Context: an optimization exercise on an open-source flow, tuned for small area, a short achievable clock period and few clock cycles. The choices shown serve that exercise and are no tape-out recipe.
RTL that was checked went through simulation tests only; none was proved equivalent to the original.
Not every run is shown, and edits may drop behaviour that the tests do not exercise.
The RTL of runs 5 to 9 and 23 to 25 was laid out without a check of its function.
Power figures rest on the tool's default switching activity, not on a simulated workload.

==> flow/design.v <==
module signed_right_shift_mplier #(
    parameter N = 32
)(
    input                 clk,
    input                 rst_n,       
    input    [N-1:0]      mcand,
    input    [N-1:0]      mplier,
    output   [2*N-1:0]    product,
    output                done
);
    reg  [31:0] mc;           
    reg  [31:0] pl;           
    reg  [3:0]  e_one, e_two, e_neg;   
    reg  [32:0] S, C;         
    reg  [7:0]  sl, cl;       
    reg         cin;          
    reg  [31:0] ph;           
    reg         first;        
    reg  [2:0]  cnt;
    function [11:0] benc(input [8:0] b);
        integer k;
        reg x2, x1, x0;
        begin
            for (k = 0; k < 4; k = k + 1) begin
                x2 = b[2*k+2]; x1 = b[2*k+1]; x0 = b[2*k];
                benc[k]     = x1 ^ x0;                               
                benc[4+k]   = (x2 & ~x1 & ~x0) | (~x2 & x1 & x0);    
                benc[8+k]   = x2;                                    
            end
        end
    endfunction
    wire [11:0] enc_start = benc({mplier[7:0], 1'b0});
    wire [11:0] enc_next  = benc(pl[15:7]);
    wire [32:0] mx  = {mc[31], mc};
    wire [32:0] mx2 = {mc, 1'b0};
    wire [32:0] pp0, pp1, pp2, pp3;
    wire [32:0] sel0 = ({33{e_one[0]}} & mx) | ({33{e_two[0]}} & mx2);
    wire [32:0] sel1 = ({33{e_one[1]}} & mx) | ({33{e_two[1]}} & mx2);
    wire [32:0] sel2 = ({33{e_one[2]}} & mx) | ({33{e_two[2]}} & mx2);
    wire [32:0] sel3 = ({33{e_one[3]}} & mx) | ({33{e_two[3]}} & mx2);
    assign pp0 = (sel0 ^ {33{e_neg[0]}}) ^ {1'b1, 32'b0};
    assign pp1 = (sel1 ^ {33{e_neg[1]}}) ^ {1'b1, 32'b0};
    assign pp2 = (sel2 ^ {33{e_neg[2]}}) ^ {1'b1, 32'b0};
    assign pp3 = (sel3 ^ {33{e_neg[3]}}) ^ {1'b1, 32'b0};
    wire [32:0] negs;
    genvar g;
    generate
        for (g = 0; g < 33; g = g + 1) begin : g_negs
            if (g % 2 == 0 && g < 31) begin : g_e
                assign negs[g] = pl[g+1];
            end else begin : g_o
                assign negs[g] = 1'b0;
            end
        end
    endgenerate
    wire [32:0] hs = first ? negs : S;
    wire [32:0] hc = first ? {1'b1, 32'b0} : C;
    wire hs0_ = hs[4] ^ hc[4];
    wire hc0_ = hs[4] & hc[4];
    wire fs0, fc0;
    csa_fa u_fa0 (.a(hs[5]), .b(hc[5]), .c(pp0[5]), .s(fs0), .co(fc0));
    wire fs1, fc1;
    csa_fa u_fa1 (.a(hs[6]), .b(hc[6]), .c(pp0[6]), .s(fs1), .co(fc1));
    wire hs1_ = pp1[4] ^ pp2[2];
    wire hc1_ = pp1[4] & pp2[2];
    wire fs2, fc2;
    csa_fa u_fa2 (.a(hs[7]), .b(hc[7]), .c(pp0[7]), .s(fs2), .co(fc2));
    wire fs3, fc3;
    csa_fa u_fa3 (.a(pp1[5]), .b(pp2[3]), .c(pp3[1]), .s(fs3), .co(fc3));
    wire fs4, fc4;
    csa_fa u_fa4 (.a(hs[8]), .b(hc[8]), .c(pp0[8]), .s(fs4), .co(fc4));
    wire fs5, fc5;
    csa_fa u_fa5 (.a(pp1[6]), .b(pp2[4]), .c(pp3[2]), .s(fs5), .co(fc5));
    wire fs6, fc6;
    csa_fa u_fa6 (.a(hs[9]), .b(hc[9]), .c(pp0[9]), .s(fs6), .co(fc6));
    wire fs7, fc7;
    csa_fa u_fa7 (.a(pp1[7]), .b(pp2[5]), .c(pp3[3]), .s(fs7), .co(fc7));
    wire fs8, fc8;
    csa_fa u_fa8 (.a(hs[10]), .b(hc[10]), .c(pp0[10]), .s(fs8), .co(fc8));
    wire fs9, fc9;
    csa_fa u_fa9 (.a(pp1[8]), .b(pp2[6]), .c(pp3[4]), .s(fs9), .co(fc9));
    wire fs10, fc10;
    csa_fa u_fa10 (.a(hs[11]), .b(hc[11]), .c(pp0[11]), .s(fs10), .co(fc10));
    wire fs11, fc11;
    csa_fa u_fa11 (.a(pp1[9]), .b(pp2[7]), .c(pp3[5]), .s(fs11), .co(fc11));
    wire fs12, fc12;
    csa_fa u_fa12 (.a(hs[12]), .b(hc[12]), .c(pp0[12]), .s(fs12), .co(fc12));
    wire fs13, fc13;
    csa_fa u_fa13 (.a(pp1[10]), .b(pp2[8]), .c(pp3[6]), .s(fs13), .co(fc13));
    wire fs14, fc14;
    csa_fa u_fa14 (.a(hs[13]), .b(hc[13]), .c(pp0[13]), .s(fs14), .co(fc14));
    wire fs15, fc15;
    csa_fa u_fa15 (.a(pp1[11]), .b(pp2[9]), .c(pp3[7]), .s(fs15), .co(fc15));
    wire fs16, fc16;
    csa_fa u_fa16 (.a(hs[14]), .b(hc[14]), .c(pp0[14]), .s(fs16), .co(fc16));
    wire fs17, fc17;
    csa_fa u_fa17 (.a(pp1[12]), .b(pp2[10]), .c(pp3[8]), .s(fs17), .co(fc17));
    wire fs18, fc18;
    csa_fa u_fa18 (.a(hs[15]), .b(hc[15]), .c(pp0[15]), .s(fs18), .co(fc18));
    wire fs19, fc19;
    csa_fa u_fa19 (.a(pp1[13]), .b(pp2[11]), .c(pp3[9]), .s(fs19), .co(fc19));
    wire fs20, fc20;
    csa_fa u_fa20 (.a(hs[16]), .b(hc[16]), .c(pp0[16]), .s(fs20), .co(fc20));
    wire fs21, fc21;
    csa_fa u_fa21 (.a(pp1[14]), .b(pp2[12]), .c(pp3[10]), .s(fs21), .co(fc21));
    wire fs22, fc22;
    csa_fa u_fa22 (.a(hs[17]), .b(hc[17]), .c(pp0[17]), .s(fs22), .co(fc22));
    wire fs23, fc23;
    csa_fa u_fa23 (.a(pp1[15]), .b(pp2[13]), .c(pp3[11]), .s(fs23), .co(fc23));
    wire fs24, fc24;
    csa_fa u_fa24 (.a(hs[18]), .b(hc[18]), .c(pp0[18]), .s(fs24), .co(fc24));
    wire fs25, fc25;
    csa_fa u_fa25 (.a(pp1[16]), .b(pp2[14]), .c(pp3[12]), .s(fs25), .co(fc25));
    wire fs26, fc26;
    csa_fa u_fa26 (.a(hs[19]), .b(hc[19]), .c(pp0[19]), .s(fs26), .co(fc26));
    wire fs27, fc27;
    csa_fa u_fa27 (.a(pp1[17]), .b(pp2[15]), .c(pp3[13]), .s(fs27), .co(fc27));
    wire fs28, fc28;
    csa_fa u_fa28 (.a(hs[20]), .b(hc[20]), .c(pp0[20]), .s(fs28), .co(fc28));
    wire fs29, fc29;
    csa_fa u_fa29 (.a(pp1[18]), .b(pp2[16]), .c(pp3[14]), .s(fs29), .co(fc29));
    wire fs30, fc30;
    csa_fa u_fa30 (.a(hs[21]), .b(hc[21]), .c(pp0[21]), .s(fs30), .co(fc30));
    wire fs31, fc31;
    csa_fa u_fa31 (.a(pp1[19]), .b(pp2[17]), .c(pp3[15]), .s(fs31), .co(fc31));
    wire fs32, fc32;
    csa_fa u_fa32 (.a(hs[22]), .b(hc[22]), .c(pp0[22]), .s(fs32), .co(fc32));
    wire fs33, fc33;
    csa_fa u_fa33 (.a(pp1[20]), .b(pp2[18]), .c(pp3[16]), .s(fs33), .co(fc33));
    wire fs34, fc34;
    csa_fa u_fa34 (.a(hs[23]), .b(hc[23]), .c(pp0[23]), .s(fs34), .co(fc34));
    wire fs35, fc35;
    csa_fa u_fa35 (.a(pp1[21]), .b(pp2[19]), .c(pp3[17]), .s(fs35), .co(fc35));
    wire fs36, fc36;
    csa_fa u_fa36 (.a(hs[24]), .b(hc[24]), .c(pp0[24]), .s(fs36), .co(fc36));
    wire fs37, fc37;
    csa_fa u_fa37 (.a(pp1[22]), .b(pp2[20]), .c(pp3[18]), .s(fs37), .co(fc37));
    wire fs38, fc38;
    csa_fa u_fa38 (.a(hs[25]), .b(hc[25]), .c(pp0[25]), .s(fs38), .co(fc38));
    wire fs39, fc39;
    csa_fa u_fa39 (.a(pp1[23]), .b(pp2[21]), .c(pp3[19]), .s(fs39), .co(fc39));
    wire fs40, fc40;
    csa_fa u_fa40 (.a(hs[26]), .b(hc[26]), .c(pp0[26]), .s(fs40), .co(fc40));
    wire fs41, fc41;
    csa_fa u_fa41 (.a(pp1[24]), .b(pp2[22]), .c(pp3[20]), .s(fs41), .co(fc41));
    wire fs42, fc42;
    csa_fa u_fa42 (.a(hs[27]), .b(hc[27]), .c(pp0[27]), .s(fs42), .co(fc42));
    wire fs43, fc43;
    csa_fa u_fa43 (.a(pp1[25]), .b(pp2[23]), .c(pp3[21]), .s(fs43), .co(fc43));
    wire fs44, fc44;
    csa_fa u_fa44 (.a(hs[28]), .b(hc[28]), .c(pp0[28]), .s(fs44), .co(fc44));
    wire fs45, fc45;
    csa_fa u_fa45 (.a(pp1[26]), .b(pp2[24]), .c(pp3[22]), .s(fs45), .co(fc45));
    wire fs46, fc46;
    csa_fa u_fa46 (.a(hs[29]), .b(hc[29]), .c(pp0[29]), .s(fs46), .co(fc46));
    wire fs47, fc47;
    csa_fa u_fa47 (.a(pp1[27]), .b(pp2[25]), .c(pp3[23]), .s(fs47), .co(fc47));
    wire fs48, fc48;
    csa_fa u_fa48 (.a(hs[30]), .b(hc[30]), .c(pp0[30]), .s(fs48), .co(fc48));
    wire fs49, fc49;
    csa_fa u_fa49 (.a(pp1[28]), .b(pp2[26]), .c(pp3[24]), .s(fs49), .co(fc49));
    wire fs50, fc50;
    csa_fa u_fa50 (.a(hs[31]), .b(hc[31]), .c(pp0[31]), .s(fs50), .co(fc50));
    wire fs51, fc51;
    csa_fa u_fa51 (.a(pp1[29]), .b(pp2[27]), .c(pp3[25]), .s(fs51), .co(fc51));
    wire fs52, fc52;
    csa_fa u_fa52 (.a(hs[32]), .b(hc[32]), .c(pp0[32]), .s(fs52), .co(fc52));
    wire fs53, fc53;
    csa_fa u_fa53 (.a(pp1[30]), .b(pp2[28]), .c(pp3[26]), .s(fs53), .co(fc53));
    wire fs54 = ~(pp1[31] ^ pp2[29]);
    wire fc54 = pp1[31] | pp2[29];
    wire hs2_ = hs[2] ^ hc[2];
    wire hc2_ = hs[2] & hc[2];
    wire fs55, fc55;
    csa_fa u_fa55 (.a(hs[3]), .b(hc[3]), .c(pp0[3]), .s(fs55), .co(fc55));
    wire fs56, fc56;
    csa_fa u_fa56 (.a(hs0_), .b(pp0[4]), .c(pp1[2]), .s(fs56), .co(fc56));
    wire fs57, fc57;
    csa_fa u_fa57 (.a(hc0_), .b(pp1[3]), .c(pp2[1]), .s(fs57), .co(fc57));
    wire fs58, fc58;
    csa_fa u_fa58 (.a(pp3[0]), .b(hs1_), .c(fc0), .s(fs58), .co(fc58));
    wire fs59, fc59;
    csa_fa u_fa59 (.a(hc1_), .b(fc1), .c(fs2), .s(fs59), .co(fc59));
    wire fs60, fc60;
    csa_fa u_fa60 (.a(fc2), .b(fc3), .c(fs4), .s(fs60), .co(fc60));
    wire fs61, fc61;
    csa_fa u_fa61 (.a(fc4), .b(fc5), .c(fs6), .s(fs61), .co(fc61));
    wire fs62, fc62;
    csa_fa u_fa62 (.a(fc6), .b(fc7), .c(fs8), .s(fs62), .co(fc62));
    wire fs63, fc63;
    csa_fa u_fa63 (.a(fc8), .b(fc9), .c(fs10), .s(fs63), .co(fc63));
    wire fs64, fc64;
    csa_fa u_fa64 (.a(fc10), .b(fc11), .c(fs12), .s(fs64), .co(fc64));
    wire fs65, fc65;
    csa_fa u_fa65 (.a(fc12), .b(fc13), .c(fs14), .s(fs65), .co(fc65));
    wire fs66, fc66;
    csa_fa u_fa66 (.a(fc14), .b(fc15), .c(fs16), .s(fs66), .co(fc66));
    wire fs67, fc67;
    csa_fa u_fa67 (.a(fc16), .b(fc17), .c(fs18), .s(fs67), .co(fc67));
    wire fs68, fc68;
    csa_fa u_fa68 (.a(fc18), .b(fc19), .c(fs20), .s(fs68), .co(fc68));
    wire fs69, fc69;
    csa_fa u_fa69 (.a(fc20), .b(fc21), .c(fs22), .s(fs69), .co(fc69));
    wire fs70, fc70;
    csa_fa u_fa70 (.a(fc22), .b(fc23), .c(fs24), .s(fs70), .co(fc70));
    wire fs71, fc71;
    csa_fa u_fa71 (.a(fc24), .b(fc25), .c(fs26), .s(fs71), .co(fc71));
    wire fs72, fc72;
    csa_fa u_fa72 (.a(fc26), .b(fc27), .c(fs28), .s(fs72), .co(fc72));
    wire fs73, fc73;
    csa_fa u_fa73 (.a(fc28), .b(fc29), .c(fs30), .s(fs73), .co(fc73));
    wire fs74, fc74;
    csa_fa u_fa74 (.a(fc30), .b(fc31), .c(fs32), .s(fs74), .co(fc74));
    wire fs75, fc75;
    csa_fa u_fa75 (.a(fc32), .b(fc33), .c(fs34), .s(fs75), .co(fc75));
    wire fs76, fc76;
    csa_fa u_fa76 (.a(fc34), .b(fc35), .c(fs36), .s(fs76), .co(fc76));
    wire fs77, fc77;
    csa_fa u_fa77 (.a(fc36), .b(fc37), .c(fs38), .s(fs77), .co(fc77));
    wire fs78, fc78;
    csa_fa u_fa78 (.a(fc38), .b(fc39), .c(fs40), .s(fs78), .co(fc78));
    wire fs79, fc79;
    csa_fa u_fa79 (.a(fc40), .b(fc41), .c(fs42), .s(fs79), .co(fc79));
    wire fs80, fc80;
    csa_fa u_fa80 (.a(fc42), .b(fc43), .c(fs44), .s(fs80), .co(fc80));
    wire fs81, fc81;
    csa_fa u_fa81 (.a(fc44), .b(fc45), .c(fs46), .s(fs81), .co(fc81));
    wire fs82, fc82;
    csa_fa u_fa82 (.a(fc46), .b(fc47), .c(fs48), .s(fs82), .co(fc82));
    wire fs83, fc83;
    csa_fa u_fa83 (.a(fc48), .b(fc49), .c(fs50), .s(fs83), .co(fc83));
    wire fs84, fc84;
    csa_fa u_fa84 (.a(fc50), .b(fc51), .c(fs52), .s(fs84), .co(fc84));
    wire fs85, fc85;
    csa_fa u_fa85 (.a(pp3[27]), .b(fc52), .c(fc53), .s(fs85), .co(fc85));
    wire fs86, fc86;
    csa_fa u_fa86 (.a(pp1[32]), .b(pp2[30]), .c(pp3[28]), .s(fs86), .co(fc86));
    wire hs3_ = 1'b1 ^ pp2[31];
    wire hc3_ = 1'b1 & pp2[31];
    wire fs87, fc87;
    csa_fa u_fa87 (.a(hs[0]), .b(hc[0]), .c(pp0[0]), .s(fs87), .co(fc87));
    wire fs88, fc88;
    csa_fa u_fa88 (.a(hs[1]), .b(hc[1]), .c(pp0[1]), .s(fs88), .co(fc88));
    wire fs89, fc89;
    csa_fa u_fa89 (.a(hs2_), .b(pp0[2]), .c(pp1[0]), .s(fs89), .co(fc89));
    wire fs90, fc90;
    csa_fa u_fa90 (.a(hc2_), .b(pp1[1]), .c(fs55), .s(fs90), .co(fc90));
    wire fs91, fc91;
    csa_fa u_fa91 (.a(pp2[0]), .b(fc55), .c(fs56), .s(fs91), .co(fc91));
    wire fs92, fc92;
    csa_fa u_fa92 (.a(fc56), .b(fs0), .c(fs57), .s(fs92), .co(fc92));
    wire fs93, fc93;
    csa_fa u_fa93 (.a(fc57), .b(fs1), .c(fs58), .s(fs93), .co(fc93));
    wire fs94, fc94;
    csa_fa u_fa94 (.a(fs3), .b(fc58), .c(fs59), .s(fs94), .co(fc94));
    wire fs95, fc95;
    csa_fa u_fa95 (.a(fs5), .b(fc59), .c(fs60), .s(fs95), .co(fc95));
    wire fs96, fc96;
    csa_fa u_fa96 (.a(fs7), .b(fc60), .c(fs61), .s(fs96), .co(fc96));
    wire fs97, fc97;
    csa_fa u_fa97 (.a(fs9), .b(fc61), .c(fs62), .s(fs97), .co(fc97));
    wire fs98, fc98;
    csa_fa u_fa98 (.a(fs11), .b(fc62), .c(fs63), .s(fs98), .co(fc98));
    wire fs99, fc99;
    csa_fa u_fa99 (.a(fs13), .b(fc63), .c(fs64), .s(fs99), .co(fc99));
    wire fs100, fc100;
    csa_fa u_fa100 (.a(fs15), .b(fc64), .c(fs65), .s(fs100), .co(fc100));
    wire fs101, fc101;
    csa_fa u_fa101 (.a(fs17), .b(fc65), .c(fs66), .s(fs101), .co(fc101));
    wire fs102, fc102;
    csa_fa u_fa102 (.a(fs19), .b(fc66), .c(fs67), .s(fs102), .co(fc102));
    wire fs103, fc103;
    csa_fa u_fa103 (.a(fs21), .b(fc67), .c(fs68), .s(fs103), .co(fc103));
    wire fs104, fc104;
    csa_fa u_fa104 (.a(fs23), .b(fc68), .c(fs69), .s(fs104), .co(fc104));
    wire fs105, fc105;
    csa_fa u_fa105 (.a(fs25), .b(fc69), .c(fs70), .s(fs105), .co(fc105));
    wire fs106, fc106;
    csa_fa u_fa106 (.a(fs27), .b(fc70), .c(fs71), .s(fs106), .co(fc106));
    wire fs107, fc107;
    csa_fa u_fa107 (.a(fs29), .b(fc71), .c(fs72), .s(fs107), .co(fc107));
    wire fs108, fc108;
    csa_fa u_fa108 (.a(fs31), .b(fc72), .c(fs73), .s(fs108), .co(fc108));
    wire fs109, fc109;
    csa_fa u_fa109 (.a(fs33), .b(fc73), .c(fs74), .s(fs109), .co(fc109));
    wire fs110, fc110;
    csa_fa u_fa110 (.a(fs35), .b(fc74), .c(fs75), .s(fs110), .co(fc110));
    wire fs111, fc111;
    csa_fa u_fa111 (.a(fs37), .b(fc75), .c(fs76), .s(fs111), .co(fc111));
    wire fs112, fc112;
    csa_fa u_fa112 (.a(fs39), .b(fc76), .c(fs77), .s(fs112), .co(fc112));
    wire fs113, fc113;
    csa_fa u_fa113 (.a(fs41), .b(fc77), .c(fs78), .s(fs113), .co(fc113));
    wire fs114, fc114;
    csa_fa u_fa114 (.a(fs43), .b(fc78), .c(fs79), .s(fs114), .co(fc114));
    wire fs115, fc115;
    csa_fa u_fa115 (.a(fs45), .b(fc79), .c(fs80), .s(fs115), .co(fc115));
    wire fs116, fc116;
    csa_fa u_fa116 (.a(fs47), .b(fc80), .c(fs81), .s(fs116), .co(fc116));
    wire fs117, fc117;
    csa_fa u_fa117 (.a(fs49), .b(fc81), .c(fs82), .s(fs117), .co(fc117));
    wire fs118, fc118;
    csa_fa u_fa118 (.a(fs51), .b(fc82), .c(fs83), .s(fs118), .co(fc118));
    wire fs119, fc119;
    csa_fa u_fa119 (.a(fs53), .b(fc83), .c(fs84), .s(fs119), .co(fc119));
    wire fs120, fc120;
    csa_fa u_fa120 (.a(fs54), .b(fs85), .c(fc84), .s(fs120), .co(fc120));
    wire fs121, fc121;
    csa_fa u_fa121 (.a(fc54), .b(fs86), .c(fc85), .s(fs121), .co(fc121));
    wire fs122, fc122;
    csa_fa u_fa122 (.a(pp3[29]), .b(hs3_), .c(fc86), .s(fs122), .co(fc122));
    wire fs123, fc123;
    csa_fa u_fa123 (.a(pp2[32]), .b(pp3[30]), .c(hc3_), .s(fs123), .co(fc123));
    wire hs4_ = 1'b1 ^ pp3[31];
    wire hc4_ = 1'b1 & pp3[31];
    wire [40:0] cs_s = {1'b0, 1'b1, pp3[32], hs4_, fs123, fs122, fs121, fs120, fs119, fs118, fs117, fs116, fs115, fs114, fs113, fs112, fs111, fs110, fs109, fs108, fs107, fs106, fs105, fs104, fs103, fs102, fs101, fs100, fs99, fs98, fs97, fs96, fs95, fs94, fs93, fs92, fs91, fs90, fs89, fs88, fs87};
    wire [40:0] cs_c = {1'b0, 1'b0, hc4_, fc123, fc122, fc121, fc120, fc119, fc118, fc117, fc116, fc115, fc114, fc113, fc112, fc111, fc110, fc109, fc108, fc107, fc106, fc105, fc104, fc103, fc102, fc101, fc100, fc99, fc98, fc97, fc96, fc95, fc94, fc93, fc92, fc91, fc90, fc89, fc88, fc87, 1'b0};
    wire [39:0] fa_a = {S[31:0], sl};
    wire [39:0] fa_b = {C[31:0], cl[7:1], cin};
    wire [39:0] pg_g = fa_a & fa_b;
    wire [39:0] pg_p = fa_a ^ fa_b;
    wire sk_g0_1;
    pfx_gray u_sk0 (.gh(pg_g[1]), .ph(pg_p[1]), .gl(pg_g[0]), .g(sk_g0_1));
    wire sk_g0_3, sk_p0_3;
    pfx_black u_sk1 (.gh(pg_g[3]), .ph(pg_p[3]), .gl(pg_g[2]), .pl(pg_p[2]), .g(sk_g0_3), .p(sk_p0_3));
    wire sk_g0_5, sk_p0_5;
    pfx_black u_sk2 (.gh(pg_g[5]), .ph(pg_p[5]), .gl(pg_g[4]), .pl(pg_p[4]), .g(sk_g0_5), .p(sk_p0_5));
    wire sk_g0_7, sk_p0_7;
    pfx_black u_sk3 (.gh(pg_g[7]), .ph(pg_p[7]), .gl(pg_g[6]), .pl(pg_p[6]), .g(sk_g0_7), .p(sk_p0_7));
    wire sk_g0_9, sk_p0_9;
    pfx_black u_sk4 (.gh(pg_g[9]), .ph(pg_p[9]), .gl(pg_g[8]), .pl(pg_p[8]), .g(sk_g0_9), .p(sk_p0_9));
    wire sk_g0_11, sk_p0_11;
    pfx_black u_sk5 (.gh(pg_g[11]), .ph(pg_p[11]), .gl(pg_g[10]), .pl(pg_p[10]), .g(sk_g0_11), .p(sk_p0_11));
    wire sk_g0_13, sk_p0_13;
    pfx_black u_sk6 (.gh(pg_g[13]), .ph(pg_p[13]), .gl(pg_g[12]), .pl(pg_p[12]), .g(sk_g0_13), .p(sk_p0_13));
    wire sk_g0_15, sk_p0_15;
    pfx_black u_sk7 (.gh(pg_g[15]), .ph(pg_p[15]), .gl(pg_g[14]), .pl(pg_p[14]), .g(sk_g0_15), .p(sk_p0_15));
    wire sk_g0_17, sk_p0_17;
    pfx_black u_sk8 (.gh(pg_g[17]), .ph(pg_p[17]), .gl(pg_g[16]), .pl(pg_p[16]), .g(sk_g0_17), .p(sk_p0_17));
    wire sk_g0_19, sk_p0_19;
    pfx_black u_sk9 (.gh(pg_g[19]), .ph(pg_p[19]), .gl(pg_g[18]), .pl(pg_p[18]), .g(sk_g0_19), .p(sk_p0_19));
    wire sk_g0_21, sk_p0_21;
    pfx_black u_sk10 (.gh(pg_g[21]), .ph(pg_p[21]), .gl(pg_g[20]), .pl(pg_p[20]), .g(sk_g0_21), .p(sk_p0_21));
    wire sk_g0_23, sk_p0_23;
    pfx_black u_sk11 (.gh(pg_g[23]), .ph(pg_p[23]), .gl(pg_g[22]), .pl(pg_p[22]), .g(sk_g0_23), .p(sk_p0_23));
    wire sk_g0_25, sk_p0_25;
    pfx_black u_sk12 (.gh(pg_g[25]), .ph(pg_p[25]), .gl(pg_g[24]), .pl(pg_p[24]), .g(sk_g0_25), .p(sk_p0_25));
    wire sk_g0_27, sk_p0_27;
    pfx_black u_sk13 (.gh(pg_g[27]), .ph(pg_p[27]), .gl(pg_g[26]), .pl(pg_p[26]), .g(sk_g0_27), .p(sk_p0_27));
    wire sk_g0_29, sk_p0_29;
    pfx_black u_sk14 (.gh(pg_g[29]), .ph(pg_p[29]), .gl(pg_g[28]), .pl(pg_p[28]), .g(sk_g0_29), .p(sk_p0_29));
    wire sk_g0_31, sk_p0_31;
    pfx_black u_sk15 (.gh(pg_g[31]), .ph(pg_p[31]), .gl(pg_g[30]), .pl(pg_p[30]), .g(sk_g0_31), .p(sk_p0_31));
    wire sk_g0_33, sk_p0_33;
    pfx_black u_sk16 (.gh(pg_g[33]), .ph(pg_p[33]), .gl(pg_g[32]), .pl(pg_p[32]), .g(sk_g0_33), .p(sk_p0_33));
    wire sk_g0_35, sk_p0_35;
    pfx_black u_sk17 (.gh(pg_g[35]), .ph(pg_p[35]), .gl(pg_g[34]), .pl(pg_p[34]), .g(sk_g0_35), .p(sk_p0_35));
    wire sk_g0_37, sk_p0_37;
    pfx_black u_sk18 (.gh(pg_g[37]), .ph(pg_p[37]), .gl(pg_g[36]), .pl(pg_p[36]), .g(sk_g0_37), .p(sk_p0_37));
    wire sk_g0_39, sk_p0_39;
    pfx_black u_sk19 (.gh(pg_g[39]), .ph(pg_p[39]), .gl(pg_g[38]), .pl(pg_p[38]), .g(sk_g0_39), .p(sk_p0_39));
    wire sk_g1_2;
    pfx_gray u_sk20 (.gh(pg_g[2]), .ph(pg_p[2]), .gl(sk_g0_1), .g(sk_g1_2));
    wire sk_g1_3;
    pfx_gray u_sk21 (.gh(sk_g0_3), .ph(sk_p0_3), .gl(sk_g0_1), .g(sk_g1_3));
    wire sk_g1_6, sk_p1_6;
    pfx_black u_sk22 (.gh(pg_g[6]), .ph(pg_p[6]), .gl(sk_g0_5), .pl(sk_p0_5), .g(sk_g1_6), .p(sk_p1_6));
    wire sk_g1_7, sk_p1_7;
    pfx_black u_sk23 (.gh(sk_g0_7), .ph(sk_p0_7), .gl(sk_g0_5), .pl(sk_p0_5), .g(sk_g1_7), .p(sk_p1_7));
    wire sk_g1_10, sk_p1_10;
    pfx_black u_sk24 (.gh(pg_g[10]), .ph(pg_p[10]), .gl(sk_g0_9), .pl(sk_p0_9), .g(sk_g1_10), .p(sk_p1_10));
    wire sk_g1_11, sk_p1_11;
    pfx_black u_sk25 (.gh(sk_g0_11), .ph(sk_p0_11), .gl(sk_g0_9), .pl(sk_p0_9), .g(sk_g1_11), .p(sk_p1_11));
    wire sk_g1_14, sk_p1_14;
    pfx_black u_sk26 (.gh(pg_g[14]), .ph(pg_p[14]), .gl(sk_g0_13), .pl(sk_p0_13), .g(sk_g1_14), .p(sk_p1_14));
    wire sk_g1_15, sk_p1_15;
    pfx_black u_sk27 (.gh(sk_g0_15), .ph(sk_p0_15), .gl(sk_g0_13), .pl(sk_p0_13), .g(sk_g1_15), .p(sk_p1_15));
    wire sk_g1_18, sk_p1_18;
    pfx_black u_sk28 (.gh(pg_g[18]), .ph(pg_p[18]), .gl(sk_g0_17), .pl(sk_p0_17), .g(sk_g1_18), .p(sk_p1_18));
    wire sk_g1_19, sk_p1_19;
    pfx_black u_sk29 (.gh(sk_g0_19), .ph(sk_p0_19), .gl(sk_g0_17), .pl(sk_p0_17), .g(sk_g1_19), .p(sk_p1_19));
    wire sk_g1_22, sk_p1_22;
    pfx_black u_sk30 (.gh(pg_g[22]), .ph(pg_p[22]), .gl(sk_g0_21), .pl(sk_p0_21), .g(sk_g1_22), .p(sk_p1_22));
    wire sk_g1_23, sk_p1_23;
    pfx_black u_sk31 (.gh(sk_g0_23), .ph(sk_p0_23), .gl(sk_g0_21), .pl(sk_p0_21), .g(sk_g1_23), .p(sk_p1_23));
    wire sk_g1_26, sk_p1_26;
    pfx_black u_sk32 (.gh(pg_g[26]), .ph(pg_p[26]), .gl(sk_g0_25), .pl(sk_p0_25), .g(sk_g1_26), .p(sk_p1_26));
    wire sk_g1_27, sk_p1_27;
    pfx_black u_sk33 (.gh(sk_g0_27), .ph(sk_p0_27), .gl(sk_g0_25), .pl(sk_p0_25), .g(sk_g1_27), .p(sk_p1_27));
    wire sk_g1_30, sk_p1_30;
    pfx_black u_sk34 (.gh(pg_g[30]), .ph(pg_p[30]), .gl(sk_g0_29), .pl(sk_p0_29), .g(sk_g1_30), .p(sk_p1_30));
    wire sk_g1_31, sk_p1_31;
    pfx_black u_sk35 (.gh(sk_g0_31), .ph(sk_p0_31), .gl(sk_g0_29), .pl(sk_p0_29), .g(sk_g1_31), .p(sk_p1_31));
    wire sk_g1_34, sk_p1_34;
    pfx_black u_sk36 (.gh(pg_g[34]), .ph(pg_p[34]), .gl(sk_g0_33), .pl(sk_p0_33), .g(sk_g1_34), .p(sk_p1_34));
    wire sk_g1_35, sk_p1_35;
    pfx_black u_sk37 (.gh(sk_g0_35), .ph(sk_p0_35), .gl(sk_g0_33), .pl(sk_p0_33), .g(sk_g1_35), .p(sk_p1_35));
    wire sk_g1_38, sk_p1_38;
    pfx_black u_sk38 (.gh(pg_g[38]), .ph(pg_p[38]), .gl(sk_g0_37), .pl(sk_p0_37), .g(sk_g1_38), .p(sk_p1_38));
    wire sk_g1_39, sk_p1_39;
    pfx_black u_sk39 (.gh(sk_g0_39), .ph(sk_p0_39), .gl(sk_g0_37), .pl(sk_p0_37), .g(sk_g1_39), .p(sk_p1_39));
    wire sk_g2_4;
    pfx_gray u_sk40 (.gh(pg_g[4]), .ph(pg_p[4]), .gl(sk_g1_3), .g(sk_g2_4));
    wire sk_g2_5;
    pfx_gray u_sk41 (.gh(sk_g0_5), .ph(sk_p0_5), .gl(sk_g1_3), .g(sk_g2_5));
    wire sk_g2_6;
    pfx_gray u_sk42 (.gh(sk_g1_6), .ph(sk_p1_6), .gl(sk_g1_3), .g(sk_g2_6));
    wire sk_g2_7;
    pfx_gray u_sk43 (.gh(sk_g1_7), .ph(sk_p1_7), .gl(sk_g1_3), .g(sk_g2_7));
    wire sk_g2_12, sk_p2_12;
    pfx_black u_sk44 (.gh(pg_g[12]), .ph(pg_p[12]), .gl(sk_g1_11), .pl(sk_p1_11), .g(sk_g2_12), .p(sk_p2_12));
    wire sk_g2_13, sk_p2_13;
    pfx_black u_sk45 (.gh(sk_g0_13), .ph(sk_p0_13), .gl(sk_g1_11), .pl(sk_p1_11), .g(sk_g2_13), .p(sk_p2_13));
    wire sk_g2_14, sk_p2_14;
    pfx_black u_sk46 (.gh(sk_g1_14), .ph(sk_p1_14), .gl(sk_g1_11), .pl(sk_p1_11), .g(sk_g2_14), .p(sk_p2_14));
    wire sk_g2_15, sk_p2_15;
    pfx_black u_sk47 (.gh(sk_g1_15), .ph(sk_p1_15), .gl(sk_g1_11), .pl(sk_p1_11), .g(sk_g2_15), .p(sk_p2_15));
    wire sk_g2_20, sk_p2_20;
    pfx_black u_sk48 (.gh(pg_g[20]), .ph(pg_p[20]), .gl(sk_g1_19), .pl(sk_p1_19), .g(sk_g2_20), .p(sk_p2_20));
    wire sk_g2_21, sk_p2_21;
    pfx_black u_sk49 (.gh(sk_g0_21), .ph(sk_p0_21), .gl(sk_g1_19), .pl(sk_p1_19), .g(sk_g2_21), .p(sk_p2_21));
    wire sk_g2_22, sk_p2_22;
    pfx_black u_sk50 (.gh(sk_g1_22), .ph(sk_p1_22), .gl(sk_g1_19), .pl(sk_p1_19), .g(sk_g2_22), .p(sk_p2_22));
    wire sk_g2_23, sk_p2_23;
    pfx_black u_sk51 (.gh(sk_g1_23), .ph(sk_p1_23), .gl(sk_g1_19), .pl(sk_p1_19), .g(sk_g2_23), .p(sk_p2_23));
    wire sk_g2_28, sk_p2_28;
    pfx_black u_sk52 (.gh(pg_g[28]), .ph(pg_p[28]), .gl(sk_g1_27), .pl(sk_p1_27), .g(sk_g2_28), .p(sk_p2_28));
    wire sk_g2_29, sk_p2_29;
    pfx_black u_sk53 (.gh(sk_g0_29), .ph(sk_p0_29), .gl(sk_g1_27), .pl(sk_p1_27), .g(sk_g2_29), .p(sk_p2_29));
    wire sk_g2_30, sk_p2_30;
    pfx_black u_sk54 (.gh(sk_g1_30), .ph(sk_p1_30), .gl(sk_g1_27), .pl(sk_p1_27), .g(sk_g2_30), .p(sk_p2_30));
    wire sk_g2_31, sk_p2_31;
    pfx_black u_sk55 (.gh(sk_g1_31), .ph(sk_p1_31), .gl(sk_g1_27), .pl(sk_p1_27), .g(sk_g2_31), .p(sk_p2_31));
    wire sk_g2_36, sk_p2_36;
    pfx_black u_sk56 (.gh(pg_g[36]), .ph(pg_p[36]), .gl(sk_g1_35), .pl(sk_p1_35), .g(sk_g2_36), .p(sk_p2_36));
    wire sk_g2_37, sk_p2_37;
    pfx_black u_sk57 (.gh(sk_g0_37), .ph(sk_p0_37), .gl(sk_g1_35), .pl(sk_p1_35), .g(sk_g2_37), .p(sk_p2_37));
    wire sk_g2_38, sk_p2_38;
    pfx_black u_sk58 (.gh(sk_g1_38), .ph(sk_p1_38), .gl(sk_g1_35), .pl(sk_p1_35), .g(sk_g2_38), .p(sk_p2_38));
    wire sk_g2_39, sk_p2_39;
    pfx_black u_sk59 (.gh(sk_g1_39), .ph(sk_p1_39), .gl(sk_g1_35), .pl(sk_p1_35), .g(sk_g2_39), .p(sk_p2_39));
    wire sk_g3_8;
    pfx_gray u_sk60 (.gh(pg_g[8]), .ph(pg_p[8]), .gl(sk_g2_7), .g(sk_g3_8));
    wire sk_g3_9;
    pfx_gray u_sk61 (.gh(sk_g0_9), .ph(sk_p0_9), .gl(sk_g2_7), .g(sk_g3_9));
    wire sk_g3_10;
    pfx_gray u_sk62 (.gh(sk_g1_10), .ph(sk_p1_10), .gl(sk_g2_7), .g(sk_g3_10));
    wire sk_g3_11;
    pfx_gray u_sk63 (.gh(sk_g1_11), .ph(sk_p1_11), .gl(sk_g2_7), .g(sk_g3_11));
    wire sk_g3_12;
    pfx_gray u_sk64 (.gh(sk_g2_12), .ph(sk_p2_12), .gl(sk_g2_7), .g(sk_g3_12));
    wire sk_g3_13;
    pfx_gray u_sk65 (.gh(sk_g2_13), .ph(sk_p2_13), .gl(sk_g2_7), .g(sk_g3_13));
    wire sk_g3_14;
    pfx_gray u_sk66 (.gh(sk_g2_14), .ph(sk_p2_14), .gl(sk_g2_7), .g(sk_g3_14));
    wire sk_g3_15;
    pfx_gray u_sk67 (.gh(sk_g2_15), .ph(sk_p2_15), .gl(sk_g2_7), .g(sk_g3_15));
    wire sk_g3_24, sk_p3_24;
    pfx_black u_sk68 (.gh(pg_g[24]), .ph(pg_p[24]), .gl(sk_g2_23), .pl(sk_p2_23), .g(sk_g3_24), .p(sk_p3_24));
    wire sk_g3_25, sk_p3_25;
    pfx_black u_sk69 (.gh(sk_g0_25), .ph(sk_p0_25), .gl(sk_g2_23), .pl(sk_p2_23), .g(sk_g3_25), .p(sk_p3_25));
    wire sk_g3_26, sk_p3_26;
    pfx_black u_sk70 (.gh(sk_g1_26), .ph(sk_p1_26), .gl(sk_g2_23), .pl(sk_p2_23), .g(sk_g3_26), .p(sk_p3_26));
    wire sk_g3_27, sk_p3_27;
    pfx_black u_sk71 (.gh(sk_g1_27), .ph(sk_p1_27), .gl(sk_g2_23), .pl(sk_p2_23), .g(sk_g3_27), .p(sk_p3_27));
    wire sk_g3_28, sk_p3_28;
    pfx_black u_sk72 (.gh(sk_g2_28), .ph(sk_p2_28), .gl(sk_g2_23), .pl(sk_p2_23), .g(sk_g3_28), .p(sk_p3_28));
    wire sk_g3_29, sk_p3_29;
    pfx_black u_sk73 (.gh(sk_g2_29), .ph(sk_p2_29), .gl(sk_g2_23), .pl(sk_p2_23), .g(sk_g3_29), .p(sk_p3_29));
    wire sk_g3_30, sk_p3_30;
    pfx_black u_sk74 (.gh(sk_g2_30), .ph(sk_p2_30), .gl(sk_g2_23), .pl(sk_p2_23), .g(sk_g3_30), .p(sk_p3_30));
    wire sk_g3_31, sk_p3_31;
    pfx_black u_sk75 (.gh(sk_g2_31), .ph(sk_p2_31), .gl(sk_g2_23), .pl(sk_p2_23), .g(sk_g3_31), .p(sk_p3_31));
    wire sk_g4_16;
    pfx_gray u_sk76 (.gh(pg_g[16]), .ph(pg_p[16]), .gl(sk_g3_15), .g(sk_g4_16));
    wire sk_g4_17;
    pfx_gray u_sk77 (.gh(sk_g0_17), .ph(sk_p0_17), .gl(sk_g3_15), .g(sk_g4_17));
    wire sk_g4_18;
    pfx_gray u_sk78 (.gh(sk_g1_18), .ph(sk_p1_18), .gl(sk_g3_15), .g(sk_g4_18));
    wire sk_g4_19;
    pfx_gray u_sk79 (.gh(sk_g1_19), .ph(sk_p1_19), .gl(sk_g3_15), .g(sk_g4_19));
    wire sk_g4_20;
    pfx_gray u_sk80 (.gh(sk_g2_20), .ph(sk_p2_20), .gl(sk_g3_15), .g(sk_g4_20));
    wire sk_g4_21;
    pfx_gray u_sk81 (.gh(sk_g2_21), .ph(sk_p2_21), .gl(sk_g3_15), .g(sk_g4_21));
    wire sk_g4_22;
    pfx_gray u_sk82 (.gh(sk_g2_22), .ph(sk_p2_22), .gl(sk_g3_15), .g(sk_g4_22));
    wire sk_g4_23;
    pfx_gray u_sk83 (.gh(sk_g2_23), .ph(sk_p2_23), .gl(sk_g3_15), .g(sk_g4_23));
    wire sk_g4_24;
    pfx_gray u_sk84 (.gh(sk_g3_24), .ph(sk_p3_24), .gl(sk_g3_15), .g(sk_g4_24));
    wire sk_g4_25;
    pfx_gray u_sk85 (.gh(sk_g3_25), .ph(sk_p3_25), .gl(sk_g3_15), .g(sk_g4_25));
    wire sk_g4_26;
    pfx_gray u_sk86 (.gh(sk_g3_26), .ph(sk_p3_26), .gl(sk_g3_15), .g(sk_g4_26));
    wire sk_g4_27;
    pfx_gray u_sk87 (.gh(sk_g3_27), .ph(sk_p3_27), .gl(sk_g3_15), .g(sk_g4_27));
    wire sk_g4_28;
    pfx_gray u_sk88 (.gh(sk_g3_28), .ph(sk_p3_28), .gl(sk_g3_15), .g(sk_g4_28));
    wire sk_g4_29;
    pfx_gray u_sk89 (.gh(sk_g3_29), .ph(sk_p3_29), .gl(sk_g3_15), .g(sk_g4_29));
    wire sk_g4_30;
    pfx_gray u_sk90 (.gh(sk_g3_30), .ph(sk_p3_30), .gl(sk_g3_15), .g(sk_g4_30));
    wire sk_g4_31;
    pfx_gray u_sk91 (.gh(sk_g3_31), .ph(sk_p3_31), .gl(sk_g3_15), .g(sk_g4_31));
    wire sk_g5_32;
    pfx_gray u_sk92 (.gh(pg_g[32]), .ph(pg_p[32]), .gl(sk_g4_31), .g(sk_g5_32));
    wire sk_g5_33;
    pfx_gray u_sk93 (.gh(sk_g0_33), .ph(sk_p0_33), .gl(sk_g4_31), .g(sk_g5_33));
    wire sk_g5_34;
    pfx_gray u_sk94 (.gh(sk_g1_34), .ph(sk_p1_34), .gl(sk_g4_31), .g(sk_g5_34));
    wire sk_g5_35;
    pfx_gray u_sk95 (.gh(sk_g1_35), .ph(sk_p1_35), .gl(sk_g4_31), .g(sk_g5_35));
    wire sk_g5_36;
    pfx_gray u_sk96 (.gh(sk_g2_36), .ph(sk_p2_36), .gl(sk_g4_31), .g(sk_g5_36));
    wire sk_g5_37;
    pfx_gray u_sk97 (.gh(sk_g2_37), .ph(sk_p2_37), .gl(sk_g4_31), .g(sk_g5_37));
    wire sk_g5_38;
    pfx_gray u_sk98 (.gh(sk_g2_38), .ph(sk_p2_38), .gl(sk_g4_31), .g(sk_g5_38));
    wire sk_g5_39;
    pfx_gray u_sk99 (.gh(sk_g2_39), .ph(sk_p2_39), .gl(sk_g4_31), .g(sk_g5_39));
    wire [39:0] fsum;
    assign fsum[0] = pg_p[0];
    assign fsum[1] = pg_p[1] ^ pg_g[0];
    assign fsum[2] = pg_p[2] ^ sk_g0_1;
    assign fsum[3] = pg_p[3] ^ sk_g1_2;
    assign fsum[4] = pg_p[4] ^ sk_g1_3;
    assign fsum[5] = pg_p[5] ^ sk_g2_4;
    assign fsum[6] = pg_p[6] ^ sk_g2_5;
    assign fsum[7] = pg_p[7] ^ sk_g2_6;
    assign fsum[8] = pg_p[8] ^ sk_g2_7;
    assign fsum[9] = pg_p[9] ^ sk_g3_8;
    assign fsum[10] = pg_p[10] ^ sk_g3_9;
    assign fsum[11] = pg_p[11] ^ sk_g3_10;
    assign fsum[12] = pg_p[12] ^ sk_g3_11;
    assign fsum[13] = pg_p[13] ^ sk_g3_12;
    assign fsum[14] = pg_p[14] ^ sk_g3_13;
    assign fsum[15] = pg_p[15] ^ sk_g3_14;
    assign fsum[16] = pg_p[16] ^ sk_g3_15;
    assign fsum[17] = pg_p[17] ^ sk_g4_16;
    assign fsum[18] = pg_p[18] ^ sk_g4_17;
    assign fsum[19] = pg_p[19] ^ sk_g4_18;
    assign fsum[20] = pg_p[20] ^ sk_g4_19;
    assign fsum[21] = pg_p[21] ^ sk_g4_20;
    assign fsum[22] = pg_p[22] ^ sk_g4_21;
    assign fsum[23] = pg_p[23] ^ sk_g4_22;
    assign fsum[24] = pg_p[24] ^ sk_g4_23;
    assign fsum[25] = pg_p[25] ^ sk_g4_24;
    assign fsum[26] = pg_p[26] ^ sk_g4_25;
    assign fsum[27] = pg_p[27] ^ sk_g4_26;
    assign fsum[28] = pg_p[28] ^ sk_g4_27;
    assign fsum[29] = pg_p[29] ^ sk_g4_28;
    assign fsum[30] = pg_p[30] ^ sk_g4_29;
    assign fsum[31] = pg_p[31] ^ sk_g4_30;
    assign fsum[32] = pg_p[32] ^ sk_g4_31;
    assign fsum[33] = pg_p[33] ^ sk_g5_32;
    assign fsum[34] = pg_p[34] ^ sk_g5_33;
    assign fsum[35] = pg_p[35] ^ sk_g5_34;
    assign fsum[36] = pg_p[36] ^ sk_g5_35;
    assign fsum[37] = pg_p[37] ^ sk_g5_36;
    assign fsum[38] = pg_p[38] ^ sk_g5_37;
    assign fsum[39] = pg_p[39] ^ sk_g5_38;
    wire cout = sk_g2_7;
    always @(posedge clk) begin
        first <= ~rst_n;
        if (!rst_n) begin
            mc    <= mcand;
            pl    <= mplier;
            e_one <= enc_start[3:0];
            e_two <= enc_start[7:4];
            e_neg <= enc_start[11:8];
            cnt   <= 3'd0;
        end else begin
            pl    <= {fsum[7:0], pl[31:8]};
            e_one <= enc_next[3:0];
            e_two <= enc_next[7:4];
            e_neg <= enc_next[11:8];
            cnt   <= cnt + 3'd1;
        end
        S   <= cs_s[40:8];
        C   <= cs_c[40:8];
        sl  <= cs_s[7:0];
        cl  <= cs_c[7:0];
        cin <= first ? 1'b0 : cout;
        ph  <= fsum[39:8];
    end
    assign product = {ph, pl};
    assign done    = (cnt == 3'd5);
endmodule
module pfx_black (
    input  gh,
    input  ph,
    input  gl,
    input  pl,
    output g,
    output p
);
    assign g = gh | (ph & gl);
    assign p = ph & pl;
endmodule
module pfx_gray (
    input  gh,
    input  ph,
    input  gl,
    output g
);
    assign g = gh | (ph & gl);
endmodule
module csa_fa (
    input  a,
    input  b,
    input  c,
    output s,
    output co
);
    assign s  = a ^ b ^ c;
    assign co = (a & b) | (a & c) | (b & c);
endmodule
==> flow/flow/run.sh <==
#!/bin/bash
# Standard ORFS layout, but with small buffers on the ports instead of the
# delay cells buffer_ports picks by default.  Each tool's output is logged
# by ORFS under orfs/logs; make's own output goes to flow_make.log.
set -euo pipefail
export BUFFER_PORTS_ARGS="-buffer_cell sky130_fd_sc_hd__buf_1"
bash standard.sh > flow_make.log 2>&1
==> flow/standard.sh <==
#!/bin/bash
# synth_recipe.tcl (not shown) runs the flow's synth.tcl, then flattens the netlist and writes it again
# the make line also repeats each setting of config.mk as NAME=value (left out here)
make -C /OpenROAD-flow-scripts/flow DESIGN_CONFIG=/design/flow/config.mk WORK_HOME=/design/flow/orfs CLKGATE_MAP_FILE= SYNTH_SCRIPT=/design/flow/synth_recipe.tcl "${@:-finish}"
==> flow/config.mk <==
export PLATFORM = sky130hd
export DESIGN_NAME = signed_right_shift_mplier
export DESIGN_NICKNAME = signed_right_shift_mplier
export VERILOG_FILES = /design/flow/design.v
export SDC_FILE = /design/flow/constraint.sdc
export NUM_CORES = 4
export LEC_CHECK = 0
export CAP_MARGIN = 20
export CORE_MARGIN = 2
export CORE_UTILIZATION = 40
export SETUP_SLACK_MARGIN = 2.5
export SLEW_MARGIN = 20
export SYNTH_HIERARCHICAL = 1
==> flow/constraint.sdc <==
create_clock -name core_clock -period 5.0 [get_ports {clk}]
set_input_delay 1.0000 -clock core_clock [delete_from_list [all_inputs] [get_ports {clk}]]
set_output_delay 1.0000 -clock core_clock [all_outputs]
set_load 0.01 [all_outputs]
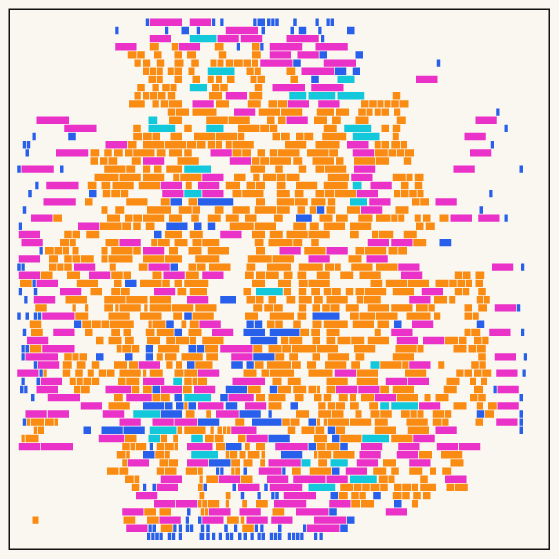
Figure 1: run 1, placed cells, one color a class.
(3 px per um)
Key: orange = combinational and other logic [cells 779, share of their area 57%]; blue = remaining buffers and delay cells [cells 212, share of their area 9.9%]; cyan = clock drivers and dummy loads [cells 32, share of their area 4.3%]; magenta = sequential cells [cells 186, share of their area 29%]

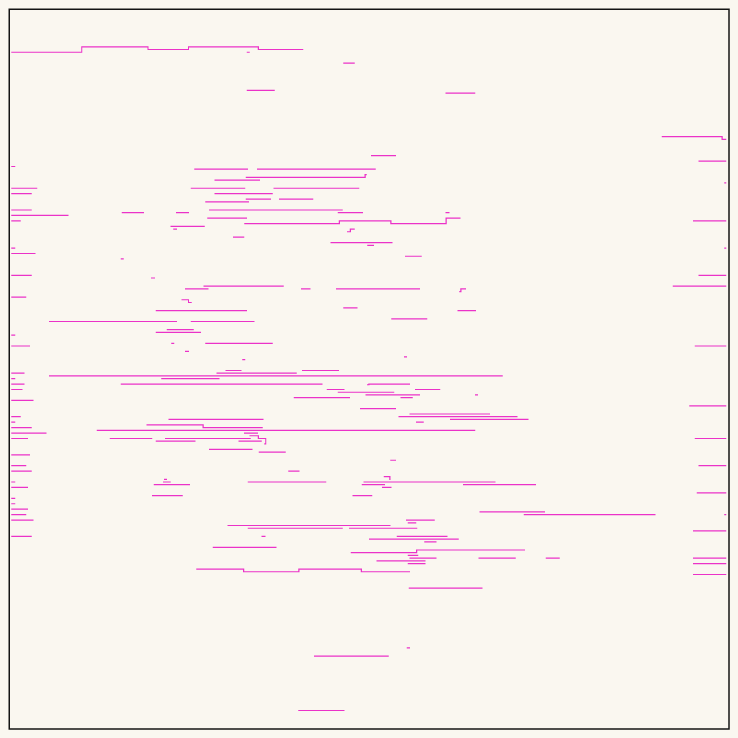
Figure 2: run 1, signal wires on met3.
(4 px per um)
The layer holds 5.6% of the routed length. The longest straight run is 113 um. The layer carries 1,880 um of wire. 119 nets have wire on it. The wires run mostly horizontal.

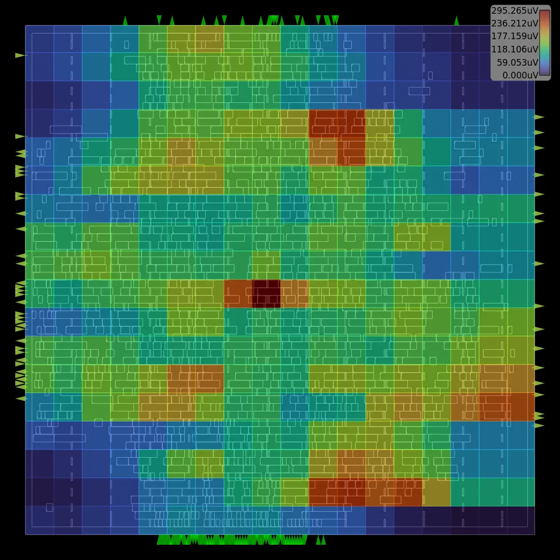
Figure 3: run 1, IR drop over the die.
pwr/cell area: 738 nW/um^2
internal power: 0.00625 W
Switch Pwr: 0.00466 W

==> parameters.txt, run 1 <==
Parameter                              Value

Yosys
  Async SR Flop Fraction ... 0%
  Ranking of synthesized cells by instance count ... dfxtp_1, xnor2_1, fa_1, a22oi_1, a21o_1
  Synth area leader ... dfxtp_1
  Main flop type after synthesis ... dfxtp_1
  Proportion of synthesized chip area in sequential cells ... 32.8%
  Fraction of post-synthesis cell area in the top cell type by area ... 25.0%
  Cell variety after synth ... 34
  Netlist area before placement ... 12,300 um^2

Place
  Post-Place Cells ... 1,505
  Final HPWL from detailed placement ... roughly 23 mm
  IO buf count ... 130

Drt
  Aggregate routed wire length ... between 30 and 40 mm
  Post-DR vias/cell ... 5.29
  First-pass iteration count of the detailed router ... 5
  DRC violation count after routing ... 0
  Avg WL per Cell ... 20.8 um
  Antenna-violating nets left ... 0

Layout
  Share of final-layout standard cells stronger than drive strength 1 ... 22.1%
  Final standard cell count with taps included and fillers excluded ... 1,605
  Register area ... 4070 um^2
  Fill cell instance count of the final layout ... 2,786
  Area added between synthesis and finish ... 20.0%
  Area occupied by multi-input gates ... 8150 um^2
  Number of nets in the finished design ... approximately 1,400

Global route
  Global-route track usage on met3 ... 4.05%
  Global Route met1 Usage ... 26.9%
  Total congestion overflow after global routing ... 0
  Number of global-route vias before repair ... 8,914
  GRT Max-Usage Layer ... met2
  Pin count of the biggest net entering global routing ... 41
  Met2 Track Usage GR ... 34.5%
  Global-route wire length before repair ... 51.5 mm

Pwr
  Sequential Power Share ... around a quarter
  Sw frac ... 42.8%
  Static leakage ... roughly 6.1 nW
  Power share of the clock group ... between 10% and 20%
  Comb power frac ... 62.0%
  Total power draw ... 0.0109 W

Die
  Vertical die dimension ... 180 um
  IO Count ... 131
  Horiz. Die Dim ... 180 um
  Site row count ... between 60 and 70

Clocking
  Number of clock sinks ... 186
  Maximum count of clock buffers along a single path ... 2
  Number of clock buffers inserted by TritonCTS ... 17
  CTS clock-pin slew for the worst setup and hold paths ... 0.08 ns
  Post-CTS Hold Buffers ... 0

Worst setup path
  CP Class ... flip-flop to flip-flop
  Arrival time worst endpoint ... approximately 2.9 ns
  Startpoint Class ... flip-flop
  Maximum fanout count along the critical path ... 7
  Data required time of the worst path ... 5.33 ns

STA
  Headroom to the max-slew limit ... 57.1%
  Total of endpoints with negative setup slack in the final report ... 0
  Fmax ... 389 MHz

Worst hold path
  Class of the most critical hold timing path ... flip-flop to flip-flop
  Hold path cells ... 1

Run status
  Outcome ... finished clean
Testbench counts for the RTL of run 1, summed over its fixed seeds: cycles 48,000.
run 1: Yosys stat by module (local to each module, per instance):
module | area [um^2] | copies in the design | cells inside
csa_fa | 20.0 | 123 | 1
pfx_black | 13.8 | 58 | 2
pfx_gray | 7.51 | 38 | 1
signed_right_shift_mplier | 8780 | 1 | 775
run 1: kinds of logic (layout without fill, tap and decap cells):
logic type      after synthesis  in the layout  synth area share, %
compound gates              241            241                 14.8
flops                       186            186                 32.8
xor+xnor                    178            178                 12.6
fa+ha+maj                   168            168                 24.5
simple gates                142            142                 6.91
buf+inv                      96            252                 4.63
mux                          40             40                 3.65
other cells                   1              2               0.0304
run 1: worst paths after layout:
check / from / to
min: cnt[0] / cnt[0]
max: mc[28] / S[20]
max reg2reg: mc[28] / S[20]
min reg2reg: cnt[0] / cnt[0]
run 1: power by group through the flow:
stage / Clock [W] / Combinational (W) / Sequential, W
floorplan: 0 / 0.00466 / 0.00263
global placement: 0 / 0.00610 / 0.00285
detailed placement: 0 / 0.00626 / 0.00284
CTS: 0.00144 / 0.00654 / 0.00274
global route: 0.00151 / 0.00767 / 0.00279
finish: 0.00141 / 0.00677 / 0.00273
run 1: area by class of cell:
cell class                 count  share of cell area (%)
multi-input combinational    771                    55.1
sequential                   186                    27.6
timing repair buffer         212                    9.58
tap                          396                    3.35
clock buffer                  17                    2.88
clock inverter                15                    1.28
inverter                       8                   0.220
run 1: metrics by stage:
stage,util [%],hold slack [ns],cell area (um^2)
CTS,46.3,0.444,14100
global route,48.6,0.483,14800
finish,48.6,0.439,14800
global placement,42.4,0.420,12900
detailed placement,42.4,0.426,12900
floorplan,-,0.406,12300
run 1: cell usage in the layout, fill, tap and decap left out, types with 3 or more instances in the layout:
master	n
a21o_1	94
a21oi_1	8
a22oi_1	71
a22oi_2	53
and2_1	59
and3b_1	3
buf_1	129
buf_12	13
buf_4	54
buf_6	7
buf_8	3
clkbuf_16	19
clkinv_8	5
dfxtp_1	144
dfxtp_2	3
dfxtp_4	7
edfxtp_1	32
fa_1	101
fa_2	22
ha_1	45
inv_1	7
inv_6	4
mux2_2	38
nand2_1	10
nor2_1	11
nor2b_1	34
nor2b_2	7
nor2b_4	6
nor3_1	4
nor3b_1	3
o21ai_0	7
xnor2_1	125
xnor2_2	11
xor2_1	42
run 1: metal layers:
layer,up-vias,share of wire [%],wire length (um)
li1,3903,-,-
met1,4276,44,14500
met2,265,49,16300
met3,46,5.6,1880
met4,0,2.1,686
met5,-,0,0
run 1: registers in the layout (all words and copies together) (netlist names):
signal	cells
sl	8
cin	1
pl	29
cnt	3
C	31
first	1
S	31
cl	7
mc	32
ph	32
e_neg	3
e_two	4
e_one	4
run 1: repair_timing:
action | 4_1_cts | 5_1_grt
resized for setup | 60 | 93
setup endpoints to repair | 71 | 86
setup buffers | 33 | 31
pin swaps | 8 | 32
gates cloned | 2 | 2
run 1: worst max-delay path: stages (launching register included):
cell	delay (ns)
edfxtp_1	0.54
a22oi_2	0.29
xnor2_2	0.15
fa_1	0.47
fa_1	0.56
fa_2	0.44
==> run 2: changes to the inputs <==
--- a/flow/config.mk
+++ b/flow/config.mk
@@ -8,6 +8,5 @@
 export CAP_MARGIN = 20
 export CORE_MARGIN = 2
 export CORE_UTILIZATION = 40
-export SETUP_SLACK_MARGIN = 2.5
 export SLEW_MARGIN = 20
 export SYNTH_HIERARCHICAL = 1
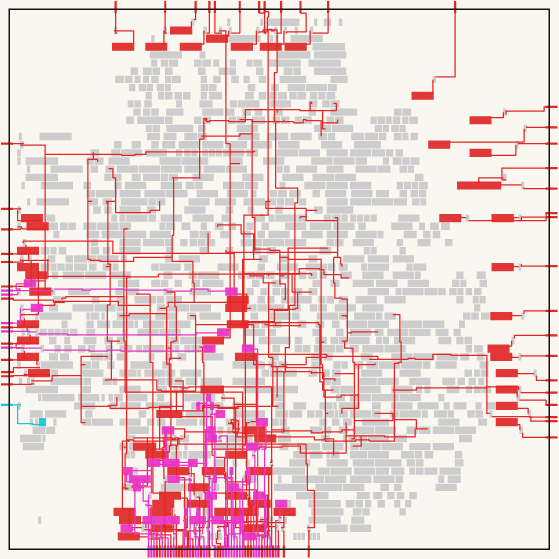
Figure 4: run 2, I/O nets highlighted.
(3 px per um)
Key: magenta = mplier [bits 32, direction input, edge 27 south, 5 west, end cells 43, buffers 32, wire 1,060 um]; cyan = done [bits 1, direction output, edge west, end cells 1, buffers 1, wire 18.5 um]; red = product [bits 64, direction output, edge 22 south, 17 east, 13 west, 12 north, end cells 64, buffers 65, wire 4,760 um]

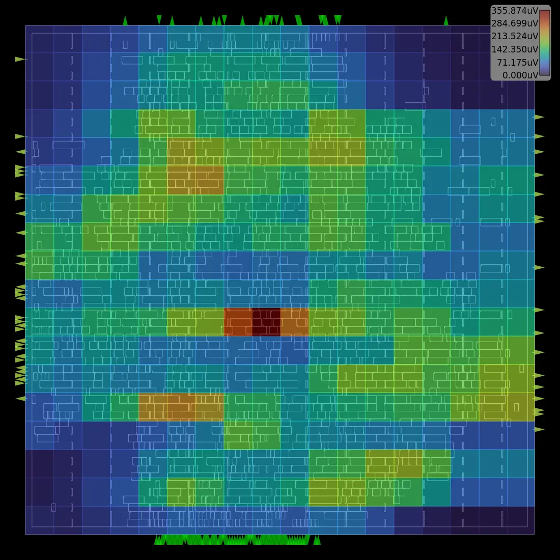
Figure 5: run 2, IR drop over the die.
total power draw: 0.0104 W
internal power: 0.00591 W
Switch Pwr: 0.00450 W

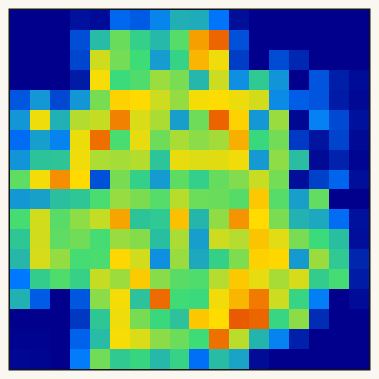
Figure 6: run 2, cell area per tile.
(2 px per um) 18 x 18 tiles, from dark blue (low) to red (high), 0 to 100% covered.
The emptiest ninth of the die: north-east. 17% of the tiles are nearly empty. 9.3% of the tiles are over 75% full.

==> run 2 against run 1 <==
Sequential share of layout area grew 2.4 points. Die area stayed put. Register-to-register slack worse by 0.48 ns. Routed wire length shrank 7.1%. Via count shrank 4.7%. Global-route usage is 1.1 points lower. First-iteration DRC count is 6.1% lower. Setup slack got worse by 0.48 ns. Power down 4.6%. Flip-flop and latch count unchanged. Final area down 8.6%. Final cell count is 4.2% lower. Critical path type unchanged. Highest routed layer unchanged.
==> parameters.txt, run 2 <==
Parameter                              Value

Run status
  Outcome ... finished clean

Drt
  Antenna-violating nets left ... 0
  Routed length on met2 ... approximately 15 mm
  Metal1 wirelength ... 13.9 mm
  Met3 Routed Length ... 1.35 mm
  Uppermost metal layer occupied by signal nets ... met4
  Post-DR vias/cell ... 5.27
  DRC violation count after routing ... 0
  First-pass iteration count of the detailed router ... 6
  Aggregate routed wire length ... a little over 30 mm

Yosys
  Fraction of post-synthesis cell area in the top cell type by area ... 25.0%
  Netlist area before placement ... 12,300 um^2
  Synth area leader ... dfxtp_1
  Ranking of synthesized cells by instance count ... dfxtp_1, xnor2_1, fa_1, a22oi_1, a21o_1
  Cell variety after synth ... 34
  Main flop type after synthesis ... dfxtp_1
  Proportion of synthesized chip area in sequential cells ... 32.8%

Clocking
  Maximum count of clock buffers along a single path ... 2
  Post-CTS setup repair buffer count ... 0
  Number of clock sinks ... 186
  Post-CTS Hold Buffers ... 0
  Number of clock buffers inserted by TritonCTS ... 17
  CTS clock-pin slew for the worst setup and hold paths ... 0.08 ns
  Cts repair resizes ... 0

Worst setup path
  Crit-path slowest cell ... dfxtp_2
  Worst path cell trace ... mux2_2, fa_1, fa_1, fa_1
  Most frequent CP cell ... fa_1
  Data required time of the worst path ... 5.33 ns
  Arrival time worst endpoint ... 3.38 ns
  Maximum fanout count along the critical path ... 49
  Max incr delay on CP ... 1.01 ns
  Count of buffering cells on the critical path with inverters included ... 0
  CP Class ... flip-flop to flip-flop
  Kind of cell adding the most delay to the critical path ... adder cells
  Startpoint Class ... flip-flop

STA
  Fmax ... about 330 MHz

Layout
  Layout Cell Area excl Fill ... 13,500 um^2
  Number of nets in the finished design ... 1,362
  Most common cell after layout, fill and taps aside ... dfxtp_1
  Area added between synthesis and finish ... 9.67%
  Finished Core Util ... 44.4%
  Commonest cells after routing, fill and taps aside ... dfxtp_1, xnor2_1, buf_1, fa_1, a22oi_1

Place
  Cell area after placement ... 12,900 um^2
  IO buf count ... between 100 and 150
  Final HPWL from detailed placement ... 22.6 mm

Die
  Vertical die dimension ... 180 um
  Horiz. Die Dim ... 180 um

Pwr
  Pwr/cell area ... 770 nW/um^2
  Static leakage ... about 5.6 nW

Global route
  Pin count of the biggest net entering global routing ... 54
  Global-route wire length before repair ... 48.9 mm
  Total congestion overflow after global routing ... 0
[run 2: cell counts after synthesis]
No cell type changed its count.
[run 2: through the flow]
stage | total power, W | worst slack [ns] | hold WS [ns] | instances
6_report | 0.0104 | 1.95 | 0.449 | 1537
2_1_floorplan | 0.00729 | 2.43 | 0.406 | 1053
3_5_place_dp | 0.00903 | 1.94 | 0.438 | 1505
3_3_place_gp | 0.00886 | 1.96 | 0.421 | 1505
5_1_grt | 0.0114 | 1.83 | 0.486 | 1537
4_1_cts | 0.0105 | 1.94 | 0.459 | 1537
[run 2: path summary, 6_finish.rpt]
kind | slack (ns) | from | cells past startpoint | endpoint
setup / recovery | 1.95 | first | 4 | S[7]
hold / removal | 0.45 | cnt[0] | 1 | cnt[0]
setup reg to reg | 1.95 | first | 4 | S[7]
hold reg to reg | 0.45 | cnt[0] | 1 | cnt[0]
[run 2: layout make-up]
type	instances	area, um^2
Sequential cell	186	4050
Fill cell	2874	16900
Timing Repair Buffer	144	594
Multi-Input combinational cell	771	7710
Inverter	8	30.0
Tap cell	396	495
Clock buffer	17	425
Clock inverter	15	204
[run 2: routing by layer]
metal  global-route usage (%)  vias to the layer above
li1                         -                     3752
met1                     25.8                     4065
met2                     32.9                      231
met3                     2.92                       45
met4                     6.57                        0
met5                        0                        -
[run 2: kinds of logic after synthesis]
kind of cell | count (synthesis) | share of synthesized area, %
AOI/OAI and AO/OA | 241 | 14.8
DFF | 186 | 32.8
xor gates and xnor gates | 178 | 12.6
adders and majority gates | 168 | 24.5
and+or+nand+nor | 142 | 6.91
buffers and inverters | 96 | 4.63
muxes | 40 | 3.65
other | 1 | 0.0304
[run 2: report_power, final]
part | internal [W] | leakage (nW) | switching (W) | total, W
clock network | 0.000692 | 0.304 | 0.000730 | 0.00142
registers | 0.00229 | 1.61 | 0.000543 | 0.00283
logic | 0.00292 | 3.67 | 0.00323 | 0.00615
[run 2: per-module statistics from Yosys (local to each module, per instance)]
module / cells / area [um^2] / times used
signed_right_shift_mplier: 775 / 8780 / 1
csa_fa: 1 / 20.0 / 123
pfx_black: 2 / 13.8 / 58
pfx_gray: 1 / 7.51 / 38
==> run 3: changes to the inputs <==
==> flow/flow/run.sh (replaced) <==
#!/bin/bash
# Standard ORFS layout with two cell choices changed: small buffers on the
# ports instead of the delay cells buffer_ports picks by default, and no
# full/half-adder cells (ADDER_MAP_FILE empty), so abc maps the carry-save
# tree to XOR gates.  ORFS logs each tool under orfs/logs; make's own output
# goes to flow_make.log.
set -euo pipefail
export BUFFER_PORTS_ARGS="-buffer_cell sky130_fd_sc_hd__buf_1"
export ADDER_MAP_FILE=
bash standard.sh > flow_make.log 2>&1
--- a/flow/config.mk
+++ b/flow/config.mk
@@ -8,5 +8,6 @@
 export CAP_MARGIN = 20
 export CORE_MARGIN = 2
 export CORE_UTILIZATION = 40
+export SETUP_SLACK_MARGIN = 2.5
 export SLEW_MARGIN = 20
 export SYNTH_HIERARCHICAL = 1
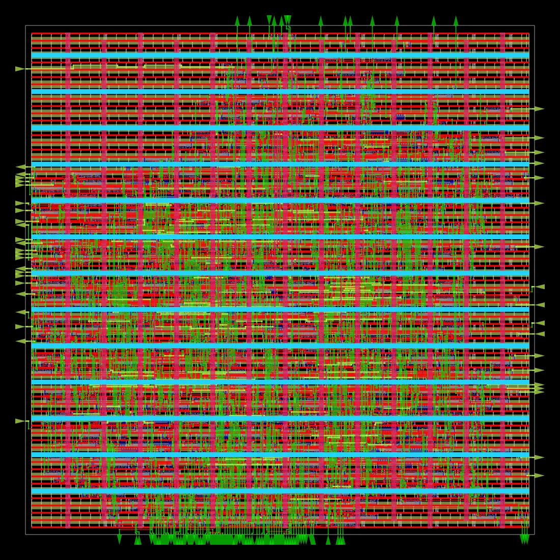
Figure 7: run 3, full-chip view from the flow's report step.
Horiz. Die Dim: 191 um
vertical die dimension: 191 um
Layout Cell Area excl Fill: 15,400 um^2

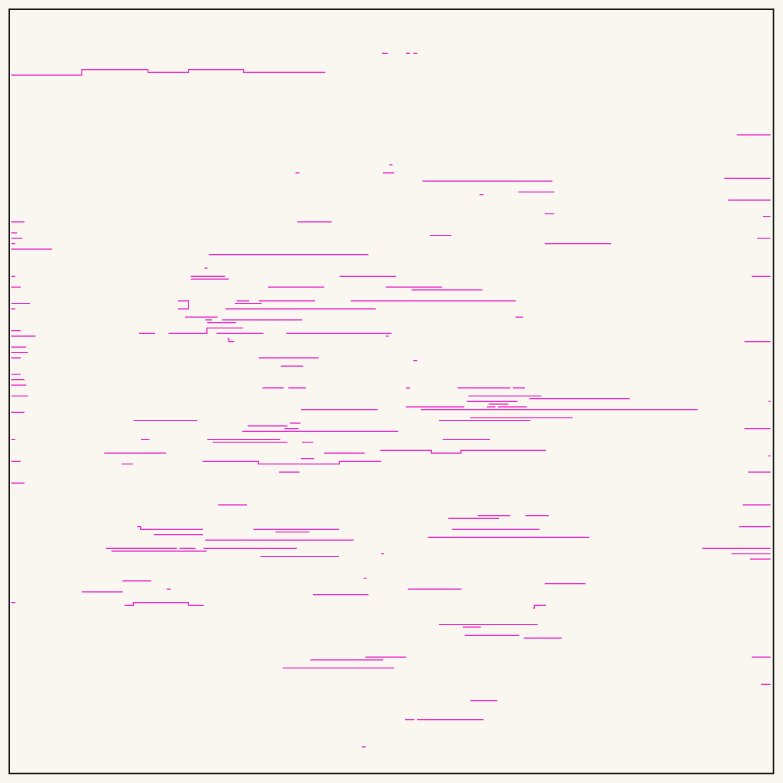
Figure 8: run 3, signal wires on met3.
(4 px per um)
The layer carries 1,660 um of wire. The longest straight run is 69.0 um. 104 nets have wire on it. The layer holds 4.7% of the routed length.

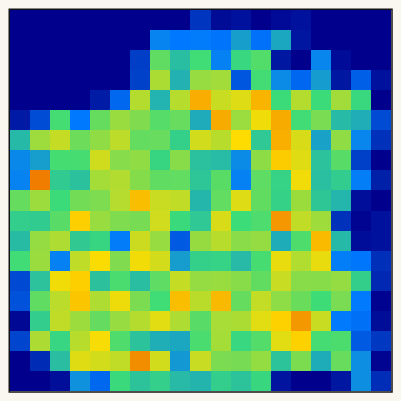
Figure 9: run 3, cell area per tile.
(2 px per um) 19 x 19 tiles, from dark blue (low) to red (high), 0 to 100% covered.
16% of the tiles are nearly empty. The emptiest ninth of the die: north-west. The fullest tile reaches 86%. 5.3% of the tiles are over 75% full.

==> run 3 against run 2 <==
Synthesized cell count grew 15%. Non-clock buffer count grew 10. Global-route usage hardly changed.
==> parameters.txt, run 3 <==
Parameter                              Value

Worst setup path
  CP Class ... flip-flop to flip-flop
  Data required time of the worst path ... around 5.3 ns
  Maximum fanout count along the critical path ... 18
  Arrival time worst endpoint ... 2.78 ns
  Startpoint Class ... flip-flop

Layout
  Register area ... 4080 um^2
  Number of nets in the finished design ... 1,362
  Commonest cells after routing, fill and taps aside ... dfxtp_1, xnor2_1, buf_1, maj3_1, xor3_1
  Final standard cell count with taps included and fillers excluded ... 1,764
  Fill cell instance count of the final layout ... 3,270
  Area added between synthesis and finish ... 10.8%
  Most common cell after layout, fill and taps aside ... dfxtp_1
  Area occupied by multi-input gates ... 9470 um^2

Die
  Site row count ... between 60 and 70
  IO Count ... 131

Pwr
  Static leakage ... about 6.7 nW
  Pwr/cell area ... between 800 and 900 nW/um^2
  Total power draw ... 0.0129 W

Yosys
  Async SR Flop Fraction ... 0%
  Synth area leader ... dfxtp_1
  Proportion of synthesized chip area in sequential cells ... 29.0%
  Netlist area before placement ... 13,900 um^2
  Ranking of synthesized cells by instance count ... dfxtp_1, xnor2_1, maj3_1, xor3_1, a22oi_1
  Main flop type after synthesis ... dfxtp_1
  Cell variety after synth ... 34
  Fraction of post-synthesis cell area in the top cell type by area ... between 20 and 25%

Global route
  Global-route wire length before repair ... approximately 54 mm
  Number of global-route vias before repair ... 9,182
  Total congestion overflow after global routing ... 0

Drt
  Aggregate routed wire length ... 35.3 mm
  Avg WL per Cell ... 20.0 um
  DRC violation count after routing ... 0

Clocking
  CTS clock-pin slew for the worst setup and hold paths ... about 0.080 ns
  Number of clock sinks ... 186
  Maximum count of clock buffers along a single path ... 2
  Post-CTS Hold Buffers ... 0

STA
  Headroom to the max-slew limit ... 29.9%
  Total of endpoints with negative setup slack in the final report ... 0
  Fmax ... between 400 and 500 MHz

Run status
  Outcome ... finished clean

Place
  Post-Place Cells ... 1,723
  IO buf count ... 130
  Final HPWL from detailed placement ... 25.7 mm
  Cell area after placement ... 14,700 um^2
[run 3: per-stage QoR]
step                utilization [%]  setup WS (ns)
CTS                            44.6           2.47
finish                         44.8           2.54
global placement               42.7           2.10
floorplan                         -           2.54
global route                   44.8           2.46
detailed placement             42.7           2.07
[run 3: layout make-up]
class,instances,area share [%]
Inverter,5,0.122
Multi-Input combinational cell,932,61.3
Clock buffer,19,2.87
Tap cell,455,3.69
Clock inverter,13,0.835
Sequential cell,186,26.4
Timing Repair Buffer,154,4.76
[run 3: worst paths after layout]
kind	from	to	slack [ns]	depth (start not counted)
worst max-delay path	first	S[17]	2.54	5
worst min-delay path	cnt[0]	cnt[0]	0.46	1
worst min register to register	cnt[0]	cnt[0]	0.46	1
worst max register to register	first	S[17]	2.54	5
[run 3: timing repair]
item                                    in CTS  in global routing
endpoints found under the setup margin      81                 62
resized for setup                           20                  9
setup buffers                                4                  5
[run 3: report_power, final]
group / switching [W] / internal, W
registers: 0.000616 / 0.00230
logic: 0.00356 / 0.00509
clock network: 0.000674 / 0.000675
[run 3: cells by family (layout without fill, tap and decap cells)]
logic type / count (synthesis) / in the layout / share of synthesized area [%]
compound gates: 237 / 237 / 12.7
xor+xnor: 343 / 343 / 34.8
fa+ha+maj: 123 / 123 / 8.83
buf+inv: 91 / 191 / 3.24
flops: 186 / 186 / 29.0
mux: 45 / 45 / 3.64
other cells: 1 / 4 / 0.0269
simple gates: 180 / 180 / 7.80
[run 3: worst max-delay path, cell delays in order, from the launching register on]
cell and delay [ns]:
dfxtp_4 0.45, buf_6 0.22, mux2_2 0.38, xor3_1 0.43, maj3_1 0.41, xor3_1 0.43
[run 3: per-layer routing]
metal  part of all wire (%)  global-route usage, %  up-vias
li1                       -                      -     4450
met1                     45                   25.6     4553
met2                     47                   32.3      255
met3                    4.7                   3.37       41
met4                    2.9                   7.63        0
met5                      0                      0        -
[run 3: per-module statistics from Yosys, one instance, submodules excluded]
| module | copies in the design | flops+latches | area (um^2) | cells inside |
|---|---|---|---|---|
| pfx_gray | 38 | 0 | 7.51 | 1 |
| pfx_black | 58 | 0 | 13.8 | 2 |
| csa_fa | 123 | 0 | 33.8 | 2 |
| signed_right_shift_mplier | 1 | 186 | 8700 | 806 |
==> run 4: changes to the inputs <==
--- a/flow/config.mk
+++ b/flow/config.mk
@@ -8,6 +8,6 @@
 export CAP_MARGIN = 20
 export CORE_MARGIN = 2
 export CORE_UTILIZATION = 40
-export SETUP_SLACK_MARGIN = 2.5
+export SETUP_SLACK_MARGIN = 3.0
 export SLEW_MARGIN = 20
 export SYNTH_HIERARCHICAL = 1
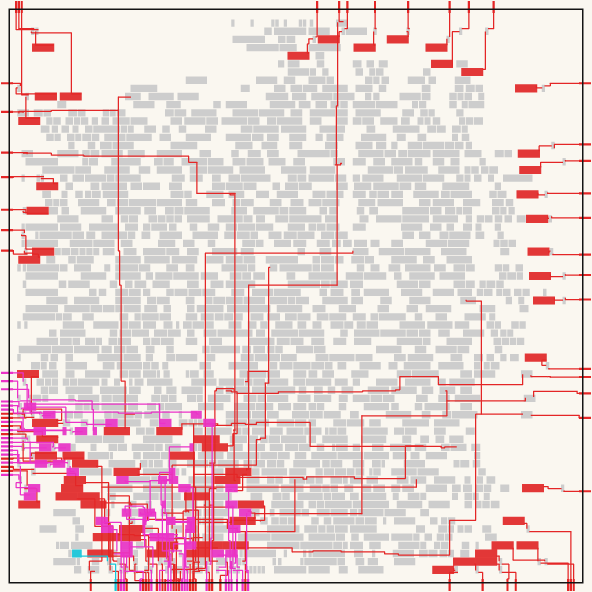
Figure 10: run 4, I/O nets highlighted.
(3 px per um)
Key: cyan = done [bits 1, direction output, edge south, end cells 1, buffers 1, wire 17.9 um]; magenta = mplier [bits 32, direction input, edge 17 south, 15 west, end cells 45, buffers 32, wire 1,000 um]; red = product [bits 64, direction output, edge 26 south, 14 west, 13 east, 11 north, end cells 64, buffers 64, wire 3,180 um]

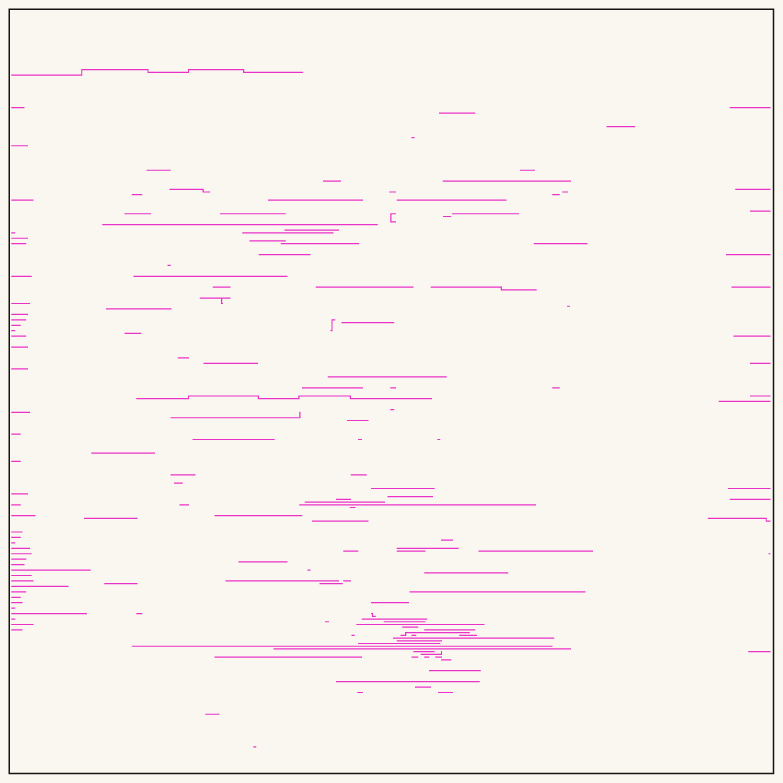
Figure 11: run 4, signal wires on met3.
(4 px per um)
The wires run mostly horizontal. 126 nets have wire on it. The longest straight run is 105 um. The layer holds 4.5% of the routed length. The layer carries 1,870 um of wire.

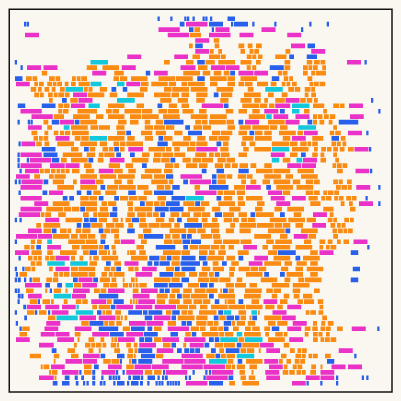
Figure 12: run 4, placed cells, one color a class.
(2 px per um)
Key: cyan = clock drivers and dummy loads [cells 32, share of their area 3.2%]; magenta = sequential cells [cells 186, share of their area 23%]; orange = combinational and other logic [cells 937, share of their area 59%]; blue = remaining buffers and delay cells [cells 325, share of their area 15%]

==> run 4 against run 3 <==
Routed wire length increased by 17%. Setup slack improved by 0.18 ns. Critical path depth increased by 1. Combinational power increased by 24%. Clock skew increased by 0.0076 ns. Synthesized cell count unchanged. Via count increased by 9.1%. Hold slack improved by 0.040 ns. Final area increased by 23%. Register-to-register slack improved by 0.18 ns. Die area unchanged. Non-clock buffer count increased by 171. Critical endpoint is now S[24]. Largest cell class unchanged. Largest power group unchanged. Highest routed layer unchanged.
==> parameters.txt, run 4 <==
Parameter                              Value

Yosys
  Cell variety after synth ... 34
  Netlist area before placement ... 13,900 um^2
  Fraction of post-synthesis cell area in the top cell type by area ... 22.1%

Clocking
  Number of clock sinks ... 186
  Maximum count of clock buffers along a single path ... 2
  Number of clock buffers inserted by TritonCTS ... 17
  CTS clock-pin slew for the worst setup and hold paths ... 0.08 ns

Pwr
  Sequential Power Share ... 19.3%
  Sw frac ... 36.6%
  Comb power frac ... a little over 70%
  Internal power ... 0.00957 W
  Total power draw ... between 0.015 and 0.02 W
  Static leakage ... 8.54 nW

Run status
  Outcome ... finished clean

Worst setup path
  Worst r2r path cells ... 6
  Data required time of the worst path ... 5.33 ns
  Maximum fanout count along the critical path ... 6

Drt
  Antenna-violating nets left ... 0
  Aggregate routed wire length ... about 41 mm

Layout
  Finished Core Util ... 55.2%

STA
  Total of endpoints with negative setup slack in the final report ... 0

Worst hold path
  Hold path cells ... 1

Global route
  Global-route wire length before repair ... 61.6 mm
  Pin count of the biggest net entering global routing ... 48

Place
  IO buf count ... 130

Die
  Vertical die dimension ... 191 um
## run 4: metrics by stage
stage	worst slack, ns	instances
6_report	2.72	1935
5_1_grt	2.69	1935
4_1_cts	2.77	1904
3_5_place_dp	1.88	1718
3_3_place_gp	1.92	1718
2_1_floorplan	2.89	1209
## run 4: worst paths after layout
check	start	end	slack, ns
worst min-delay path	pl[30]	pl[22]	0.50
worst max register to register	mc[27]	S[24]	2.72
worst max-delay path	mc[27]	S[24]	2.72
worst min register to register	pl[30]	pl[22]	0.50
## run 4: repair_timing
action	CTS	global route
resized for setup	250	103
pin swaps	105	75
buffers inserted	147	29
cloned	7	2
endpoints found under the setup margin	158	106
hold buffers	0	0
## run 4: cell families (layout without fill, tap and decap cells)
group                    count (synthesis)  count (layout)  synth area share, %
flip-flops                             186             186                 29.0
multiplexers                            45              45                 3.64
buffers and inverters                   91             362                 3.24
adder cells (fa/ha/maj)                123             123                 8.83
AO/OA/AOI/OAI                          237             237                 12.7
other                                    1               4               0.0269
AND/OR/NAND/NOR                        180             180                 7.80
XOR/XNOR                               343             343                 34.8
## run 4: cell type report
cell class / instances / area, um^2
fill: 2907 / 15400
inverter: 5 / 31.3
multi-input combinational: 932 / 10900
sequential: 186 / 4170
clock inverter: 14 / 170
tap: 455 / 569
clock buffer: 18 / 429
timing repair buffer: 325 / 2790
## run 4: Yosys stat by module, one instance, submodules excluded
module,flops+latches,copies in the design,cells inside,cell area (um^2)
signed_right_shift_mplier,186,1,806,8700
pfx_black,0,58,2,13.8
csa_fa,0,123,2,33.8
pfx_gray,0,38,1,7.51
## run 4: critical path: stages, from the launching register on
cell	delay (ns)
edfxtp_1	0.57
buf_4	0.22
a22oi_2	0.16
xnor2_2	0.12
maj3_2	0.33
maj3_2	0.33
xor3_1	0.41
## run 4: power groups by stage
| stage | clock network (W) | registers, W | logic [W] |
|---|---|---|---|
| global route | 0.00152 | 0.00299 | 0.0115 |
| finish | 0.00143 | 0.00292 | 0.0107 |
| floorplan | 0 | 0.00270 | 0.00766 |
| detailed placement | 0 | 0.00304 | 0.00895 |
| global placement | 0 | 0.00303 | 0.00889 |
| CTS | 0.00146 | 0.00288 | 0.0104 |
## run 4: metal layers
metal	GRT usage, %	vias up	share of wire (%)
li1	-	4792	-
met1	29.2	5059	44
met2	39.3	241	49
met3	3.24	50	4.5
met4	6.89	0	2.4
met5	0	-	0
==> run 5: changes to the inputs <==
--- a/flow/design.v
+++ b/flow/design.v
@@ -15,7 +15,9 @@
     reg  [7:0]  sl, cl;       
     reg         cin;          
     reg  [31:0] ph;           
+    reg  [3:0]  e_onen, e_twon, e_negn;   
     reg         first;        
+    reg         firstn;       
     reg  [2:0]  cnt;
     function [11:0] benc(input [8:0] b);
         integer k;
@@ -33,15 +35,20 @@
     wire [11:0] enc_next  = benc(pl[15:7]);
     wire [32:0] mx  = {mc[31], mc};
     wire [32:0] mx2 = {mc, 1'b0};
+    wire [3:0]  one_h = ~e_onen, two_h = ~e_twon, neg_h = ~e_negn;
     wire [32:0] pp0, pp1, pp2, pp3;
-    wire [32:0] sel0 = ({33{e_one[0]}} & mx) | ({33{e_two[0]}} & mx2);
-    wire [32:0] sel1 = ({33{e_one[1]}} & mx) | ({33{e_two[1]}} & mx2);
-    wire [32:0] sel2 = ({33{e_one[2]}} & mx) | ({33{e_two[2]}} & mx2);
-    wire [32:0] sel3 = ({33{e_one[3]}} & mx) | ({33{e_two[3]}} & mx2);
-    assign pp0 = (sel0 ^ {33{e_neg[0]}}) ^ {1'b1, 32'b0};
-    assign pp1 = (sel1 ^ {33{e_neg[1]}}) ^ {1'b1, 32'b0};
-    assign pp2 = (sel2 ^ {33{e_neg[2]}}) ^ {1'b1, 32'b0};
-    assign pp3 = (sel3 ^ {33{e_neg[3]}}) ^ {1'b1, 32'b0};
+    wire [32:0] sel0 = {({16{one_h[0]}} & mx[32:17]) | ({16{two_h[0]}} & mx2[32:17]),
+                        ({17{e_one[0]}} & mx[16:0]) | ({17{e_two[0]}} & mx2[16:0])};
+    wire [32:0] sel1 = {({16{one_h[1]}} & mx[32:17]) | ({16{two_h[1]}} & mx2[32:17]),
+                        ({17{e_one[1]}} & mx[16:0]) | ({17{e_two[1]}} & mx2[16:0])};
+    wire [32:0] sel2 = {({16{one_h[2]}} & mx[32:17]) | ({16{two_h[2]}} & mx2[32:17]),
+                        ({17{e_one[2]}} & mx[16:0]) | ({17{e_two[2]}} & mx2[16:0])};
+    wire [32:0] sel3 = {({16{one_h[3]}} & mx[32:17]) | ({16{two_h[3]}} & mx2[32:17]),
+                        ({17{e_one[3]}} & mx[16:0]) | ({17{e_two[3]}} & mx2[16:0])};
+    assign pp0 = (sel0 ^ {{16{neg_h[0]}}, {17{e_neg[0]}}}) ^ {1'b1, 32'b0};
+    assign pp1 = (sel1 ^ {{16{neg_h[1]}}, {17{e_neg[1]}}}) ^ {1'b1, 32'b0};
+    assign pp2 = (sel2 ^ {{16{neg_h[2]}}, {17{e_neg[2]}}}) ^ {1'b1, 32'b0};
+    assign pp3 = (sel3 ^ {{16{neg_h[3]}}, {17{e_neg[3]}}}) ^ {1'b1, 32'b0};
     wire [32:0] negs;
     genvar g;
     generate
@@ -53,8 +60,9 @@
             end
         end
     endgenerate
-    wire [32:0] hs = first ? negs : S;
-    wire [32:0] hc = first ? {1'b1, 32'b0} : C;
+    wire        first_h = ~firstn;
+    wire [32:0] hs = {first_h ? negs[32:17] : S[32:17], first ? negs[16:0] : S[16:0]};
+    wire [32:0] hc = {first_h ? {1'b1, 15'b0} : C[32:17], first ? 17'b0 : C[16:0]};
     wire hs0_ = hs[4] ^ hc[4];
     wire hc0_ = hs[4] & hc[4];
     wire fs0, fc0;
@@ -562,19 +570,26 @@
     assign fsum[39] = pg_p[39] ^ sk_g5_38;
     wire cout = sk_g2_7;
     always @(posedge clk) begin
-        first <= ~rst_n;
+        first  <= ~rst_n;
+        firstn <= rst_n;
         if (!rst_n) begin
             mc    <= mcand;
             pl    <= mplier;
             e_one <= enc_start[3:0];
             e_two <= enc_start[7:4];
             e_neg <= enc_start[11:8];
+            e_onen <= ~enc_start[3:0];
+            e_twon <= ~enc_start[7:4];
+            e_negn <= ~enc_start[11:8];
             cnt   <= 3'd0;
         end else begin
             pl    <= {fsum[7:0], pl[31:8]};
             e_one <= enc_next[3:0];
             e_two <= enc_next[7:4];
             e_neg <= enc_next[11:8];
+            e_onen <= ~enc_next[3:0];
+            e_twon <= ~enc_next[7:4];
+            e_negn <= ~enc_next[11:8];
             cnt   <= cnt + 3'd1;
         end
         S   <= cs_s[40:8];
--- a/flow/config.mk
+++ b/flow/config.mk
@@ -8,6 +8,6 @@
 export CAP_MARGIN = 20
 export CORE_MARGIN = 2
 export CORE_UTILIZATION = 40
-export SETUP_SLACK_MARGIN = 3.0
+export SETUP_SLACK_MARGIN = 2.5
 export SLEW_MARGIN = 20
 export SYNTH_HIERARCHICAL = 1
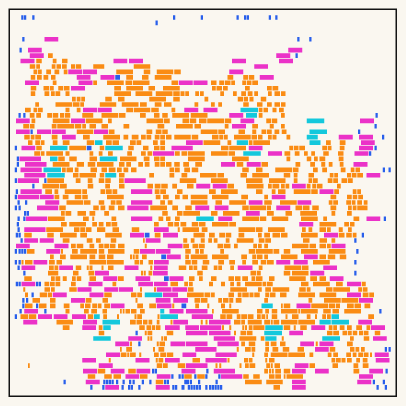
Figure 13: run 5, placed cells, one color a class.
(2 px per um)
Key: cyan = clock drivers and dummy loads [cells 32, share of their area 4.2%]; orange = combinational and other logic [cells 973, share of their area 63%]; magenta = sequential cells [cells 199, share of their area 29%]; blue = remaining buffers and delay cells [cells 137, share of their area 3.6%]

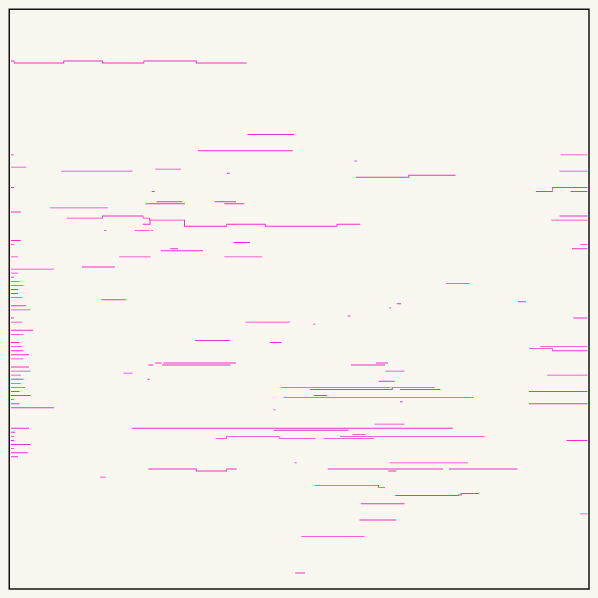
Figure 14: run 5, signal wires on met3.
(3 px per um)
The layer holds 4.3% of the routed length. The longest straight run is 107 um. 113 nets have wire on it.

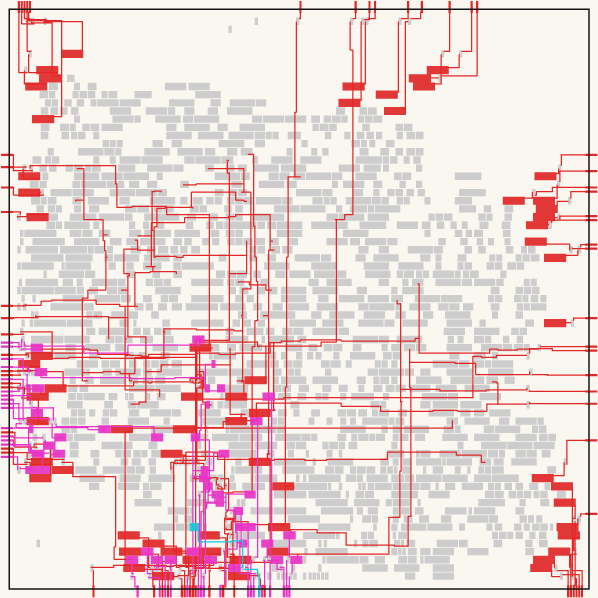
Figure 15: run 5, I/O nets highlighted.
(3 px per um)
Key: magenta = mplier [bits 32, direction input, edge 17 south, 15 west, end cells 46, buffers 32, wire 1,000 um]; red = product [bits 64, direction output, edge 19 south, 16 east, 15 west, 14 north, end cells 64, buffers 67, wire 4,580 um]; cyan = done [bits 1, direction output, edge south, end cells 1, buffers 1, wire 39.5 um]

==> run 5 against run 4 <==
Critical endpoint is now S[1]. Die area up 2.2%. Largest cell class unchanged. Maximum frequency down 6.5%. Final area down 18%. Largest power group unchanged. Via count down 7.6%.
==> parameters.txt, run 5 <==
Parameter                              Value

Run status
  Outcome ... finished clean

Yosys
  Main flop type after synthesis ... dfxtp_1
  Proportion of synthesized chip area in sequential cells ... 30.2%
  Synth area leader ... dfxtp_1
  Async SR Flop Fraction ... 0%

Clocking
  Post-CTS setup repair buffer count ... 0
  Number of clock sinks ... 199
  Maximum count of clock buffers along a single path ... 2

Layout
  Number of nets in the finished design ... between 1,000 and 1,500
  Fill cell instance count of the final layout ... 3,354
  Area added between synthesis and finish ... 10.1%
  Most common cell after layout, fill and taps aside ... dfxtp_1

Die
  IO Count ... about 130
  Site row count ... 69
  Vertical die dimension ... approximately 190 um
  Horiz. Die Dim ... 193 um

Drt
  DRC violation count after routing ... 0

Place
  Final HPWL from detailed placement ... 26.8 mm
  Post-Place Cells ... between 1,500 and 2,000

Worst setup path
  CP Class ... flip-flop to flip-flop
  Data required time of the worst path ... 5.34 ns
  Arrival time worst endpoint ... 2.78 ns

STA
  Fmax ... 410 MHz
  Total of endpoints with negative setup slack in the final report ... 0

Global route
  Total congestion overflow after global routing ... 0
  Number of global-route vias before repair ... 9,357

Worst hold path
  Class of the most critical hold timing path ... flip-flop to flip-flop

Pwr
  Pwr/cell area ... around 840 nW/um^2
-- run 5: layout make-up --
cell class / count / area [um^2] / share of cell area, %
clock buffer: 18 / 450 / 2.87
multi-input combinational: 944 / 9490 / 60.5
timing repair buffer: 137 / 542 / 3.45
sequential: 199 / 4330 / 27.6
inverter: 29 / 111 / 0.710
clock inverter: 14 / 190 / 1.21
tap: 461 / 577 / 3.68
-- run 5: what timing repair did --
item	4_1_cts	5_1_grt
setup endpoints to repair	68	59
resized for setup	16	15
hold buffers	0	0
pin swaps	0	0
-- run 5: logic make-up after synthesis --
| logic type | count (synthesis) | share of synthesized area, % |
|---|---|---|
| buf+inv | 107 | 3.62 |
| xor+xnor | 343 | 34.1 |
| fa+ha+maj | 123 | 8.64 |
| other cells | 1 | 0.0263 |
| mux | 45 | 3.53 |
| flops | 199 | 30.2 |
| simple gates | 190 | 7.79 |
| compound gates | 239 | 12.1 |
-- run 5: worst paths after layout --
check,from,endpoint,slack (ns),cells after the start
setup / recovery,first,S[1],2.56,5
hold / removal,cnt[0],cnt[0],0.46,1
setup reg to reg,first,S[1],2.56,5
hold reg to reg,cnt[0],cnt[0],0.46,1
-- run 5: through the flow --
stage	worst slack (ns)	utilization [%]	cell area (um^2)	hold slack (ns)
after floorplan	2.75	-	14300	0.418
after global placement	2.19	42.4	15000	0.431
after detailed placement	2.11	42.4	15000	0.441
after CTS	2.51	44.3	15600	0.460
after global routing	2.51	44.4	15700	0.488
final	2.56	44.4	15700	0.456
-- run 5: per-layer routing --
| layer | vias up | wire (um) | track usage, % |
|---|---|---|---|
| li1 | 4536 | - | - |
| met3 | 30 | 1500 | 3.56 |
| met1 | 4616 | 16000 | 25.9 |
| met2 | 186 | 17000 | 33.1 |
| met5 | - | 0 | 0 |
| met4 | 0 | 561 | 4.61 |
-- run 5: modules after synthesis (local to each module, per instance) --
| module | flops+latches | area [um^2] | cells inside |
|---|---|---|---|
| csa_fa | 0 | 33.8 | 2 |
| pfx_black | 0 | 13.8 | 2 |
| pfx_gray | 0 | 7.51 | 1 |
| signed_right_shift_mplier | 199 | 9020 | 847 |
-- run 5: critical path: stages, from the launching register on --
cell,delay [ns]
dfxtp_4,0.53
buf_4,0.24
mux2_1,0.37
xor3_1,0.41
maj3_1,0.39
xor3_1,0.36
-- run 5: power breakdown --
group          total (W)  leakage, nW  switching (W)  internal (W)
clock            0.00149        0.311       0.000762      0.000725
combinational    0.00860         4.83        0.00356       0.00504
sequential       0.00312         1.72       0.000708       0.00242
==> run 6: changes to the inputs <==
==> flow/flow/run.sh (replaced) <==
#!/bin/bash
# Standard ORFS layout, but with small buffers on the ports instead of the
# delay cells buffer_ports picks by default.  Each tool's output is logged
# by ORFS under orfs/logs; make's own output goes to flow_make.log.
set -euo pipefail
export BUFFER_PORTS_ARGS="-buffer_cell sky130_fd_sc_hd__buf_1"
bash standard.sh > flow_make.log 2>&1
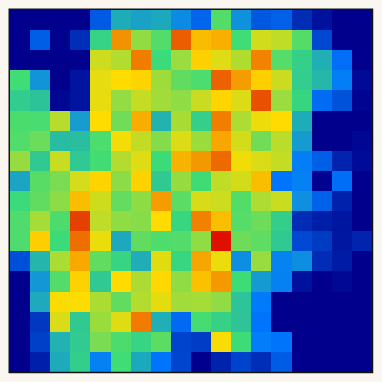
Figure 16: run 6, cell area per tile.
(2 px per um) 18 x 18 tiles, from dark blue (low) to red (high), 0 to 100% covered.
The fullest tile reaches 98%. 12% of the tiles are over 75% full. 17% of the tiles are nearly empty.

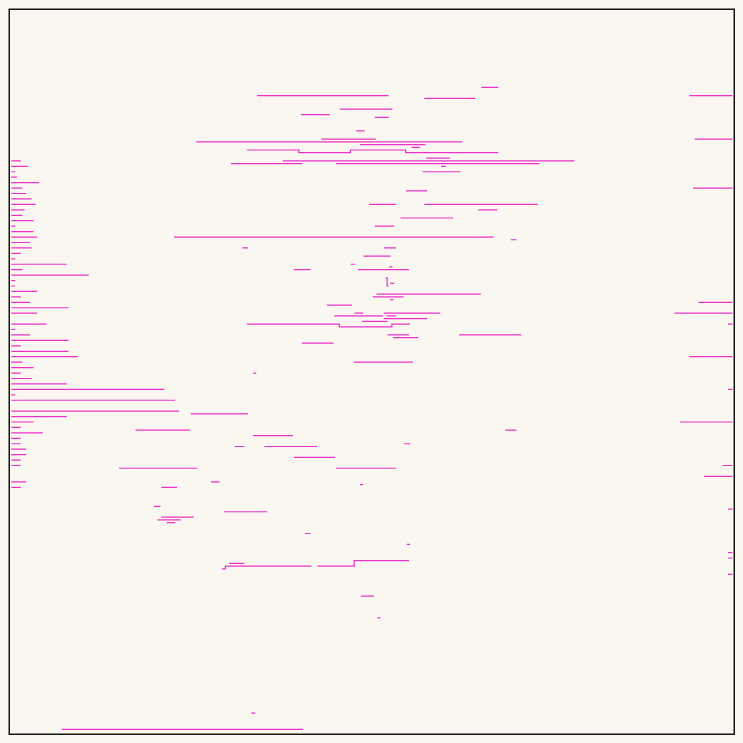
Figure 17: run 6, signal wires on met3.
(4 px per um)
The wires run mostly horizontal. The longest straight run is 79.6 um.

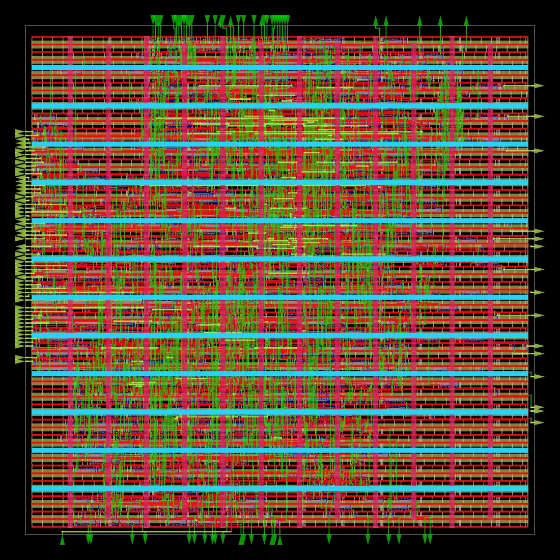
Figure 18: run 6, full-chip view from the flow's report step.
Finished Core Util: 46.6%
final standard cell count with taps included and fillers excluded: 1,623
Horiz. Die Dim: 181 um
IO Count: 131
site row count: 64

==> run 6 against run 5 <==
Setup slack lost 0.059 ns. Die area shrank 12%. Global-route usage shrank 0.70 points. Synthesized cell count shrank 13%. Clock power shrank 3%. Combinational power shrank 27%. Non-clock buffer count grew 45. Sequential share of layout area grew 3.0 points. Via count shrank 12%. Highest routed layer unchanged.
==> parameters.txt, run 6 <==
Parameter                              Value

Run status
  Outcome ... finished clean

Worst setup path
  Crit-path slowest cell ... edfxtp_1
  Startpoint Class ... flip-flop
  Worst path cell trace ... a22oi_2, xnor2_2, fa_1, fa_1, fa_1
  Count of buffering cells on the critical path with inverters included ... 0
  Kind of cell adding the most delay to the critical path ... adder cells
  Arrival time worst endpoint ... approximately 2.8 ns
  Most frequent CP cell ... fa_1
  Data required time of the worst path ... 5.34 ns
  Maximum fanout count along the critical path ... 8
  Worst r2r path cells ... 5
  Endpoint of the most critical register-to-register path ... S[7]

Layout
  Share of final-layout standard cells stronger than drive strength 1 ... between 10% and 20%
  Commonest cells after routing, fill and taps aside ... dfxtp_1, xnor2_1, buf_1, fa_1, a21o_1
  Area added between synthesis and finish ... 14.3%

Drt
  Antenna-violating nets left ... 0
  Aggregate routed wire length ... slightly above 30 mm
  Post-DR vias/cell ... 5.11

Yosys
  Ranking of synthesized cells by instance count ... dfxtp_1, xnor2_1, fa_1, a21o_1, and2_1
  Main flop type after synthesis ... dfxtp_1
  Async SR Flop Fraction ... 0%
  Synth area leader ... dfxtp_1

Worst hold path
  Worst min-delay path endpoint ... cnt[0]
  Class of the most critical hold timing path ... flip-flop to flip-flop
  Start point of the worst hold path ... cnt[0]

STA
  Worst hold-check slack ... 0.454 ns
  Fmax ... approximately 400 MHz
  Total of endpoints with negative setup slack in the final report ... 0
  Headroom to the max-slew limit ... 54.0%

Global route
  Global-route wire length before repair ... 48.0 mm
  Number of global-route vias before repair ... 8,470
  Pin count of the biggest net entering global routing ... 35
  Total congestion overflow after global routing ... 0

Clocking
  Number of clock buffers inserted by TritonCTS ... 17
  Maximum count of clock buffers along a single path ... 2

Place
  Post-Place Cells ... about 1,500
run 6: cell types whose count changed in the layout (fill, tap and decap cells not counted), sizes merged, moves of 5 or more:
cell and change:
and2 -39, inv -7, xor3 -123, a21oi +6, xor2 -46, xnor2 +6, maj3 -123, nand2 -8
buf +45, mux2 -5, ha +45, fa +123
run 6: cells by family after synthesis:
kind of cell    count (synthesis)  synth area share, %
simple gates                  150                 7.09
compound gates                249                 14.1
xor+xnor                      180                 12.6
flops                         199                 34.4
other cells                     1               0.0300
mux                            39                 3.49
fa+ha+maj                     168                 24.2
buf+inv                       104                 4.14
run 6: power by group:
part / internal (W) / switching, W
registers: 0.00242 / 0.000580
clock network: 0.000764 / 0.000689
logic: 0.00306 / 0.00319
run 6: layout make-up:
type                            instances  area, um^2
Clock buffer                           18         429
Clock inverter                         14         186
Fill cell                            2843       16400
Inverter                               26         106
Multi-Input combinational cell        788        7820
Sequential cell                       199        4370
Tap cell                              396         495
Timing Repair Buffer                  182         891
run 6: what timing repair did:
item	4_1_cts	5_1_grt
setup buffers	7	38
endpoints found under the setup margin	77	43
gates resized for setup	45	44
pin swaps	1	17
run 6: worst max-delay path by stage:
stage          startpoint     to  slack (ns)  cells after the start
6_report           mc[15]   S[7]        2.50                      5
5_1_grt            mc[16]  S[11]        2.40                      6
4_1_cts            mc[14]  S[14]        2.51                      6
3_5_place_dp       firstn  S[17]        1.96                      4
3_3_place_gp       firstn  S[23]        2.03                      4
2_1_floorplan       first   S[1]        2.52                      6
run 6: layer usage:
layer / part of all wire, % / vias to the layer above / wire length (um) / GRT usage [%]
li1: - / 3971 / - / -
met1: 47 / 4073 / 14600 / 26.9
met2: 46 / 210 / 14200 / 29.1
met3: 4.8 / 34 / 1470 / 3.73
met4: 1.8 / 0 / 566 / 5.45
met5: 0 / - / 0 / 0
run 6: modules after synthesis (local to each module, per instance):
module / cells / flip-flops and latches / area [um^2] / times used
csa_fa: 1 / 0 / 20.0 / 123
signed_right_shift_mplier: 813 / 199 / 8970 / 1
pfx_black: 2 / 0 / 13.8 / 58
pfx_gray: 1 / 0 / 7.51 / 38
run 6: stage by stage:
stage | instance area (um^2) | power, W | utilization (%) | setup slack [ns]
final | 14300 | 0.0107 | 46.6 | 2.50
after global placement | 13100 | 0.00887 | 42.8 | 2.03
after global routing | 14300 | 0.0117 | 46.6 | 2.40
after detailed placement | 13100 | 0.00909 | 42.8 | 1.96
after CTS | 13900 | 0.0107 | 45.3 | 2.51
after floorplan | 12500 | 0.00734 | - | 2.52
==> run 7: changes to the inputs <==
--- a/flow/config.mk
+++ b/flow/config.mk
@@ -8,6 +8,7 @@
 export CAP_MARGIN = 20
 export CORE_MARGIN = 2
 export CORE_UTILIZATION = 40
+export CTS_BUF_LIST = sky130_fd_sc_hd__clkbuf_4 sky130_fd_sc_hd__clkbuf_8
 export SETUP_SLACK_MARGIN = 2.5
 export SLEW_MARGIN = 20
 export SYNTH_HIERARCHICAL = 1
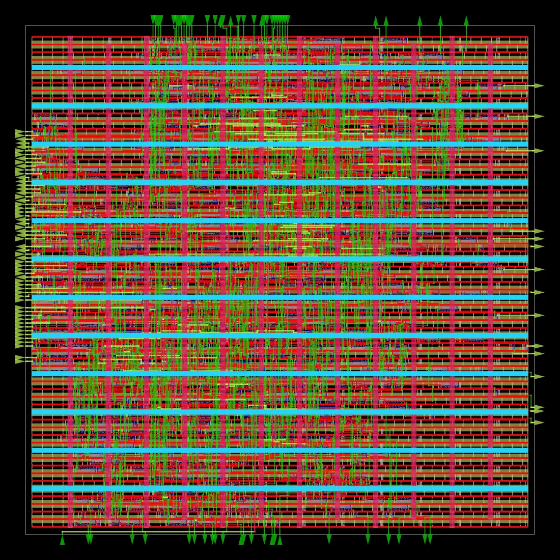
Figure 19: run 7, full-chip view from the flow's report step.
Die Outline Area: 32,700 um^2
aggregate routed wire length: 30.5 mm
Finished Core Util: 45.8%
Layout Cell Area excl Fill: 14,100 um^2
final standard cell count with taps included and fillers excluded: 1,611

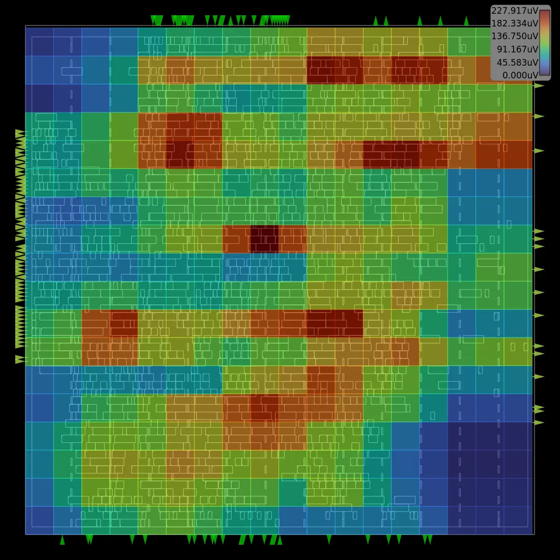
Figure 20: run 7, IR drop over the die.
pwr/cell area: 735 nW/um^2
Switch Pwr: 0.00440 W
internal power: 0.00592 W

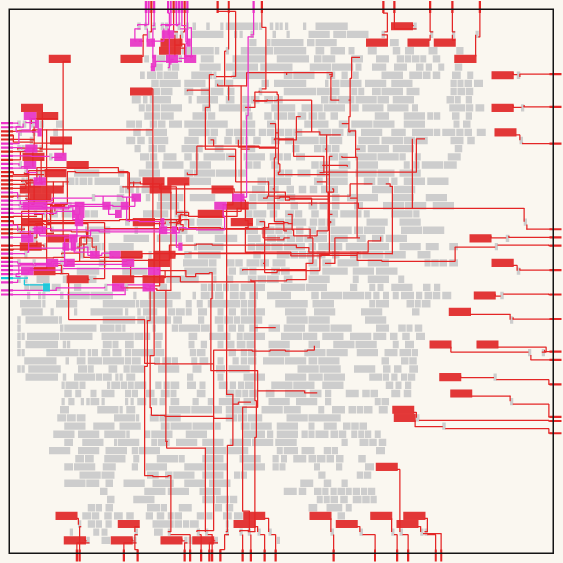
Figure 21: run 7, I/O nets highlighted.
(3 px per um)
Key: cyan = done [bits 1, direction output, edge west, end cells 1, buffers 1, wire 15.4 um]; red = product [bits 64, direction output, edge 20 south, 18 west, 15 east, 11 north, end cells 64, buffers 67, wire 4,280 um]; magenta = mplier [bits 32, direction input, edge 22 west, 10 north, end cells 46, buffers 32, wire 947 um]

==> run 7 against run 6 <==
Non-clock buffer count decreased by 12. Critical path type unchanged. Largest power group unchanged. Highest routed layer unchanged. Clock skew rose by 0.0080 ns. First-iteration DRC count increased by 4.1%. Clock-buffer cell count stayed put. Flip-flop and latch count unchanged. Critical path depth stayed put.
==> parameters.txt, run 7 <==
Parameter                              Value

Yosys
  Adder-cell share of the synthesized area ... 24.2%
  Ranking of synthesized cells by instance count ... dfxtp_1, xnor2_1, fa_1, a21o_1, and2_1
  Area fraction in compound gates after synthesis ... approximately 14%
  Synth Area in XOR/XNOR ... 12.6%
  Cell variety after synth ... 36
  Fraction of post-synthesis cell area in the top cell type by area ... 26.7%
  Netlist area before placement ... 12,500 um^2
  Area share of and/or/nand/nor cells after synthesis ... 7.09%
  Main flop type after synthesis ... dfxtp_1

Layout
  Most common cell after layout, fill and taps aside ... dfxtp_1
  Register area ... 4380 um^2
  Commonest cells after routing, fill and taps aside ... dfxtp_1, xnor2_1, buf_1, fa_1, a21o_1
  Number of nets in the finished design ... 1,436
  Fill cell instance count of the final layout ... 2,868
  Share of final-layout standard cells stronger than drive strength 1 ... 15.0%

Worst setup path
  Data required time of the worst path ... 5.39 ns
  Maximum fanout count along the critical path ... 8
  Startpoint Class ... flip-flop
  CP Class ... flip-flop to flip-flop

Run status
  Outcome ... finished clean

Die
  Vertical die dimension ... 181 um
  IO Count ... 131
  Site row count ... 64

Pwr
  Total power draw ... 0.0103 W

Clocking
  Number of clock buffers inserted by TritonCTS ... 17
  Post-CTS Hold Buffers ... 0
  Maximum count of clock buffers along a single path ... 2

Drt
  Antenna-violating nets left ... 0
  Avg WL per Cell ... 18.9 um
  DRC violation count after routing ... 0
  Post-DR vias/cell ... a little over 5

Global route
  Met2 Track Usage GR ... 28.6%
  Global-route track usage on met3 ... 4.03%
  Total congestion overflow after global routing ... 0
  Global Route met1 Usage ... 26.8%
  Global-route wire length before repair ... 47.7 mm
  Pin count of the biggest net entering global routing ... 35

STA
  Total of endpoints with negative setup slack in the final report ... 0

Place
  Post-Place Cells ... 1,546

Worst hold path
  Class of the most critical hold timing path ... flip-flop to flip-flop
[run 7: through the flow]
| stage | worst slack, ns | instance area (um^2) | hold WS, ns |
|---|---|---|---|
| finish | 2.49 | 14100 | 0.462 |
| global route | 2.45 | 14100 | 0.486 |
| CTS | 2.51 | 13700 | 0.468 |
| detailed placement | 1.96 | 13100 | 0.441 |
| global placement | 2.03 | 13100 | 0.422 |
| floorplan | 2.52 | 12500 | 0.406 |
[run 7: report_power, final]
part	switching, W	leakage (nW)	internal [W]
Combinational	0.00317	3.88	0.00303
Clock	0.000653	0.213	0.000475
Sequential	0.000578	1.73	0.00242
[run 7: cell type report]
cell class	instances	share of cell area [%]
Clock buffer	18	1.72
Clock inverter	14	1.33
Inverter	26	0.757
Multi-Input combinational cell	788	55.7
Sequential cell	199	31.1
Tap cell	396	3.53
Timing Repair Buffer	170	5.79
[run 7: path summary, 6_finish.rpt]
kind,from,end,slack (ns),depth (start not counted)
worst max-delay path,mc[13],S[5],2.49,5
worst min-delay path,cnt[0],cnt[0],0.46,1
worst max register to register,mc[13],S[5],2.49,5
worst min register to register,cnt[0],cnt[0],0.46,1
[run 7: critical path, cell delays in order, from the launching register on]
cell      delay [ns]
edfxtp_1        0.56
a22oi_1         0.30
xnor2_1         0.17
fa_1            0.46
fa_1            0.52
fa_1            0.41
[run 7: logic make-up after synthesis]
group | Yosys count
other | 1
muxes | 39
and+or+nand+nor | 150
AOI/OAI and AO/OA | 249
DFF | 199
buffers and inverters | 104
xor gates and xnor gates | 180
adders and majority gates | 168
[run 7: repair_timing]
action / in CTS / in global routing
setup buffers: 8 / 25
cloned: 0 / 0
setup endpoints to repair: 77 / 46
pin swaps: 1 / 13
gates resized for setup: 45 / 49
[run 7: layer usage]
| metal | wire [um] | up-vias | part of all wire, % |
|---|---|---|---|
| li1 | - | 3935 | - |
| met1 | 14400 | 4074 | 47 |
| met2 | 13800 | 227 | 45 |
| met3 | 1600 | 45 | 5.2 |
| met4 | 706 | 0 | 2.3 |
| met5 | 0 | - | 0 |
[run 7: per-module statistics from Yosys (local to each module, per instance)]
| module | flops+latches | area (um^2) | times used |
|---|---|---|---|
| pfx_gray | 0 | 7.51 | 38 |
| csa_fa | 0 | 20.0 | 123 |
| pfx_black | 0 | 13.8 | 58 |
| signed_right_shift_mplier | 199 | 8970 | 1 |
==> run 8: changes to the inputs <==
--- a/flow/config.mk
+++ b/flow/config.mk
@@ -9,6 +9,6 @@
 export CORE_MARGIN = 2
 export CORE_UTILIZATION = 40
 export CTS_BUF_LIST = sky130_fd_sc_hd__clkbuf_4 sky130_fd_sc_hd__clkbuf_8
-export SETUP_SLACK_MARGIN = 2.5
+export SETUP_SLACK_MARGIN = 2.3
 export SLEW_MARGIN = 20
 export SYNTH_HIERARCHICAL = 1
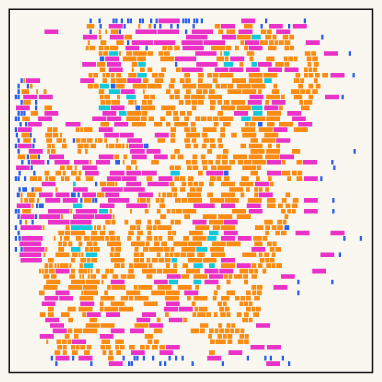
Figure 22: run 8, placed cells, one color a class.
(2 px per um)
Key: magenta = sequential cells [cells 199, share of their area 33%]; cyan = clock drivers and dummy loads [cells 32, share of their area 3.3%]; blue = remaining buffers and delay cells [cells 141, share of their area 4.3%]; orange = combinational and other logic [cells 814, share of their area 59%]

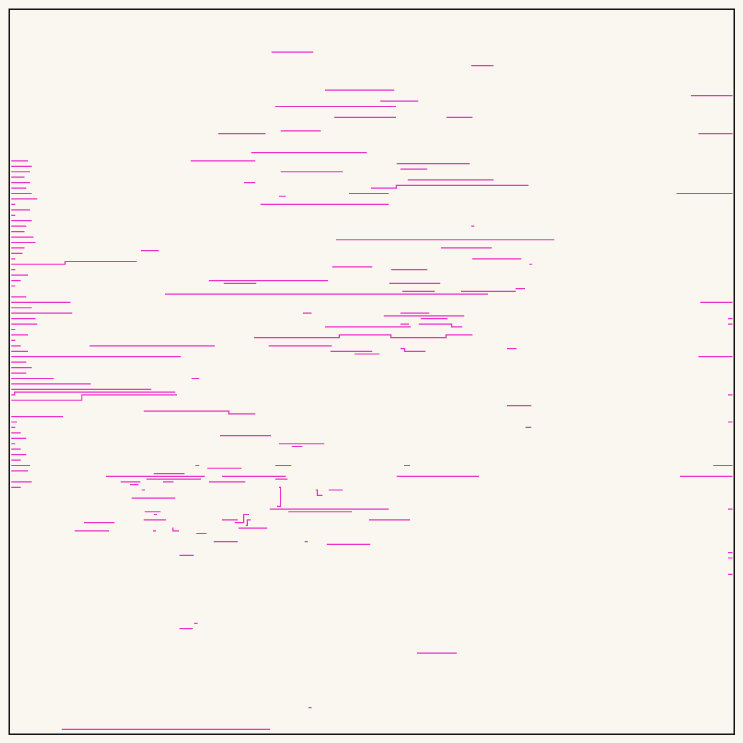
Figure 23: run 8, signal wires on met3.
(4 px per um)
The longest straight run is 80.5 um. The layer carries 1,630 um of wire. The wires run mostly horizontal. The layer holds 5.4% of the routed length. 137 nets have wire on it.

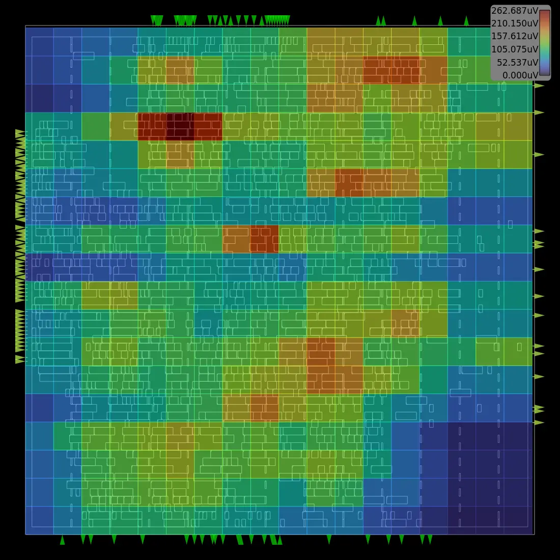
Figure 24: run 8, IR drop over the die.
Switch Pwr: 0.00439 W
pwr/cell area: 745 nW/um^2
total power draw: 0.0102 W

==> run 8 against run 7 <==
Combinational power down 2%. Final cell count down 1.8%. Register-to-register slack worse by 0.09 ns. Largest cell class unchanged. Hold slack worse by 0.0070 ns. Final area down 2.9%. Power down 1.6%. Global-route usage down 0.17 points. Clock skew down 0.0069 ns. Setup slack worse by 0.089 ns. Synthesized area unchanged. Via count down 1.4%. Largest power group unchanged. Sequential share of layout area up 0.65 points.
==> parameters.txt, run 8 <==
Parameter                              Value

STA
  Headroom to the max-slew limit ... a little under three fifths

Pwr
  Static leakage ... 5.67 nW

Place
  IO buf count ... 130
  Post-Place Cells ... about 1,500
  Worst slack at placement ... 1.96 ns

Yosys
  Cell variety after synth ... 36
  Fraction of post-synthesis cell area in the top cell type by area ... 26.7%

Worst setup path
  Endpoint of the most critical register-to-register path ... S[22]
  CP Class ... flip-flop to flip-flop
  Most frequent CP cell ... fa_1
  Worst path cell trace ... inv_1, o22ai_1, xnor2_1, fa_1, fa_1, fa_1
  Arrival time worst endpoint ... ~3 ns
  Max incr delay on CP ... 0.53 ns
  Data required time of the worst path ... between 5 and 6 ns
  Maximum fanout count along the critical path ... 8

Drt
  Post-DR vias/cell ... about 5.2
  First-pass iteration count of the detailed router ... 7
  Avg WL per Cell ... 19.1 um
  DRC violation count after routing ... 0
  Antenna-violating nets left ... 0

Global route
  Global-route wire length before repair ... 47.2 mm
  Total congestion overflow after global routing ... 0
  Pin count of the biggest net entering global routing ... 63
  Number of global-route vias before repair ... approximately 8,300
  Met2 Track Usage GR ... about 28%

Layout
  Commonest cells after routing, fill and taps aside ... dfxtp_1, xnor2_1, buf_1, fa_1, a21o_1
  Most common cell after layout, fill and taps aside ... dfxtp_1
  Share of final-layout standard cells stronger than drive strength 1 ... 9.19%

Clocking
  Number of clock sinks ... 199
  CTS clock-pin slew for the worst setup and hold paths ... 0.12 ns

Die
  Vertical die dimension ... about 180 um
  Die Outline Area ... 32,700 um^2

Worst hold path
  Class of the most critical hold timing path ... flip-flop to flip-flop

Run status
  Outcome ... finished clean
[run 8: cell type report]
cell class / count / area (um^2) / area share (%)
clock inverter: 15 / 196 / 1.44
clock buffer: 17 / 234 / 1.72
inverter: 26 / 97.6 / 0.715
timing repair buffer: 141 / 572 / 4.19
multi-input combinational: 788 / 7710 / 56.5
sequential: 199 / 4340 / 31.8
tap: 396 / 495 / 3.63
[run 8: logic make-up after synthesis]
group / share of synthesized area, %
AO/OA/AOI/OAI: 14.1
XOR/XNOR: 12.6
adder cells (fa/ha/maj): 24.2
buffers and inverters: 4.14
flip-flops: 34.4
multiplexers: 3.49
other: 0.0300
AND/OR/NAND/NOR: 7.09
[run 8: Yosys stat by module, one instance, submodules excluded]
module / flops+latches / area [um^2]
signed_right_shift_mplier: 199 / 8970
csa_fa: 0 / 20.0
pfx_black: 0 / 13.8
pfx_gray: 0 / 7.51
[run 8: power breakdown]
group / switching [W] / internal (W) / total (W)
registers: 0.000578 / 0.00241 / 0.00299
logic: 0.00313 / 0.00293 / 0.00606
clock network: 0.000684 / 0.000433 / 0.00112
total: 0.00439 / 0.00577 / 0.0102
[run 8: worst max-delay path, delay by kind of cell, from the launching register on]
family / cells / cell delay [ns]
adders and majority gates: 3 / 1.46
DFF: 1 / 0.37
xor gates and xnor gates: 1 / 0.28
buffers and inverters: 1 / 0.23
AOI/OAI and AO/OA: 1 / 0.15
[run 8: worst max-delay path by stage]
stage | start | end | slack (ns) | cells past startpoint
6_report | mc[30] | S[22] | 2.40 | 6
5_1_grt | mc[18] | S[10] | 2.33 | 6
4_1_cts | e_two[0] | S[2] | 2.31 | 5
3_5_place_dp | firstn | S[22] | 1.96 | 4
3_3_place_gp | firstn | S[23] | 2.05 | 4
2_1_floorplan | first | S[7] | 2.47 | 6
[run 8: routing by layer]
metal	vias up	share of wire (%)	routed length, um
met5	-	0	0
met4	0	2.1	623
met3	34	5.4	1630
met2	251	45	13500
met1	3992	48	14500
li1	3887	-	-
[run 8: through the flow]
step           area [um^2]  power (W)  utilization, %  hold slack, ns
3_3_place_gp         13100    0.00889            42.8           0.421
4_1_cts              13600     0.0103            44.3           0.463
3_5_place_dp         13100    0.00906            42.8           0.436
2_1_floorplan        12500    0.00734               -           0.406
6_report             13600     0.0102            44.5           0.455
5_1_grt              13600     0.0111            44.5           0.503
[run 8: what timing repair did]
action	in CTS	in global routing
setup endpoints to repair	58	47
setup buffers	0	3
pin swaps	0	1
gates resized for setup	18	11
==> run 9: changes to the inputs <==
--- a/flow/config.mk
+++ b/flow/config.mk
@@ -7,8 +7,8 @@
 export LEC_CHECK = 0
 export CAP_MARGIN = 20
 export CORE_MARGIN = 2
-export CORE_UTILIZATION = 40
-export CTS_BUF_LIST = sky130_fd_sc_hd__clkbuf_4 sky130_fd_sc_hd__clkbuf_8
-export SETUP_SLACK_MARGIN = 2.3
+export CORE_UTILIZATION = 65
+export PLACE_DENSITY = 0.75
+export SETUP_SLACK_MARGIN = 2.5
 export SLEW_MARGIN = 20
 export SYNTH_HIERARCHICAL = 1
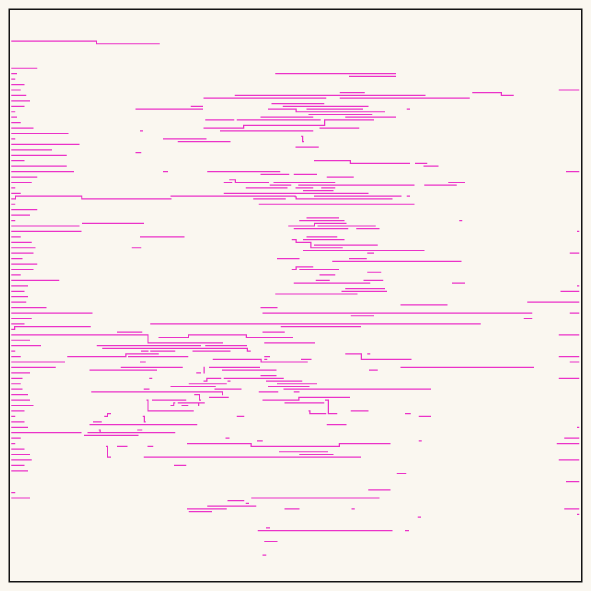
Figure 25: run 9, signal wires on met3.
(4 px per um)
The layer holds 9.5% of the routed length. The wires run mostly horizontal. 214 nets have wire on it. The layer carries 2,780 um of wire.

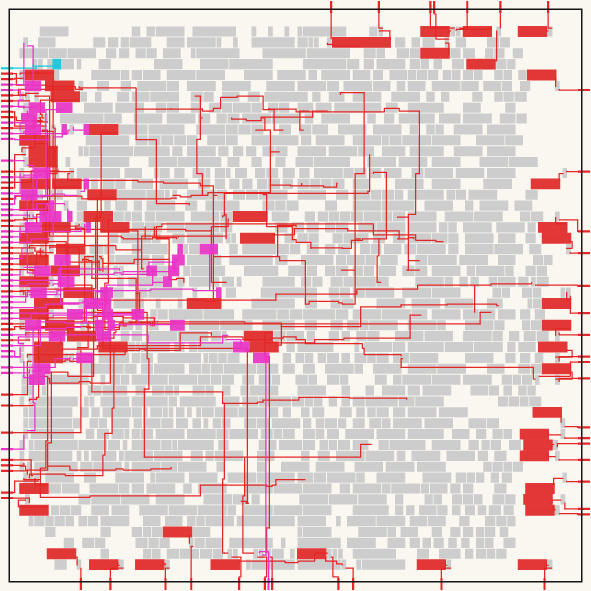
Figure 26: run 9, I/O nets highlighted.
(4 px per um)
Key: magenta = mplier [bits 32, direction input, edge 31 west, 1 south, end cells 46, buffers 32, wire 888 um]; red = product [bits 64, direction output, edge 29 west, 17 east, 11 south, 7 north, end cells 64, buffers 65, wire 3,590 um]; cyan = done [bits 1, direction output, edge west, end cells 1, buffers 1, wire 13.6 um]

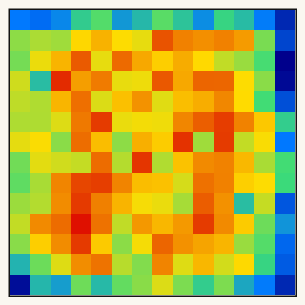
Figure 27: run 9, cell area per tile.
(2 px per um) 14 x 14 tiles, from dark blue (low) to red (high), 0 to 100% covered.
1.0% of the tiles are nearly empty. The fullest tile reaches 98%. The mean over all tiles is 67%. 44% of the tiles are over 75% full.

==> run 9 against run 8 <==
Synthesized cell count did not move. Via count rose by 5.4%. Register-to-register slack improved by 0.07 ns. Die area fell by 38%. Highest routed layer unchanged.
==> parameters.txt, run 9 <==
Parameter                              Value

Pwr
  Pwr/cell area ... 753 nW/um^2
  Total power draw ... 0.0105 W
  Static leakage ... 5.83 nW

Die
  IO Count ... between 100 and 150
  Vertical die dimension ... 143 um
  Horiz. Die Dim ... roughly 140 um
  Die Outline Area ... 20,400 um^2
  Site row count ... 50

Drt
  Antenna-violating nets left ... 0
  Routed length on met2 ... 12.8 mm
  Metal1 wirelength ... 13.2 mm
  Uppermost metal layer occupied by signal nets ... met4
  Post-DR vias/cell ... 5.96
  Aggregate routed wire length ... approximately 29 mm
  Met3 Routed Length ... 2.78 mm
  First-pass iteration count of the detailed router ... 5

Yosys
  Async SR Flop Fraction ... 0%
  Main flop type after synthesis ... dfxtp_1
  Proportion of synthesized chip area in sequential cells ... 34.4%
  Netlist area before placement ... between 10,000 and 15,000 um^2
  Cell variety after synth ... 36
  Synth area leader ... dfxtp_1

Worst setup path
  CP Class ... flip-flop to flip-flop
  Worst path cell trace ... buf_4, a22oi_2, xnor2_1, fa_1, fa_1, fa_1
  Crit-path slowest cell ... fa_1
  Most frequent CP cell ... fa_1
  Maximum fanout count along the critical path ... 4
  Startpoint Class ... flip-flop
  Arrival time worst endpoint ... approximately 2.9 ns
  Data required time of the worst path ... 5.32 ns

Layout
  Area added between synthesis and finish ... 11.7%
  Number of nets in the finished design ... about 1,400
  Most common cell after layout, fill and taps aside ... dfxtp_1
  Commonest cells after routing, fill and taps aside ... dfxtp_1, xnor2_1, buf_1, fa_1, a21o_1

Clocking
  Post-CTS Hold Buffers ... 0
  Number of clock buffers inserted by TritonCTS ... 17
  Maximum count of clock buffers along a single path ... 2
  Number of clock sinks ... 199

Global route
  Total congestion overflow after global routing ... 0
  Global-route wire length before repair ... around 46 mm
  Pin count of the biggest net entering global routing ... 33
  Number of global-route vias before repair ... 8,441

STA
  Headroom to the max-slew limit ... 53.5%
  Fmax ... 395 MHz
  Total of endpoints with negative setup slack in the final report ... 0

Place
  IO buf count ... 130

Run status
  Outcome ... finished clean
==> run 9: final timing paths <==
| path | endpoint | slack [ns] | from | depth (start not counted) |
|---|---|---|---|---|
| max | S[8] | 2.47 | mc[16] | 6 |
| min | cnt[0] | 0.46 | cnt[0] | 1 |
| max reg2reg | S[8] | 2.47 | mc[16] | 6 |
| min reg2reg | cnt[0] | 0.46 | cnt[0] | 1 |
==> run 9: modules after synthesis (local to each module, per instance) <==
| module | flip-flops and latches | cells inside |
|---|---|---|
| signed_right_shift_mplier | 199 | 813 |
| csa_fa | 0 | 1 |
| pfx_black | 0 | 2 |
| pfx_gray | 0 | 1 |
==> run 9: cell families (layout without fill, tap and decap cells) <==
kind of cell    Yosys count  count (layout)  share of synthesized area, %
mux                      39              39                          3.49
xor+xnor                180             180                          12.6
buf+inv                 104             220                          4.14
flops                   199             199                          34.4
fa+ha+maj               168             168                          24.2
other cells               1               4                        0.0300
simple gates            150             150                          7.09
compound gates          249             249                          14.1
==> run 9: repair_timing <==
item / 4_1_cts / 5_1_grt
pin swaps: 0 / 14
buffers inserted: 9 / 16
resized for setup: 55 / 49
setup endpoints to repair: 70 / 47
==> run 9: layout make-up <==
type                    instances  area, um^2
diodes                          2        5.00
clock buffers                  18         429
clock inverters                14         146
inverters                      26         114
repair buffers                162         748
fillers                      1280        4790
multi-input cells             788        7870
flip-flops and latches        199        4380
well taps                     234         293
==> run 9: metal layers <==
layer,GRT usage (%),up-vias
li1,-,3937
met1,44.0,4178
met2,44.2,439
met3,7.58,53
met4,9.95,0
met5,0,-
==> run 9: where the power goes <==
part	switching [W]	internal (W)	total [W]
clock network	0.000652	0.000700	0.00135
registers	0.000621	0.00242	0.00304
logic	0.00313	0.00300	0.00613
total	0.00440	0.00612	0.0105
==> run 9: stage by stage <==
| stage | hold WS, ns | cell area, um^2 | worst slack [ns] | util [%] | cells |
|---|---|---|---|---|---|
| final | 0.459 | 14000 | 2.47 | 74.5 | 1443 |
| after global routing | 0.480 | 14000 | 2.40 | 74.5 | 1442 |
| after global placement | 0.420 | 12900 | 2.11 | 68.9 | 1384 |
| after detailed placement | 0.458 | 12900 | 2.03 | 68.9 | 1384 |
| after floorplan | 0.406 | 12500 | 2.52 | - | 1091 |
| after CTS | 0.473 | 13700 | 2.45 | 72.9 | 1425 |
==> run 9: worst reg2reg max path: cells and delay by family, from the launching register on <==
kind | cells | cell delay (ns)
fa+ha+maj | 3 | 1.51
flops | 1 | 0.45
buf+inv | 1 | 0.19
xor+xnor | 1 | 0.11
compound gates | 1 | 0.16
==> run 10: changes to the inputs <==
--- a/flow/design.v
+++ b/flow/design.v
@@ -628,6 +628,15 @@
     output s,
     output co
 );
-    assign s  = a ^ b ^ c;
+    wire t;
+    csa_xor u_x (.a(a), .b(b), .y(t));
+    assign s  = t ^ c;
     assign co = (a & b) | (a & c) | (b & c);
 endmodule
+module csa_xor (
+    input  a,
+    input  b,
+    output y
+);
+    assign y = a ^ b;
+endmodule
--- a/flow/config.mk
+++ b/flow/config.mk
@@ -7,8 +7,7 @@
 export LEC_CHECK = 0
 export CAP_MARGIN = 20
 export CORE_MARGIN = 2
-export CORE_UTILIZATION = 65
-export PLACE_DENSITY = 0.75
+export CORE_UTILIZATION = 40
 export SETUP_SLACK_MARGIN = 2.5
 export SLEW_MARGIN = 20
 export SYNTH_HIERARCHICAL = 1
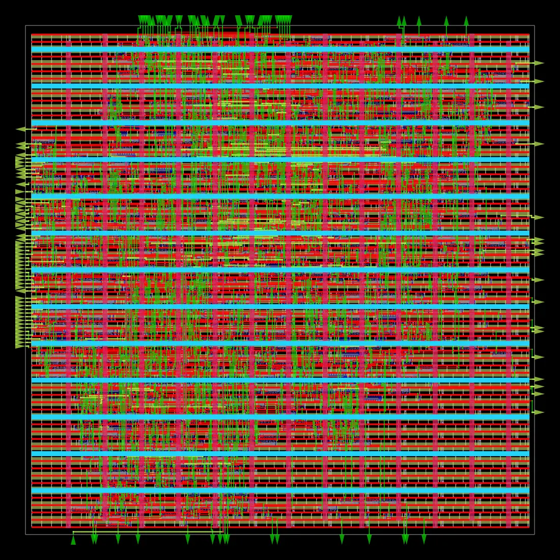
Figure 28: run 10, full-chip view from the flow's report step.
final standard cell count with taps included and fillers excluded: 1,880
site row count: 67
vertical die dimension: 188 um
Layout Cell Area excl Fill: 14,900 um^2
Horiz. Die Dim: 188 um

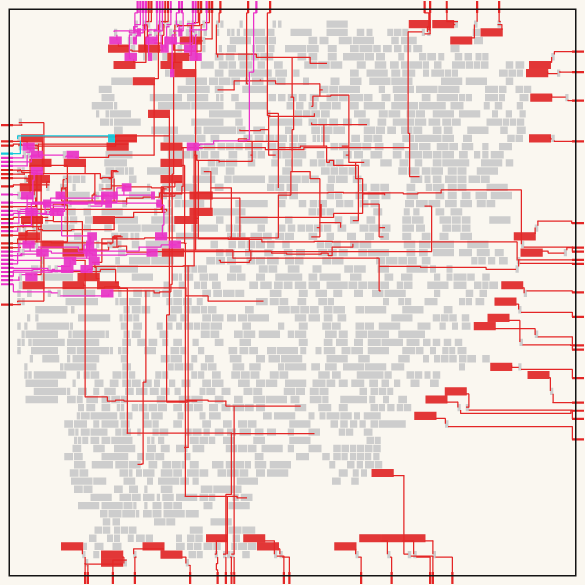
Figure 29: run 10, I/O nets highlighted.
(3 px per um)
Key: cyan = done [bits 1, direction output, edge west, end cells 1, buffers 1, wire 40.5 um]; magenta = mplier [bits 32, direction input, edge 18 west, 14 north, end cells 46, buffers 32, wire 891 um]; red = product [bits 64, direction output, edge 18 east, 16 north, 16 south, 14 west, end cells 64, buffers 64, wire 4,240 um]

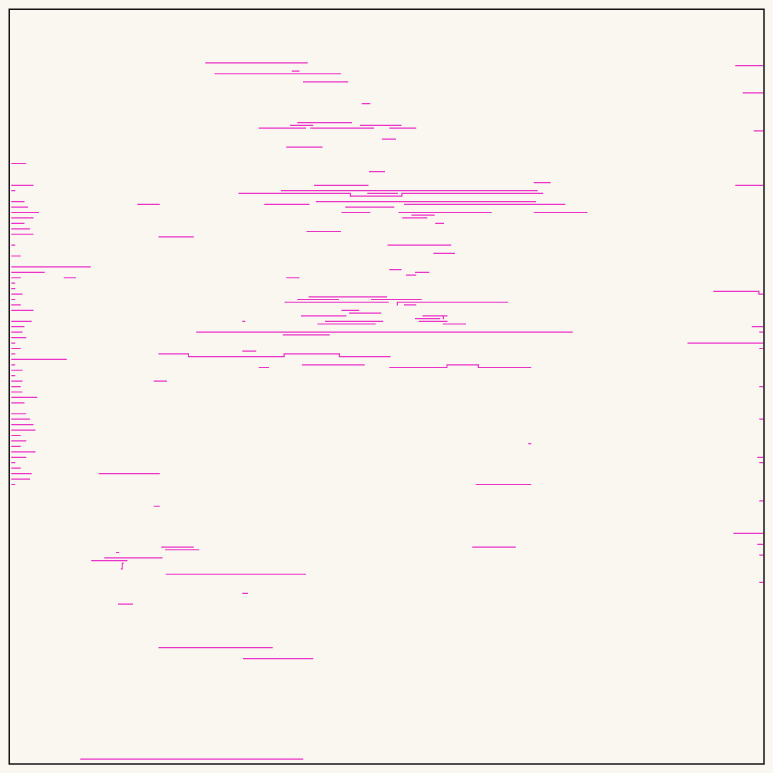
Figure 30: run 10, signal wires on met3.
(4 px per um)
The wires run mostly horizontal. The layer carries 1,420 um of wire. The longest straight run is 93.8 um.

==> run 10 against run 9 <==
Still clean on timing, DRC and antenna. Global-route usage decreased by 11 points. Sequential power is essentially flat. Flip-flop and latch count is the same. Critical endpoint is now product[5].
==> parameters.txt, run 10 <==
Parameter                              Value

Yosys
  Mux contribution to synthesized area ... 3.21%
  Area fraction in compound gates after synthesis ... approximately 13%
  Synth Area in XOR/XNOR ... 27.5%
  Async SR Flop Fraction ... 0%
  Area share of and/or/nand/nor cells after synthesis ... between 6 and 7%

Clocking
  Number of clock buffers inserted by TritonCTS ... 17
  Number of clock sinks ... 199

Worst setup path
  Register-to-Register Setup Slack ... 2.61 ns
  Data required time of the worst path ... approximately 4 ns
  Count of buffering cells on the critical path with inverters included ... 1
  Kind of cell adding the most delay to the critical path ... flip-flops
  Critical R2R Launch ... cl[1]

STA
  Total of endpoints with negative setup slack in the final report ... 0

Layout
  Number of nets in the finished design ... ~1,500
  Area added between synthesis and finish ... 9.91%
  Commonest cells after routing, fill and taps aside ... xor2_1, dfxtp_1, xnor2_1, buf_1, maj3_2
  Most common cell after layout, fill and taps aside ... xor2_1

Worst hold path
  Hold path cells ... 1
  Worst min-delay path endpoint ... cnt[0]
  Start point of the worst hold path ... cnt[0]

Run status
  Outcome ... finished clean

Pwr
  Sequential Power Share ... 24.9%
  Pwr/cell area ... approximately 810 nW/um^2
  Internal power ... 0.00672 W
  Power share of the clock group ... 11.6%

Global route
  Number of global-route vias before repair ... 9,416

Drt
  Avg WL per Cell ... between 15 and 20 um
  Antenna-violating nets left ... 0
Testbench counts for the RTL of run 10, summed over its fixed seeds: cycles 48,000.
==> run 10: kinds of logic after synthesis <==
| family | after synthesis |
|---|---|
| muxes | 39 |
| xor gates and xnor gates | 426 |
| other | 1 |
| adders and majority gates | 168 |
| buffers and inverters | 104 |
| AOI/OAI and AO/OA | 249 |
| and+or+nand+nor | 150 |
| DFF | 199 |
==> run 10: area by class of cell <==
| cell class | instances | area [um^2] |
|---|---|---|
| timing repair buffer | 138 | 549 |
| clock inverter | 14 | 170 |
| clock buffer | 18 | 429 |
| multi-input combinational | 1036 | 8790 |
| antenna | 1 | 2.50 |
| inverter | 26 | 101 |
| fill | 3263 | 18600 |
| tap | 448 | 561 |
| sequential | 199 | 4330 |
==> run 10: how the worst max path moves through the flow <==
| stage | start | to | slack (ns) | depth (start not counted) |
|---|---|---|---|---|
| 2_1_floorplan | rst_n | e_twon[0] | 2.62 | 4 |
| 3_3_place_gp | rst_n | e_two[0] | 2.18 | 6 |
| 3_5_place_dp | rst_n | e_two[0] | 2.07 | 6 |
| 4_1_cts | cl[1] | ph[29] | 2.52 | 8 |
| 5_1_grt | e_two[1] | S[12] | 2.50 | 6 |
| 6_report | e_neg[2] | product[5] | 2.55 | 1 |
==> run 10: repair_timing <==
action / 4_1_cts / 5_1_grt
resized for setup: 7 / 17
buffers inserted: 0 / 2
setup endpoints to repair: 49 / 60
hold buffers: 0 / 0
==> run 10: metrics by stage <==
stage | utilization [%] | cells
global route | 44.5 | 1879
global placement | 42.6 | 1845
detailed placement | 42.6 | 1845
finish | 44.5 | 1880
floorplan | - | 1339
CTS | 44.4 | 1877
==> run 10: per-layer routing <==
metal	GRT usage, %	share of wire, %	vias up	wire [um]
li1	-	-	4755	-
met1	27.7	50	4576	16600
met2	28.9	44	216	14300
met3	3.05	4.3	24	1420
met4	5.35	1.7	0	555
met5	0	0	-	0
==> run 10: per-module statistics from Yosys, one instance, submodules excluded <==
module,copies in the design,cells
csa_fa,123,2
csa_xor,123,1
pfx_gray,38,1
signed_right_shift_mplier,1,813
pfx_black,58,2
==> run 10: power groups by stage <==
stage | Sequential, W | Clock, W | Combinational, W
2_1_floorplan | 0.00275 | 0 | 0.00631
3_3_place_gp | 0.00305 | 0 | 0.00753
3_5_place_dp | 0.00305 | 0 | 0.00766
4_1_cts | 0.00302 | 0.00144 | 0.00771
5_1_grt | 0.00309 | 0.00151 | 0.00856
6_report | 0.00302 | 0.00140 | 0.00768
==> run 11: changes to the inputs <==
--- a/flow/config.mk
+++ b/flow/config.mk
@@ -8,6 +8,6 @@
 export CAP_MARGIN = 20
 export CORE_MARGIN = 2
 export CORE_UTILIZATION = 40
-export SETUP_SLACK_MARGIN = 2.5
+export SETUP_SLACK_MARGIN = 3.2
 export SLEW_MARGIN = 20
 export SYNTH_HIERARCHICAL = 1
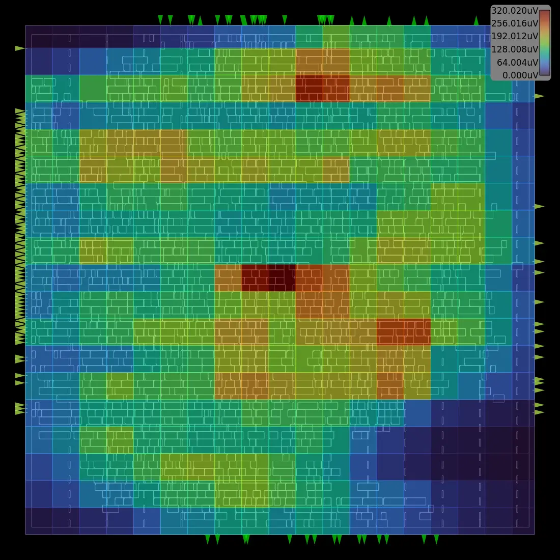
Figure 31: run 11, IR drop over the die.
pwr/cell area: 749 nW/um^2
Switch Pwr: 0.00625 W
total power draw: 0.0148 W

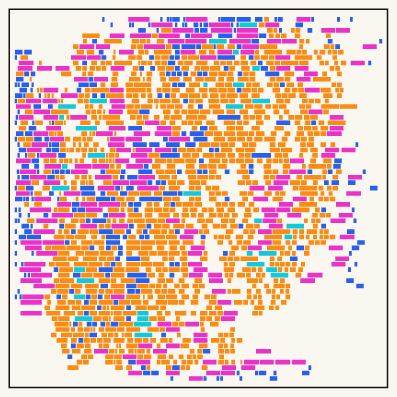
Figure 32: run 11, placed cells, one color a class.
(2 px per um)
Key: cyan = clock drivers and dummy loads [cells 32, share of their area 3.3%]; orange = combinational and other logic [cells 1,063, share of their area 58%]; blue = remaining buffers and delay cells [cells 326, share of their area 15%]; magenta = sequential cells [cells 199, share of their area 24%]

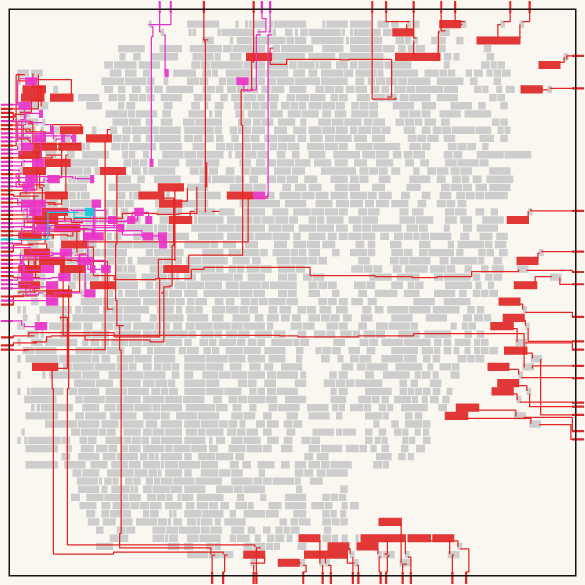
Figure 33: run 11, I/O nets highlighted.
(3 px per um)
Key: red = product [bits 64, direction output, edge 24 west, 16 east, 15 south, 9 north, end cells 64, buffers 66, wire 2,800 um]; magenta = mplier [bits 32, direction input, edge 28 west, 4 north, end cells 46, buffers 32, wire 935 um]; cyan = done [bits 1, direction output, edge west, end cells 1, buffers 1, wire 41.8 um]

==> run 11 against run 10 <==
Power up 22%. Die area unchanged. Via count up 12%. Critical endpoint is now done. Combinational power up 33%. Global-route usage up 2.6 points. Clock skew down 0.00079 ns. Clock power up 7%. Largest cell class unchanged. Final cell count up 10%. Sequential share of layout area down 6.1 points. Clock-buffer cell count down 1. Critical path type unchanged. Flip-flop and latch count unchanged. First-iteration DRC count up 1.6%.
==> parameters.txt, run 11 <==
Parameter                              Value

Yosys
  Synth Area in XOR/XNOR ... ~27%
  Area share of and/or/nand/nor cells after synthesis ... 6.53%
  Cell variety after synth ... 36
  Fraction of post-synthesis cell area in the top cell type by area ... approximately a quarter
  Proportion of synthesized chip area in sequential cells ... a little under a third
  Adder-cell share of the synthesized area ... 14.3%

Layout
  Diode count ... 0
  Final standard cell count with taps included and fillers excluded ... 2,068
  Number of nets in the finished design ... 1,718
  Most common cell after layout, fill and taps aside ... xor2_1
  Area added between synthesis and finish ... 45.0%
  Layout Cell Area excl Fill ... about 20,000 um^2

Worst hold path
  Hold path cells ... 1
  Start point of the worst hold path ... cnt[0]
  Class of the most critical hold timing path ... flip-flop to flip-flop

Die
  Horiz. Die Dim ... around 190 um
  Site row count ... 67
  IO Count ... 131
  Die Outline Area ... 35,500 um^2

Global route
  Total congestion overflow after global routing ... 0
  Global Route met1 Usage ... 31.0%
  Number of global-route vias before repair ... 10,500

Worst setup path
  Endpoint of the most critical register-to-register path ... C[1]
  Worst r2r path cells ... 7
  Kind of cell adding the most delay to the critical path ... flip-flops
  Register-to-Register Setup Slack ... 2.82 ns

Drt
  Avg WL per Cell ... 19.3 um

Clocking
  Maximum count of clock buffers along a single path ... 2

STA
  Total of endpoints with negative setup slack in the final report ... 0

Run status
  Outcome ... finished clean
[run 11: cell count changes in the layout (fill, tap and decap cells not counted), sizes merged, moves of 2 or more]
cell      delta
clkinvlp     +2
inv          -9
bufbuf       +2
clkinv       +8
buf        +185
[run 11: timing repair]
action / in CTS / in global routing
buffers inserted: 131 / 53
pin swaps: 169 / 131
gates cloned: 5 / 1
endpoints found under the setup margin: 207 / 165
resized for setup: 351 / 162
[run 11: worst max path at each step]
stage | startpoint | to | slack (ns) | cells after the start
floorplan | cl[1] | ph[28] | 2.85 | 8
global placement | e_one[2] | S[4] | 2.46 | 6
detailed placement | e_twon[1] | S[13] | 2.46 | 6
CTS | cnt[1] | done | 2.72 | 4
global route | cnt[1] | done | 2.73 | 4
finish | cnt[1] | done | 2.77 | 4
[run 11: metal layers]
| metal | routed length, um | share of wire, % |
|---|---|---|
| met5 | 0 | 0 |
| met4 | 832 | 2.1 |
| met3 | 2080 | 5.2 |
| met2 | 18100 | 45 |
| met1 | 18900 | 47 |
[run 11: cells by family (layout without fill, tap and decap cells)]
kind of cell,after synthesis,count (layout)
XOR/XNOR,426,426
AO/OA/AOI/OAI,249,249
flip-flops,199,199
adder cells (fa/ha/maj),168,168
AND/OR/NAND/NOR,150,150
buffers and inverters,104,385
multiplexers,39,39
other,1,4
[run 11: final cells by class]
class,instances,area [um^2],area share [%]
clock buffers,17,425,2.16
clock inverters,15,201,1.02
inverters,26,164,0.832
multi-input cells,1036,11000,55.7
flip-flops and latches,199,4510,22.9
well taps,448,561,2.84
repair buffers,326,2870,14.6
repair inverters,1,7.51,0.0381
[run 11: stage by stage]
step	utilization [%]	worst slack, ns	power [W]
floorplan	-	2.85	0.00943
finish	58.8	2.77	0.0148
global route	58.8	2.73	0.0158
global placement	44.9	2.46	0.0108
CTS	54.7	2.72	0.0137
detailed placement	44.9	2.46	0.0109
[run 11: where the power goes]
group / internal [W] / switching (W)
sequential: 0.00248 / 0.000625
combinational: 0.00530 / 0.00486
clock: 0.000732 / 0.000767
total: 0.00851 / 0.00625
[run 11: Yosys stat by module, one instance, submodules excluded]
module                     cells  flops+latches  copies in the design
signed_right_shift_mplier    813            199                     1
csa_fa                         2              0                   123
pfx_black                      2              0                    58
csa_xor                        1              0                   123
pfx_gray                       1              0                    38
==> run 12: changes to the inputs <==
--- a/flow/config.mk
+++ b/flow/config.mk
@@ -8,6 +8,6 @@
 export CAP_MARGIN = 20
 export CORE_MARGIN = 2
 export CORE_UTILIZATION = 40
-export SETUP_SLACK_MARGIN = 3.2
+export SETUP_SLACK_MARGIN = 3.0
 export SLEW_MARGIN = 20
 export SYNTH_HIERARCHICAL = 1
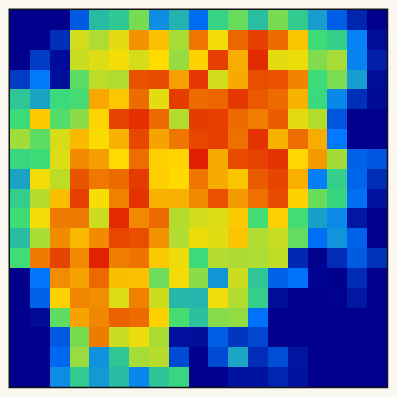
Figure 34: run 12, cell area per tile.
(2 px per um) 19 x 19 tiles, from dark blue (low) to red (high), 0 to 100% covered.
The mean over all tiles is 51%. The emptiest ninth of the die: south-east. 34% of the tiles are over 75% full. 15% of the tiles are nearly empty. The fullest tile reaches 96%.

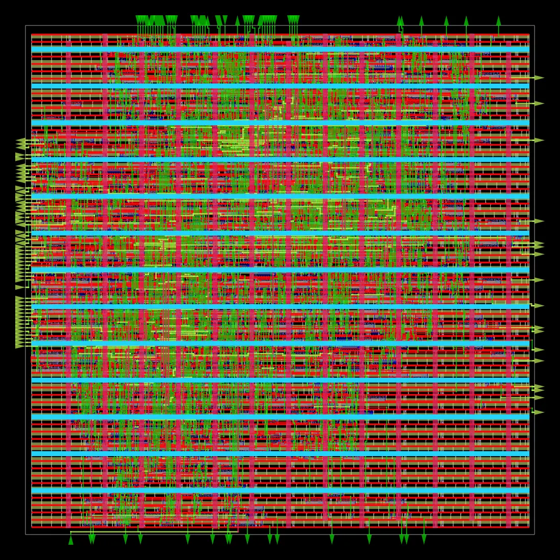
Figure 35: run 12, full-chip view from the flow's report step.
final standard cell count with taps included and fillers excluded: 2,063
aggregate routed wire length: 40.3 mm
Layout Cell Area excl Fill: 18,700 um^2
Die Outline Area: 35,500 um^2
Finished Core Util: 55.8%

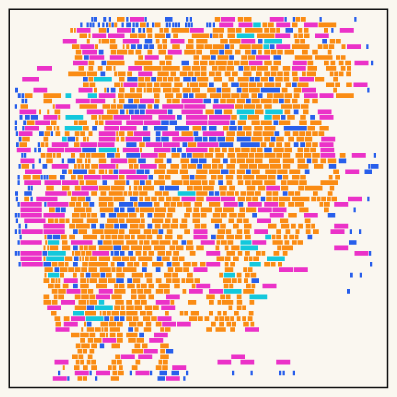
Figure 36: run 12, placed cells, one color a class.
(2 px per um)
Key: cyan = clock drivers and dummy loads [cells 32, share of their area 3.4%]; blue = remaining buffers and delay cells [cells 322, share of their area 13%]; orange = combinational and other logic [cells 1,062, share of their area 59%]; magenta = sequential cells [cells 199, share of their area 25%]

==> run 12 against run 11 <==
Maximum frequency down 0.44%. Routed wire length up 0.86%. Register-to-register slack about the same. Flip-flop and latch count unchanged. Sequential share of layout area up 1.0 points. Via count up 0.65%.
==> parameters.txt, run 12 <==
Parameter                              Value

Run status
  Outcome ... finished clean

Clocking
  Number of clock buffers inserted by TritonCTS ... 17
  CTS clock-pin slew for the worst setup and hold paths ... 0.08 ns

STA
  Headroom to the max-slew limit ... 46.7%
  Fmax ... 446 MHz
  Total of endpoints with negative setup slack in the final report ... 0

Worst setup path
  Kind of cell adding the most delay to the critical path ... flip-flops
  Startpoint Class ... flip-flop
  Cell depth of the worst setup path ... 4
  CP Class ... flip-flop to primary output
  Worst r2r path cells ... 7
  Data required time of the worst path ... 4.00 ns
  Endpoint of the most critical register-to-register path ... S[9]
  Crit-path slowest cell ... dfxtp_2
  Worst path cell trace ... inv_2, ha_4, and2_4, buf_6

Place
  IO buf count ... 130
  Post-Place Cells ... 1,843

Pwr
  Static leakage ... around 8.0 nW
  Pwr/cell area ... 753 nW/um^2

Die
  Vertical die dimension ... 188 um
  Horiz. Die Dim ... 188 um
  Site row count ... 67

Yosys
  Async SR Flop Fraction ... 0%
  Main flop type after synthesis ... dfxtp_1
  Proportion of synthesized chip area in sequential cells ... 31.7%
  Ranking of synthesized cells by instance count ... xor2_1, dfxtp_1, xnor2_1, maj3_2, a21o_1

Global route
  Total congestion overflow after global routing ... 0
  Number of global-route vias before repair ... 10,000
  Pin count of the biggest net entering global routing ... 63

Drt
  DRC violation count after routing ... 0
  Avg WL per Cell ... roughly 20 um

Worst hold path
  Hold path cells ... 1
## run 12: cell counts after synthesis
No cell type changed its count.
## run 12: how the worst max path moves through the flow
stage,slack (ns),to,from
6_report,2.76,done,cnt[1]
5_1_grt,2.70,done,cnt[1]
4_1_cts,2.74,done,cnt[1]
3_5_place_dp,2.48,S[13],firstn
3_3_place_gp,2.40,S[9],pl[7]
2_1_floorplan,2.85,ph[28],cl[1]
## run 12: per-module statistics from Yosys, one instance, submodules excluded
module	flops+latches	cells inside
pfx_gray	0	1
pfx_black	0	2
signed_right_shift_mplier	199	813
csa_fa	0	2
csa_xor	0	1
## run 12: per-layer routing
metal  wire [um]  vias up  GRT usage (%)
li1            -     5103              -
met1       17300     5261           26.5
met2       19300      358           32.9
met3        2360       74           4.88
met4        1240        0           6.55
met5           0        -              0
## run 12: cell families (layout without fill, tap and decap cells)
group | count (synthesis) | after routing | share of synthesized area [%]
buffers and inverters | 104 | 380 | 3.81
other | 1 | 4 | 0.0276
flip-flops | 199 | 199 | 31.7
XOR/XNOR | 426 | 426 | 27.5
AND/OR/NAND/NOR | 150 | 150 | 6.53
adder cells (fa/ha/maj) | 168 | 168 | 14.3
AO/OA/AOI/OAI | 249 | 249 | 13.0
multiplexers | 39 | 39 | 3.21
## run 12: what timing repair did
action,in CTS,in global routing
resized for setup,273,219
setup endpoints to repair,109,106
gates cloned,3,0
pin swaps,83,168
buffers inserted,97,88
## run 12: power by group
part	leakage, nW	total [W]	internal [W]	switching (W)
Clock	0.295	0.00144	0.000696	0.000741
Sequential	1.74	0.00303	0.00245	0.000578
Combinational	6.00	0.00962	0.00488	0.00474
## run 12: stage by stage
stage | worst slack [ns] | total power [W]
2_1_floorplan | 2.85 | 0.00911
3_3_place_gp | 2.40 | 0.0105
3_5_place_dp | 2.48 | 0.0106
4_1_cts | 2.74 | 0.0130
5_1_grt | 2.70 | 0.0151
6_report | 2.76 | 0.0141
## run 12: final cells by class
type	instances	area, um^2
Sequential cell	199	4470
Tap cell	448	561
Timing Repair Buffer	322	2400
Multi-Input combinational cell	1036	10500
Inverter	26	144
Fill cell	2773	14800
Clock buffer	18	439
Clock inverter	14	174
## run 12: worst reg2reg max path, delay by kind of cell (launching register included)
family	cells	cell delay, ns
buffers and inverters	1	0.17
XOR/XNOR	3	0.51
adder cells (fa/ha/maj)	2	0.71
AO/OA/AOI/OAI	1	0.17
flip-flops	1	0.51
==> run 13: changes to the inputs <==
--- a/flow/config.mk
+++ b/flow/config.mk
@@ -8,6 +8,6 @@
 export CAP_MARGIN = 20
 export CORE_MARGIN = 2
 export CORE_UTILIZATION = 40
-export SETUP_SLACK_MARGIN = 3.0
+export SETUP_SLACK_MARGIN = 2.8
 export SLEW_MARGIN = 20
 export SYNTH_HIERARCHICAL = 1
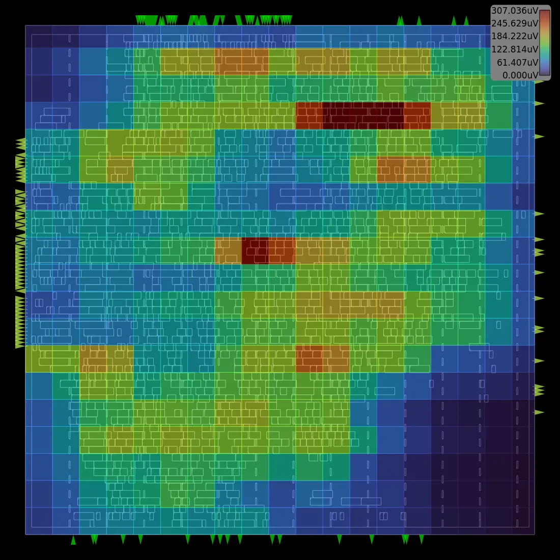
Figure 37: run 13, IR drop over the die.
pwr/cell area: 804 nW/um^2
total power draw: 0.0126 W

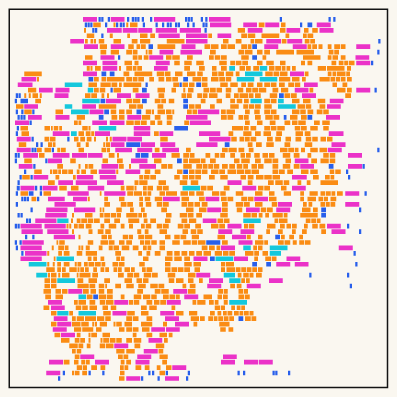
Figure 38: run 13, placed cells, one color a class.
(2 px per um)
Key: cyan = clock drivers and dummy loads [cells 32, share of their area 4.1%]; blue = remaining buffers and delay cells [cells 167, share of their area 5.4%]; orange = combinational and other logic [cells 1,062, share of their area 61%]; magenta = sequential cells [cells 199, share of their area 29%]

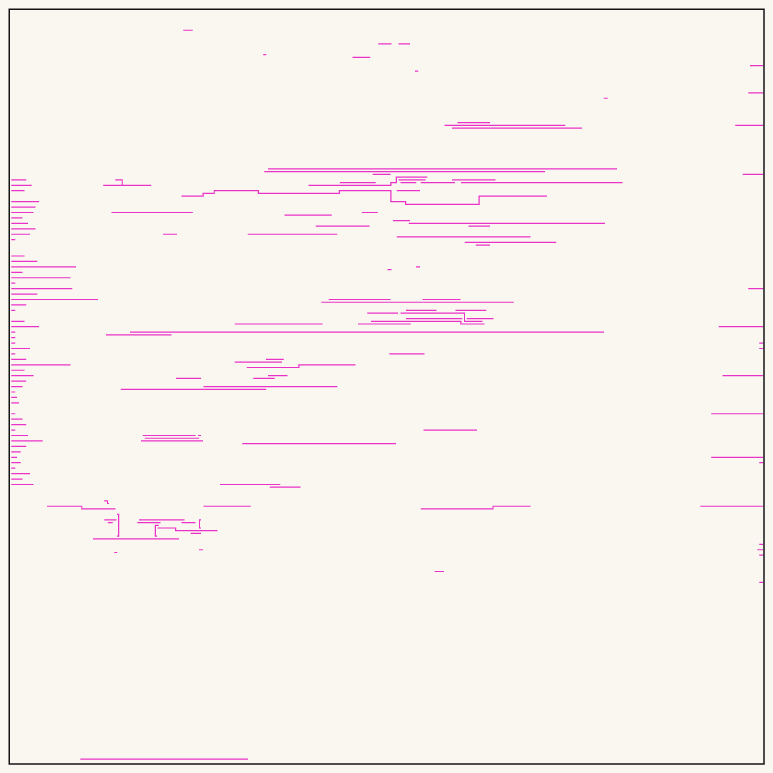
Figure 39: run 13, signal wires on met3.
(4 px per um)
The wires run mostly horizontal. The longest straight run is 118 um. The layer holds 5.3% of the routed length. 129 nets have wire on it.

==> run 13 against run 12 <==
Core utilization fell by 9.1 points. Critical endpoint unchanged. Global-route usage shrank 1.8 points. First-iteration DRC count shrank 26%. Via count fell by 11%. Power down 11%. Non-clock buffer count shrank 155. Final area down 16%. Synthesized area unchanged. Clock skew hardly changed.
==> parameters.txt, run 13 <==
Parameter                              Value

STA
  Headroom to the max-slew limit ... a little under half
  Total of endpoints with negative setup slack in the final report ... 0
  Fmax ... about 450 MHz
  Worst hold-check slack ... around 0.45 ns

Yosys
  Main flop type after synthesis ... dfxtp_1
  Proportion of synthesized chip area in sequential cells ... 31.7%
  Synth area leader ... dfxtp_1
  Async SR Flop Fraction ... 0%
  Ranking of synthesized cells by instance count ... xor2_1, dfxtp_1, xnor2_1, maj3_2, a21o_1
  Cell variety after synth ... 36

Layout
  Share of final-layout standard cells stronger than drive strength 1 ... 22.9%
  Area occupied by multi-input gates ... between 9000 and 10,000 um^2
  Register area ... 4400 um^2
  Final standard cell count with taps included and fillers excluded ... 1,908
  Area added between synthesis and finish ... 15.1%
  Fill cell instance count of the final layout ... 3,218
  Diode count ... 0
  Most common cell after layout, fill and taps aside ... xor2_1

Worst setup path
  Cell depth of the worst setup path ... 4
  Kind of cell adding the most delay to the critical path ... flip-flops
  Max incr delay on CP ... 0.34 ns
  Arrival time worst endpoint ... 1.21 ns
  Data required time of the worst path ... roughly 4 ns
  Count of buffering cells on the critical path with inverters included ... 2
  CP Class ... flip-flop to primary output
  Maximum fanout count along the critical path ... 2
  Crit-path slowest cell ... dfxtp_2
  Register-to-Register Setup Slack ... 2.83 ns
  Startpoint Class ... flip-flop
  Worst r2r path cells ... 8
  Worst path cell trace ... inv_2, ha_4, and2_4, buf_6

Clocking
  Number of clock sinks ... 199
  CTS clock-pin slew for the worst setup and hold paths ... 0.08 ns
  Maximum count of clock buffers along a single path ... 2

Drt
  First-pass iteration count of the detailed router ... 6
  Avg WL per Cell ... 17.4 um
  Post-DR vias/cell ... 5.06
  Antenna-violating nets left ... 0

Place
  Cell area after placement ... around 14,000 um^2
  Worst slack at placement ... ~2.4 ns
  Final HPWL from detailed placement ... 24.9 mm
  Post-Place Cells ... 1,844

Worst hold path
  Class of the most critical hold timing path ... flip-flop to flip-flop
  Hold path cells ... 1

Global route
  Total congestion overflow after global routing ... 0
  Number of global-route vias before repair ... 9,134
  Pin count of the biggest net entering global routing ... 63

Die
  Die Outline Area ... 35,500 um^2
  IO Count ... around 130
  Horiz. Die Dim ... 188 um
  Site row count ... 67
  Vertical die dimension ... 188 um

Run status
  Outcome ... finished clean

Pwr
  Static leakage ... 6.57 nW
run 13: cell count changes in the layout (fill, tap and decap cells not counted), moves of 46 or more:
cell / delta
a22oi_1: +46
xnor2_2: -52
buf_4: -102
a22oi_2: -46
xnor2_1: +53
buf_6: -49
run 13: area by class of cell:
type | count | share of cell area (%)
well taps | 448 | 3.58
inverters | 26 | 0.648
clock buffers | 17 | 2.72
flip-flops and latches | 199 | 28.1
repair buffers | 167 | 5.22
clock inverters | 15 | 1.24
multi-input cells | 1036 | 58.5
run 13: kinds of logic (layout without fill, tap and decap cells):
family	Yosys count	after routing	synth area share (%)
other	1	4	0.0276
buffers and inverters	104	225	3.81
adder cells (fa/ha/maj)	168	168	14.3
XOR/XNOR	426	426	27.5
flip-flops	199	199	31.7
AND/OR/NAND/NOR	150	150	6.53
multiplexers	39	39	3.21
AO/OA/AOI/OAI	249	249	13.0
run 13: Yosys stat by module, one instance, submodules excluded:
module                     cells inside  copies in the design
signed_right_shift_mplier           813                     1
csa_fa                                2                   123
pfx_black                             2                    58
csa_xor                               1                   123
pfx_gray                              1                    38
run 13: worst paths after layout:
kind	start	endpoint
min	cnt[0]	cnt[0]
min reg2reg	cnt[0]	cnt[0]
max	cnt[1]	done
max reg2reg	cl[1]	ph[30]
run 13: report_power, final:
group | switching (W) | total (W) | internal, W
clock network | 0.000748 | 0.00144 | 0.000689
logic | 0.00406 | 0.00808 | 0.00402
registers | 0.000630 | 0.00306 | 0.00243
total | 0.00544 | 0.0126 | 0.00714
run 13: per-stage QoR:
step                      power [W]  utilization [%]
after CTS                    0.0123             45.0
after detailed placement     0.0106             42.6
after floorplan             0.00908                -
final                        0.0126             46.7
after global placement       0.0105             42.6
after global routing         0.0136             46.7
run 13: timing repair:
| action | CTS | global route |
|---|---|---|
| endpoints found under the setup margin | 96 | 60 |
| buffers inserted | 12 | 20 |
| hold buffers | 0 | 0 |
| pin swaps | 10 | 21 |
| resized for setup | 50 | 81 |
run 13: layer usage:
metal  up-vias  GRT usage, %  wire [um]
met1      4573          25.7      15800
met4         2          5.62        620
met3        28          3.91       1740
met2       235          28.6      15100
met5         -             0         10
li1       4816             -          -
==> run 14: changes to the inputs <==
--- a/flow/design.v
+++ b/flow/design.v
@@ -19,6 +19,7 @@
     reg         first;        
     reg         firstn;       
     reg  [2:0]  cnt;
+    reg         done_r;
     function [11:0] benc(input [8:0] b);
         integer k;
         reg x2, x1, x0;
@@ -582,6 +583,7 @@
             e_twon <= ~enc_start[7:4];
             e_negn <= ~enc_start[11:8];
             cnt   <= 3'd0;
+            done_r <= 1'b0;
         end else begin
             pl    <= {fsum[7:0], pl[31:8]};
             e_one <= enc_next[3:0];
@@ -591,6 +593,7 @@
             e_twon <= ~enc_next[7:4];
             e_negn <= ~enc_next[11:8];
             cnt   <= cnt + 3'd1;
+            done_r <= (cnt == 3'd4);
         end
         S   <= cs_s[40:8];
         C   <= cs_c[40:8];
@@ -600,7 +603,7 @@
         ph  <= fsum[39:8];
     end
     assign product = {ph, pl};
-    assign done    = (cnt == 3'd5);
+    assign done    = done_r;
 endmodule
 module pfx_black (
     input  gh,
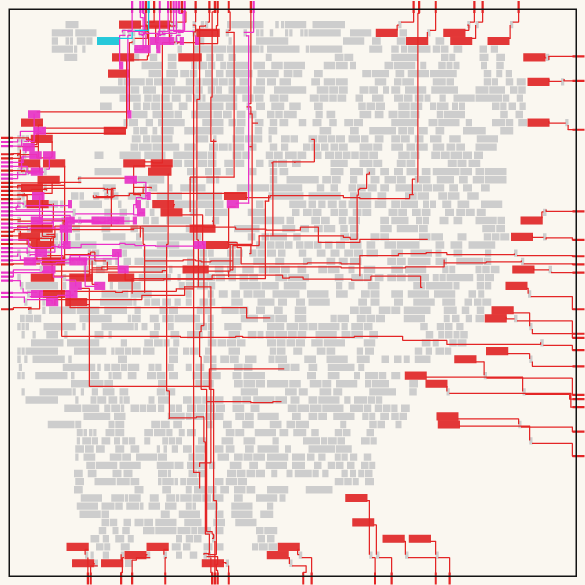
Figure 40: run 14, I/O nets highlighted.
(3 px per um)
Key: cyan = done [bits 1, direction output, edge north, end cells 1, buffers 1, wire 17.5 um]; magenta = mplier [bits 32, direction input, edge 22 west, 10 north, end cells 46, buffers 32, wire 880 um]; red = product [bits 64, direction output, edge 18 east, 16 north, 15 west, 15 south, end cells 64, buffers 66, wire 3,980 um]

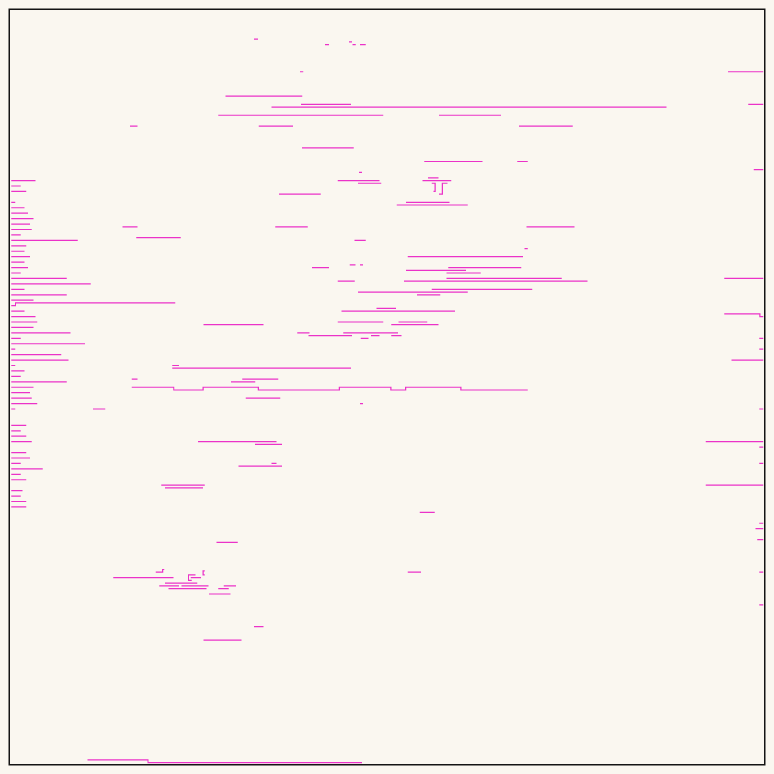
Figure 41: run 14, signal wires on met3.
(4 px per um)
The layer holds 4.3% of the routed length. The layer carries 1,470 um of wire.

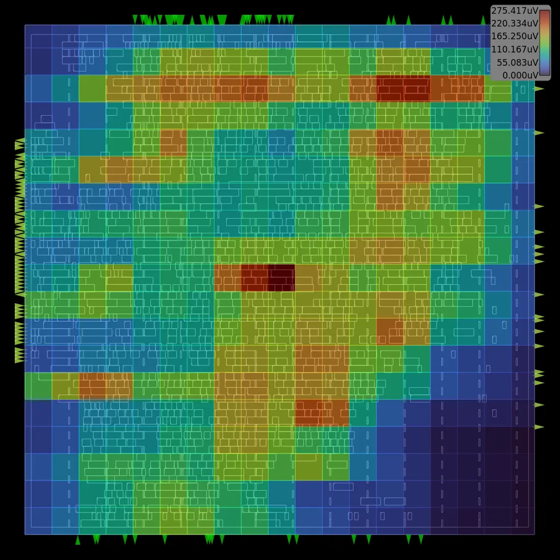
Figure 42: run 14, IR drop over the die.
internal power: 0.00713 W
Switch Pwr: 0.00550 W
total power draw: 0.0126 W
pwr/cell area: 805 nW/um^2

==> run 14 against run 13 <==
Global-route usage grew 0.61 points. Power grew 0.45%. Clock-buffer cell count grew 1. Via count grew 1.6%. Clock power hardly changed. Final area up 0.35%. Clock skew shrank 0.0012 ns. Core utilization rose by 0.16 points. Sequential power about the same. Critical endpoint is now C[25]. Final cell count grew 0.26%. Combinational power is 0.5% higher. Synthesized area rose by 0.19%.
==> parameters.txt, run 14 <==
Parameter                              Value

Clocking
  Number of clock sinks ... 200
  Number of clock buffers inserted by TritonCTS ... 17

Die
  Die Outline Area ... 35,500 um^2
  Vertical die dimension ... ~190 um
  Site row count ... 67

Global route
  Pin count of the biggest net entering global routing ... 65
  Total congestion overflow after global routing ... 0
  Global-route wire length before repair ... 53.0 mm
  Number of global-route vias before repair ... 9,540

Yosys
  Netlist area before placement ... 13,600 um^2
  Cell variety after synth ... 37
  Fraction of post-synthesis cell area in the top cell type by area ... ~25%
  Synth area leader ... dfxtp_1
  Ranking of synthesized cells by instance count ... xor2_1, dfxtp_1, xnor2_1, maj3_2, a21o_1

Drt
  Avg WL per Cell ... 17.8 um
  Post-DR vias/cell ... 5.12
  DRC violation count after routing ... 0
  Antenna-violating nets left ... 0
  Aggregate routed wire length ... 34.0 mm

Worst setup path
  Arrival time worst endpoint ... 2.52 ns
  Maximum fanout count along the critical path ... 5
  Data required time of the worst path ... 5.34 ns

Layout
  Share of final-layout standard cells stronger than drive strength 1 ... about 22%
  Number of nets in the finished design ... 1,562
  Commonest cells after routing, fill and taps aside ... xor2_1, xnor2_1, dfxtp_1, buf_1, maj3_2

Pwr
  Power share of the clock group ... 11.4%
  Sw frac ... 43.5%
  Comb power frac ... 64.2%

Place
  IO buf count ... 130

STA
  Headroom to the max-slew limit ... 47.1%
  Worst hold-check slack ... 0.438 ns

Run status
  Outcome ... finished clean
Testbench counts for the RTL of run 14, summed over its fixed seeds: cycles 48,000.
## run 14: path summary, 6_finish.rpt
| kind | from | end | slack [ns] | depth (start not counted) |
|---|---|---|---|---|
| setup reg to reg | mc[31] | C[25] | 2.82 | 7 |
| hold / removal | cnt[0] | cnt[0] | 0.44 | 1 |
| hold reg to reg | cnt[0] | cnt[0] | 0.44 | 1 |
| setup / recovery | mc[31] | C[25] | 2.82 | 7 |
## run 14: power by group through the flow
stage | registers, W | logic, W | clock network, W
global placement | 0.00307 | 0.00741 | 0
detailed placement | 0.00306 | 0.00756 | 0
floorplan | 0.00276 | 0.00633 | 0
CTS | 0.00303 | 0.00785 | 0.00149
global route | 0.00315 | 0.00902 | 0.00155
finish | 0.00308 | 0.00812 | 0.00144
## run 14: logic make-up after synthesis
| family | share of synthesized area [%] |
|---|---|
| compound gates | 13.0 |
| mux | 3.21 |
| fa+ha+maj | 14.3 |
| other cells | 0.0275 |
| simple gates | 6.44 |
| buf+inv | 3.90 |
| flops | 31.8 |
| xor+xnor | 27.4 |
## run 14: Yosys stat by module, one instance, submodules excluded
| module | cell area, um^2 | flops+latches | cells |
|---|---|---|---|
| pfx_black | 13.8 | 0 | 2 |
| pfx_gray | 7.51 | 0 | 1 |
| signed_right_shift_mplier | 8990 | 200 | 815 |
| csa_fa | 20.0 | 0 | 2 |
| csa_xor | 8.76 | 0 | 1 |
## run 14: critical path: stages (launching register included)
cell and delay [ns]:
edfxtp_1 0.49, inv_1 0.15, o22ai_1 0.28, xnor2_2 0.13
maj3_2 0.34, xor2_1 0.24, xor2_2 0.12, maj3_2 0.31
## run 14: stage by stage
step	total power, W	std cells	setup slack, ns	instance area [um^2]
after CTS	0.0124	1891	2.72	15200
after detailed placement	0.0106	1845	2.43	14300
final	0.0126	1913	2.82	15700
after global placement	0.0105	1845	2.43	14300
after floorplan	0.00909	1341	2.81	13600
after global routing	0.0137	1912	2.73	15700
## run 14: timing repair
item / in CTS / in global routing
endpoints found under the setup margin: 97 / 61
cloned: 1 / 1
pin swaps: 10 / 9
gates resized for setup: 54 / 67
setup buffers: 13 / 20
## run 14: area by class of cell
cell class | instances | area [um^2]
inverters | 27 | 105
diodes | 1 | 2.50
multi-input cells | 1036 | 9130
clock inverters | 14 | 178
clock buffers | 18 | 450
repair buffers | 169 | 870
fillers | 3225 | 17800
well taps | 448 | 561
flip-flops and latches | 200 | 4410
## run 14: routing by layer
layer	part of all wire (%)	GRT usage, %
met3	4.3	3.35
met4	1.9	6.13
met2	44	29.1
met5	0	0
met1	50	27.2
==> run 15: changes to the inputs <==
--- a/flow/config.mk
+++ b/flow/config.mk
@@ -8,6 +8,7 @@
 export CAP_MARGIN = 20
 export CORE_MARGIN = 2
 export CORE_UTILIZATION = 40
+export CTS_CLUSTER_SIZE = 40
 export SETUP_SLACK_MARGIN = 2.8
 export SLEW_MARGIN = 20
 export SYNTH_HIERARCHICAL = 1
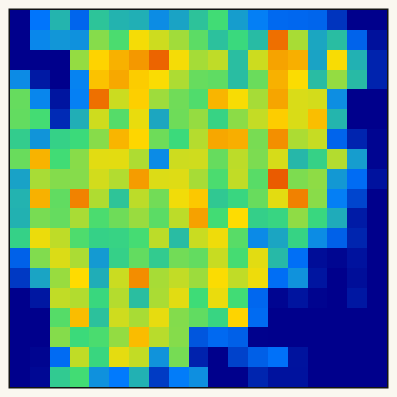
Figure 43: run 15, cell area per tile.
(2 px per um) 19 x 19 tiles, from dark blue (low) to red (high), 0 to 100% covered.
9.7% of the tiles are over 75% full. The emptiest ninth of the die: south-east. The fullest tile reaches 90%. The mean over all tiles is 43%. 16% of the tiles are nearly empty.

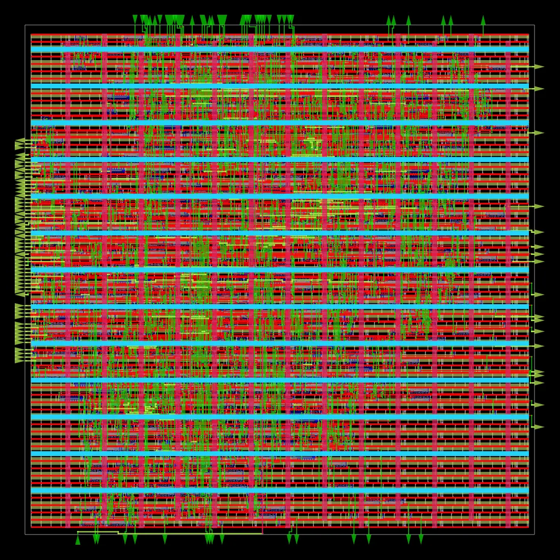
Figure 44: run 15, full-chip view from the flow's report step.
final standard cell count with taps included and fillers excluded: 1,913
vertical die dimension: 188 um
Finished Core Util: 46.8%

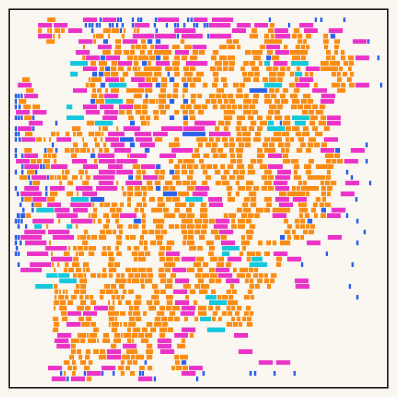
Figure 45: run 15, placed cells, one color a class.
(2 px per um)
Key: blue = remaining buffers and delay cells [cells 169, share of their area 5.7%]; orange = combinational and other logic [cells 1,063, share of their area 61%]; cyan = clock drivers and dummy loads [cells 32, share of their area 4.1%]; magenta = sequential cells [cells 200, share of their area 29%]

==> run 15 against run 14 <==
Power stayed put. Final cell count is the same. Critical path depth is the same. Die area is the same. Maximum frequency is the same. Global-route usage unchanged.
==> parameters.txt, run 15 <==
Parameter                              Value

Run status
  Outcome ... finished clean

Layout
  Register area ... 4410 um^2
  Most common cell after layout, fill and taps aside ... xor2_1
  Commonest cells after routing, fill and taps aside ... xor2_1, xnor2_1, dfxtp_1, buf_1, maj3_2
  Share of final-layout standard cells stronger than drive strength 1 ... between 20% and 30%
  Area occupied by multi-input gates ... 9130 um^2
  Number of nets in the finished design ... 1,562

Yosys
  Proportion of synthesized chip area in sequential cells ... between 30% and 40%
  Fraction of post-synthesis cell area in the top cell type by area ... 24.7%
  Netlist area before placement ... 13,600 um^2
  Ranking of synthesized cells by instance count ... xor2_1, dfxtp_1, xnor2_1, maj3_2, a21o_1

Worst setup path
  Data required time of the worst path ... 5.34 ns
  CP Class ... flip-flop to flip-flop
  Startpoint Class ... flip-flop
  Worst path cell trace ... inv_1, o22ai_1, xnor2_2, maj3_2, xor2_1, xor2_2, maj3_2
  Max incr delay on CP ... 0.49 ns
  Arrival time worst endpoint ... 2.52 ns
  Maximum fanout count along the critical path ... 5
  Most frequent CP cell ... maj3_2

Pwr
  Sw frac ... 43.5%
  Pwr/cell area ... 805 nW/um^2
  Power share of the clock group ... approximately 11%
  Internal power ... 0.00713 W
  Comb power frac ... 64.2%

Drt
  Post-DR vias/cell ... 5.12
  Antenna-violating nets left ... 0
  Aggregate routed wire length ... ~34 mm

Place
  IO buf count ... 130

Clocking
  Maximum count of clock buffers along a single path ... 2
  Number of clock sinks ... 200
  CTS clock-pin slew for the worst setup and hold paths ... 0.08 ns

STA
  Fmax ... 459 MHz
  Total of endpoints with negative setup slack in the final report ... 0
  Headroom to the max-slew limit ... between 40% and 50%
  Worst hold-check slack ... roughly 0.44 ns

Global route
  Pin count of the biggest net entering global routing ... 65
  Number of global-route vias before repair ... 9,540

Die
  IO Count ... between 100 and 150
run 15: cell counts after synthesis:
No cell type changed its count.
run 15: cells by family after synthesis:
group / count (synthesis) / share of synthesized area (%)
buffers and inverters: 105 / 3.90
flip-flops: 200 / 31.8
other: 1 / 0.0275
XOR/XNOR: 426 / 27.4
multiplexers: 39 / 3.21
AO/OA/AOI/OAI: 250 / 13.0
AND/OR/NAND/NOR: 149 / 6.44
adder cells (fa/ha/maj): 168 / 14.3
run 15: through the flow:
step                instance area, um^2  util (%)  setup WS [ns]  std cells
global route                      15700      46.8           2.73       1912
finish                            15700      46.8           2.82       1913
global placement                  14300      42.6           2.43       1845
floorplan                         13600         -           2.81       1341
detailed placement                14300      42.6           2.43       1845
CTS                               15200      45.3           2.72       1891
run 15: power by group through the flow:
stage | Clock [W] | Combinational, W | Sequential, W
final | 0.00144 | 0.00812 | 0.00308
after global routing | 0.00155 | 0.00902 | 0.00315
after CTS | 0.00149 | 0.00785 | 0.00303
after detailed placement | 0 | 0.00756 | 0.00306
after global placement | 0 | 0.00741 | 0.00307
after floorplan | 0 | 0.00633 | 0.00276
run 15: path summary, 6_finish.rpt:
check	cells after the start	slack [ns]	startpoint	endpoint
setup / recovery	7	2.82	mc[31]	C[25]
setup reg to reg	7	2.82	mc[31]	C[25]
hold / removal	1	0.44	cnt[0]	cnt[0]
hold reg to reg	1	0.44	cnt[0]	cnt[0]
run 15: cell type report:
class / count / area share, %
Sequential cell: 200 / 28.1
Timing Repair Buffer: 169 / 5.54
Multi-Input combinational cell: 1036 / 58.1
Tap cell: 448 / 3.57
Clock buffer: 18 / 2.87
Inverter: 27 / 0.669
Antenna cell: 1 / 0.0159
Clock inverter: 14 / 1.13
run 15: what timing repair did:
| action | CTS | global route |
|---|---|---|
| pin swaps | 10 | 9 |
| endpoints found under the hold margin | 0 | 0 |
| gates cloned | 1 | 1 |
| buffers inserted | 13 | 20 |
| resized for setup | 54 | 67 |
| endpoints found under the setup margin | 97 | 61 |
run 15: metal layers:
metal | global-route usage (%) | wire [um]
met1 | 27.2 | 17000
met2 | 29.1 | 14900
met4 | 6.13 | 646
met5 | 0 | 0
met3 | 3.35 | 1470
run 15: modules after synthesis, one instance, submodules excluded:
| module | flops+latches | area [um^2] |
|---|---|---|
| pfx_gray | 0 | 7.51 |
| csa_xor | 0 | 8.76 |
| csa_fa | 0 | 20.0 |
| signed_right_shift_mplier | 200 | 8990 |
| pfx_black | 0 | 13.8 |
run 15: critical path: cells and delay by family, from the launching register on:
kind / cells / cell delay [ns]
xor gates and xnor gates: 3 / 0.49
adders and majority gates: 2 / 0.65
AOI/OAI and AO/OA: 1 / 0.28
DFF: 1 / 0.49
buffers and inverters: 1 / 0.15
==> run 16: changes to the inputs <==
--- a/flow/config.mk
+++ b/flow/config.mk
@@ -8,7 +8,6 @@
 export CAP_MARGIN = 20
 export CORE_MARGIN = 2
 export CORE_UTILIZATION = 40
-export CTS_CLUSTER_SIZE = 40
-export SETUP_SLACK_MARGIN = 2.8
+export SETUP_SLACK_MARGIN = 2.6
 export SLEW_MARGIN = 20
 export SYNTH_HIERARCHICAL = 1
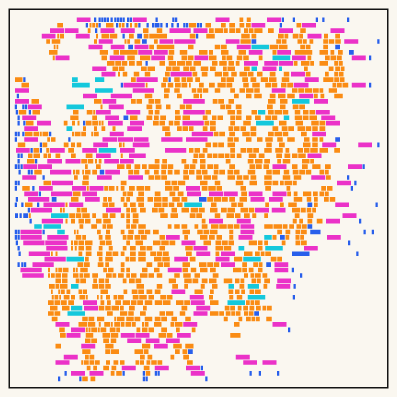
Figure 46: run 16, placed cells, one color a class.
(2 px per um)
Key: orange = combinational and other logic [cells 1,063, share of their area 61%]; cyan = clock drivers and dummy loads [cells 32, share of their area 4.0%]; blue = remaining buffers and delay cells [cells 151, share of their area 4.6%]; magenta = sequential cells [cells 200, share of their area 30%]

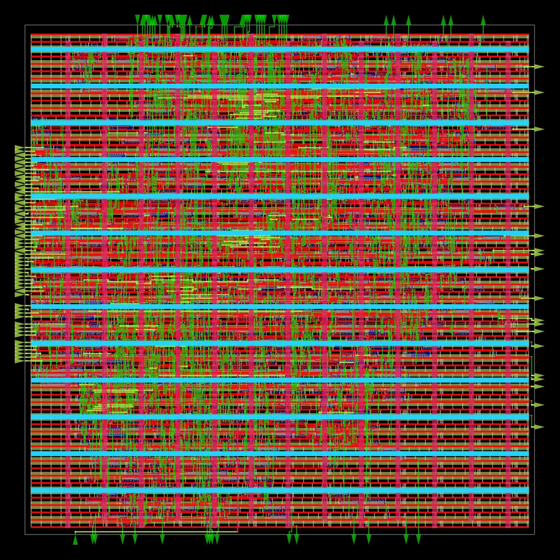
Figure 47: run 16, full-chip view from the flow's report step.
Die Outline Area: 35,500 um^2
final standard cell count with taps included and fillers excluded: 1,894
Layout Cell Area excl Fill: 15,100 um^2

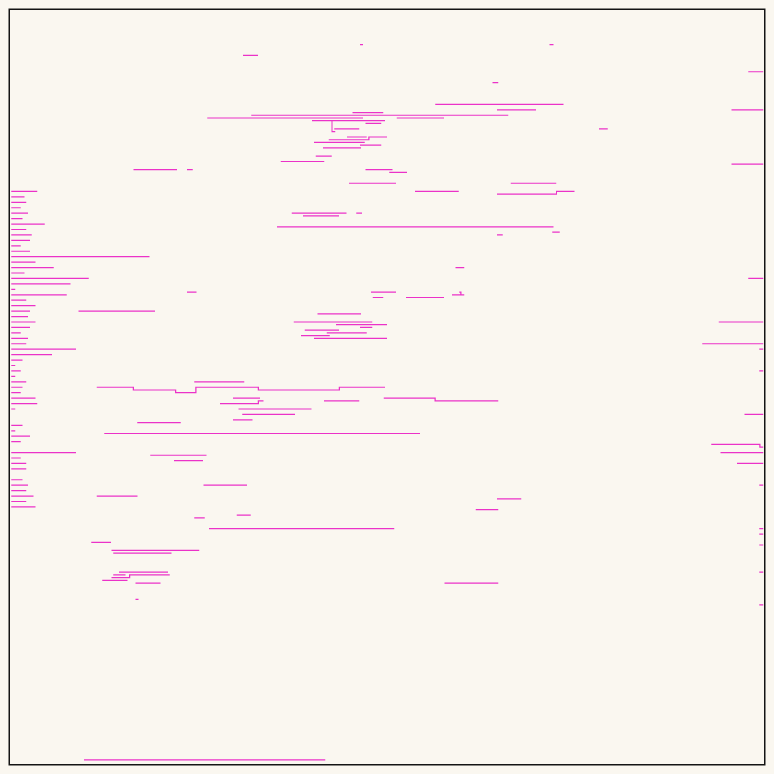
Figure 48: run 16, signal wires on met3.
(4 px per um)
The wires run mostly horizontal. The layer carries 1,480 um of wire. 124 nets have wire on it. The layer holds 4.5% of the routed length. The longest straight run is 78.7 um.

==> run 16 against run 15 <==
Setup slack got worse by 0.15 ns. Global-route usage is 0.53 points lower. Sequential share of layout area up 0.71 points. Non-clock buffer count is 18 lower. Critical path type is now flip-flop to primary output. Critical endpoint is now product[7].
==> parameters.txt, run 16 <==
Parameter                              Value

Run status
  Outcome ... finished clean

Worst setup path
  Worst r2r path cells ... 9
  Max incr delay on CP ... roughly 0.37 ns
  Cell depth of the worst setup path ... 2
  Worst path cell trace ... buf_4, buf_1
  Data required time of the worst path ... 4.00 ns
  Maximum fanout count along the critical path ... 22
  Kind of cell adding the most delay to the critical path ... buffers and inverters
  Arrival time worst endpoint ... 1.33 ns
  CP Class ... flip-flop to primary output
  Crit-path slowest cell ... buf_4
  Count of buffering cells on the critical path with inverters included ... 2

Layout
  Area added between synthesis and finish ... 11.2%
  Most common cell after layout, fill and taps aside ... xor2_1
  Commonest cells after routing, fill and taps aside ... xor2_1, dfxtp_1, xnor2_1, buf_1, maj3_2
  Number of nets in the finished design ... 1,544
  Finished Core Util ... 45.2%
  Diode count ... 0
  Share of final-layout standard cells stronger than drive strength 1 ... between 10% and 20%

Die
  Horiz. Die Dim ... 188 um
  IO Count ... 131
  Vertical die dimension ... 188 um
  Site row count ... 67

Yosys
  Cell variety after synth ... 37
  Synth area leader ... dfxtp_1
  Main flop type after synthesis ... dfxtp_1
  Netlist area before placement ... 13,600 um^2
  Fraction of post-synthesis cell area in the top cell type by area ... 24.7%
  Proportion of synthesized chip area in sequential cells ... 31.8%
  Count of flip-flops with a built-in enable after synthesis ... 32
  Ranking of synthesized cells by instance count ... xor2_1, dfxtp_1, xnor2_1, maj3_2, a21o_1
  Async SR Flop Fraction ... 0%

Place
  GPL Wtd Cong ... between 0.8 and 0.9
  IO buf count ... 130
  Final HPWL from detailed placement ... 25.1 mm
  Post-Place Cells ... between 1,500 and 2,000

Drt
  Aggregate routed wire length ... 33.0 mm
  DRC violation count after routing ... 0
  Antenna-violating nets left ... 0
  Avg WL per Cell ... between 15 and 20 um
  Post-DR vias/cell ... 5.08

Worst hold path
  Hold path cells ... 1
  Class of the most critical hold timing path ... flip-flop to flip-flop

Pwr
  Total power draw ... 0.0124 W
  Static leakage ... 6.44 nW
  Pwr/cell area ... 817 nW/um^2

Global route
  Global-route wire length before repair ... just over 50 mm
  Total congestion overflow after global routing ... 0
  Pin count of the biggest net entering global routing ... 65
  Number of global-route vias before repair ... 9,064

Clocking
  CTS clock-pin slew for the worst setup and hold paths ... 0.08 ns
  Post-CTS Hold Buffers ... 0
  Maximum count of clock buffers along a single path ... 2
  Number of clock buffers inserted by TritonCTS ... 17

STA
  Headroom to the max-slew limit ... 54.9%
  Final Max Tran Viols ... 0
  Total of endpoints with negative setup slack in the final report ... 0
  Fmax ... 428 MHz
[run 16: stage by stage]
stage | worst slack (ns) | hold slack (ns) | area [um^2]
2_1_floorplan | 2.62 | 0.402 | 13600
3_3_place_gp | 2.28 | 0.414 | 14300
3_5_place_dp | 2.21 | 0.425 | 14300
4_1_cts | 2.60 | 0.440 | 15000
5_1_grt | 2.59 | 0.464 | 15100
6_report | 2.67 | 0.440 | 15100
[run 16: path summary, 6_finish.rpt]
| kind | startpoint | to | slack [ns] |
|---|---|---|---|
| hold reg to reg | cnt[0] | cnt[0] | 0.44 |
| setup reg to reg | sl[1] | ph[29] | 2.68 |
| setup / recovery | pl[7] | product[7] | 2.67 |
| hold / removal | cnt[0] | cnt[0] | 0.44 |
[run 16: repair_timing]
| item | CTS | global route |
|---|---|---|
| gates cloned | 0 | 1 |
| resized for setup | 19 | 23 |
| endpoints found under the setup margin | 72 | 60 |
| setup buffers | 3 | 11 |
| pin swaps | 3 | 8 |
[run 16: modules after synthesis (local to each module, per instance)]
module / area [um^2] / flip-flops and latches / copies in the design
csa_fa: 20.0 / 0 / 123
csa_xor: 8.76 / 0 / 123
pfx_black: 13.8 / 0 / 58
pfx_gray: 7.51 / 0 / 38
signed_right_shift_mplier: 8990 / 200 / 1
[run 16: kinds of logic (layout without fill, tap and decap cells)]
logic type	after synthesis	count (layout)	share of synthesized area [%]
xor+xnor	426	426	27.4
compound gates	250	250	13.0
flops	200	200	31.8
fa+ha+maj	168	168	14.3
simple gates	149	149	6.44
buf+inv	105	210	3.90
mux	39	39	3.21
other cells	1	4	0.0275
[run 16: layer usage]
metal | wire length [um] | global-route usage (%) | share of wire [%]
met2 | 14000 | 27.1 | 42
met4 | 466 | 5.35 | 1.4
met3 | 1480 | 2.92 | 4.5
met1 | 17000 | 27.9 | 52
met5 | 0 | 0 | 0
[run 16: cell type report]
cell class                 count  area, um^2
tap                          448         561
fill                        3277       18400
sequential                   200        4360
clock buffer                  18         439
timing repair buffer         151         676
multi-input combinational   1036        8860
clock inverter                14         146
inverter                      27         101
[run 16: where the power goes]
group          internal [W]  switching [W]  total [W]
combinational       0.00387        0.00407    0.00793
clock              0.000684       0.000721    0.00140
sequential          0.00243       0.000608    0.00303
==> run 17: changes to the inputs <==
--- a/flow/config.mk
+++ b/flow/config.mk
@@ -8,6 +8,8 @@
 export CAP_MARGIN = 20
 export CORE_MARGIN = 2
 export CORE_UTILIZATION = 40
-export SETUP_SLACK_MARGIN = 2.6
+export CTS_BUF_LIST = sky130_fd_sc_hd__clkbuf_8
+export CTS_CLUSTER_SIZE = 30
+export SETUP_SLACK_MARGIN = 2.8
 export SLEW_MARGIN = 20
 export SYNTH_HIERARCHICAL = 1
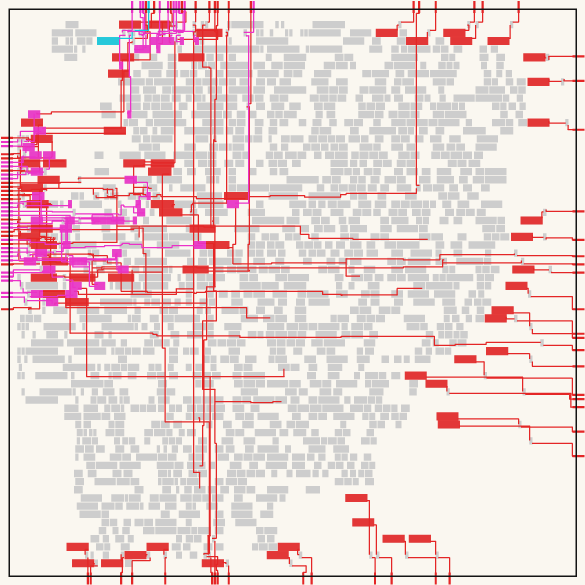
Figure 49: run 17, I/O nets highlighted.
(3 px per um)
Key: magenta = mplier [bits 32, direction input, edge 22 west, 10 north, end cells 46, buffers 32, wire 885 um]; red = product [bits 64, direction output, edge 18 east, 16 north, 15 west, 15 south, end cells 64, buffers 66, wire 3,730 um]; cyan = done [bits 1, direction output, edge north, end cells 1, buffers 1, wire 17.5 um]

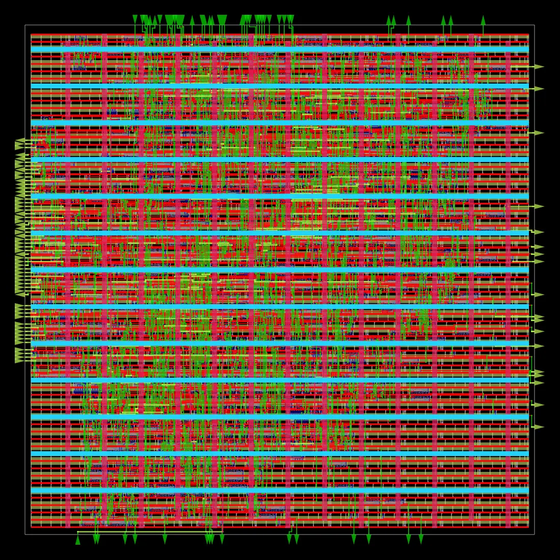
Figure 50: run 17, full-chip view from the flow's report step.
final standard cell count with taps included and fillers excluded: 1,925
aggregate routed wire length: 34.3 mm

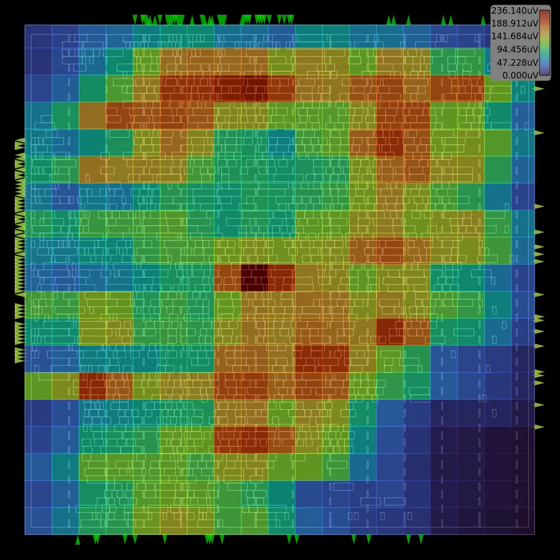
Figure 51: run 17, IR drop over the die.
total power draw: 0.0124 W
internal power: 0.00689 W

==> run 17 against run 16 <==
Die area stayed put. Critical endpoint is now ph[29]. Maximum frequency up 7.3%. Sequential share of layout area decreased by 0.42 points. Flip-flop and latch count unchanged. Setup slack better by 0.16 ns. Combinational power grew 2.9%. Still clean. Power hardly changed. Clock-buffer cell count shrank 1. Final area grew 3.3%. Non-clock buffer count is 31 higher.
==> parameters.txt, run 17 <==
Parameter                              Value

Drt
  Avg WL per Cell ... 17.8 um
  Post-DR vias/cell ... 5.14
  Antenna-violating nets left ... 0
  First-pass iteration count of the detailed router ... 5

STA
  Worst hold-check slack ... around 0.45 ns
  Fin worst setup slack ... 2.83 ns
  Final Max Tran Viols ... 0
  Total of endpoints with negative setup slack in the final report ... 0
  Headroom to the max-slew limit ... 46.5%
  Fin crit period ... 2.17 ns

Layout
  Area added between synthesis and finish ... 14.9%
  Most common cell after layout, fill and taps aside ... xor2_1
  Share of final-layout standard cells stronger than drive strength 1 ... 23.9%
  Diode count ... 0
  Layout Cell Area excl Fill ... between 15,000 and 20,000 um^2
  Commonest cells after routing, fill and taps aside ... xor2_1, xnor2_1, buf_1, dfxtp_1, maj3_2
  Number of nets in the finished design ... 1,575

Die
  Horiz. Die Dim ... 188 um
  Site row count ... 67
  Vertical die dimension ... 188 um
  Die Outline Area ... between 30,000 and 40,000 um^2
  IO Count ... 131

Worst setup path
  Critical R2R Launch ... cl[1]
  Maximum fanout count along the critical path ... 8
  Startpoint Class ... flip-flop
  Worst setup path startpoint ... cl[1]
  Arrival time worst endpoint ... 2.57 ns
  CP Class ... flip-flop to flip-flop

Clocking
  CTS clock-pin slew for the worst setup and hold paths ... roughly 0.11 ns
  Number of clock buffers inserted by TritonCTS ... 17
  Post-CTS Hold Buffers ... 0
  Maximum count of clock buffers along a single path ... 2
  Number of clock sinks ... 200

Place
  Post-Place Cells ... 1,845
  IO buf count ... 130
  Worst slack at placement ... 2.43 ns
  Cell area after placement ... 14,300 um^2

Pwr
  Pwr/cell area ... 790 nW/um^2
  Static leakage ... 6.59 nW

Yosys
  Proportion of synthesized chip area in sequential cells ... a little under a third
  Cell variety after synth ... 37
  Async SR Flop Fraction ... 0%
  Fraction of post-synthesis cell area in the top cell type by area ... 24.7%
  Synth area leader ... dfxtp_1

Global route
  Number of global-route vias before repair ... 9,567
  Total congestion overflow after global routing ... 0

Run status
  Outcome ... finished clean

Worst hold path
  Start point of the worst hold path ... cnt[0]
  Class of the most critical hold timing path ... flip-flop to flip-flop
## run 17: final cells by class
| cell class | count | area [um^2] |
|---|---|---|
| flip-flops and latches | 200 | 4440 |
| fillers | 3237 | 17900 |
| multi-input cells | 1036 | 9130 |
| inverters | 27 | 105 |
| clock inverters | 15 | 208 |
| clock buffers | 17 | 234 |
| repair buffers | 182 | 966 |
| well taps | 448 | 561 |
## run 17: critical path: stages (launching register included)
cell     delay [ns]
dfxtp_1        0.32
ha_1           0.30
a21o_1         0.18
a21o_4         0.23
a21o_4         0.23
a21o_4         0.24
a21o_4         0.25
a21o_1         0.17
xor2_1         0.14
## run 17: what timing repair did
item                       in CTS  in global routing
hold endpoints to repair        0                  0
setup endpoints to repair     102                 63
gates cloned                    1                  1
buffers inserted               16                 30
pin swaps                      11                 14
resized for setup              68                 76
## run 17: cells by family after synthesis
family / Yosys count / synth area share, %
buf+inv: 105 / 3.90
xor+xnor: 426 / 27.4
mux: 39 / 3.21
flops: 200 / 31.8
fa+ha+maj: 168 / 14.3
other cells: 1 / 0.0275
simple gates: 149 / 6.44
compound gates: 250 / 13.0
## run 17: power breakdown
part	internal, W	leakage, nW	switching [W]
Sequential	0.00245	1.74	0.000638
Clock	0.000437	0.219	0.000682
Combinational	0.00400	4.63	0.00415
Total	0.00689	6.59	0.00547
## run 17: per-stage QoR
| stage | utilization, % | total power, W |
|---|---|---|
| final | 46.7 | 0.0124 |
| after global routing | 46.7 | 0.0134 |
| after CTS | 44.8 | 0.0121 |
| after detailed placement | 42.6 | 0.0106 |
| after global placement | 42.6 | 0.0105 |
| after floorplan | - | 0.00909 |
## run 17: modules after synthesis, one instance, submodules excluded
module,cell area [um^2],times used
csa_fa,20.0,123
csa_xor,8.76,123
pfx_black,13.8,58
pfx_gray,7.51,38
signed_right_shift_mplier,8990,1
## run 17: path summary, 6_finish.rpt
kind                  to  slack [ns]  depth (start not counted)
setup reg to reg  ph[29]        2.83                          8
setup / recovery  ph[29]        2.83                          8
hold / removal    cnt[0]        0.45                          1
hold reg to reg   cnt[0]        0.45                          1
## run 17: routing by layer
layer	global-route usage, %	share of wire, %	vias up
met1	26.9	49	4774
met3	3.78	5.1	40
met2	28.9	44	250
li1	-	-	4840
met4	6.52	2.3	0
met5	0	0	-
==> run 18: changes to the inputs <==
--- a/flow/config.mk
+++ b/flow/config.mk
@@ -7,9 +7,8 @@
 export LEC_CHECK = 0
 export CAP_MARGIN = 20
 export CORE_MARGIN = 2
-export CORE_UTILIZATION = 40
-export CTS_BUF_LIST = sky130_fd_sc_hd__clkbuf_8
-export CTS_CLUSTER_SIZE = 30
+export CORE_UTILIZATION = 70
+export PLACE_DENSITY = 0.8
 export SETUP_SLACK_MARGIN = 2.8
 export SLEW_MARGIN = 20
 export SYNTH_HIERARCHICAL = 1
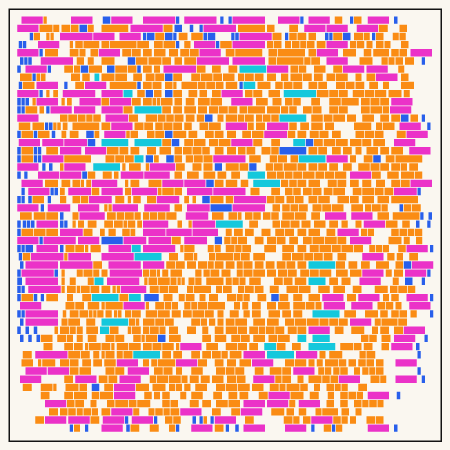
Figure 52: run 18, placed cells, one color a class.
(3 px per um)
Key: orange = combinational and other logic [cells 1,063, share of their area 61%]; cyan = clock drivers and dummy loads [cells 32, share of their area 4.0%]; magenta = sequential cells [cells 200, share of their area 29%]; blue = remaining buffers and delay cells [cells 168, share of their area 5.5%]

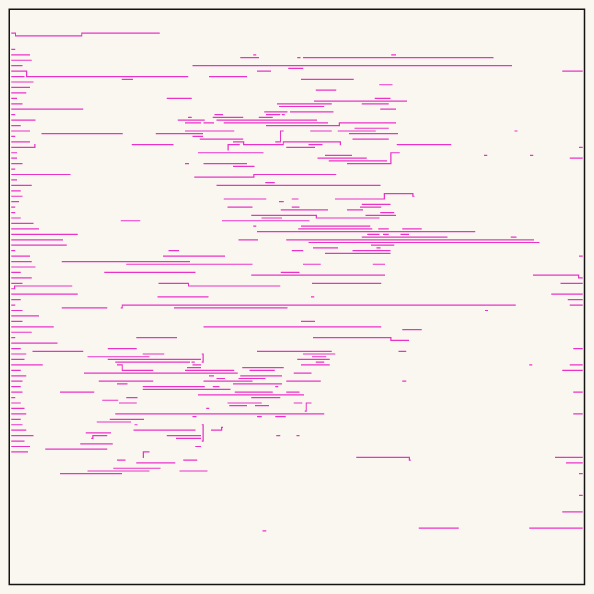
Figure 53: run 18, signal wires on met3.
(4 px per um)
The layer holds 8.1% of the routed length. The layer carries 2,700 um of wire. The longest straight run is 98.2 um. 236 nets have wire on it. The wires run mostly horizontal.

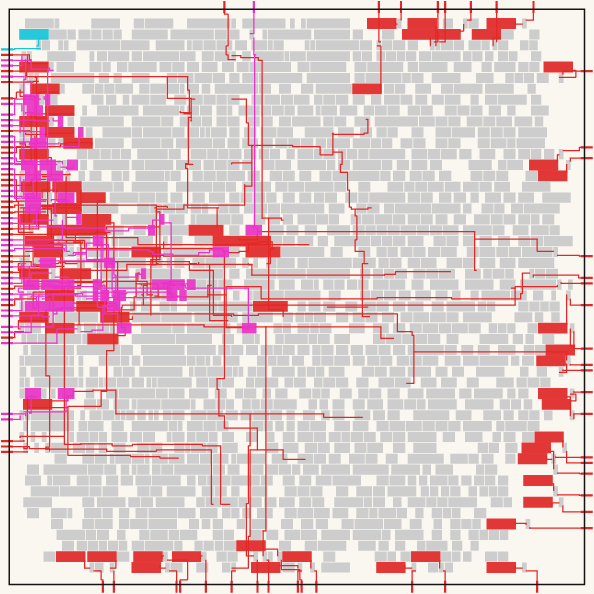
Figure 54: run 18, I/O nets highlighted.
(4 px per um)
Key: magenta = mplier [bits 32, direction input, edge 31 west, 1 north, end cells 46, buffers 32, wire 939 um]; cyan = done [bits 1, direction output, edge west, end cells 1, buffers 1, wire 12.1 um]; red = product [bits 64, direction output, edge 24 west, 18 east, 14 south, 8 north, end cells 64, buffers 65, wire 3,050 um]

==> run 18 against run 17 <==
Still clean. Hold slack got worse by 0.0032 ns. Non-clock buffer count fell by 14. Sequential power about the same. Sequential share of layout area up 0.30 points. Register-to-register slack about the same. Maximum frequency is 0.42% lower. Synthesized cell count unchanged. Via count grew 3.4%. Clock power up 26%.
==> parameters.txt, run 18 <==
Parameter                              Value

Layout
  Finished Core Util ... 79.5%
  Fill cell instance count of the final layout ... between 1,000 and 1,500
  Area added between synthesis and finish ... 12.5%
  Diode count ... 0
  Share of final-layout standard cells stronger than drive strength 1 ... about a fifth
  Commonest cells after routing, fill and taps aside ... xor2_1, dfxtp_1, xnor2_1, buf_1, maj3_2

Yosys
  Main flop type after synthesis ... dfxtp_1
  Synth area leader ... dfxtp_1
  Count of flip-flops with a built-in enable after synthesis ... 32
  Async SR Flop Fraction ... 0%
  Fraction of post-synthesis cell area in the top cell type by area ... between 20% and 30%
  Netlist area before placement ... 13,600 um^2
  Cell variety after synth ... 37

Drt
  Post-DR vias/cell ... 5.93
  First-pass iteration count of the detailed router ... 8
  Avg WL per Cell ... 19.3 um
  Antenna-violating nets left ... 0
  Aggregate routed wire length ... 33.4 mm
  DRC violation count after routing ... 0

Worst hold path
  Hold path cells ... 1

Die
  IO Count ... 131
  Site row count ... 51
  Horiz. Die Dim ... ~140 um
  Die Outline Area ... 20,600 um^2
  Vertical die dimension ... 143 um

Clocking
  Maximum count of clock buffers along a single path ... 2
  Number of clock buffers inserted by TritonCTS ... 17
  Post-CTS Hold Buffers ... 0
  CTS clock-pin slew for the worst setup and hold paths ... about 0.080 ns

Place
  IO buf count ... 130
  Final HPWL from detailed placement ... 23.2 mm
  Cell area after placement ... about 14,000 um^2

Worst setup path
  Worst r2r path cells ... 6
  Data required time of the worst path ... roughly 5.4 ns
  Maximum fanout count along the critical path ... 7
  Arrival time worst endpoint ... 2.57 ns

Pwr
  Total power draw ... 0.0126 W
  Static leakage ... ~6.6 nW

Run status
  Outcome ... finished clean

Global route
  Pin count of the biggest net entering global routing ... 65
  Number of global-route vias before repair ... roughly 9,500

STA
  Total of endpoints with negative setup slack in the final report ... 0
## run 18: cell counts after synthesis
Identical to the previous run, type by type.
## run 18: cell type report
| type | instances | area (um^2) | share of cell area [%] |
|---|---|---|---|
| multi-input combinational | 1036 | 9060 | 59.1 |
| sequential | 200 | 4390 | 28.7 |
| timing repair buffer | 168 | 825 | 5.38 |
| clock buffer | 17 | 425 | 2.78 |
| tap | 265 | 332 | 2.16 |
| clock inverter | 15 | 181 | 1.18 |
| inverter | 27 | 105 | 0.686 |
## run 18: layer usage
metal | track usage (%) | part of all wire, % | vias up
li1 | - | - | 4817
met1 | 43.1 | 44 | 4882
met2 | 50.2 | 46 | 487
met3 | 6.36 | 8.1 | 56
met4 | 7.59 | 2.0 | 0
met5 | 0 | 0 | -
## run 18: logic make-up after synthesis
family | count (synthesis) | share of synthesized area [%]
buffers and inverters | 105 | 3.90
flip-flops | 200 | 31.8
adder cells (fa/ha/maj) | 168 | 14.3
AO/OA/AOI/OAI | 250 | 13.0
AND/OR/NAND/NOR | 149 | 6.44
XOR/XNOR | 426 | 27.4
other | 1 | 0.0275
multiplexers | 39 | 3.21
## run 18: worst paths after layout
path	start	endpoint	slack, ns
worst max register to register	mc[3]	C[3]	2.82
worst max-delay path	mc[3]	C[3]	2.82
worst min-delay path	cnt[0]	cnt[0]	0.44
worst min register to register	cnt[0]	cnt[0]	0.44
## run 18: metrics by stage
step	setup slack [ns]	hold slack (ns)
global placement	2.50	0.417
finish	2.82	0.443
floorplan	2.81	0.402
detailed placement	2.43	0.422
global route	2.70	0.462
CTS	2.72	0.441
## run 18: critical path: stages, from the launching register on
cell	delay (ns)
edfxtp_1	0.52
a22oi_1	0.30
xnor2_1	0.23
maj3_2	0.33
xor2_1	0.19
xor2_1	0.30
maj3_2	0.26
## run 18: power breakdown
| part | switching [W] | internal, W | total (W) |
|---|---|---|---|
| Clock | 0.000692 | 0.000719 | 0.00141 |
| Sequential | 0.000626 | 0.00243 | 0.00306 |
| Combinational | 0.00416 | 0.00395 | 0.00811 |
## run 18: timing repair
item,CTS,global route
gates cloned,0,1
pin swaps,11,10
endpoints found under the setup margin,90,55
setup buffers,16,18
gates resized for setup,43,54
endpoints found under the hold margin,0,0
## run 18: per-module statistics from Yosys (local to each module, per instance)
module	flops+latches	times used
signed_right_shift_mplier	200	1
pfx_gray	0	38
pfx_black	0	58
csa_fa	0	123
csa_xor	0	123
==> run 19: changes to the inputs <==
--- a/flow/config.mk
+++ b/flow/config.mk
@@ -7,8 +7,8 @@
 export LEC_CHECK = 0
 export CAP_MARGIN = 20
 export CORE_MARGIN = 2
-export CORE_UTILIZATION = 70
-export PLACE_DENSITY = 0.8
+export CORE_UTILIZATION = 60
+export PLACE_DENSITY = 0.7
 export SETUP_SLACK_MARGIN = 2.8
 export SLEW_MARGIN = 20
 export SYNTH_HIERARCHICAL = 1
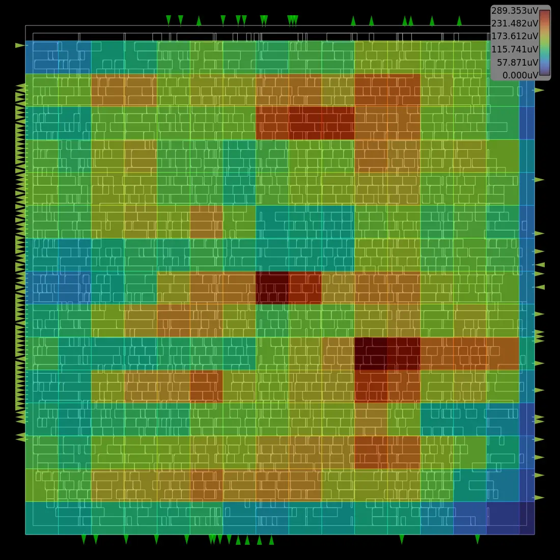
Figure 55: run 19, IR drop over the die.
pwr/cell area: 815 nW/um^2
Switch Pwr: 0.00544 W
total power draw: 0.0125 W
internal power: 0.00707 W

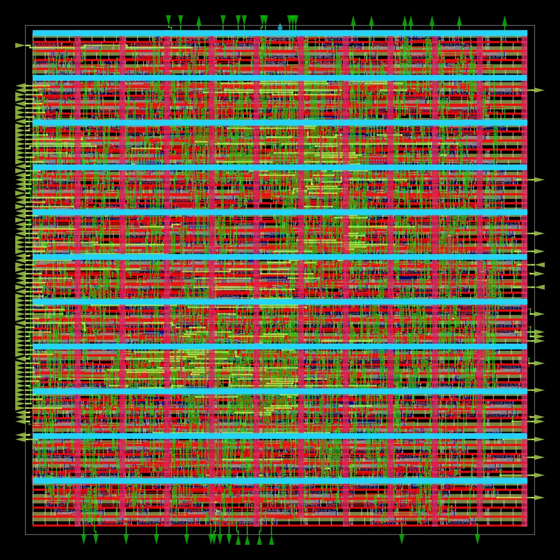
Figure 56: run 19, full-chip view from the flow's report step.
vertical die dimension: 155 um
Finished Core Util: 68.4%
Horiz. Die Dim: 155 um

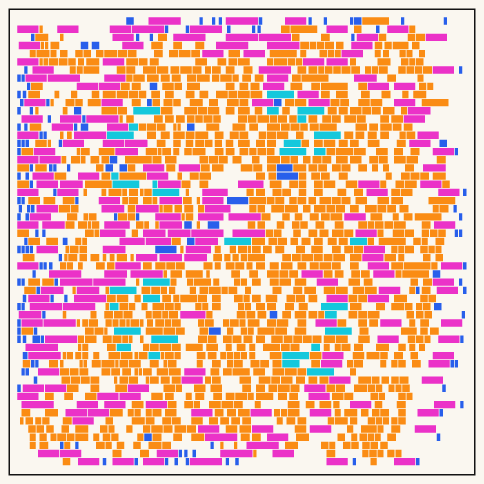
Figure 57: run 19, placed cells, one color a class.
(3 px per um)
Key: blue = remaining buffers and delay cells [cells 156, share of their area 4.9%]; cyan = clock drivers and dummy loads [cells 32, share of their area 4.0%]; magenta = sequential cells [cells 200, share of their area 29%]; orange = combinational and other logic [cells 1,063, share of their area 62%]

==> run 19 against run 18 <==
Non-clock buffer count down 12. Maximum frequency up 0.32%. Critical path depth unchanged. Routed wire length down 2.3%. Via count down 3.0%. Hold slack better by 0.0026 ns. First-iteration DRC count down 3.4%. Global-route usage down 4.3 points. Final area up 0.20%. Synthesized cell count unchanged. Sequential power about the same. Sequential share of layout area about the same. Critical path type unchanged. Critical endpoint unchanged.
==> parameters.txt, run 19 <==
Parameter                              Value

Die
  Site row count ... 55

Place
  Final HPWL from detailed placement ... 23.3 mm
  GPL Wtd Cong ... 0.854

Worst setup path
  Endpoint of the most critical register-to-register path ... C[3]
  Most frequent CP cell ... maj3_2
  Kind of cell adding the most delay to the critical path ... XOR/XNOR gates
  Crit-path slowest cell ... edfxtp_1
  Maximum fanout count along the critical path ... 8
  Max incr delay on CP ... around 0.57 ns

Pwr
  Power share of the clock group ... about 11%
  Sw frac ... 43.5%

Layout
  Most common cell after layout, fill and taps aside ... xor2_1
  Share of final-layout standard cells stronger than drive strength 1 ... 21.9%
  Area added between synthesis and finish ... 12.7%
  Number of nets in the finished design ... ~1,500

Clocking
  Maximum count of clock buffers along a single path ... 2

Drt
  Aggregate routed wire length ... 32.6 mm
  DRC violation count after routing ... 0
  First-pass iteration count of the detailed router ... 5

Yosys
  Proportion of synthesized chip area in sequential cells ... 31.8%
  Ranking of synthesized cells by instance count ... xor2_1, dfxtp_1, xnor2_1, maj3_2, a21o_1

Worst hold path
  Worst min-delay path endpoint ... cnt[0]
  Hold path cells ... 1
  Start point of the worst hold path ... cnt[0]

Run status
  Outcome ... finished clean

Global route
  Total congestion overflow after global routing ... 0
-- run 19: cell counts after synthesis --
No cell type changed its count.
-- run 19: worst max path at each step --
stage	end	slack, ns	depth (start not counted)
floorplan	ph[28]	2.81	8
CTS	product[1]	2.80	2
global route	C[4]	2.76	6
global placement	C[4]	2.41	5
finish	C[3]	2.82	6
detailed placement	C[4]	2.37	5
-- run 19: Yosys stat by module (local to each module, per instance) --
| module | area [um^2] | cells |
|---|---|---|
| pfx_black | 13.8 | 2 |
| signed_right_shift_mplier | 8990 | 815 |
| pfx_gray | 7.51 | 1 |
| csa_fa | 20.0 | 2 |
| csa_xor | 8.76 | 1 |
-- run 19: worst register-to-register path, cell delays in order, from the launching register on --
cell      delay [ns]
edfxtp_1        0.57
a22oi_1         0.18
xnor2_1         0.31
maj3_2          0.32
xor2_1          0.24
xor2_2          0.14
maj3_2          0.31
-- run 19: area by class of cell --
cell class | instances | area [um^2]
clock buffers | 18 | 439
clock inverters | 14 | 158
well taps | 285 | 357
flip-flops and latches | 200 | 4400
multi-input cells | 1036 | 9150
inverters | 27 | 108
repair buffers | 156 | 739
fillers | 1769 | 7080
-- run 19: cells by family after synthesis --
| family | count (synthesis) | synth area share, % |
|---|---|---|
| buffers and inverters | 105 | 3.90 |
| AO/OA/AOI/OAI | 250 | 13.0 |
| flip-flops | 200 | 31.8 |
| XOR/XNOR | 426 | 27.4 |
| adder cells (fa/ha/maj) | 168 | 14.3 |
| AND/OR/NAND/NOR | 149 | 6.44 |
| multiplexers | 39 | 3.21 |
| other | 1 | 0.0275 |
-- run 19: per-layer routing --
metal | part of all wire, % | vias up | track usage (%) | routed length [um]
met1 | 48 | 4743 | 38.9 | 15600
met4 | 1.6 | 0 | 6.48 | 511
li1 | - | 4791 | - | -
met5 | 0 | - | 0 | 0
met3 | 6.5 | 35 | 4.79 | 2120
met2 | 44 | 368 | 41.6 | 14400
-- run 19: repair_timing --
action	in CTS	in global routing
gates resized for setup	53	65
setup endpoints to repair	93	56
endpoints found under the hold margin	0	0
pin swaps	14	8
setup buffers	16	6
-- run 19: power groups by stage --
stage / Combinational, W / Clock [W] / Sequential [W]
3_3_place_gp: 0.00731 / 0 / 0.00304
6_report: 0.00803 / 0.00138 / 0.00309
4_1_cts: 0.00784 / 0.00141 / 0.00302
3_5_place_dp: 0.00747 / 0 / 0.00303
2_1_floorplan: 0.00633 / 0 / 0.00276
5_1_grt: 0.00880 / 0.00146 / 0.00315
-- run 19: through the flow --
stage                     instance area [um^2]  cells  power, W
after floorplan                          13600   1341   0.00909
after global placement                   14100   1682    0.0103
after detailed placement                 14100   1682    0.0105
after CTS                                15000   1730    0.0123
after global routing                     15400   1736    0.0134
final                                    15400   1736    0.0125
==> run 20: changes to the inputs <==
--- a/flow/config.mk
+++ b/flow/config.mk
@@ -8,6 +8,7 @@
 export CAP_MARGIN = 20
 export CORE_MARGIN = 2
 export CORE_UTILIZATION = 60
+export GPL_TIMING_DRIVEN = 1
 export PLACE_DENSITY = 0.7
 export SETUP_SLACK_MARGIN = 2.8
 export SLEW_MARGIN = 20
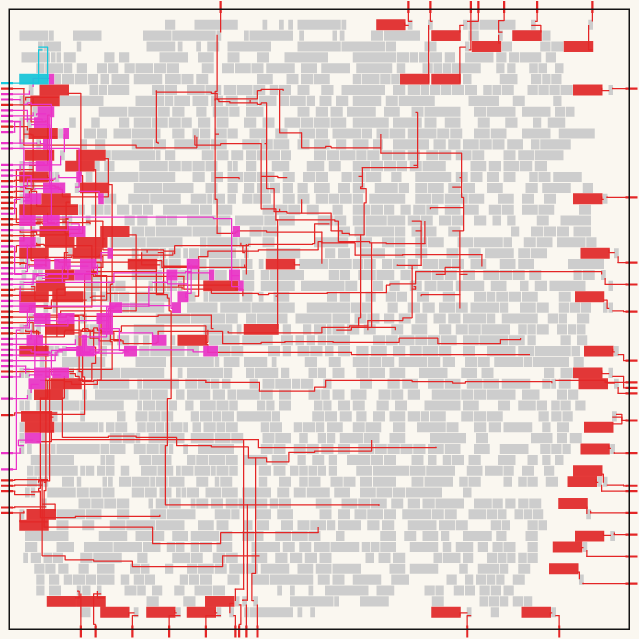
Figure 58: run 20, I/O nets highlighted.
(4 px per um)
Key: red = product [bits 64, direction output, edge 28 west, 17 east, 11 south, 8 north, end cells 64, buffers 66, wire 3,650 um]; magenta = mplier [bits 32, direction input, edge west, end cells 46, buffers 32, wire 903 um]; cyan = done [bits 1, direction output, edge west, end cells 1, buffers 1, wire 26.7 um]

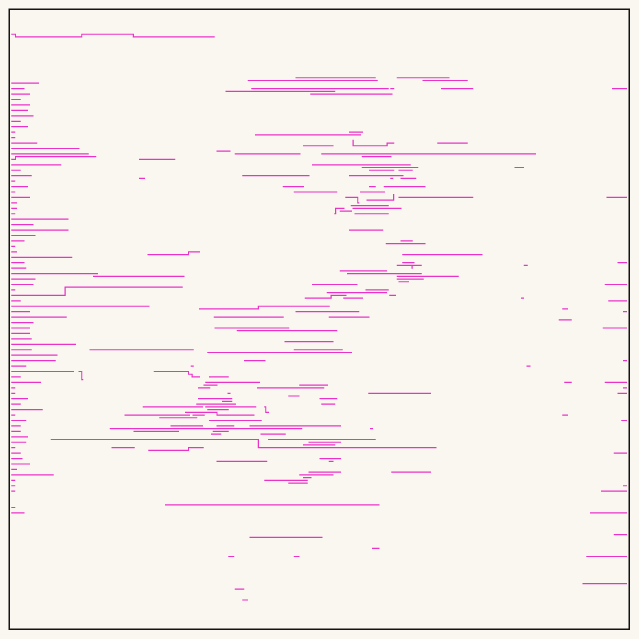
Figure 59: run 20, signal wires on met3.
(4 px per um)
The layer carries 2,120 um of wire. The wires run mostly horizontal. 193 nets have wire on it.

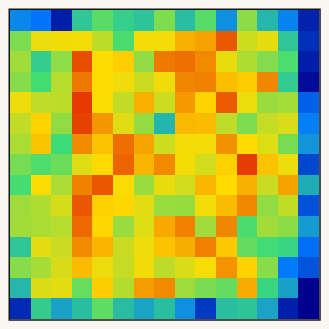
Figure 60: run 20, cell area per tile.
(2 px per um) 15 x 15 tiles, from dark blue (low) to red (high), 0 to 100% covered.
The mean over all tiles is 63%. The fullest tile reaches 94%. 0.90% of the tiles are nearly empty. 29% of the tiles are over 75% full.

==> run 20 against run 19 <==
Die area is the same. Clock-buffer cell count is the same. Synthesized cell count is the same. Via count is the same. Synthesized area is the same. Flip-flop and latch count is the same. Final area is the same.
==> parameters.txt, run 20 <==
Parameter                              Value

Worst setup path
  Maximum fanout count along the critical path ... 8
  Worst r2r path cells ... 6
  Arrival time worst endpoint ... roughly 2.5 ns
  Register-to-Register Setup Slack ... 2.82 ns
  Max incr delay on CP ... 0.57 ns
  Kind of cell adding the most delay to the critical path ... XOR/XNOR gates
  CP Class ... flip-flop to flip-flop
  Endpoint of the most critical register-to-register path ... C[3]
  Count of buffering cells on the critical path with inverters included ... 0
  Most frequent CP cell ... maj3_2
  Worst path cell trace ... a22oi_1, xnor2_1, maj3_2, xor2_1, xor2_2, maj3_2

Global route
  Global Route met1 Usage ... between 30% and 40%
  Number of global-route vias before repair ... 9,413
  GRT Max-Usage Layer ... met2
  Global-route wire length before repair ... 50.5 mm
  Met2 Track Usage GR ... 41.6%
  Pin count of the biggest net entering global routing ... between 60 and 70
  Total congestion overflow after global routing ... 0

STA
  Worst hold-check slack ... 0.446 ns
  Headroom to the max-slew limit ... 42.3%
  Total of endpoints with negative setup slack in the final report ... 0

Layout
  Most common cell after layout, fill and taps aside ... xor2_1
  Area added between synthesis and finish ... 12.7%
  Commonest cells after routing, fill and taps aside ... xor2_1, dfxtp_1, xnor2_1, buf_1, maj3_2
  Fill cell instance count of the final layout ... 1,769
  Number of nets in the finished design ... 1,549
  Share of final-layout standard cells stronger than drive strength 1 ... 21.9%

Die
  Horiz. Die Dim ... 155 um
  Vertical die dimension ... 155 um
  Site row count ... 55

Drt
  DRC violation count after routing ... 0

Yosys
  Count of flip-flops with a built-in enable after synthesis ... 32
  Async SR Flop Fraction ... 0%
  Synth area leader ... dfxtp_1
  Main flop type after synthesis ... dfxtp_1
  Cell variety after synth ... 37

Place
  Final HPWL from detailed placement ... 23.3 mm
  IO buf count ... 130

Clocking
  Number of clock sinks ... 200
  Maximum count of clock buffers along a single path ... 2
  CTS clock-pin slew for the worst setup and hold paths ... 0.08 ns

Run status
  Outcome ... finished clean

Worst hold path
  Start point of the worst hold path ... cnt[0]
  Worst min-delay path endpoint ... cnt[0]

Pwr
  Pwr/cell area ... 815 nW/um^2
run 20: cell counts after synthesis:
Identical to the previous run, type by type.
run 20: what timing repair did:
item	in CTS	in global routing
buffers inserted	16	6
pin swaps	14	8
cloned	0	0
endpoints found under the setup margin	93	56
resized for setup	53	65
run 20: layout make-up:
type	instances	share of cell area, %
clock buffer	18	2.86
tap	285	2.32
sequential	200	28.6
multi-input combinational	1036	59.6
clock inverter	14	1.03
timing repair buffer	156	4.82
inverter	27	0.701
run 20: per-stage QoR:
stage | utilization (%) | worst slack [ns] | cells | power (W) | instance area (um^2)
final | 68.4 | 2.82 | 1736 | 0.0125 | 15400
after global routing | 68.4 | 2.76 | 1736 | 0.0134 | 15400
after CTS | 66.8 | 2.80 | 1730 | 0.0123 | 15000
after detailed placement | 62.8 | 2.37 | 1682 | 0.0105 | 14100
after global placement | 62.8 | 2.41 | 1682 | 0.0103 | 14100
after floorplan | - | 2.81 | 1341 | 0.00909 | 13600
run 20: kinds of logic (layout without fill, tap and decap cells):
logic type      Yosys count  after routing  synth area share, %
flops                   200            200                 31.8
other cells               1              4               0.0275
buf+inv                 105            215                 3.90
xor+xnor                426            426                 27.4
mux                      39             39                 3.21
fa+ha+maj               168            168                 14.3
simple gates            149            149                 6.44
compound gates          250            250                 13.0
run 20: how the worst max path moves through the flow:
| stage | start | end | slack, ns | depth (start not counted) |
|---|---|---|---|---|
| after global routing | e_one[1] | C[4] | 2.76 | 6 |
| final | mc[9] | C[3] | 2.82 | 6 |
| after detailed placement | pl[7] | C[4] | 2.37 | 5 |
| after floorplan | cl[1] | ph[28] | 2.81 | 8 |
| after CTS | e_neg[0] | product[1] | 2.80 | 2 |
| after global placement | pl[7] | C[4] | 2.41 | 5 |
run 20: metal layers:
metal	up-vias	share of wire, %
met1	4743	48
met3	35	6.5
met2	368	44
met4	0	1.6
li1	4791	-
met5	-	0
run 20: power by group:
| group | internal [W] | leakage [nW] | switching, W |
|---|---|---|---|
| Clock | 0.000684 | 0.289 | 0.000698 |
| Sequential | 0.00243 | 1.73 | 0.000657 |
| Combinational | 0.00395 | 4.50 | 0.00408 |
| Total | 0.00707 | 6.52 | 0.00544 |
run 20: modules after synthesis (local to each module, per instance):
module	flops+latches	copies in the design	cells	area, um^2
csa_fa	0	123	2	20.0
signed_right_shift_mplier	200	1	815	8990
csa_xor	0	123	1	8.76
pfx_gray	0	38	1	7.51
pfx_black	0	58	2	13.8
==> run 21: changes to the inputs <==
--- a/flow/config.mk
+++ b/flow/config.mk
@@ -8,7 +8,7 @@
 export CAP_MARGIN = 20
 export CORE_MARGIN = 2
 export CORE_UTILIZATION = 60
-export GPL_TIMING_DRIVEN = 1
+export CTS_CLUSTER_DIAMETER = 50
 export PLACE_DENSITY = 0.7
 export SETUP_SLACK_MARGIN = 2.8
 export SLEW_MARGIN = 20
==> run 21 against run 20 <==
Clock-buffer cell count unchanged. Flip-flop and latch count did not move. Combinational power hardly changed. Non-clock buffer count stayed put. Still clean on timing, DRC and antenna. Critical path depth unchanged. Routed wire length unchanged. Maximum frequency stayed put. Global-route usage unchanged. Final cell count stayed put.
==> parameters.txt, run 21 <==
Parameter                              Value

STA
  Fmax ... 459 MHz
  Headroom to the max-slew limit ... roughly 42%
  Fin worst setup slack ... 2.82 ns
  Fin crit period ... approximately 2.2 ns

Yosys
  Main flop type after synthesis ... dfxtp_1
  Proportion of synthesized chip area in sequential cells ... 31.8%
  Adder-cell share of the synthesized area ... 14.3%
  Synth area leader ... dfxtp_1
  Area share of and/or/nand/nor cells after synthesis ... between 6 and 7%
  Area fraction in compound gates after synthesis ... 13.0%

Pwr
  Static leakage ... 6.52 nW
  Internal power ... 0.00707 W
  Power share of the clock group ... 11.1%

Layout
  Register area ... 4400 um^2
  Diode count ... 0
  Area occupied by multi-input gates ... about 9200 um^2
  Area added between synthesis and finish ... 12.7%

Worst setup path
  Startpoint Class ... flip-flop
  Critical R2R Launch ... mc[9]
  Cell depth of the worst setup path ... 6
  Crit-path slowest cell ... edfxtp_1
  Worst setup path startpoint ... mc[9]

Worst hold path
  Class of the most critical hold timing path ... flip-flop to flip-flop
  Start point of the worst hold path ... cnt[0]

Die
  Vertical die dimension ... 155 um

Clocking
  Number of clock sinks ... 200

Run status
  Outcome ... finished clean

Place
  GPL Wtd Cong ... ~0.85
[run 21: cell counts after synthesis]
Identical to the previous run, type by type.
[run 21: how the worst max path moves through the flow]
stage / end / slack [ns]
global route: C[4] / 2.76
floorplan: ph[28] / 2.81
global placement: C[4] / 2.41
finish: C[3] / 2.82
detailed placement: C[4] / 2.37
CTS: product[1] / 2.80
[run 21: kinds of logic after synthesis]
group | after synthesis
simple gates | 149
compound gates | 250
fa+ha+maj | 168
xor+xnor | 426
other cells | 1
mux | 39
flops | 200
buf+inv | 105
[run 21: layout make-up]
type | instances | area share, %
clock buffer | 18 | 2.86
clock inverter | 14 | 1.03
inverter | 27 | 0.701
multi-input combinational | 1036 | 59.6
sequential | 200 | 28.6
tap | 285 | 2.32
timing repair buffer | 156 | 4.82
[run 21: power groups by stage]
| stage | combinational (W) | clock [W] | sequential [W] |
|---|---|---|---|
| 3_5_place_dp | 0.00747 | 0 | 0.00303 |
| 3_3_place_gp | 0.00731 | 0 | 0.00304 |
| 2_1_floorplan | 0.00633 | 0 | 0.00276 |
| 5_1_grt | 0.00880 | 0.00146 | 0.00315 |
| 4_1_cts | 0.00784 | 0.00141 | 0.00302 |
| 6_report | 0.00803 | 0.00138 | 0.00309 |
[run 21: Yosys stat by module (local to each module, per instance)]
module | cells inside | area [um^2] | flip-flops and latches | times used
csa_fa | 2 | 20.0 | 0 | 123
csa_xor | 1 | 8.76 | 0 | 123
pfx_black | 2 | 13.8 | 0 | 58
pfx_gray | 1 | 7.51 | 0 | 38
signed_right_shift_mplier | 815 | 8990 | 200 | 1
[run 21: per-stage QoR]
| stage | instances | util, % | area (um^2) |
|---|---|---|---|
| floorplan | 1341 | - | 13600 |
| global placement | 1682 | 62.8 | 14100 |
| detailed placement | 1682 | 62.8 | 14100 |
| CTS | 1730 | 66.8 | 15000 |
| global route | 1736 | 68.4 | 15400 |
| finish | 1736 | 68.4 | 15400 |
[run 21: worst register-to-register path, stage by stage, from the launching register on]
cell and delay, ns:
edfxtp_1 0.57, a22oi_1 0.18, xnor2_1 0.31, maj3_2 0.32, xor2_1 0.24, xor2_2 0.14
maj3_2 0.31
[run 21: per-layer routing]
layer	GRT usage, %	up-vias
met5	0	-
met4	6.48	0
met3	4.79	35
met2	41.6	368
met1	38.9	4743
li1	-	4791
[run 21: repair_timing]
item / 4_1_cts / 5_1_grt
buffers inserted: 16 / 6
endpoints found under the setup margin: 93 / 56
hold buffers: 0 / 0
gates resized for setup: 53 / 65
pin swaps: 14 / 8
==> run 22: changes to the inputs <==
--- a/flow/config.mk
+++ b/flow/config.mk
@@ -8,8 +8,7 @@
 export CAP_MARGIN = 20
 export CORE_MARGIN = 2
 export CORE_UTILIZATION = 60
-export CTS_CLUSTER_DIAMETER = 50
 export PLACE_DENSITY = 0.7
-export SETUP_SLACK_MARGIN = 2.8
+export SETUP_SLACK_MARGIN = 2.85
 export SLEW_MARGIN = 20
 export SYNTH_HIERARCHICAL = 1
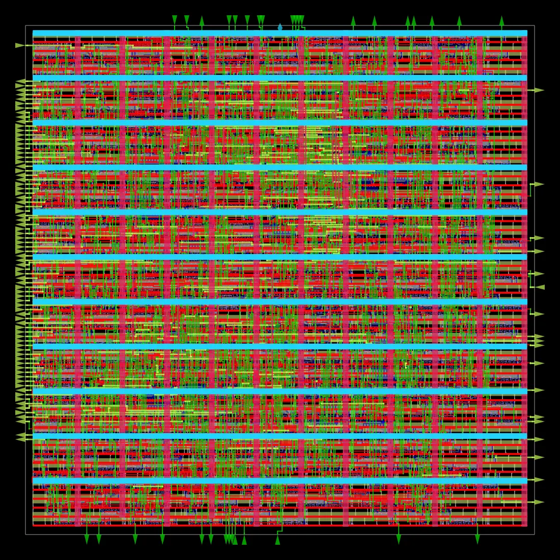
Figure 61: run 22, full-chip view from the flow's report step.
Die Outline Area: 23,900 um^2
aggregate routed wire length: 33.0 mm
final standard cell count with taps included and fillers excluded: 1,754
Layout Cell Area excl Fill: 15,600 um^2
Finished Core Util: 69.7%

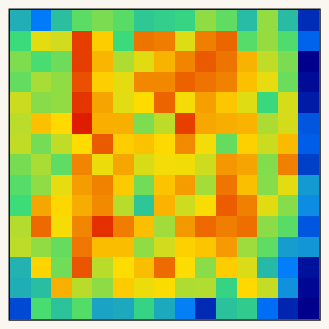
Figure 62: run 22, cell area per tile.
(2 px per um) 15 x 15 tiles, from dark blue (low) to red (high), 0 to 100% covered.
38% of the tiles are over 75% full. The mean over all tiles is 64%. The fullest tile reaches 97%.

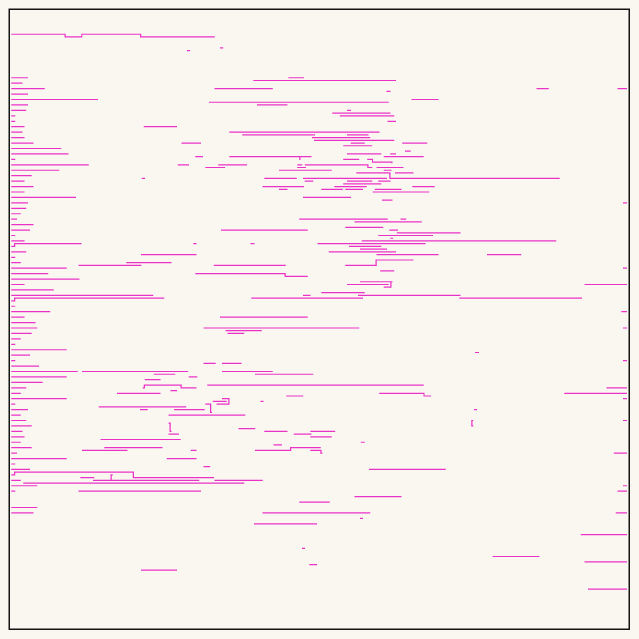
Figure 63: run 22, signal wires on met3.
(4 px per um)
The longest straight run is 55.0 um. The layer holds 7.1% of the routed length.

==> run 22 against run 21 <==
Clock power rose by 4%. Clock-buffer cell count did not move. Sequential power barely moved. Hold slack got worse by 0.0036 ns. Core utilization rose by 1.3 points. Power rose by 1.2%. Setup slack got worse by 0.014 ns. Critical path depth did not move. Largest cell class unchanged.
==> parameters.txt, run 22 <==
Parameter                              Value

STA
  Final Max Tran Viols ... 0
  Fmax ... 457 MHz
  Headroom to the max-slew limit ... 44.3%

Place
  IO buf count ... 130
  Final HPWL from detailed placement ... 23.4 mm
  Cell area after placement ... roughly 14,000 um^2
  Worst slack at placement ... approximately 2.4 ns

Worst setup path
  Crit-path slowest cell ... edfxtp_1
  Kind of cell adding the most delay to the critical path ... XOR/XNOR gates
  Max incr delay on CP ... about 0.55 ns
  Data required time of the worst path ... 5.39 ns
  Arrival time worst endpoint ... 2.58 ns
  Count of buffering cells on the critical path with inverters included ... 0

Layout
  Share of final-layout standard cells stronger than drive strength 1 ... 24.9%
  Diode count ... 0
  Commonest cells after routing, fill and taps aside ... xor2_1, buf_1, xnor2_1, maj3_2, dfxtp_1

Drt
  DRC violation count after routing ... 0
  Antenna-violating nets left ... 0
  Avg WL per Cell ... 18.8 um
  Post-DR vias/cell ... 5.70

Yosys
  Proportion of synthesized chip area in sequential cells ... 31.8%
  Synth area leader ... dfxtp_1
  Main flop type after synthesis ... dfxtp_1
  Netlist area before placement ... 13,600 um^2
  Cell variety after synth ... 37
  Count of flip-flops with a built-in enable after synthesis ... 32

Pwr
  Total power draw ... 0.0127 W
  Pwr/cell area ... 809 nW/um^2
  Static leakage ... 6.66 nW

Die
  Horiz. Die Dim ... about 150 um
  Site row count ... 55
  Vertical die dimension ... 155 um

Worst hold path
  Class of the most critical hold timing path ... flip-flop to flip-flop

Global route
  Total congestion overflow after global routing ... 0
  GRT Max-Usage Layer ... met2
  Global Route met1 Usage ... a little under two fifths

Run status
  Outcome ... finished clean

Clocking
  CTS clock-pin slew for the worst setup and hold paths ... 0.08 ns
==> run 22: changes by cell type in the layout (fill, tap and decap cells not counted), moves of 6 or more <==
cell	before	now
buf_4	20	39
dfxtp_1	134	118
dfxtp_2	22	28
dfxtp_4	12	22
xnor2_1	132	125
xnor2_2	10	17
==> run 22: modules after synthesis, one instance, submodules excluded <==
module,flip-flops and latches,cells,area (um^2),times used
csa_fa,0,2,20.0,123
signed_right_shift_mplier,200,815,8990,1
csa_xor,0,1,8.76,123
pfx_gray,0,1,7.51,38
pfx_black,0,2,13.8,58
==> run 22: per-layer routing <==
layer	wire, um	vias to the layer above
met5	0	-
met4	681	0
li1	-	4822
met2	14800	377
met3	2340	51
met1	15200	4740
==> run 22: worst reg2reg max path, cell delays in order, from the launching register on <==
cell	delay [ns]
edfxtp_1	0.55
a22oi_1	0.36
xnor2_1	0.22
maj3_2	0.28
xor2_1	0.19
xor2_1	0.29
maj3_2	0.26
==> run 22: power by group <==
group	switching (W)	leakage, nW	total (W)	internal (W)
sequential	0.000651	1.74	0.00310	0.00245
clock	0.000707	0.303	0.00144	0.000735
combinational	0.00408	4.62	0.00812	0.00403
==> run 22: through the flow <==
step	hold WS (ns)	std cells
6_report	0.442	1754
4_1_cts	0.451	1736
5_1_grt	0.458	1754
3_3_place_gp	0.419	1681
3_5_place_dp	0.430	1681
2_1_floorplan	0.402	1341
==> run 22: timing repair <==
item | in CTS | in global routing
endpoints found under the setup margin | 97 | 73
setup buffers | 23 | 18
pin swaps | 18 | 21
gates resized for setup | 65 | 86
==> run 22: cell type report <==
| class | count | area (um^2) |
|---|---|---|
| clock buffer | 18 | 439 |
| timing repair buffer | 174 | 863 |
| inverter | 27 | 105 |
| tap | 285 | 357 |
| fill | 1747 | 6790 |
| multi-input combinational | 1036 | 9250 |
| sequential | 200 | 4440 |
| clock inverter | 14 | 183 |
==> run 22: cells by family (layout without fill, tap and decap cells) <==
logic type / Yosys count / count (layout) / share of synthesized area, %
AOI/OAI and AO/OA: 250 / 250 / 13.0
xor gates and xnor gates: 426 / 426 / 27.4
adders and majority gates: 168 / 168 / 14.3
buffers and inverters: 105 / 233 / 3.90
DFF: 200 / 200 / 31.8
muxes: 39 / 39 / 3.21
other: 1 / 4 / 0.0275
and+or+nand+nor: 149 / 149 / 6.44
==> run 22: final timing paths <==
path,start,end,slack [ns],depth (start not counted)
min reg2reg,cnt[0],cnt[0],0.44,1
max reg2reg,mc[9],C[4],2.81,6
min,cnt[0],cnt[0],0.44,1
max,mc[9],C[4],2.81,6
==> run 23: changes to the inputs <==
--- a/flow/design.v
+++ b/flow/design.v
@@ -15,9 +15,7 @@
     reg  [7:0]  sl, cl;       
     reg         cin;          
     reg  [31:0] ph;           
-    reg  [3:0]  e_onen, e_twon, e_negn;   
     reg         first;        
-    reg         firstn;       
     reg  [2:0]  cnt;
     reg         done_r;
     function [11:0] benc(input [8:0] b);
@@ -36,7 +34,7 @@
     wire [11:0] enc_next  = benc(pl[15:7]);
     wire [32:0] mx  = {mc[31], mc};
     wire [32:0] mx2 = {mc, 1'b0};
-    wire [3:0]  one_h = ~e_onen, two_h = ~e_twon, neg_h = ~e_negn;
+    wire [3:0]  one_h = e_one, two_h = e_two, neg_h = e_neg;
     wire [32:0] pp0, pp1, pp2, pp3;
     wire [32:0] sel0 = {({16{one_h[0]}} & mx[32:17]) | ({16{two_h[0]}} & mx2[32:17]),
                         ({17{e_one[0]}} & mx[16:0]) | ({17{e_two[0]}} & mx2[16:0])};
@@ -61,7 +59,7 @@
             end
         end
     endgenerate
-    wire        first_h = ~firstn;
+    wire        first_h = first;
     wire [32:0] hs = {first_h ? negs[32:17] : S[32:17], first ? negs[16:0] : S[16:0]};
     wire [32:0] hc = {first_h ? {1'b1, 15'b0} : C[32:17], first ? 17'b0 : C[16:0]};
     wire hs0_ = hs[4] ^ hc[4];
@@ -572,16 +570,12 @@
     wire cout = sk_g2_7;
     always @(posedge clk) begin
         first  <= ~rst_n;
-        firstn <= rst_n;
         if (!rst_n) begin
             mc    <= mcand;
             pl    <= mplier;
             e_one <= enc_start[3:0];
             e_two <= enc_start[7:4];
             e_neg <= enc_start[11:8];
-            e_onen <= ~enc_start[3:0];
-            e_twon <= ~enc_start[7:4];
-            e_negn <= ~enc_start[11:8];
             cnt   <= 3'd0;
             done_r <= 1'b0;
         end else begin
@@ -589,9 +583,6 @@
             e_one <= enc_next[3:0];
             e_two <= enc_next[7:4];
             e_neg <= enc_next[11:8];
-            e_onen <= ~enc_next[3:0];
-            e_twon <= ~enc_next[7:4];
-            e_negn <= ~enc_next[11:8];
             cnt   <= cnt + 3'd1;
             done_r <= (cnt == 3'd4);
         end
--- a/flow/config.mk
+++ b/flow/config.mk
@@ -9,6 +9,6 @@
 export CORE_MARGIN = 2
 export CORE_UTILIZATION = 60
 export PLACE_DENSITY = 0.7
-export SETUP_SLACK_MARGIN = 2.85
+export SETUP_SLACK_MARGIN = 2.8
 export SLEW_MARGIN = 20
 export SYNTH_HIERARCHICAL = 1
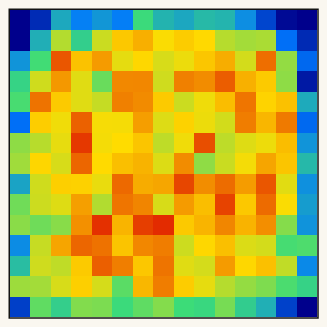
Figure 64: run 23, cell area per tile.
(2 px per um) 15 x 15 tiles, from dark blue (low) to red (high), 0 to 100% covered.
43% of the tiles are over 75% full. The mean over all tiles is 65%. The fullest tile reaches 95%. 2.2% of the tiles are nearly empty.

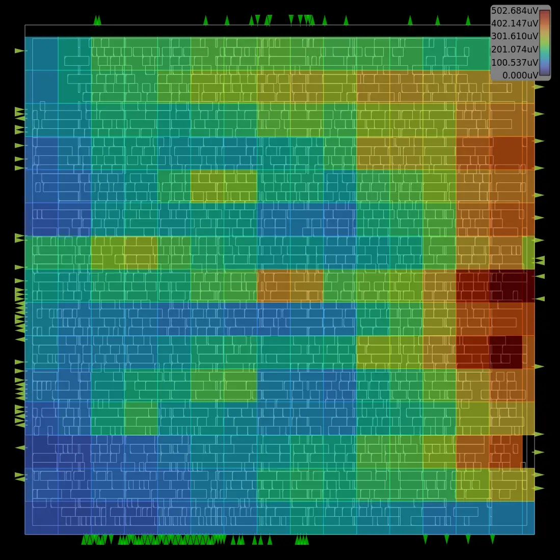
Figure 65: run 23, IR drop over the die.
pwr/cell area: 826 nW/um^2
total power draw: 0.0130 W
Switch Pwr: 0.00577 W
internal power: 0.00726 W

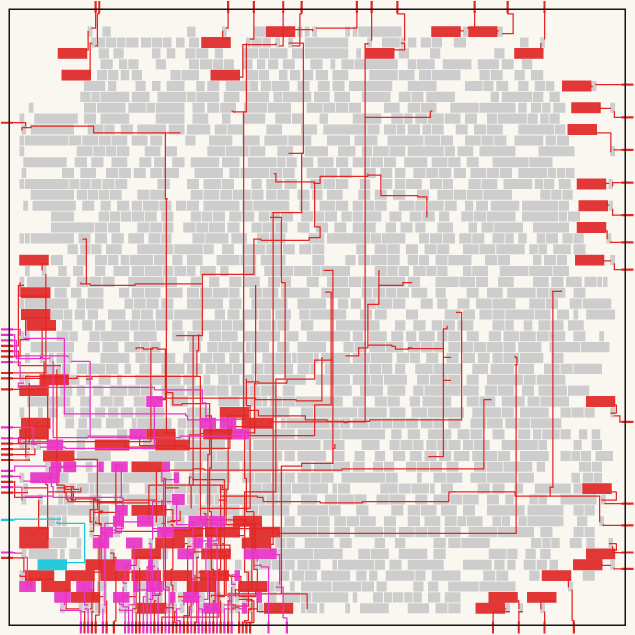
Figure 66: run 23, I/O nets highlighted.
(4 px per um)
Key: cyan = done [bits 1, direction output, edge west, end cells 1, buffers 1, wire 34.1 um]; red = product [bits 64, direction output, edge 26 south, 14 west, 12 east, 12 north, end cells 64, buffers 67, wire 3,570 um]; magenta = mplier [bits 32, direction input, edge 22 south, 10 west, end cells 44, buffers 32, wire 916 um]

==> run 23 against run 22 <==
Sequential share of layout area fell by 2.3 points. Sequential power fell by 9.0%. Via count rose by 0.75%. Synthesized area fell by 1.3%. Clock-buffer cell count did not move. First-iteration DRC count fell by 11%. Core utilization rose by 2.4 points. Clock power barely moved. Global-route usage rose by 1.6 points. Power rose by 2.9%. Largest power group unchanged.
==> parameters.txt, run 23 <==
Parameter                              Value

Worst setup path
  Max incr delay on CP ... 0.56 ns
  Register-to-Register Setup Slack ... ~2.8 ns
  Crit-path slowest cell ... edfxtp_1
  Maximum fanout count along the critical path ... 7
  Arrival time worst endpoint ... around 2.5 ns
  Startpoint Class ... flip-flop
  CP Class ... flip-flop to flip-flop

Layout
  Share of final-layout standard cells stronger than drive strength 1 ... 25.6%
  Commonest cells after routing, fill and taps aside ... xor2_1, dfxtp_1, buf_1, xnor2_1, maj3_2
  Diode count ... 0
  Fill cell instance count of the final layout ... 1,660

Drt
  Post-DR vias/cell ... 5.83
  Avg WL per Cell ... 20.5 um
  First-pass iteration count of the detailed router ... 5

Global route
  Pin count of the biggest net entering global routing ... 55
  Number of global-route vias before repair ... approximately 9,800
  Total congestion overflow after global routing ... 0

Pwr
  Sw frac ... 44.3%
  Power share of the clock group ... 11.2%

STA
  Fin worst setup slack ... ~2.8 ns
  Fmax ... 450 MHz
  Total of endpoints with negative setup slack in the final report ... 0

Place
  Final HPWL from detailed placement ... 23.5 mm
  GPL Wtd Cong ... 0.850

Yosys
  Main flop type after synthesis ... dfxtp_1
  Proportion of synthesized chip area in sequential cells ... 30.2%
  Netlist area before placement ... 13,400 um^2
  Fraction of post-synthesis cell area in the top cell type by area ... 23.1%
  Count of flip-flops with a built-in enable after synthesis ... 32
  Ranking of synthesized cells by instance count ... xor2_1, dfxtp_1, xnor2_1, maj3_2, a22oi_1
  Async SR Flop Fraction ... 0%

Worst hold path
  Class of the most critical hold timing path ... flip-flop to flip-flop

Run status
  Outcome ... finished clean

Die
  Horiz. Die Dim ... approximately 150 um
  Vertical die dimension ... 154 um

Clocking
  Number of clock sinks ... 187
  Number of clock buffers inserted by TritonCTS ... 17
-- run 23: changes by cell type in the layout (fill, tap and decap cells not counted), sizes merged, moves of 7 or more --
cell,delta
and2,-22
dfxtp,-13
nor2b,+20
o21a,-7
inv,-17
nand2,-9
a22oi,+60
buf,+22
o22ai,-61
-- run 23: path summary, 6_finish.rpt --
path / start / to / cells after the start
worst max-delay path: mc[20] / S[17] / 7
worst min-delay path: cnt[0] / cnt[0] / 1
worst max register to register: mc[20] / S[17] / 7
worst min register to register: cnt[0] / cnt[0] / 1
-- run 23: metrics by stage --
| step | hold WS (ns) | cells | area, um^2 | utilization, % | power [W] |
|---|---|---|---|---|---|
| after floorplan | 0.402 | 1304 | 13500 | - | 0.00902 |
| after global placement | 0.420 | 1639 | 13900 | 63.3 | 0.0104 |
| after detailed placement | 0.434 | 1640 | 13900 | 63.4 | 0.0106 |
| after CTS | 0.454 | 1697 | 15000 | 68.4 | 0.0124 |
| after global routing | 0.479 | 1727 | 15800 | 72.1 | 0.0140 |
| final | 0.446 | 1727 | 15800 | 72.1 | 0.0130 |
-- run 23: modules after synthesis (local to each module, per instance) --
module / cells inside / times used / area (um^2)
csa_fa: 2 / 123 / 20.0
csa_xor: 1 / 123 / 8.76
pfx_gray: 1 / 38 / 7.51
pfx_black: 2 / 58 / 13.8
signed_right_shift_mplier: 778 / 1 / 8810
-- run 23: layout make-up --
| type | instances | area (um^2) | share of cell area (%) |
|---|---|---|---|
| sequential | 187 | 4110 | 26.1 |
| clock buffer | 18 | 450 | 2.85 |
| multi-input combinational | 1021 | 9350 | 59.2 |
| timing repair buffer | 198 | 1280 | 8.08 |
| inverter | 9 | 37.5 | 0.238 |
| clock inverter | 14 | 206 | 1.31 |
| tap | 280 | 350 | 2.22 |
-- run 23: what timing repair did --
| action | 4_1_cts | 5_1_grt |
|---|---|---|
| resized for setup | 51 | 87 |
| hold buffers | 0 | 0 |
| hold endpoints to repair | 0 | 0 |
| pin swaps | 14 | 29 |
| buffers inserted | 24 | 26 |
| cloned | 1 | 4 |
| setup endpoints to repair | 97 | 65 |
-- run 23: logic make-up (layout without fill, tap and decap cells) --
| kind of cell | after synthesis | in the layout | synth area share, % |
|---|---|---|---|
| xor+xnor | 424 | 424 | 27.6 |
| compound gates | 241 | 242 | 13.6 |
| flops | 187 | 187 | 30.2 |
| fa+ha+maj | 168 | 168 | 14.5 |
| simple gates | 143 | 143 | 6.35 |
| buf+inv | 97 | 239 | 4.32 |
| mux | 40 | 40 | 3.35 |
| other cells | 1 | 4 | 0.0279 |
-- run 23: metal layers --
metal  GRT usage [%]  share of wire, %  wire length [um]  vias to the layer above
met3            4.43               5.3              1890                       68
met4            10.0               3.3              1180                        0
li1                -                 -                 -                     4745
met5               0                 0                 0                        -
met2            47.4                48             17000                      330
met1            37.4                44             15400                     4922
-- run 23: power groups by stage --
stage | clock (W) | combinational [W] | sequential, W
2_1_floorplan | 0 | 0.00638 | 0.00263
3_3_place_gp | 0 | 0.00755 | 0.00283
3_5_place_dp | 0 | 0.00775 | 0.00281
4_1_cts | 0.00149 | 0.00818 | 0.00276
5_1_grt | 0.00155 | 0.00953 | 0.00287
6_report | 0.00146 | 0.00875 | 0.00282
-- run 23: worst reg2reg max path, delay by kind of cell, from the launching register on --
kind / cells / cell delay (ns)
flip-flops: 1 / 0.56
adder cells (fa/ha/maj): 2 / 0.72
AO/OA/AOI/OAI: 1 / 0.15
XOR/XNOR: 3 / 0.48
buffers and inverters: 1 / 0.20
## Run 24: large edit since run 23, in outline
flow/design.v: 636 -> 655 lines; modules unchanged: 4
  signed_right_shift_mplier: edited, 598 -> 607 lines
  csa_fac: new, 10 lines
==> module csa_fac as of run 24 <==
module csa_fac (
    input  a,
    input  b,
    input  c,
    output s,
    output co
);
    assign s  = a ^ b ^ c;
    assign co = (a & b) | (a & c) | (b & c);
endmodule
--- a/flow/config.mk
+++ b/flow/config.mk
@@ -8,6 +8,5 @@
 export CAP_MARGIN = 20
 export CORE_MARGIN = 2
-export CORE_UTILIZATION = 60
-export PLACE_DENSITY = 0.7
+export CORE_UTILIZATION = 40
 export SETUP_SLACK_MARGIN = 2.8
 export SLEW_MARGIN = 20
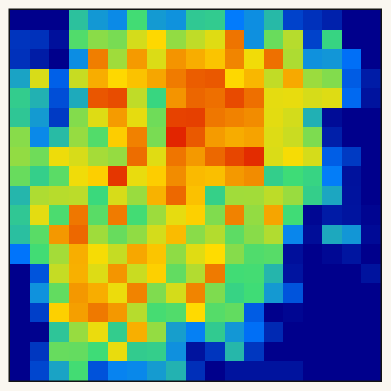
Figure 67: run 24, cell area per tile.
(2 px per um) 19 x 19 tiles, from dark blue (low) to red (high), 0 to 100% covered.
The mean over all tiles is 46%. 23% of the tiles are over 75% full. The emptiest ninth of the die: south-east. The fullest tile reaches 96%. 16% of the tiles are nearly empty.

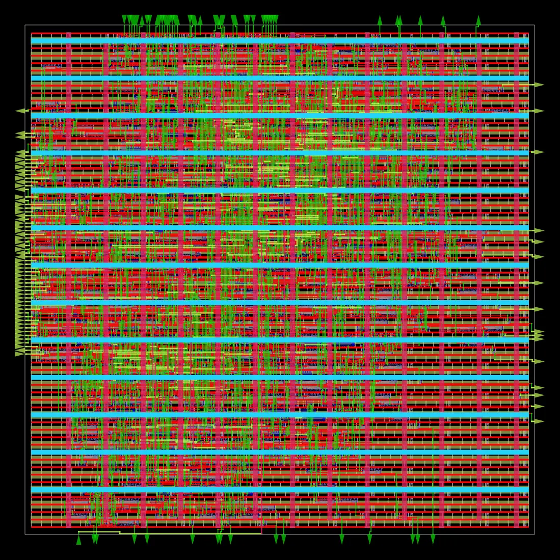
Figure 68: run 24, full-chip view from the flow's report step.
vertical die dimension: 185 um
aggregate routed wire length: 35.7 mm
site row count: 66
Die Outline Area: 34,300 um^2
Horiz. Die Dim: 185 um

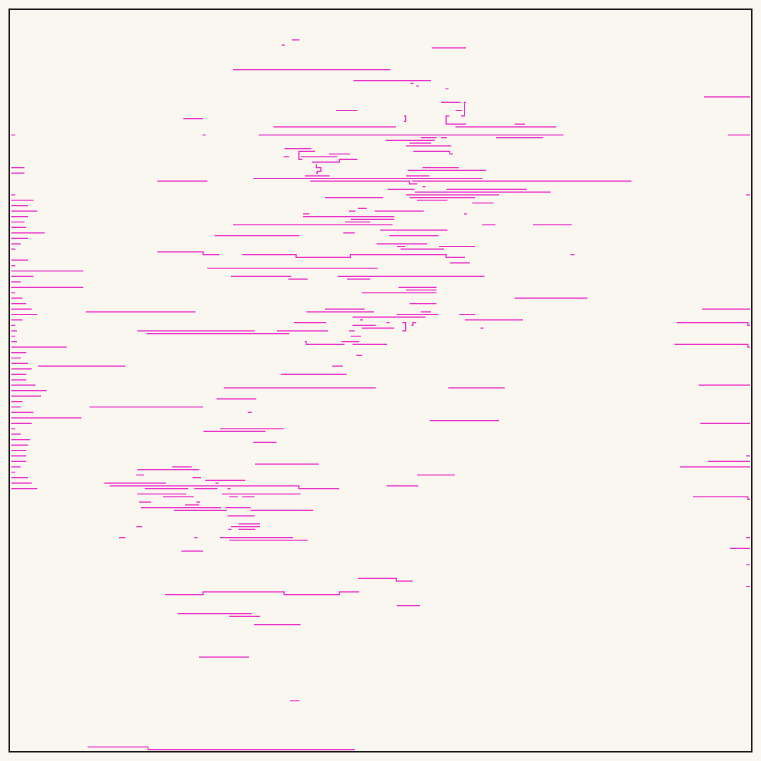
Figure 69: run 24, signal wires on met3.
(4 px per um)
The longest straight run is 75.9 um. The layer carries 2,400 um of wire. The wires run mostly horizontal.

==> run 24 against run 23 <==
Still clean. Final cell count is 9.5% higher. Combinational power is 3.0% lower. Clock skew is 0.0035 ns higher. Critical path type unchanged. Highest routed layer unchanged.
==> parameters.txt, run 24 <==
Parameter                              Value

Layout
  Layout Cell Area excl Fill ... 16,500 um^2
  Share of final-layout standard cells stronger than drive strength 1 ... 31.1%
  Finished Core Util ... 50.8%
  Fill cell instance count of the final layout ... roughly 2,900
  Most common cell after layout, fill and taps aside ... xor2_1
  Final standard cell count with taps included and fillers excluded ... between 1,500 and 2,000

Global route
  Global-route wire length before repair ... 51.5 mm
  Total congestion overflow after global routing ... 0
  Number of global-route vias before repair ... 9,080
  Pin count of the biggest net entering global routing ... 67

Place
  Post-Place Cells ... 1,730
  GPL Wtd Cong ... 0.875
  Final HPWL from detailed placement ... 24.0 mm

Clocking
  Number of clock sinks ... 200
  Post-CTS Hold Buffers ... 0
  Maximum count of clock buffers along a single path ... 2

Pwr
  Internal power ... 0.00751 W
  Pwr/cell area ... approximately 790 nW/um^2
  Switch Pwr ... 0.00545 W
  Sw frac ... 42.1%

STA
  Total of endpoints with negative setup slack in the final report ... 0
  Final Max Tran Viols ... 0

Run status
  Outcome ... finished clean

Die
  IO Count ... 131

Drt
  Antenna-violating nets left ... 0
  Avg WL per Cell ... ~19 um

Yosys
  Main flop type after synthesis ... dfxtp_1
  Fraction of post-synthesis cell area in the top cell type by area ... between 20 and 30%
[run 24: power by group through the flow]
| stage | Combinational, W | Clock (W) | Sequential, W |
|---|---|---|---|
| after floorplan | 0.00608 | 0 | 0.00276 |
| after global placement | 0.00729 | 0 | 0.00302 |
| after detailed placement | 0.00738 | 0 | 0.00302 |
| after CTS | 0.00779 | 0.00146 | 0.00300 |
| after global routing | 0.00933 | 0.00152 | 0.00311 |
| final | 0.00849 | 0.00143 | 0.00304 |
[run 24: cells by family after synthesis]
group           after synthesis  synth area share [%]
xor+xnor                    318                  21.2
compound gates              250                  13.4
flops                       200                  32.9
fa+ha+maj                   168                  18.4
simple gates                149                  6.67
buf+inv                     105                  4.04
mux                          39                  3.32
other cells                   1                0.0285
[run 24: through the flow]
stage	hold WS [ns]	power [W]	setup WS, ns
after floorplan	0.402	0.00883	2.81
final	0.437	0.0130	2.70
after global routing	0.470	0.0140	2.65
after global placement	0.416	0.0103	1.89
after CTS	0.442	0.0122	2.75
after detailed placement	0.425	0.0104	1.78
[run 24: Yosys stat by module, one instance, submodules excluded]
module,cell area (um^2),flops+latches,times used
csa_fa,20.0,0,69
csa_xor,8.76,0,69
signed_right_shift_mplier,8990,200,1
pfx_black,13.8,0,58
pfx_gray,7.51,0,38
csa_fac,20.0,0,54
[run 24: path summary, 6_finish.rpt]
kind,start,end,cells after the start
max reg2reg,mc[12],C[6],6
min,cnt[0],cnt[0],1
max,mc[12],C[6],6
min reg2reg,cnt[0],cnt[0],1
[run 24: timing repair]
item,in CTS,in global routing
setup endpoints to repair,134,75
resized for setup,107,138
cloned,3,1
pin swaps,29,118
buffers inserted,54,71
[run 24: area by class of cell]
type | instances | area, um^2 | share of cell area [%]
multi-input cells | 926 | 9070 | 55.0
flip-flops and latches | 200 | 4420 | 26.8
repair buffers | 263 | 1700 | 10.3
well taps | 442 | 553 | 3.36
clock buffers | 21 | 482 | 2.92
inverters | 27 | 130 | 0.789
clock inverters | 11 | 125 | 0.759
repair inverters | 1 | 7.51 | 0.0455
[run 24: routing by layer]
metal	up-vias	part of all wire [%]	GRT usage, %
met1	4751	46	28.0
li1	4632	-	-
met2	383	46	31.1
met3	47	6.7	3.48
met4	0	1.9	5.02
met5	-	0	0
[run 24: critical path: stages (launching register included)]
cell      delay [ns]
edfxtp_1        0.50
buf_6           0.17
a22oi_2         0.21
xnor2_2         0.15
fa_1            0.48
maj3_2          0.36
maj3_2          0.32
--- run 25: outline of the changes from run 24 ---
flow/design.v: 655 -> 43 lines; modules unchanged: 0
  signed_right_shift_mplier: edited, 607 -> 43 lines
  removed: pfx_black, pfx_gray, csa_fa, csa_fac, csa_xor
==> module signed_right_shift_mplier as of run 25 <==
module signed_right_shift_mplier #(
    parameter N = 32
)(
    input                 clk,
    input                 rst_n,       
    input    [N-1:0]      mcand,
    input    [N-1:0]      mplier,
    output   [2*N-1:0]    product,
    output                done 
);
    reg signed  [2*N-1:0]         partial_product;
    reg signed  [N:0]             mcand_reg;
    reg signed  [N:0]             mplier_reg;
    reg         [$clog2(N):0]     counter;
    reg  [N:0]  mux_out;
    reg  [N:0]  sum;
    reg         cout;
    always @(*) begin
        case (mplier_reg[1:0])   
          2'b00 , 2'b11 :   mux_out = 0;
          2'b01         :   mux_out = mcand_reg;
          default       :   mux_out = ~mcand_reg + 1;   
        endcase
        {cout,sum} = partial_product[2*N-1:N-1] + mux_out;
    end
    reg LSB;
    always @(posedge clk) begin
        if (!rst_n) begin
            partial_product <= 0;
            counter         <= 0;
            LSB             <= 0;
            mcand_reg       <= {mcand[N-1],mcand};
            mplier_reg      <= {mplier,1'b0};
        end else begin
            partial_product <= {sum[N], sum, partial_product[N-2:1]};
            LSB             <= (counter== N-1) ? partial_product[0] : LSB;
            counter         <= counter + 1;
            mplier_reg      <= mplier_reg >>> 1;
        end
    end
        assign done = (counter == N);
        assign product = {partial_product[2*N-2:0],LSB};
endmodule
==> flow/run.sh (new file) <==
#!/bin/bash
# synth_recipe.tcl (not shown) runs the flow's synth.tcl, then flattens the netlist and writes it again
# the make line also repeats each setting of config.mk as NAME=value (left out here)
make -C /OpenROAD-flow-scripts/flow DESIGN_CONFIG=/design/flow/config.mk WORK_HOME=/design/flow/orfs CLKGATE_MAP_FILE= SYNTH_SCRIPT=/design/flow/synth_recipe.tcl finish
--- a/flow/config.mk
+++ b/flow/config.mk
@@ -9,5 +9,3 @@
 export CORE_MARGIN = 2
 export CORE_UTILIZATION = 40
-export SETUP_SLACK_MARGIN = 2.8
 export SLEW_MARGIN = 20
-export SYNTH_HIERARCHICAL = 1
removed: flow/flow/run.sh
removed: flow/standard.sh
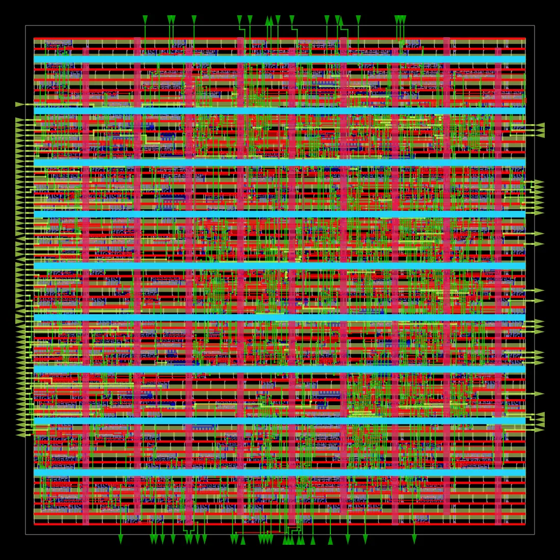
Figure 70: run 25, full-chip view from the flow's report step.
vertical die dimension: 134 um
Horiz. Die Dim: 134 um
Layout Cell Area excl Fill: 8840 um^2
final standard cell count with taps included and fillers excluded: 1,078

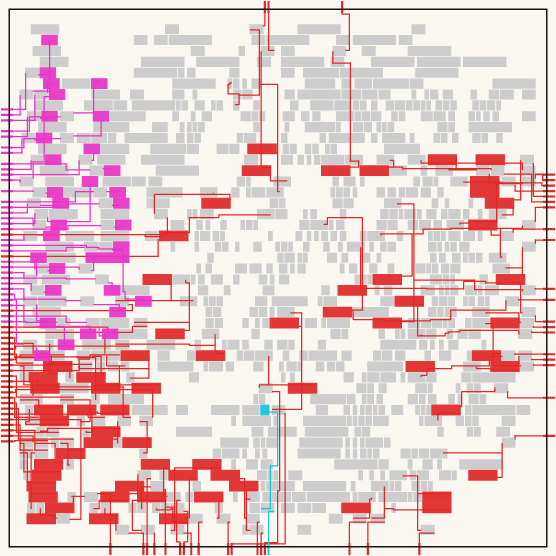
Figure 71: run 25, I/O nets highlighted.
(4 px per um)
Key: cyan = done [bits 1, direction output, edge south, end cells 1, buffers 1, wire 42.1 um]; magenta = mplier [bits 32, direction input, edge west, end cells 32, buffers 32, wire 619 um]; red = product [bits 64, direction output, edge 25 west, 19 east, 17 south, 3 north, end cells 64, buffers 64, wire 2,400 um]

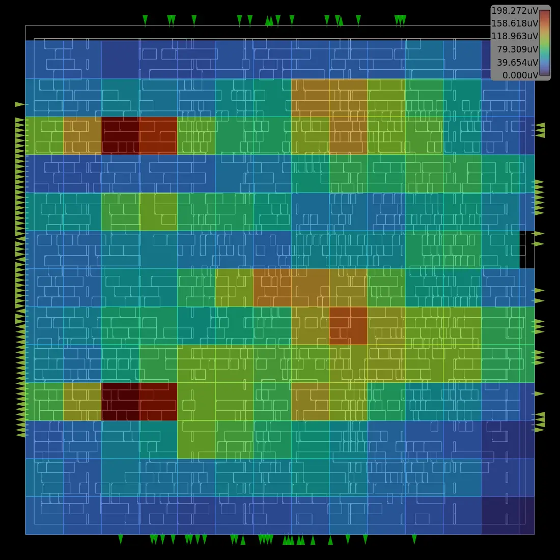
Figure 72: run 25, IR drop over the die.
Switch Pwr: 0.00125 W
internal power: 0.00245 W

==> run 25 against run 24 <==
Final cell count decreased by 43%. Maximum frequency down 48%. Sequential share of layout area up 7.5 points. Synthesized cell count decreased by 41%. Core utilization rose by 2.7 points. Critical endpoint is now partial_product[60]. Power decreased by 71%. Combinational power down 87%. Largest cell class unchanged. Register-to-register slack got worse by 2.1 ns. Flip-flop and latch count down 65. Synthesized area fell by 49%. Via count decreased by 41%. Sequential power fell by 55%.
==> parameters.txt, run 25 <==
Parameter                              Value

Run status
  Outcome ... finished clean

Die
  Die Outline Area ... 18,000 um^2
  IO Count ... 131

Yosys
  Ranking of synthesized cells by instance count ... dfxtp_1, nand2_1, o21ai_0, nor2_1
  Area fraction in compound gates after synthesis ... 16.4%
  Async SR Flop Fraction ... 0%
  Cell variety after synth ... 56
  Adder-cell share of the synthesized area ... 6.96%
  Synth Area in XOR/XNOR ... 2.98%
  Netlist area before placement ... 6760 um^2

Place
  IO buf count ... 130
  Cell area after placement ... between 8000 and 9000 um^2

STA
  Headroom to the max-slew limit ... 35.6%
  Final Max Tran Viols ... 0

Clocking
  Cts repair resizes ... 0

Layout
  Finished Core Util ... 53.5%
  Area added between synthesis and finish ... 30.8%

Worst setup path
  Worst setup path startpoint ... mcand_reg[10]
  CP Class ... flip-flop to flip-flop
  Startpoint Class ... flip-flop
  Timing endpoint of the critical path ... partial_product[60]
  Data required time of the worst path ... about 5.4 ns
  Arrival time worst endpoint ... 4.74 ns

Global route
  Global-route wire length before repair ... between 20 and 30 mm
  Total congestion overflow after global routing ... 0

Pwr
  Sw frac ... 33.9%
  Total power draw ... 0.00370 W
  Sequential Power Share ... 37.0%
  Power share of the clock group ... about a third

Drt
  Antenna-violating nets left ... 0
[run 25: power by group through the flow]
| stage | logic, W | clock network (W) | registers [W] |
|---|---|---|---|
| 6_report | 0.00110 | 0.00123 | 0.00137 |
| 5_1_grt | 0.00122 | 0.00132 | 0.00139 |
| 2_1_floorplan | 0.000651 | 0 | 0.00140 |
| 4_1_cts | 0.00110 | 0.00126 | 0.00137 |
| 3_3_place_gp | 0.00109 | 0 | 0.00139 |
| 3_5_place_dp | 0.00110 | 0 | 0.00139 |
[run 25: cell families after synthesis]
group,after synthesis
compound gates,180
xor+xnor,23
fa+ha+maj,37
buf+inv,56
flops,135
mux,40
simple gates,255
[run 25: metal layers]
layer,up-vias,wire length [um],track usage (%)
met5,-,0,0
met4,0,217,6.74
met3,16,1440,7.03
met2,196,8030,31.3
met1,2691,7700,24.1
li1,2868,-,-
[run 25: final cells by class]
cell class,count,area (um^2),area share [%]
Clock buffer,17,425,4.81
Timing Repair Buffer,137,1350,15.3
Inverter,19,71.3,0.807
Multi-Input combinational cell,535,3510,39.7
Tap cell,220,275,3.11
Sequential cell,135,3030,34.3
Clock inverter,15,178,2.01
[run 25: worst max-delay path, stage by stage, from the launching register on]
cell and delay [ns]:
edfxtp_1 0.47, or3_1 0.47, or3b_1 0.50, or2_4 0.32, or3_4 0.38, o31ai_4 0.24, o21ai_0 0.14, ha_1 0.42
nand2_1 0.11, o21ai_0 0.37, a21oi_1 0.12, o211ai_1 0.25, o2111ai_1 0.18, a211o_1 0.32, nand2_1 0.06
[run 25: worst min path at each step]
stage | start | to | slack, ns | depth (start not counted)
finish | mplier_reg[31] | mplier_reg[30] | 0.45 | 1
global route | mplier_reg[28] | mplier_reg[27] | 0.47 | 1
CTS | mplier_reg[31] | mplier_reg[30] | 0.46 | 1
detailed placement | mplier_reg[13] | mplier_reg[12] | 0.44 | 1
global placement | mplier_reg[6] | mplier_reg[5] | 0.44 | 1
floorplan | counter[0] | counter[0] | 0.43 | 1

==> gallery <==
I/O nets highlighted.
(a)
(3 px per um)
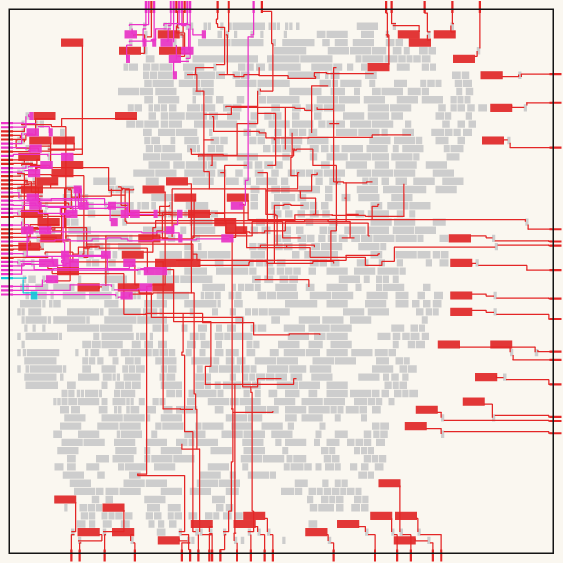
(b)
(4 px per um)
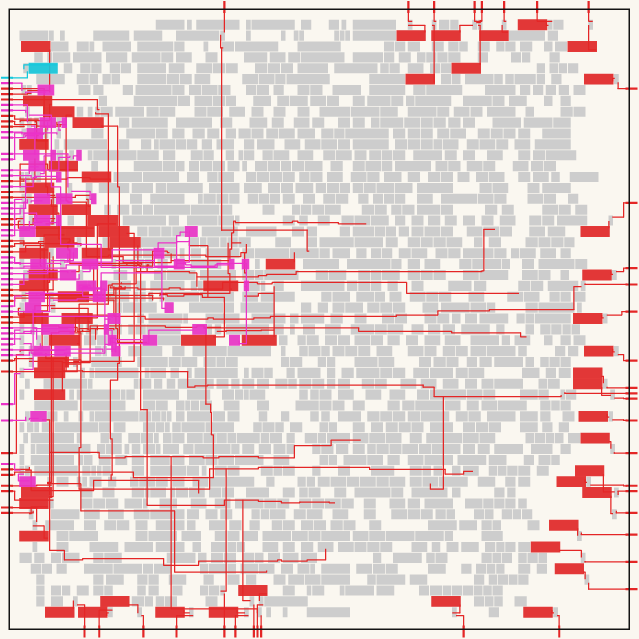
(c)
(3 px per um)
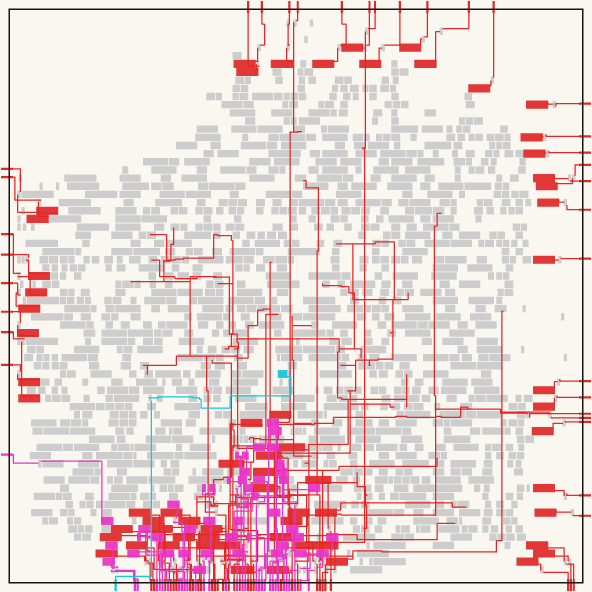
(d)
(3 px per um)
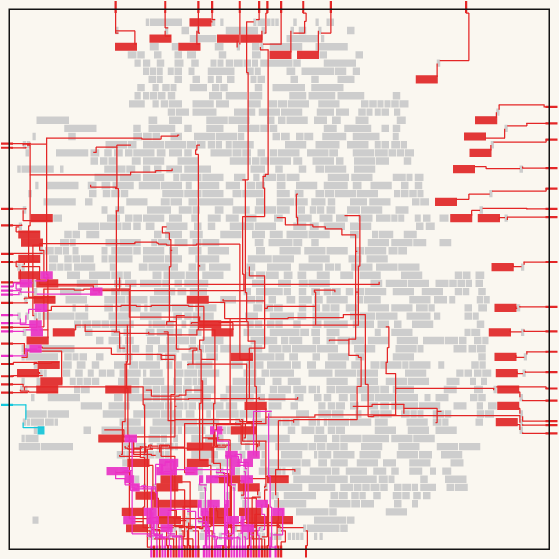
Of these, smallest die: (b)
run 3 -> (c)
run 8 -> (a)
run 22 -> (b)
run 1 -> (d)


==> notes/layouts.md <==
Pictures saved along the way, in no particular order.

Placed cells, one color a class.
image #1
(2 px per um)
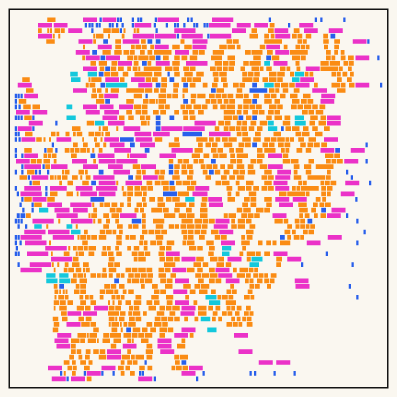
image #2
(4 px per um)
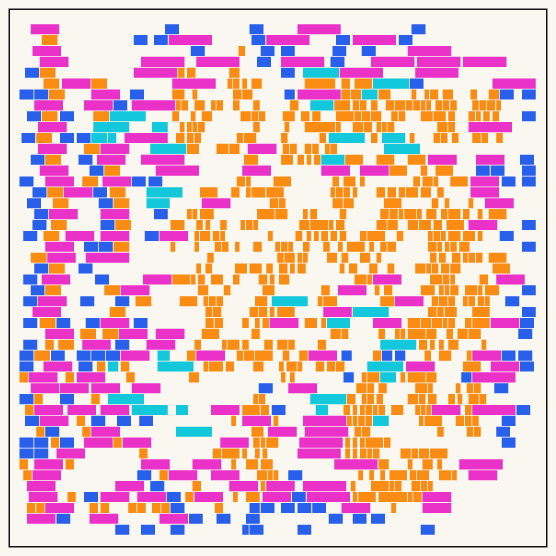
image #3
(3 px per um)
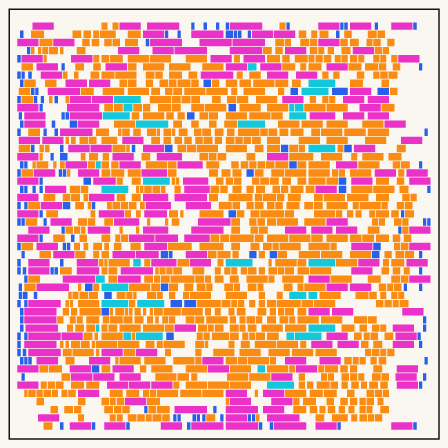
image #4
(2 px per um)
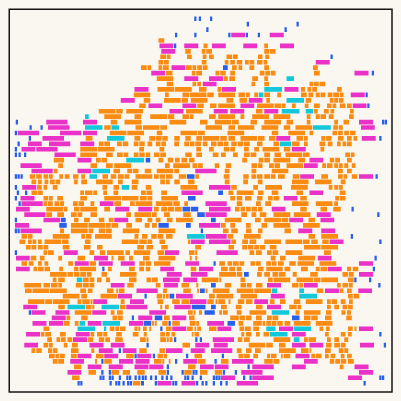
image #5
(3 px per um)
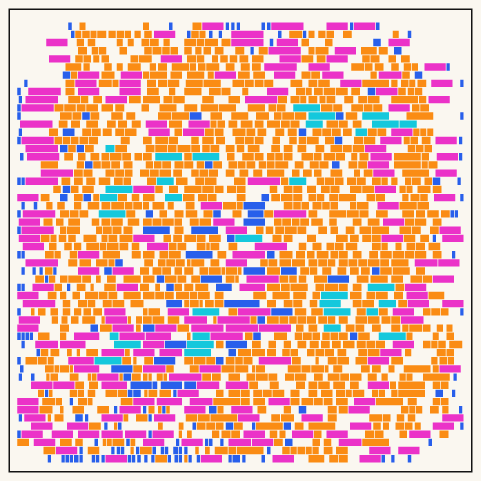
image #6
(3 px per um)
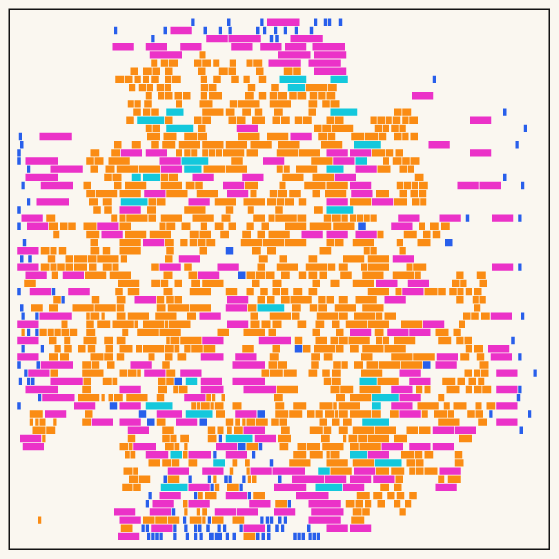
- fewest cells: image #2
- fewest sequential cells: image #2
image #1: run 17
image #3: run 9
image #2: run 25
image #4: run 3
image #5: run 23
image #6: run 2

port drivers added, routing unchanged:
The flow's constraints put no driver on any port. The routed layouts listed below were extracted and timed again, unchanged, in two steps. Step 1 assumes that a clkbuf_16 drives the clock port and a buf_2 every other input. Step 2 times the ports against the registers' clock, not the clock port: input delays grow and output delays shrink by t, the midpoint of the rising clock arrivals with the driver on. Three values: no drivers, after step 1, after step 2; two values: the first two.
| run | t, ns | setup slack, ns | pins driven straight from the clock port |
|---|---|---|---|
| run 1 | 0.498 | 2.428 / 2.428 / 2.309 | 1 |
| run 2 | 0.506 | 1.950 / 1.935 / 1.950 | 1 |
| run 3 | 0.498 | 2.535 / 2.535 / 2.300 | 1 |
| run 4 | 0.511 | 2.719 / 2.719 / 2.639 | 1 |
| run 5 | 0.504 | 2.562 / 2.562 / 2.297 | 1 |
| run 6 | 0.493 | 2.503 / 2.503 / 2.446 | 1 |
| run 7 | 0.543 | 2.485 / 2.485 / 2.169 | 1 |
| run 8 | 0.540 | 2.396 / 2.372 / 2.396 | 1 |
| run 9 | 0.483 | 2.468 / 2.468 / 2.468 | 1 |
| run 10 | 0.497 | 2.546 / 2.496 / 2.440 | 1 |
| run 11 | 0.514 | 2.767 / 2.714 / 2.797 | 1 |
| run 12 | 0.508 | 2.757 / 2.707 / 2.633 | 1 |
| run 13 | 0.505 | 2.785 / 2.734 / 2.608 | 1 |
| run 14 | 0.498 | 2.819 / 2.805 / 2.588 | 1 |
| run 15 | 0.498 | 2.819 / 2.805 / 2.588 | 1 |
| run 16 | 0.493 | 2.666 / 2.621 / 2.597 | 1 |
| run 17 | 0.544 | 2.826 / 2.812 / 2.597 | 1 |
| run 18 | 0.486 | 2.816 / 2.776 / 2.577 | 1 |
| run 19 | 0.484 | 2.823 / 2.787 / 2.514 | 1 |
| run 20 | 0.484 | 2.823 / 2.787 / 2.514 | 1 |
| run 21 | 0.484 | 2.823 / 2.787 / 2.514 | 1 |
| run 22 | 0.482 | 2.810 / 2.810 / 2.554 | 1 |
| run 23 | 0.484 | 2.775 / 2.775 / 2.587 | 1 |
| run 24 | 0.489 | 2.704 / 2.704 / 2.516 | 1 |
| run 25 | 0.458 | 0.615 / 0.615 / 0.615 | 1 |
After both steps every run listed still meets setup and hold. For run 7, which loses most, drivers alone change the setup slack by 0.000 ns; drivers and shift together by -0.316 ns.
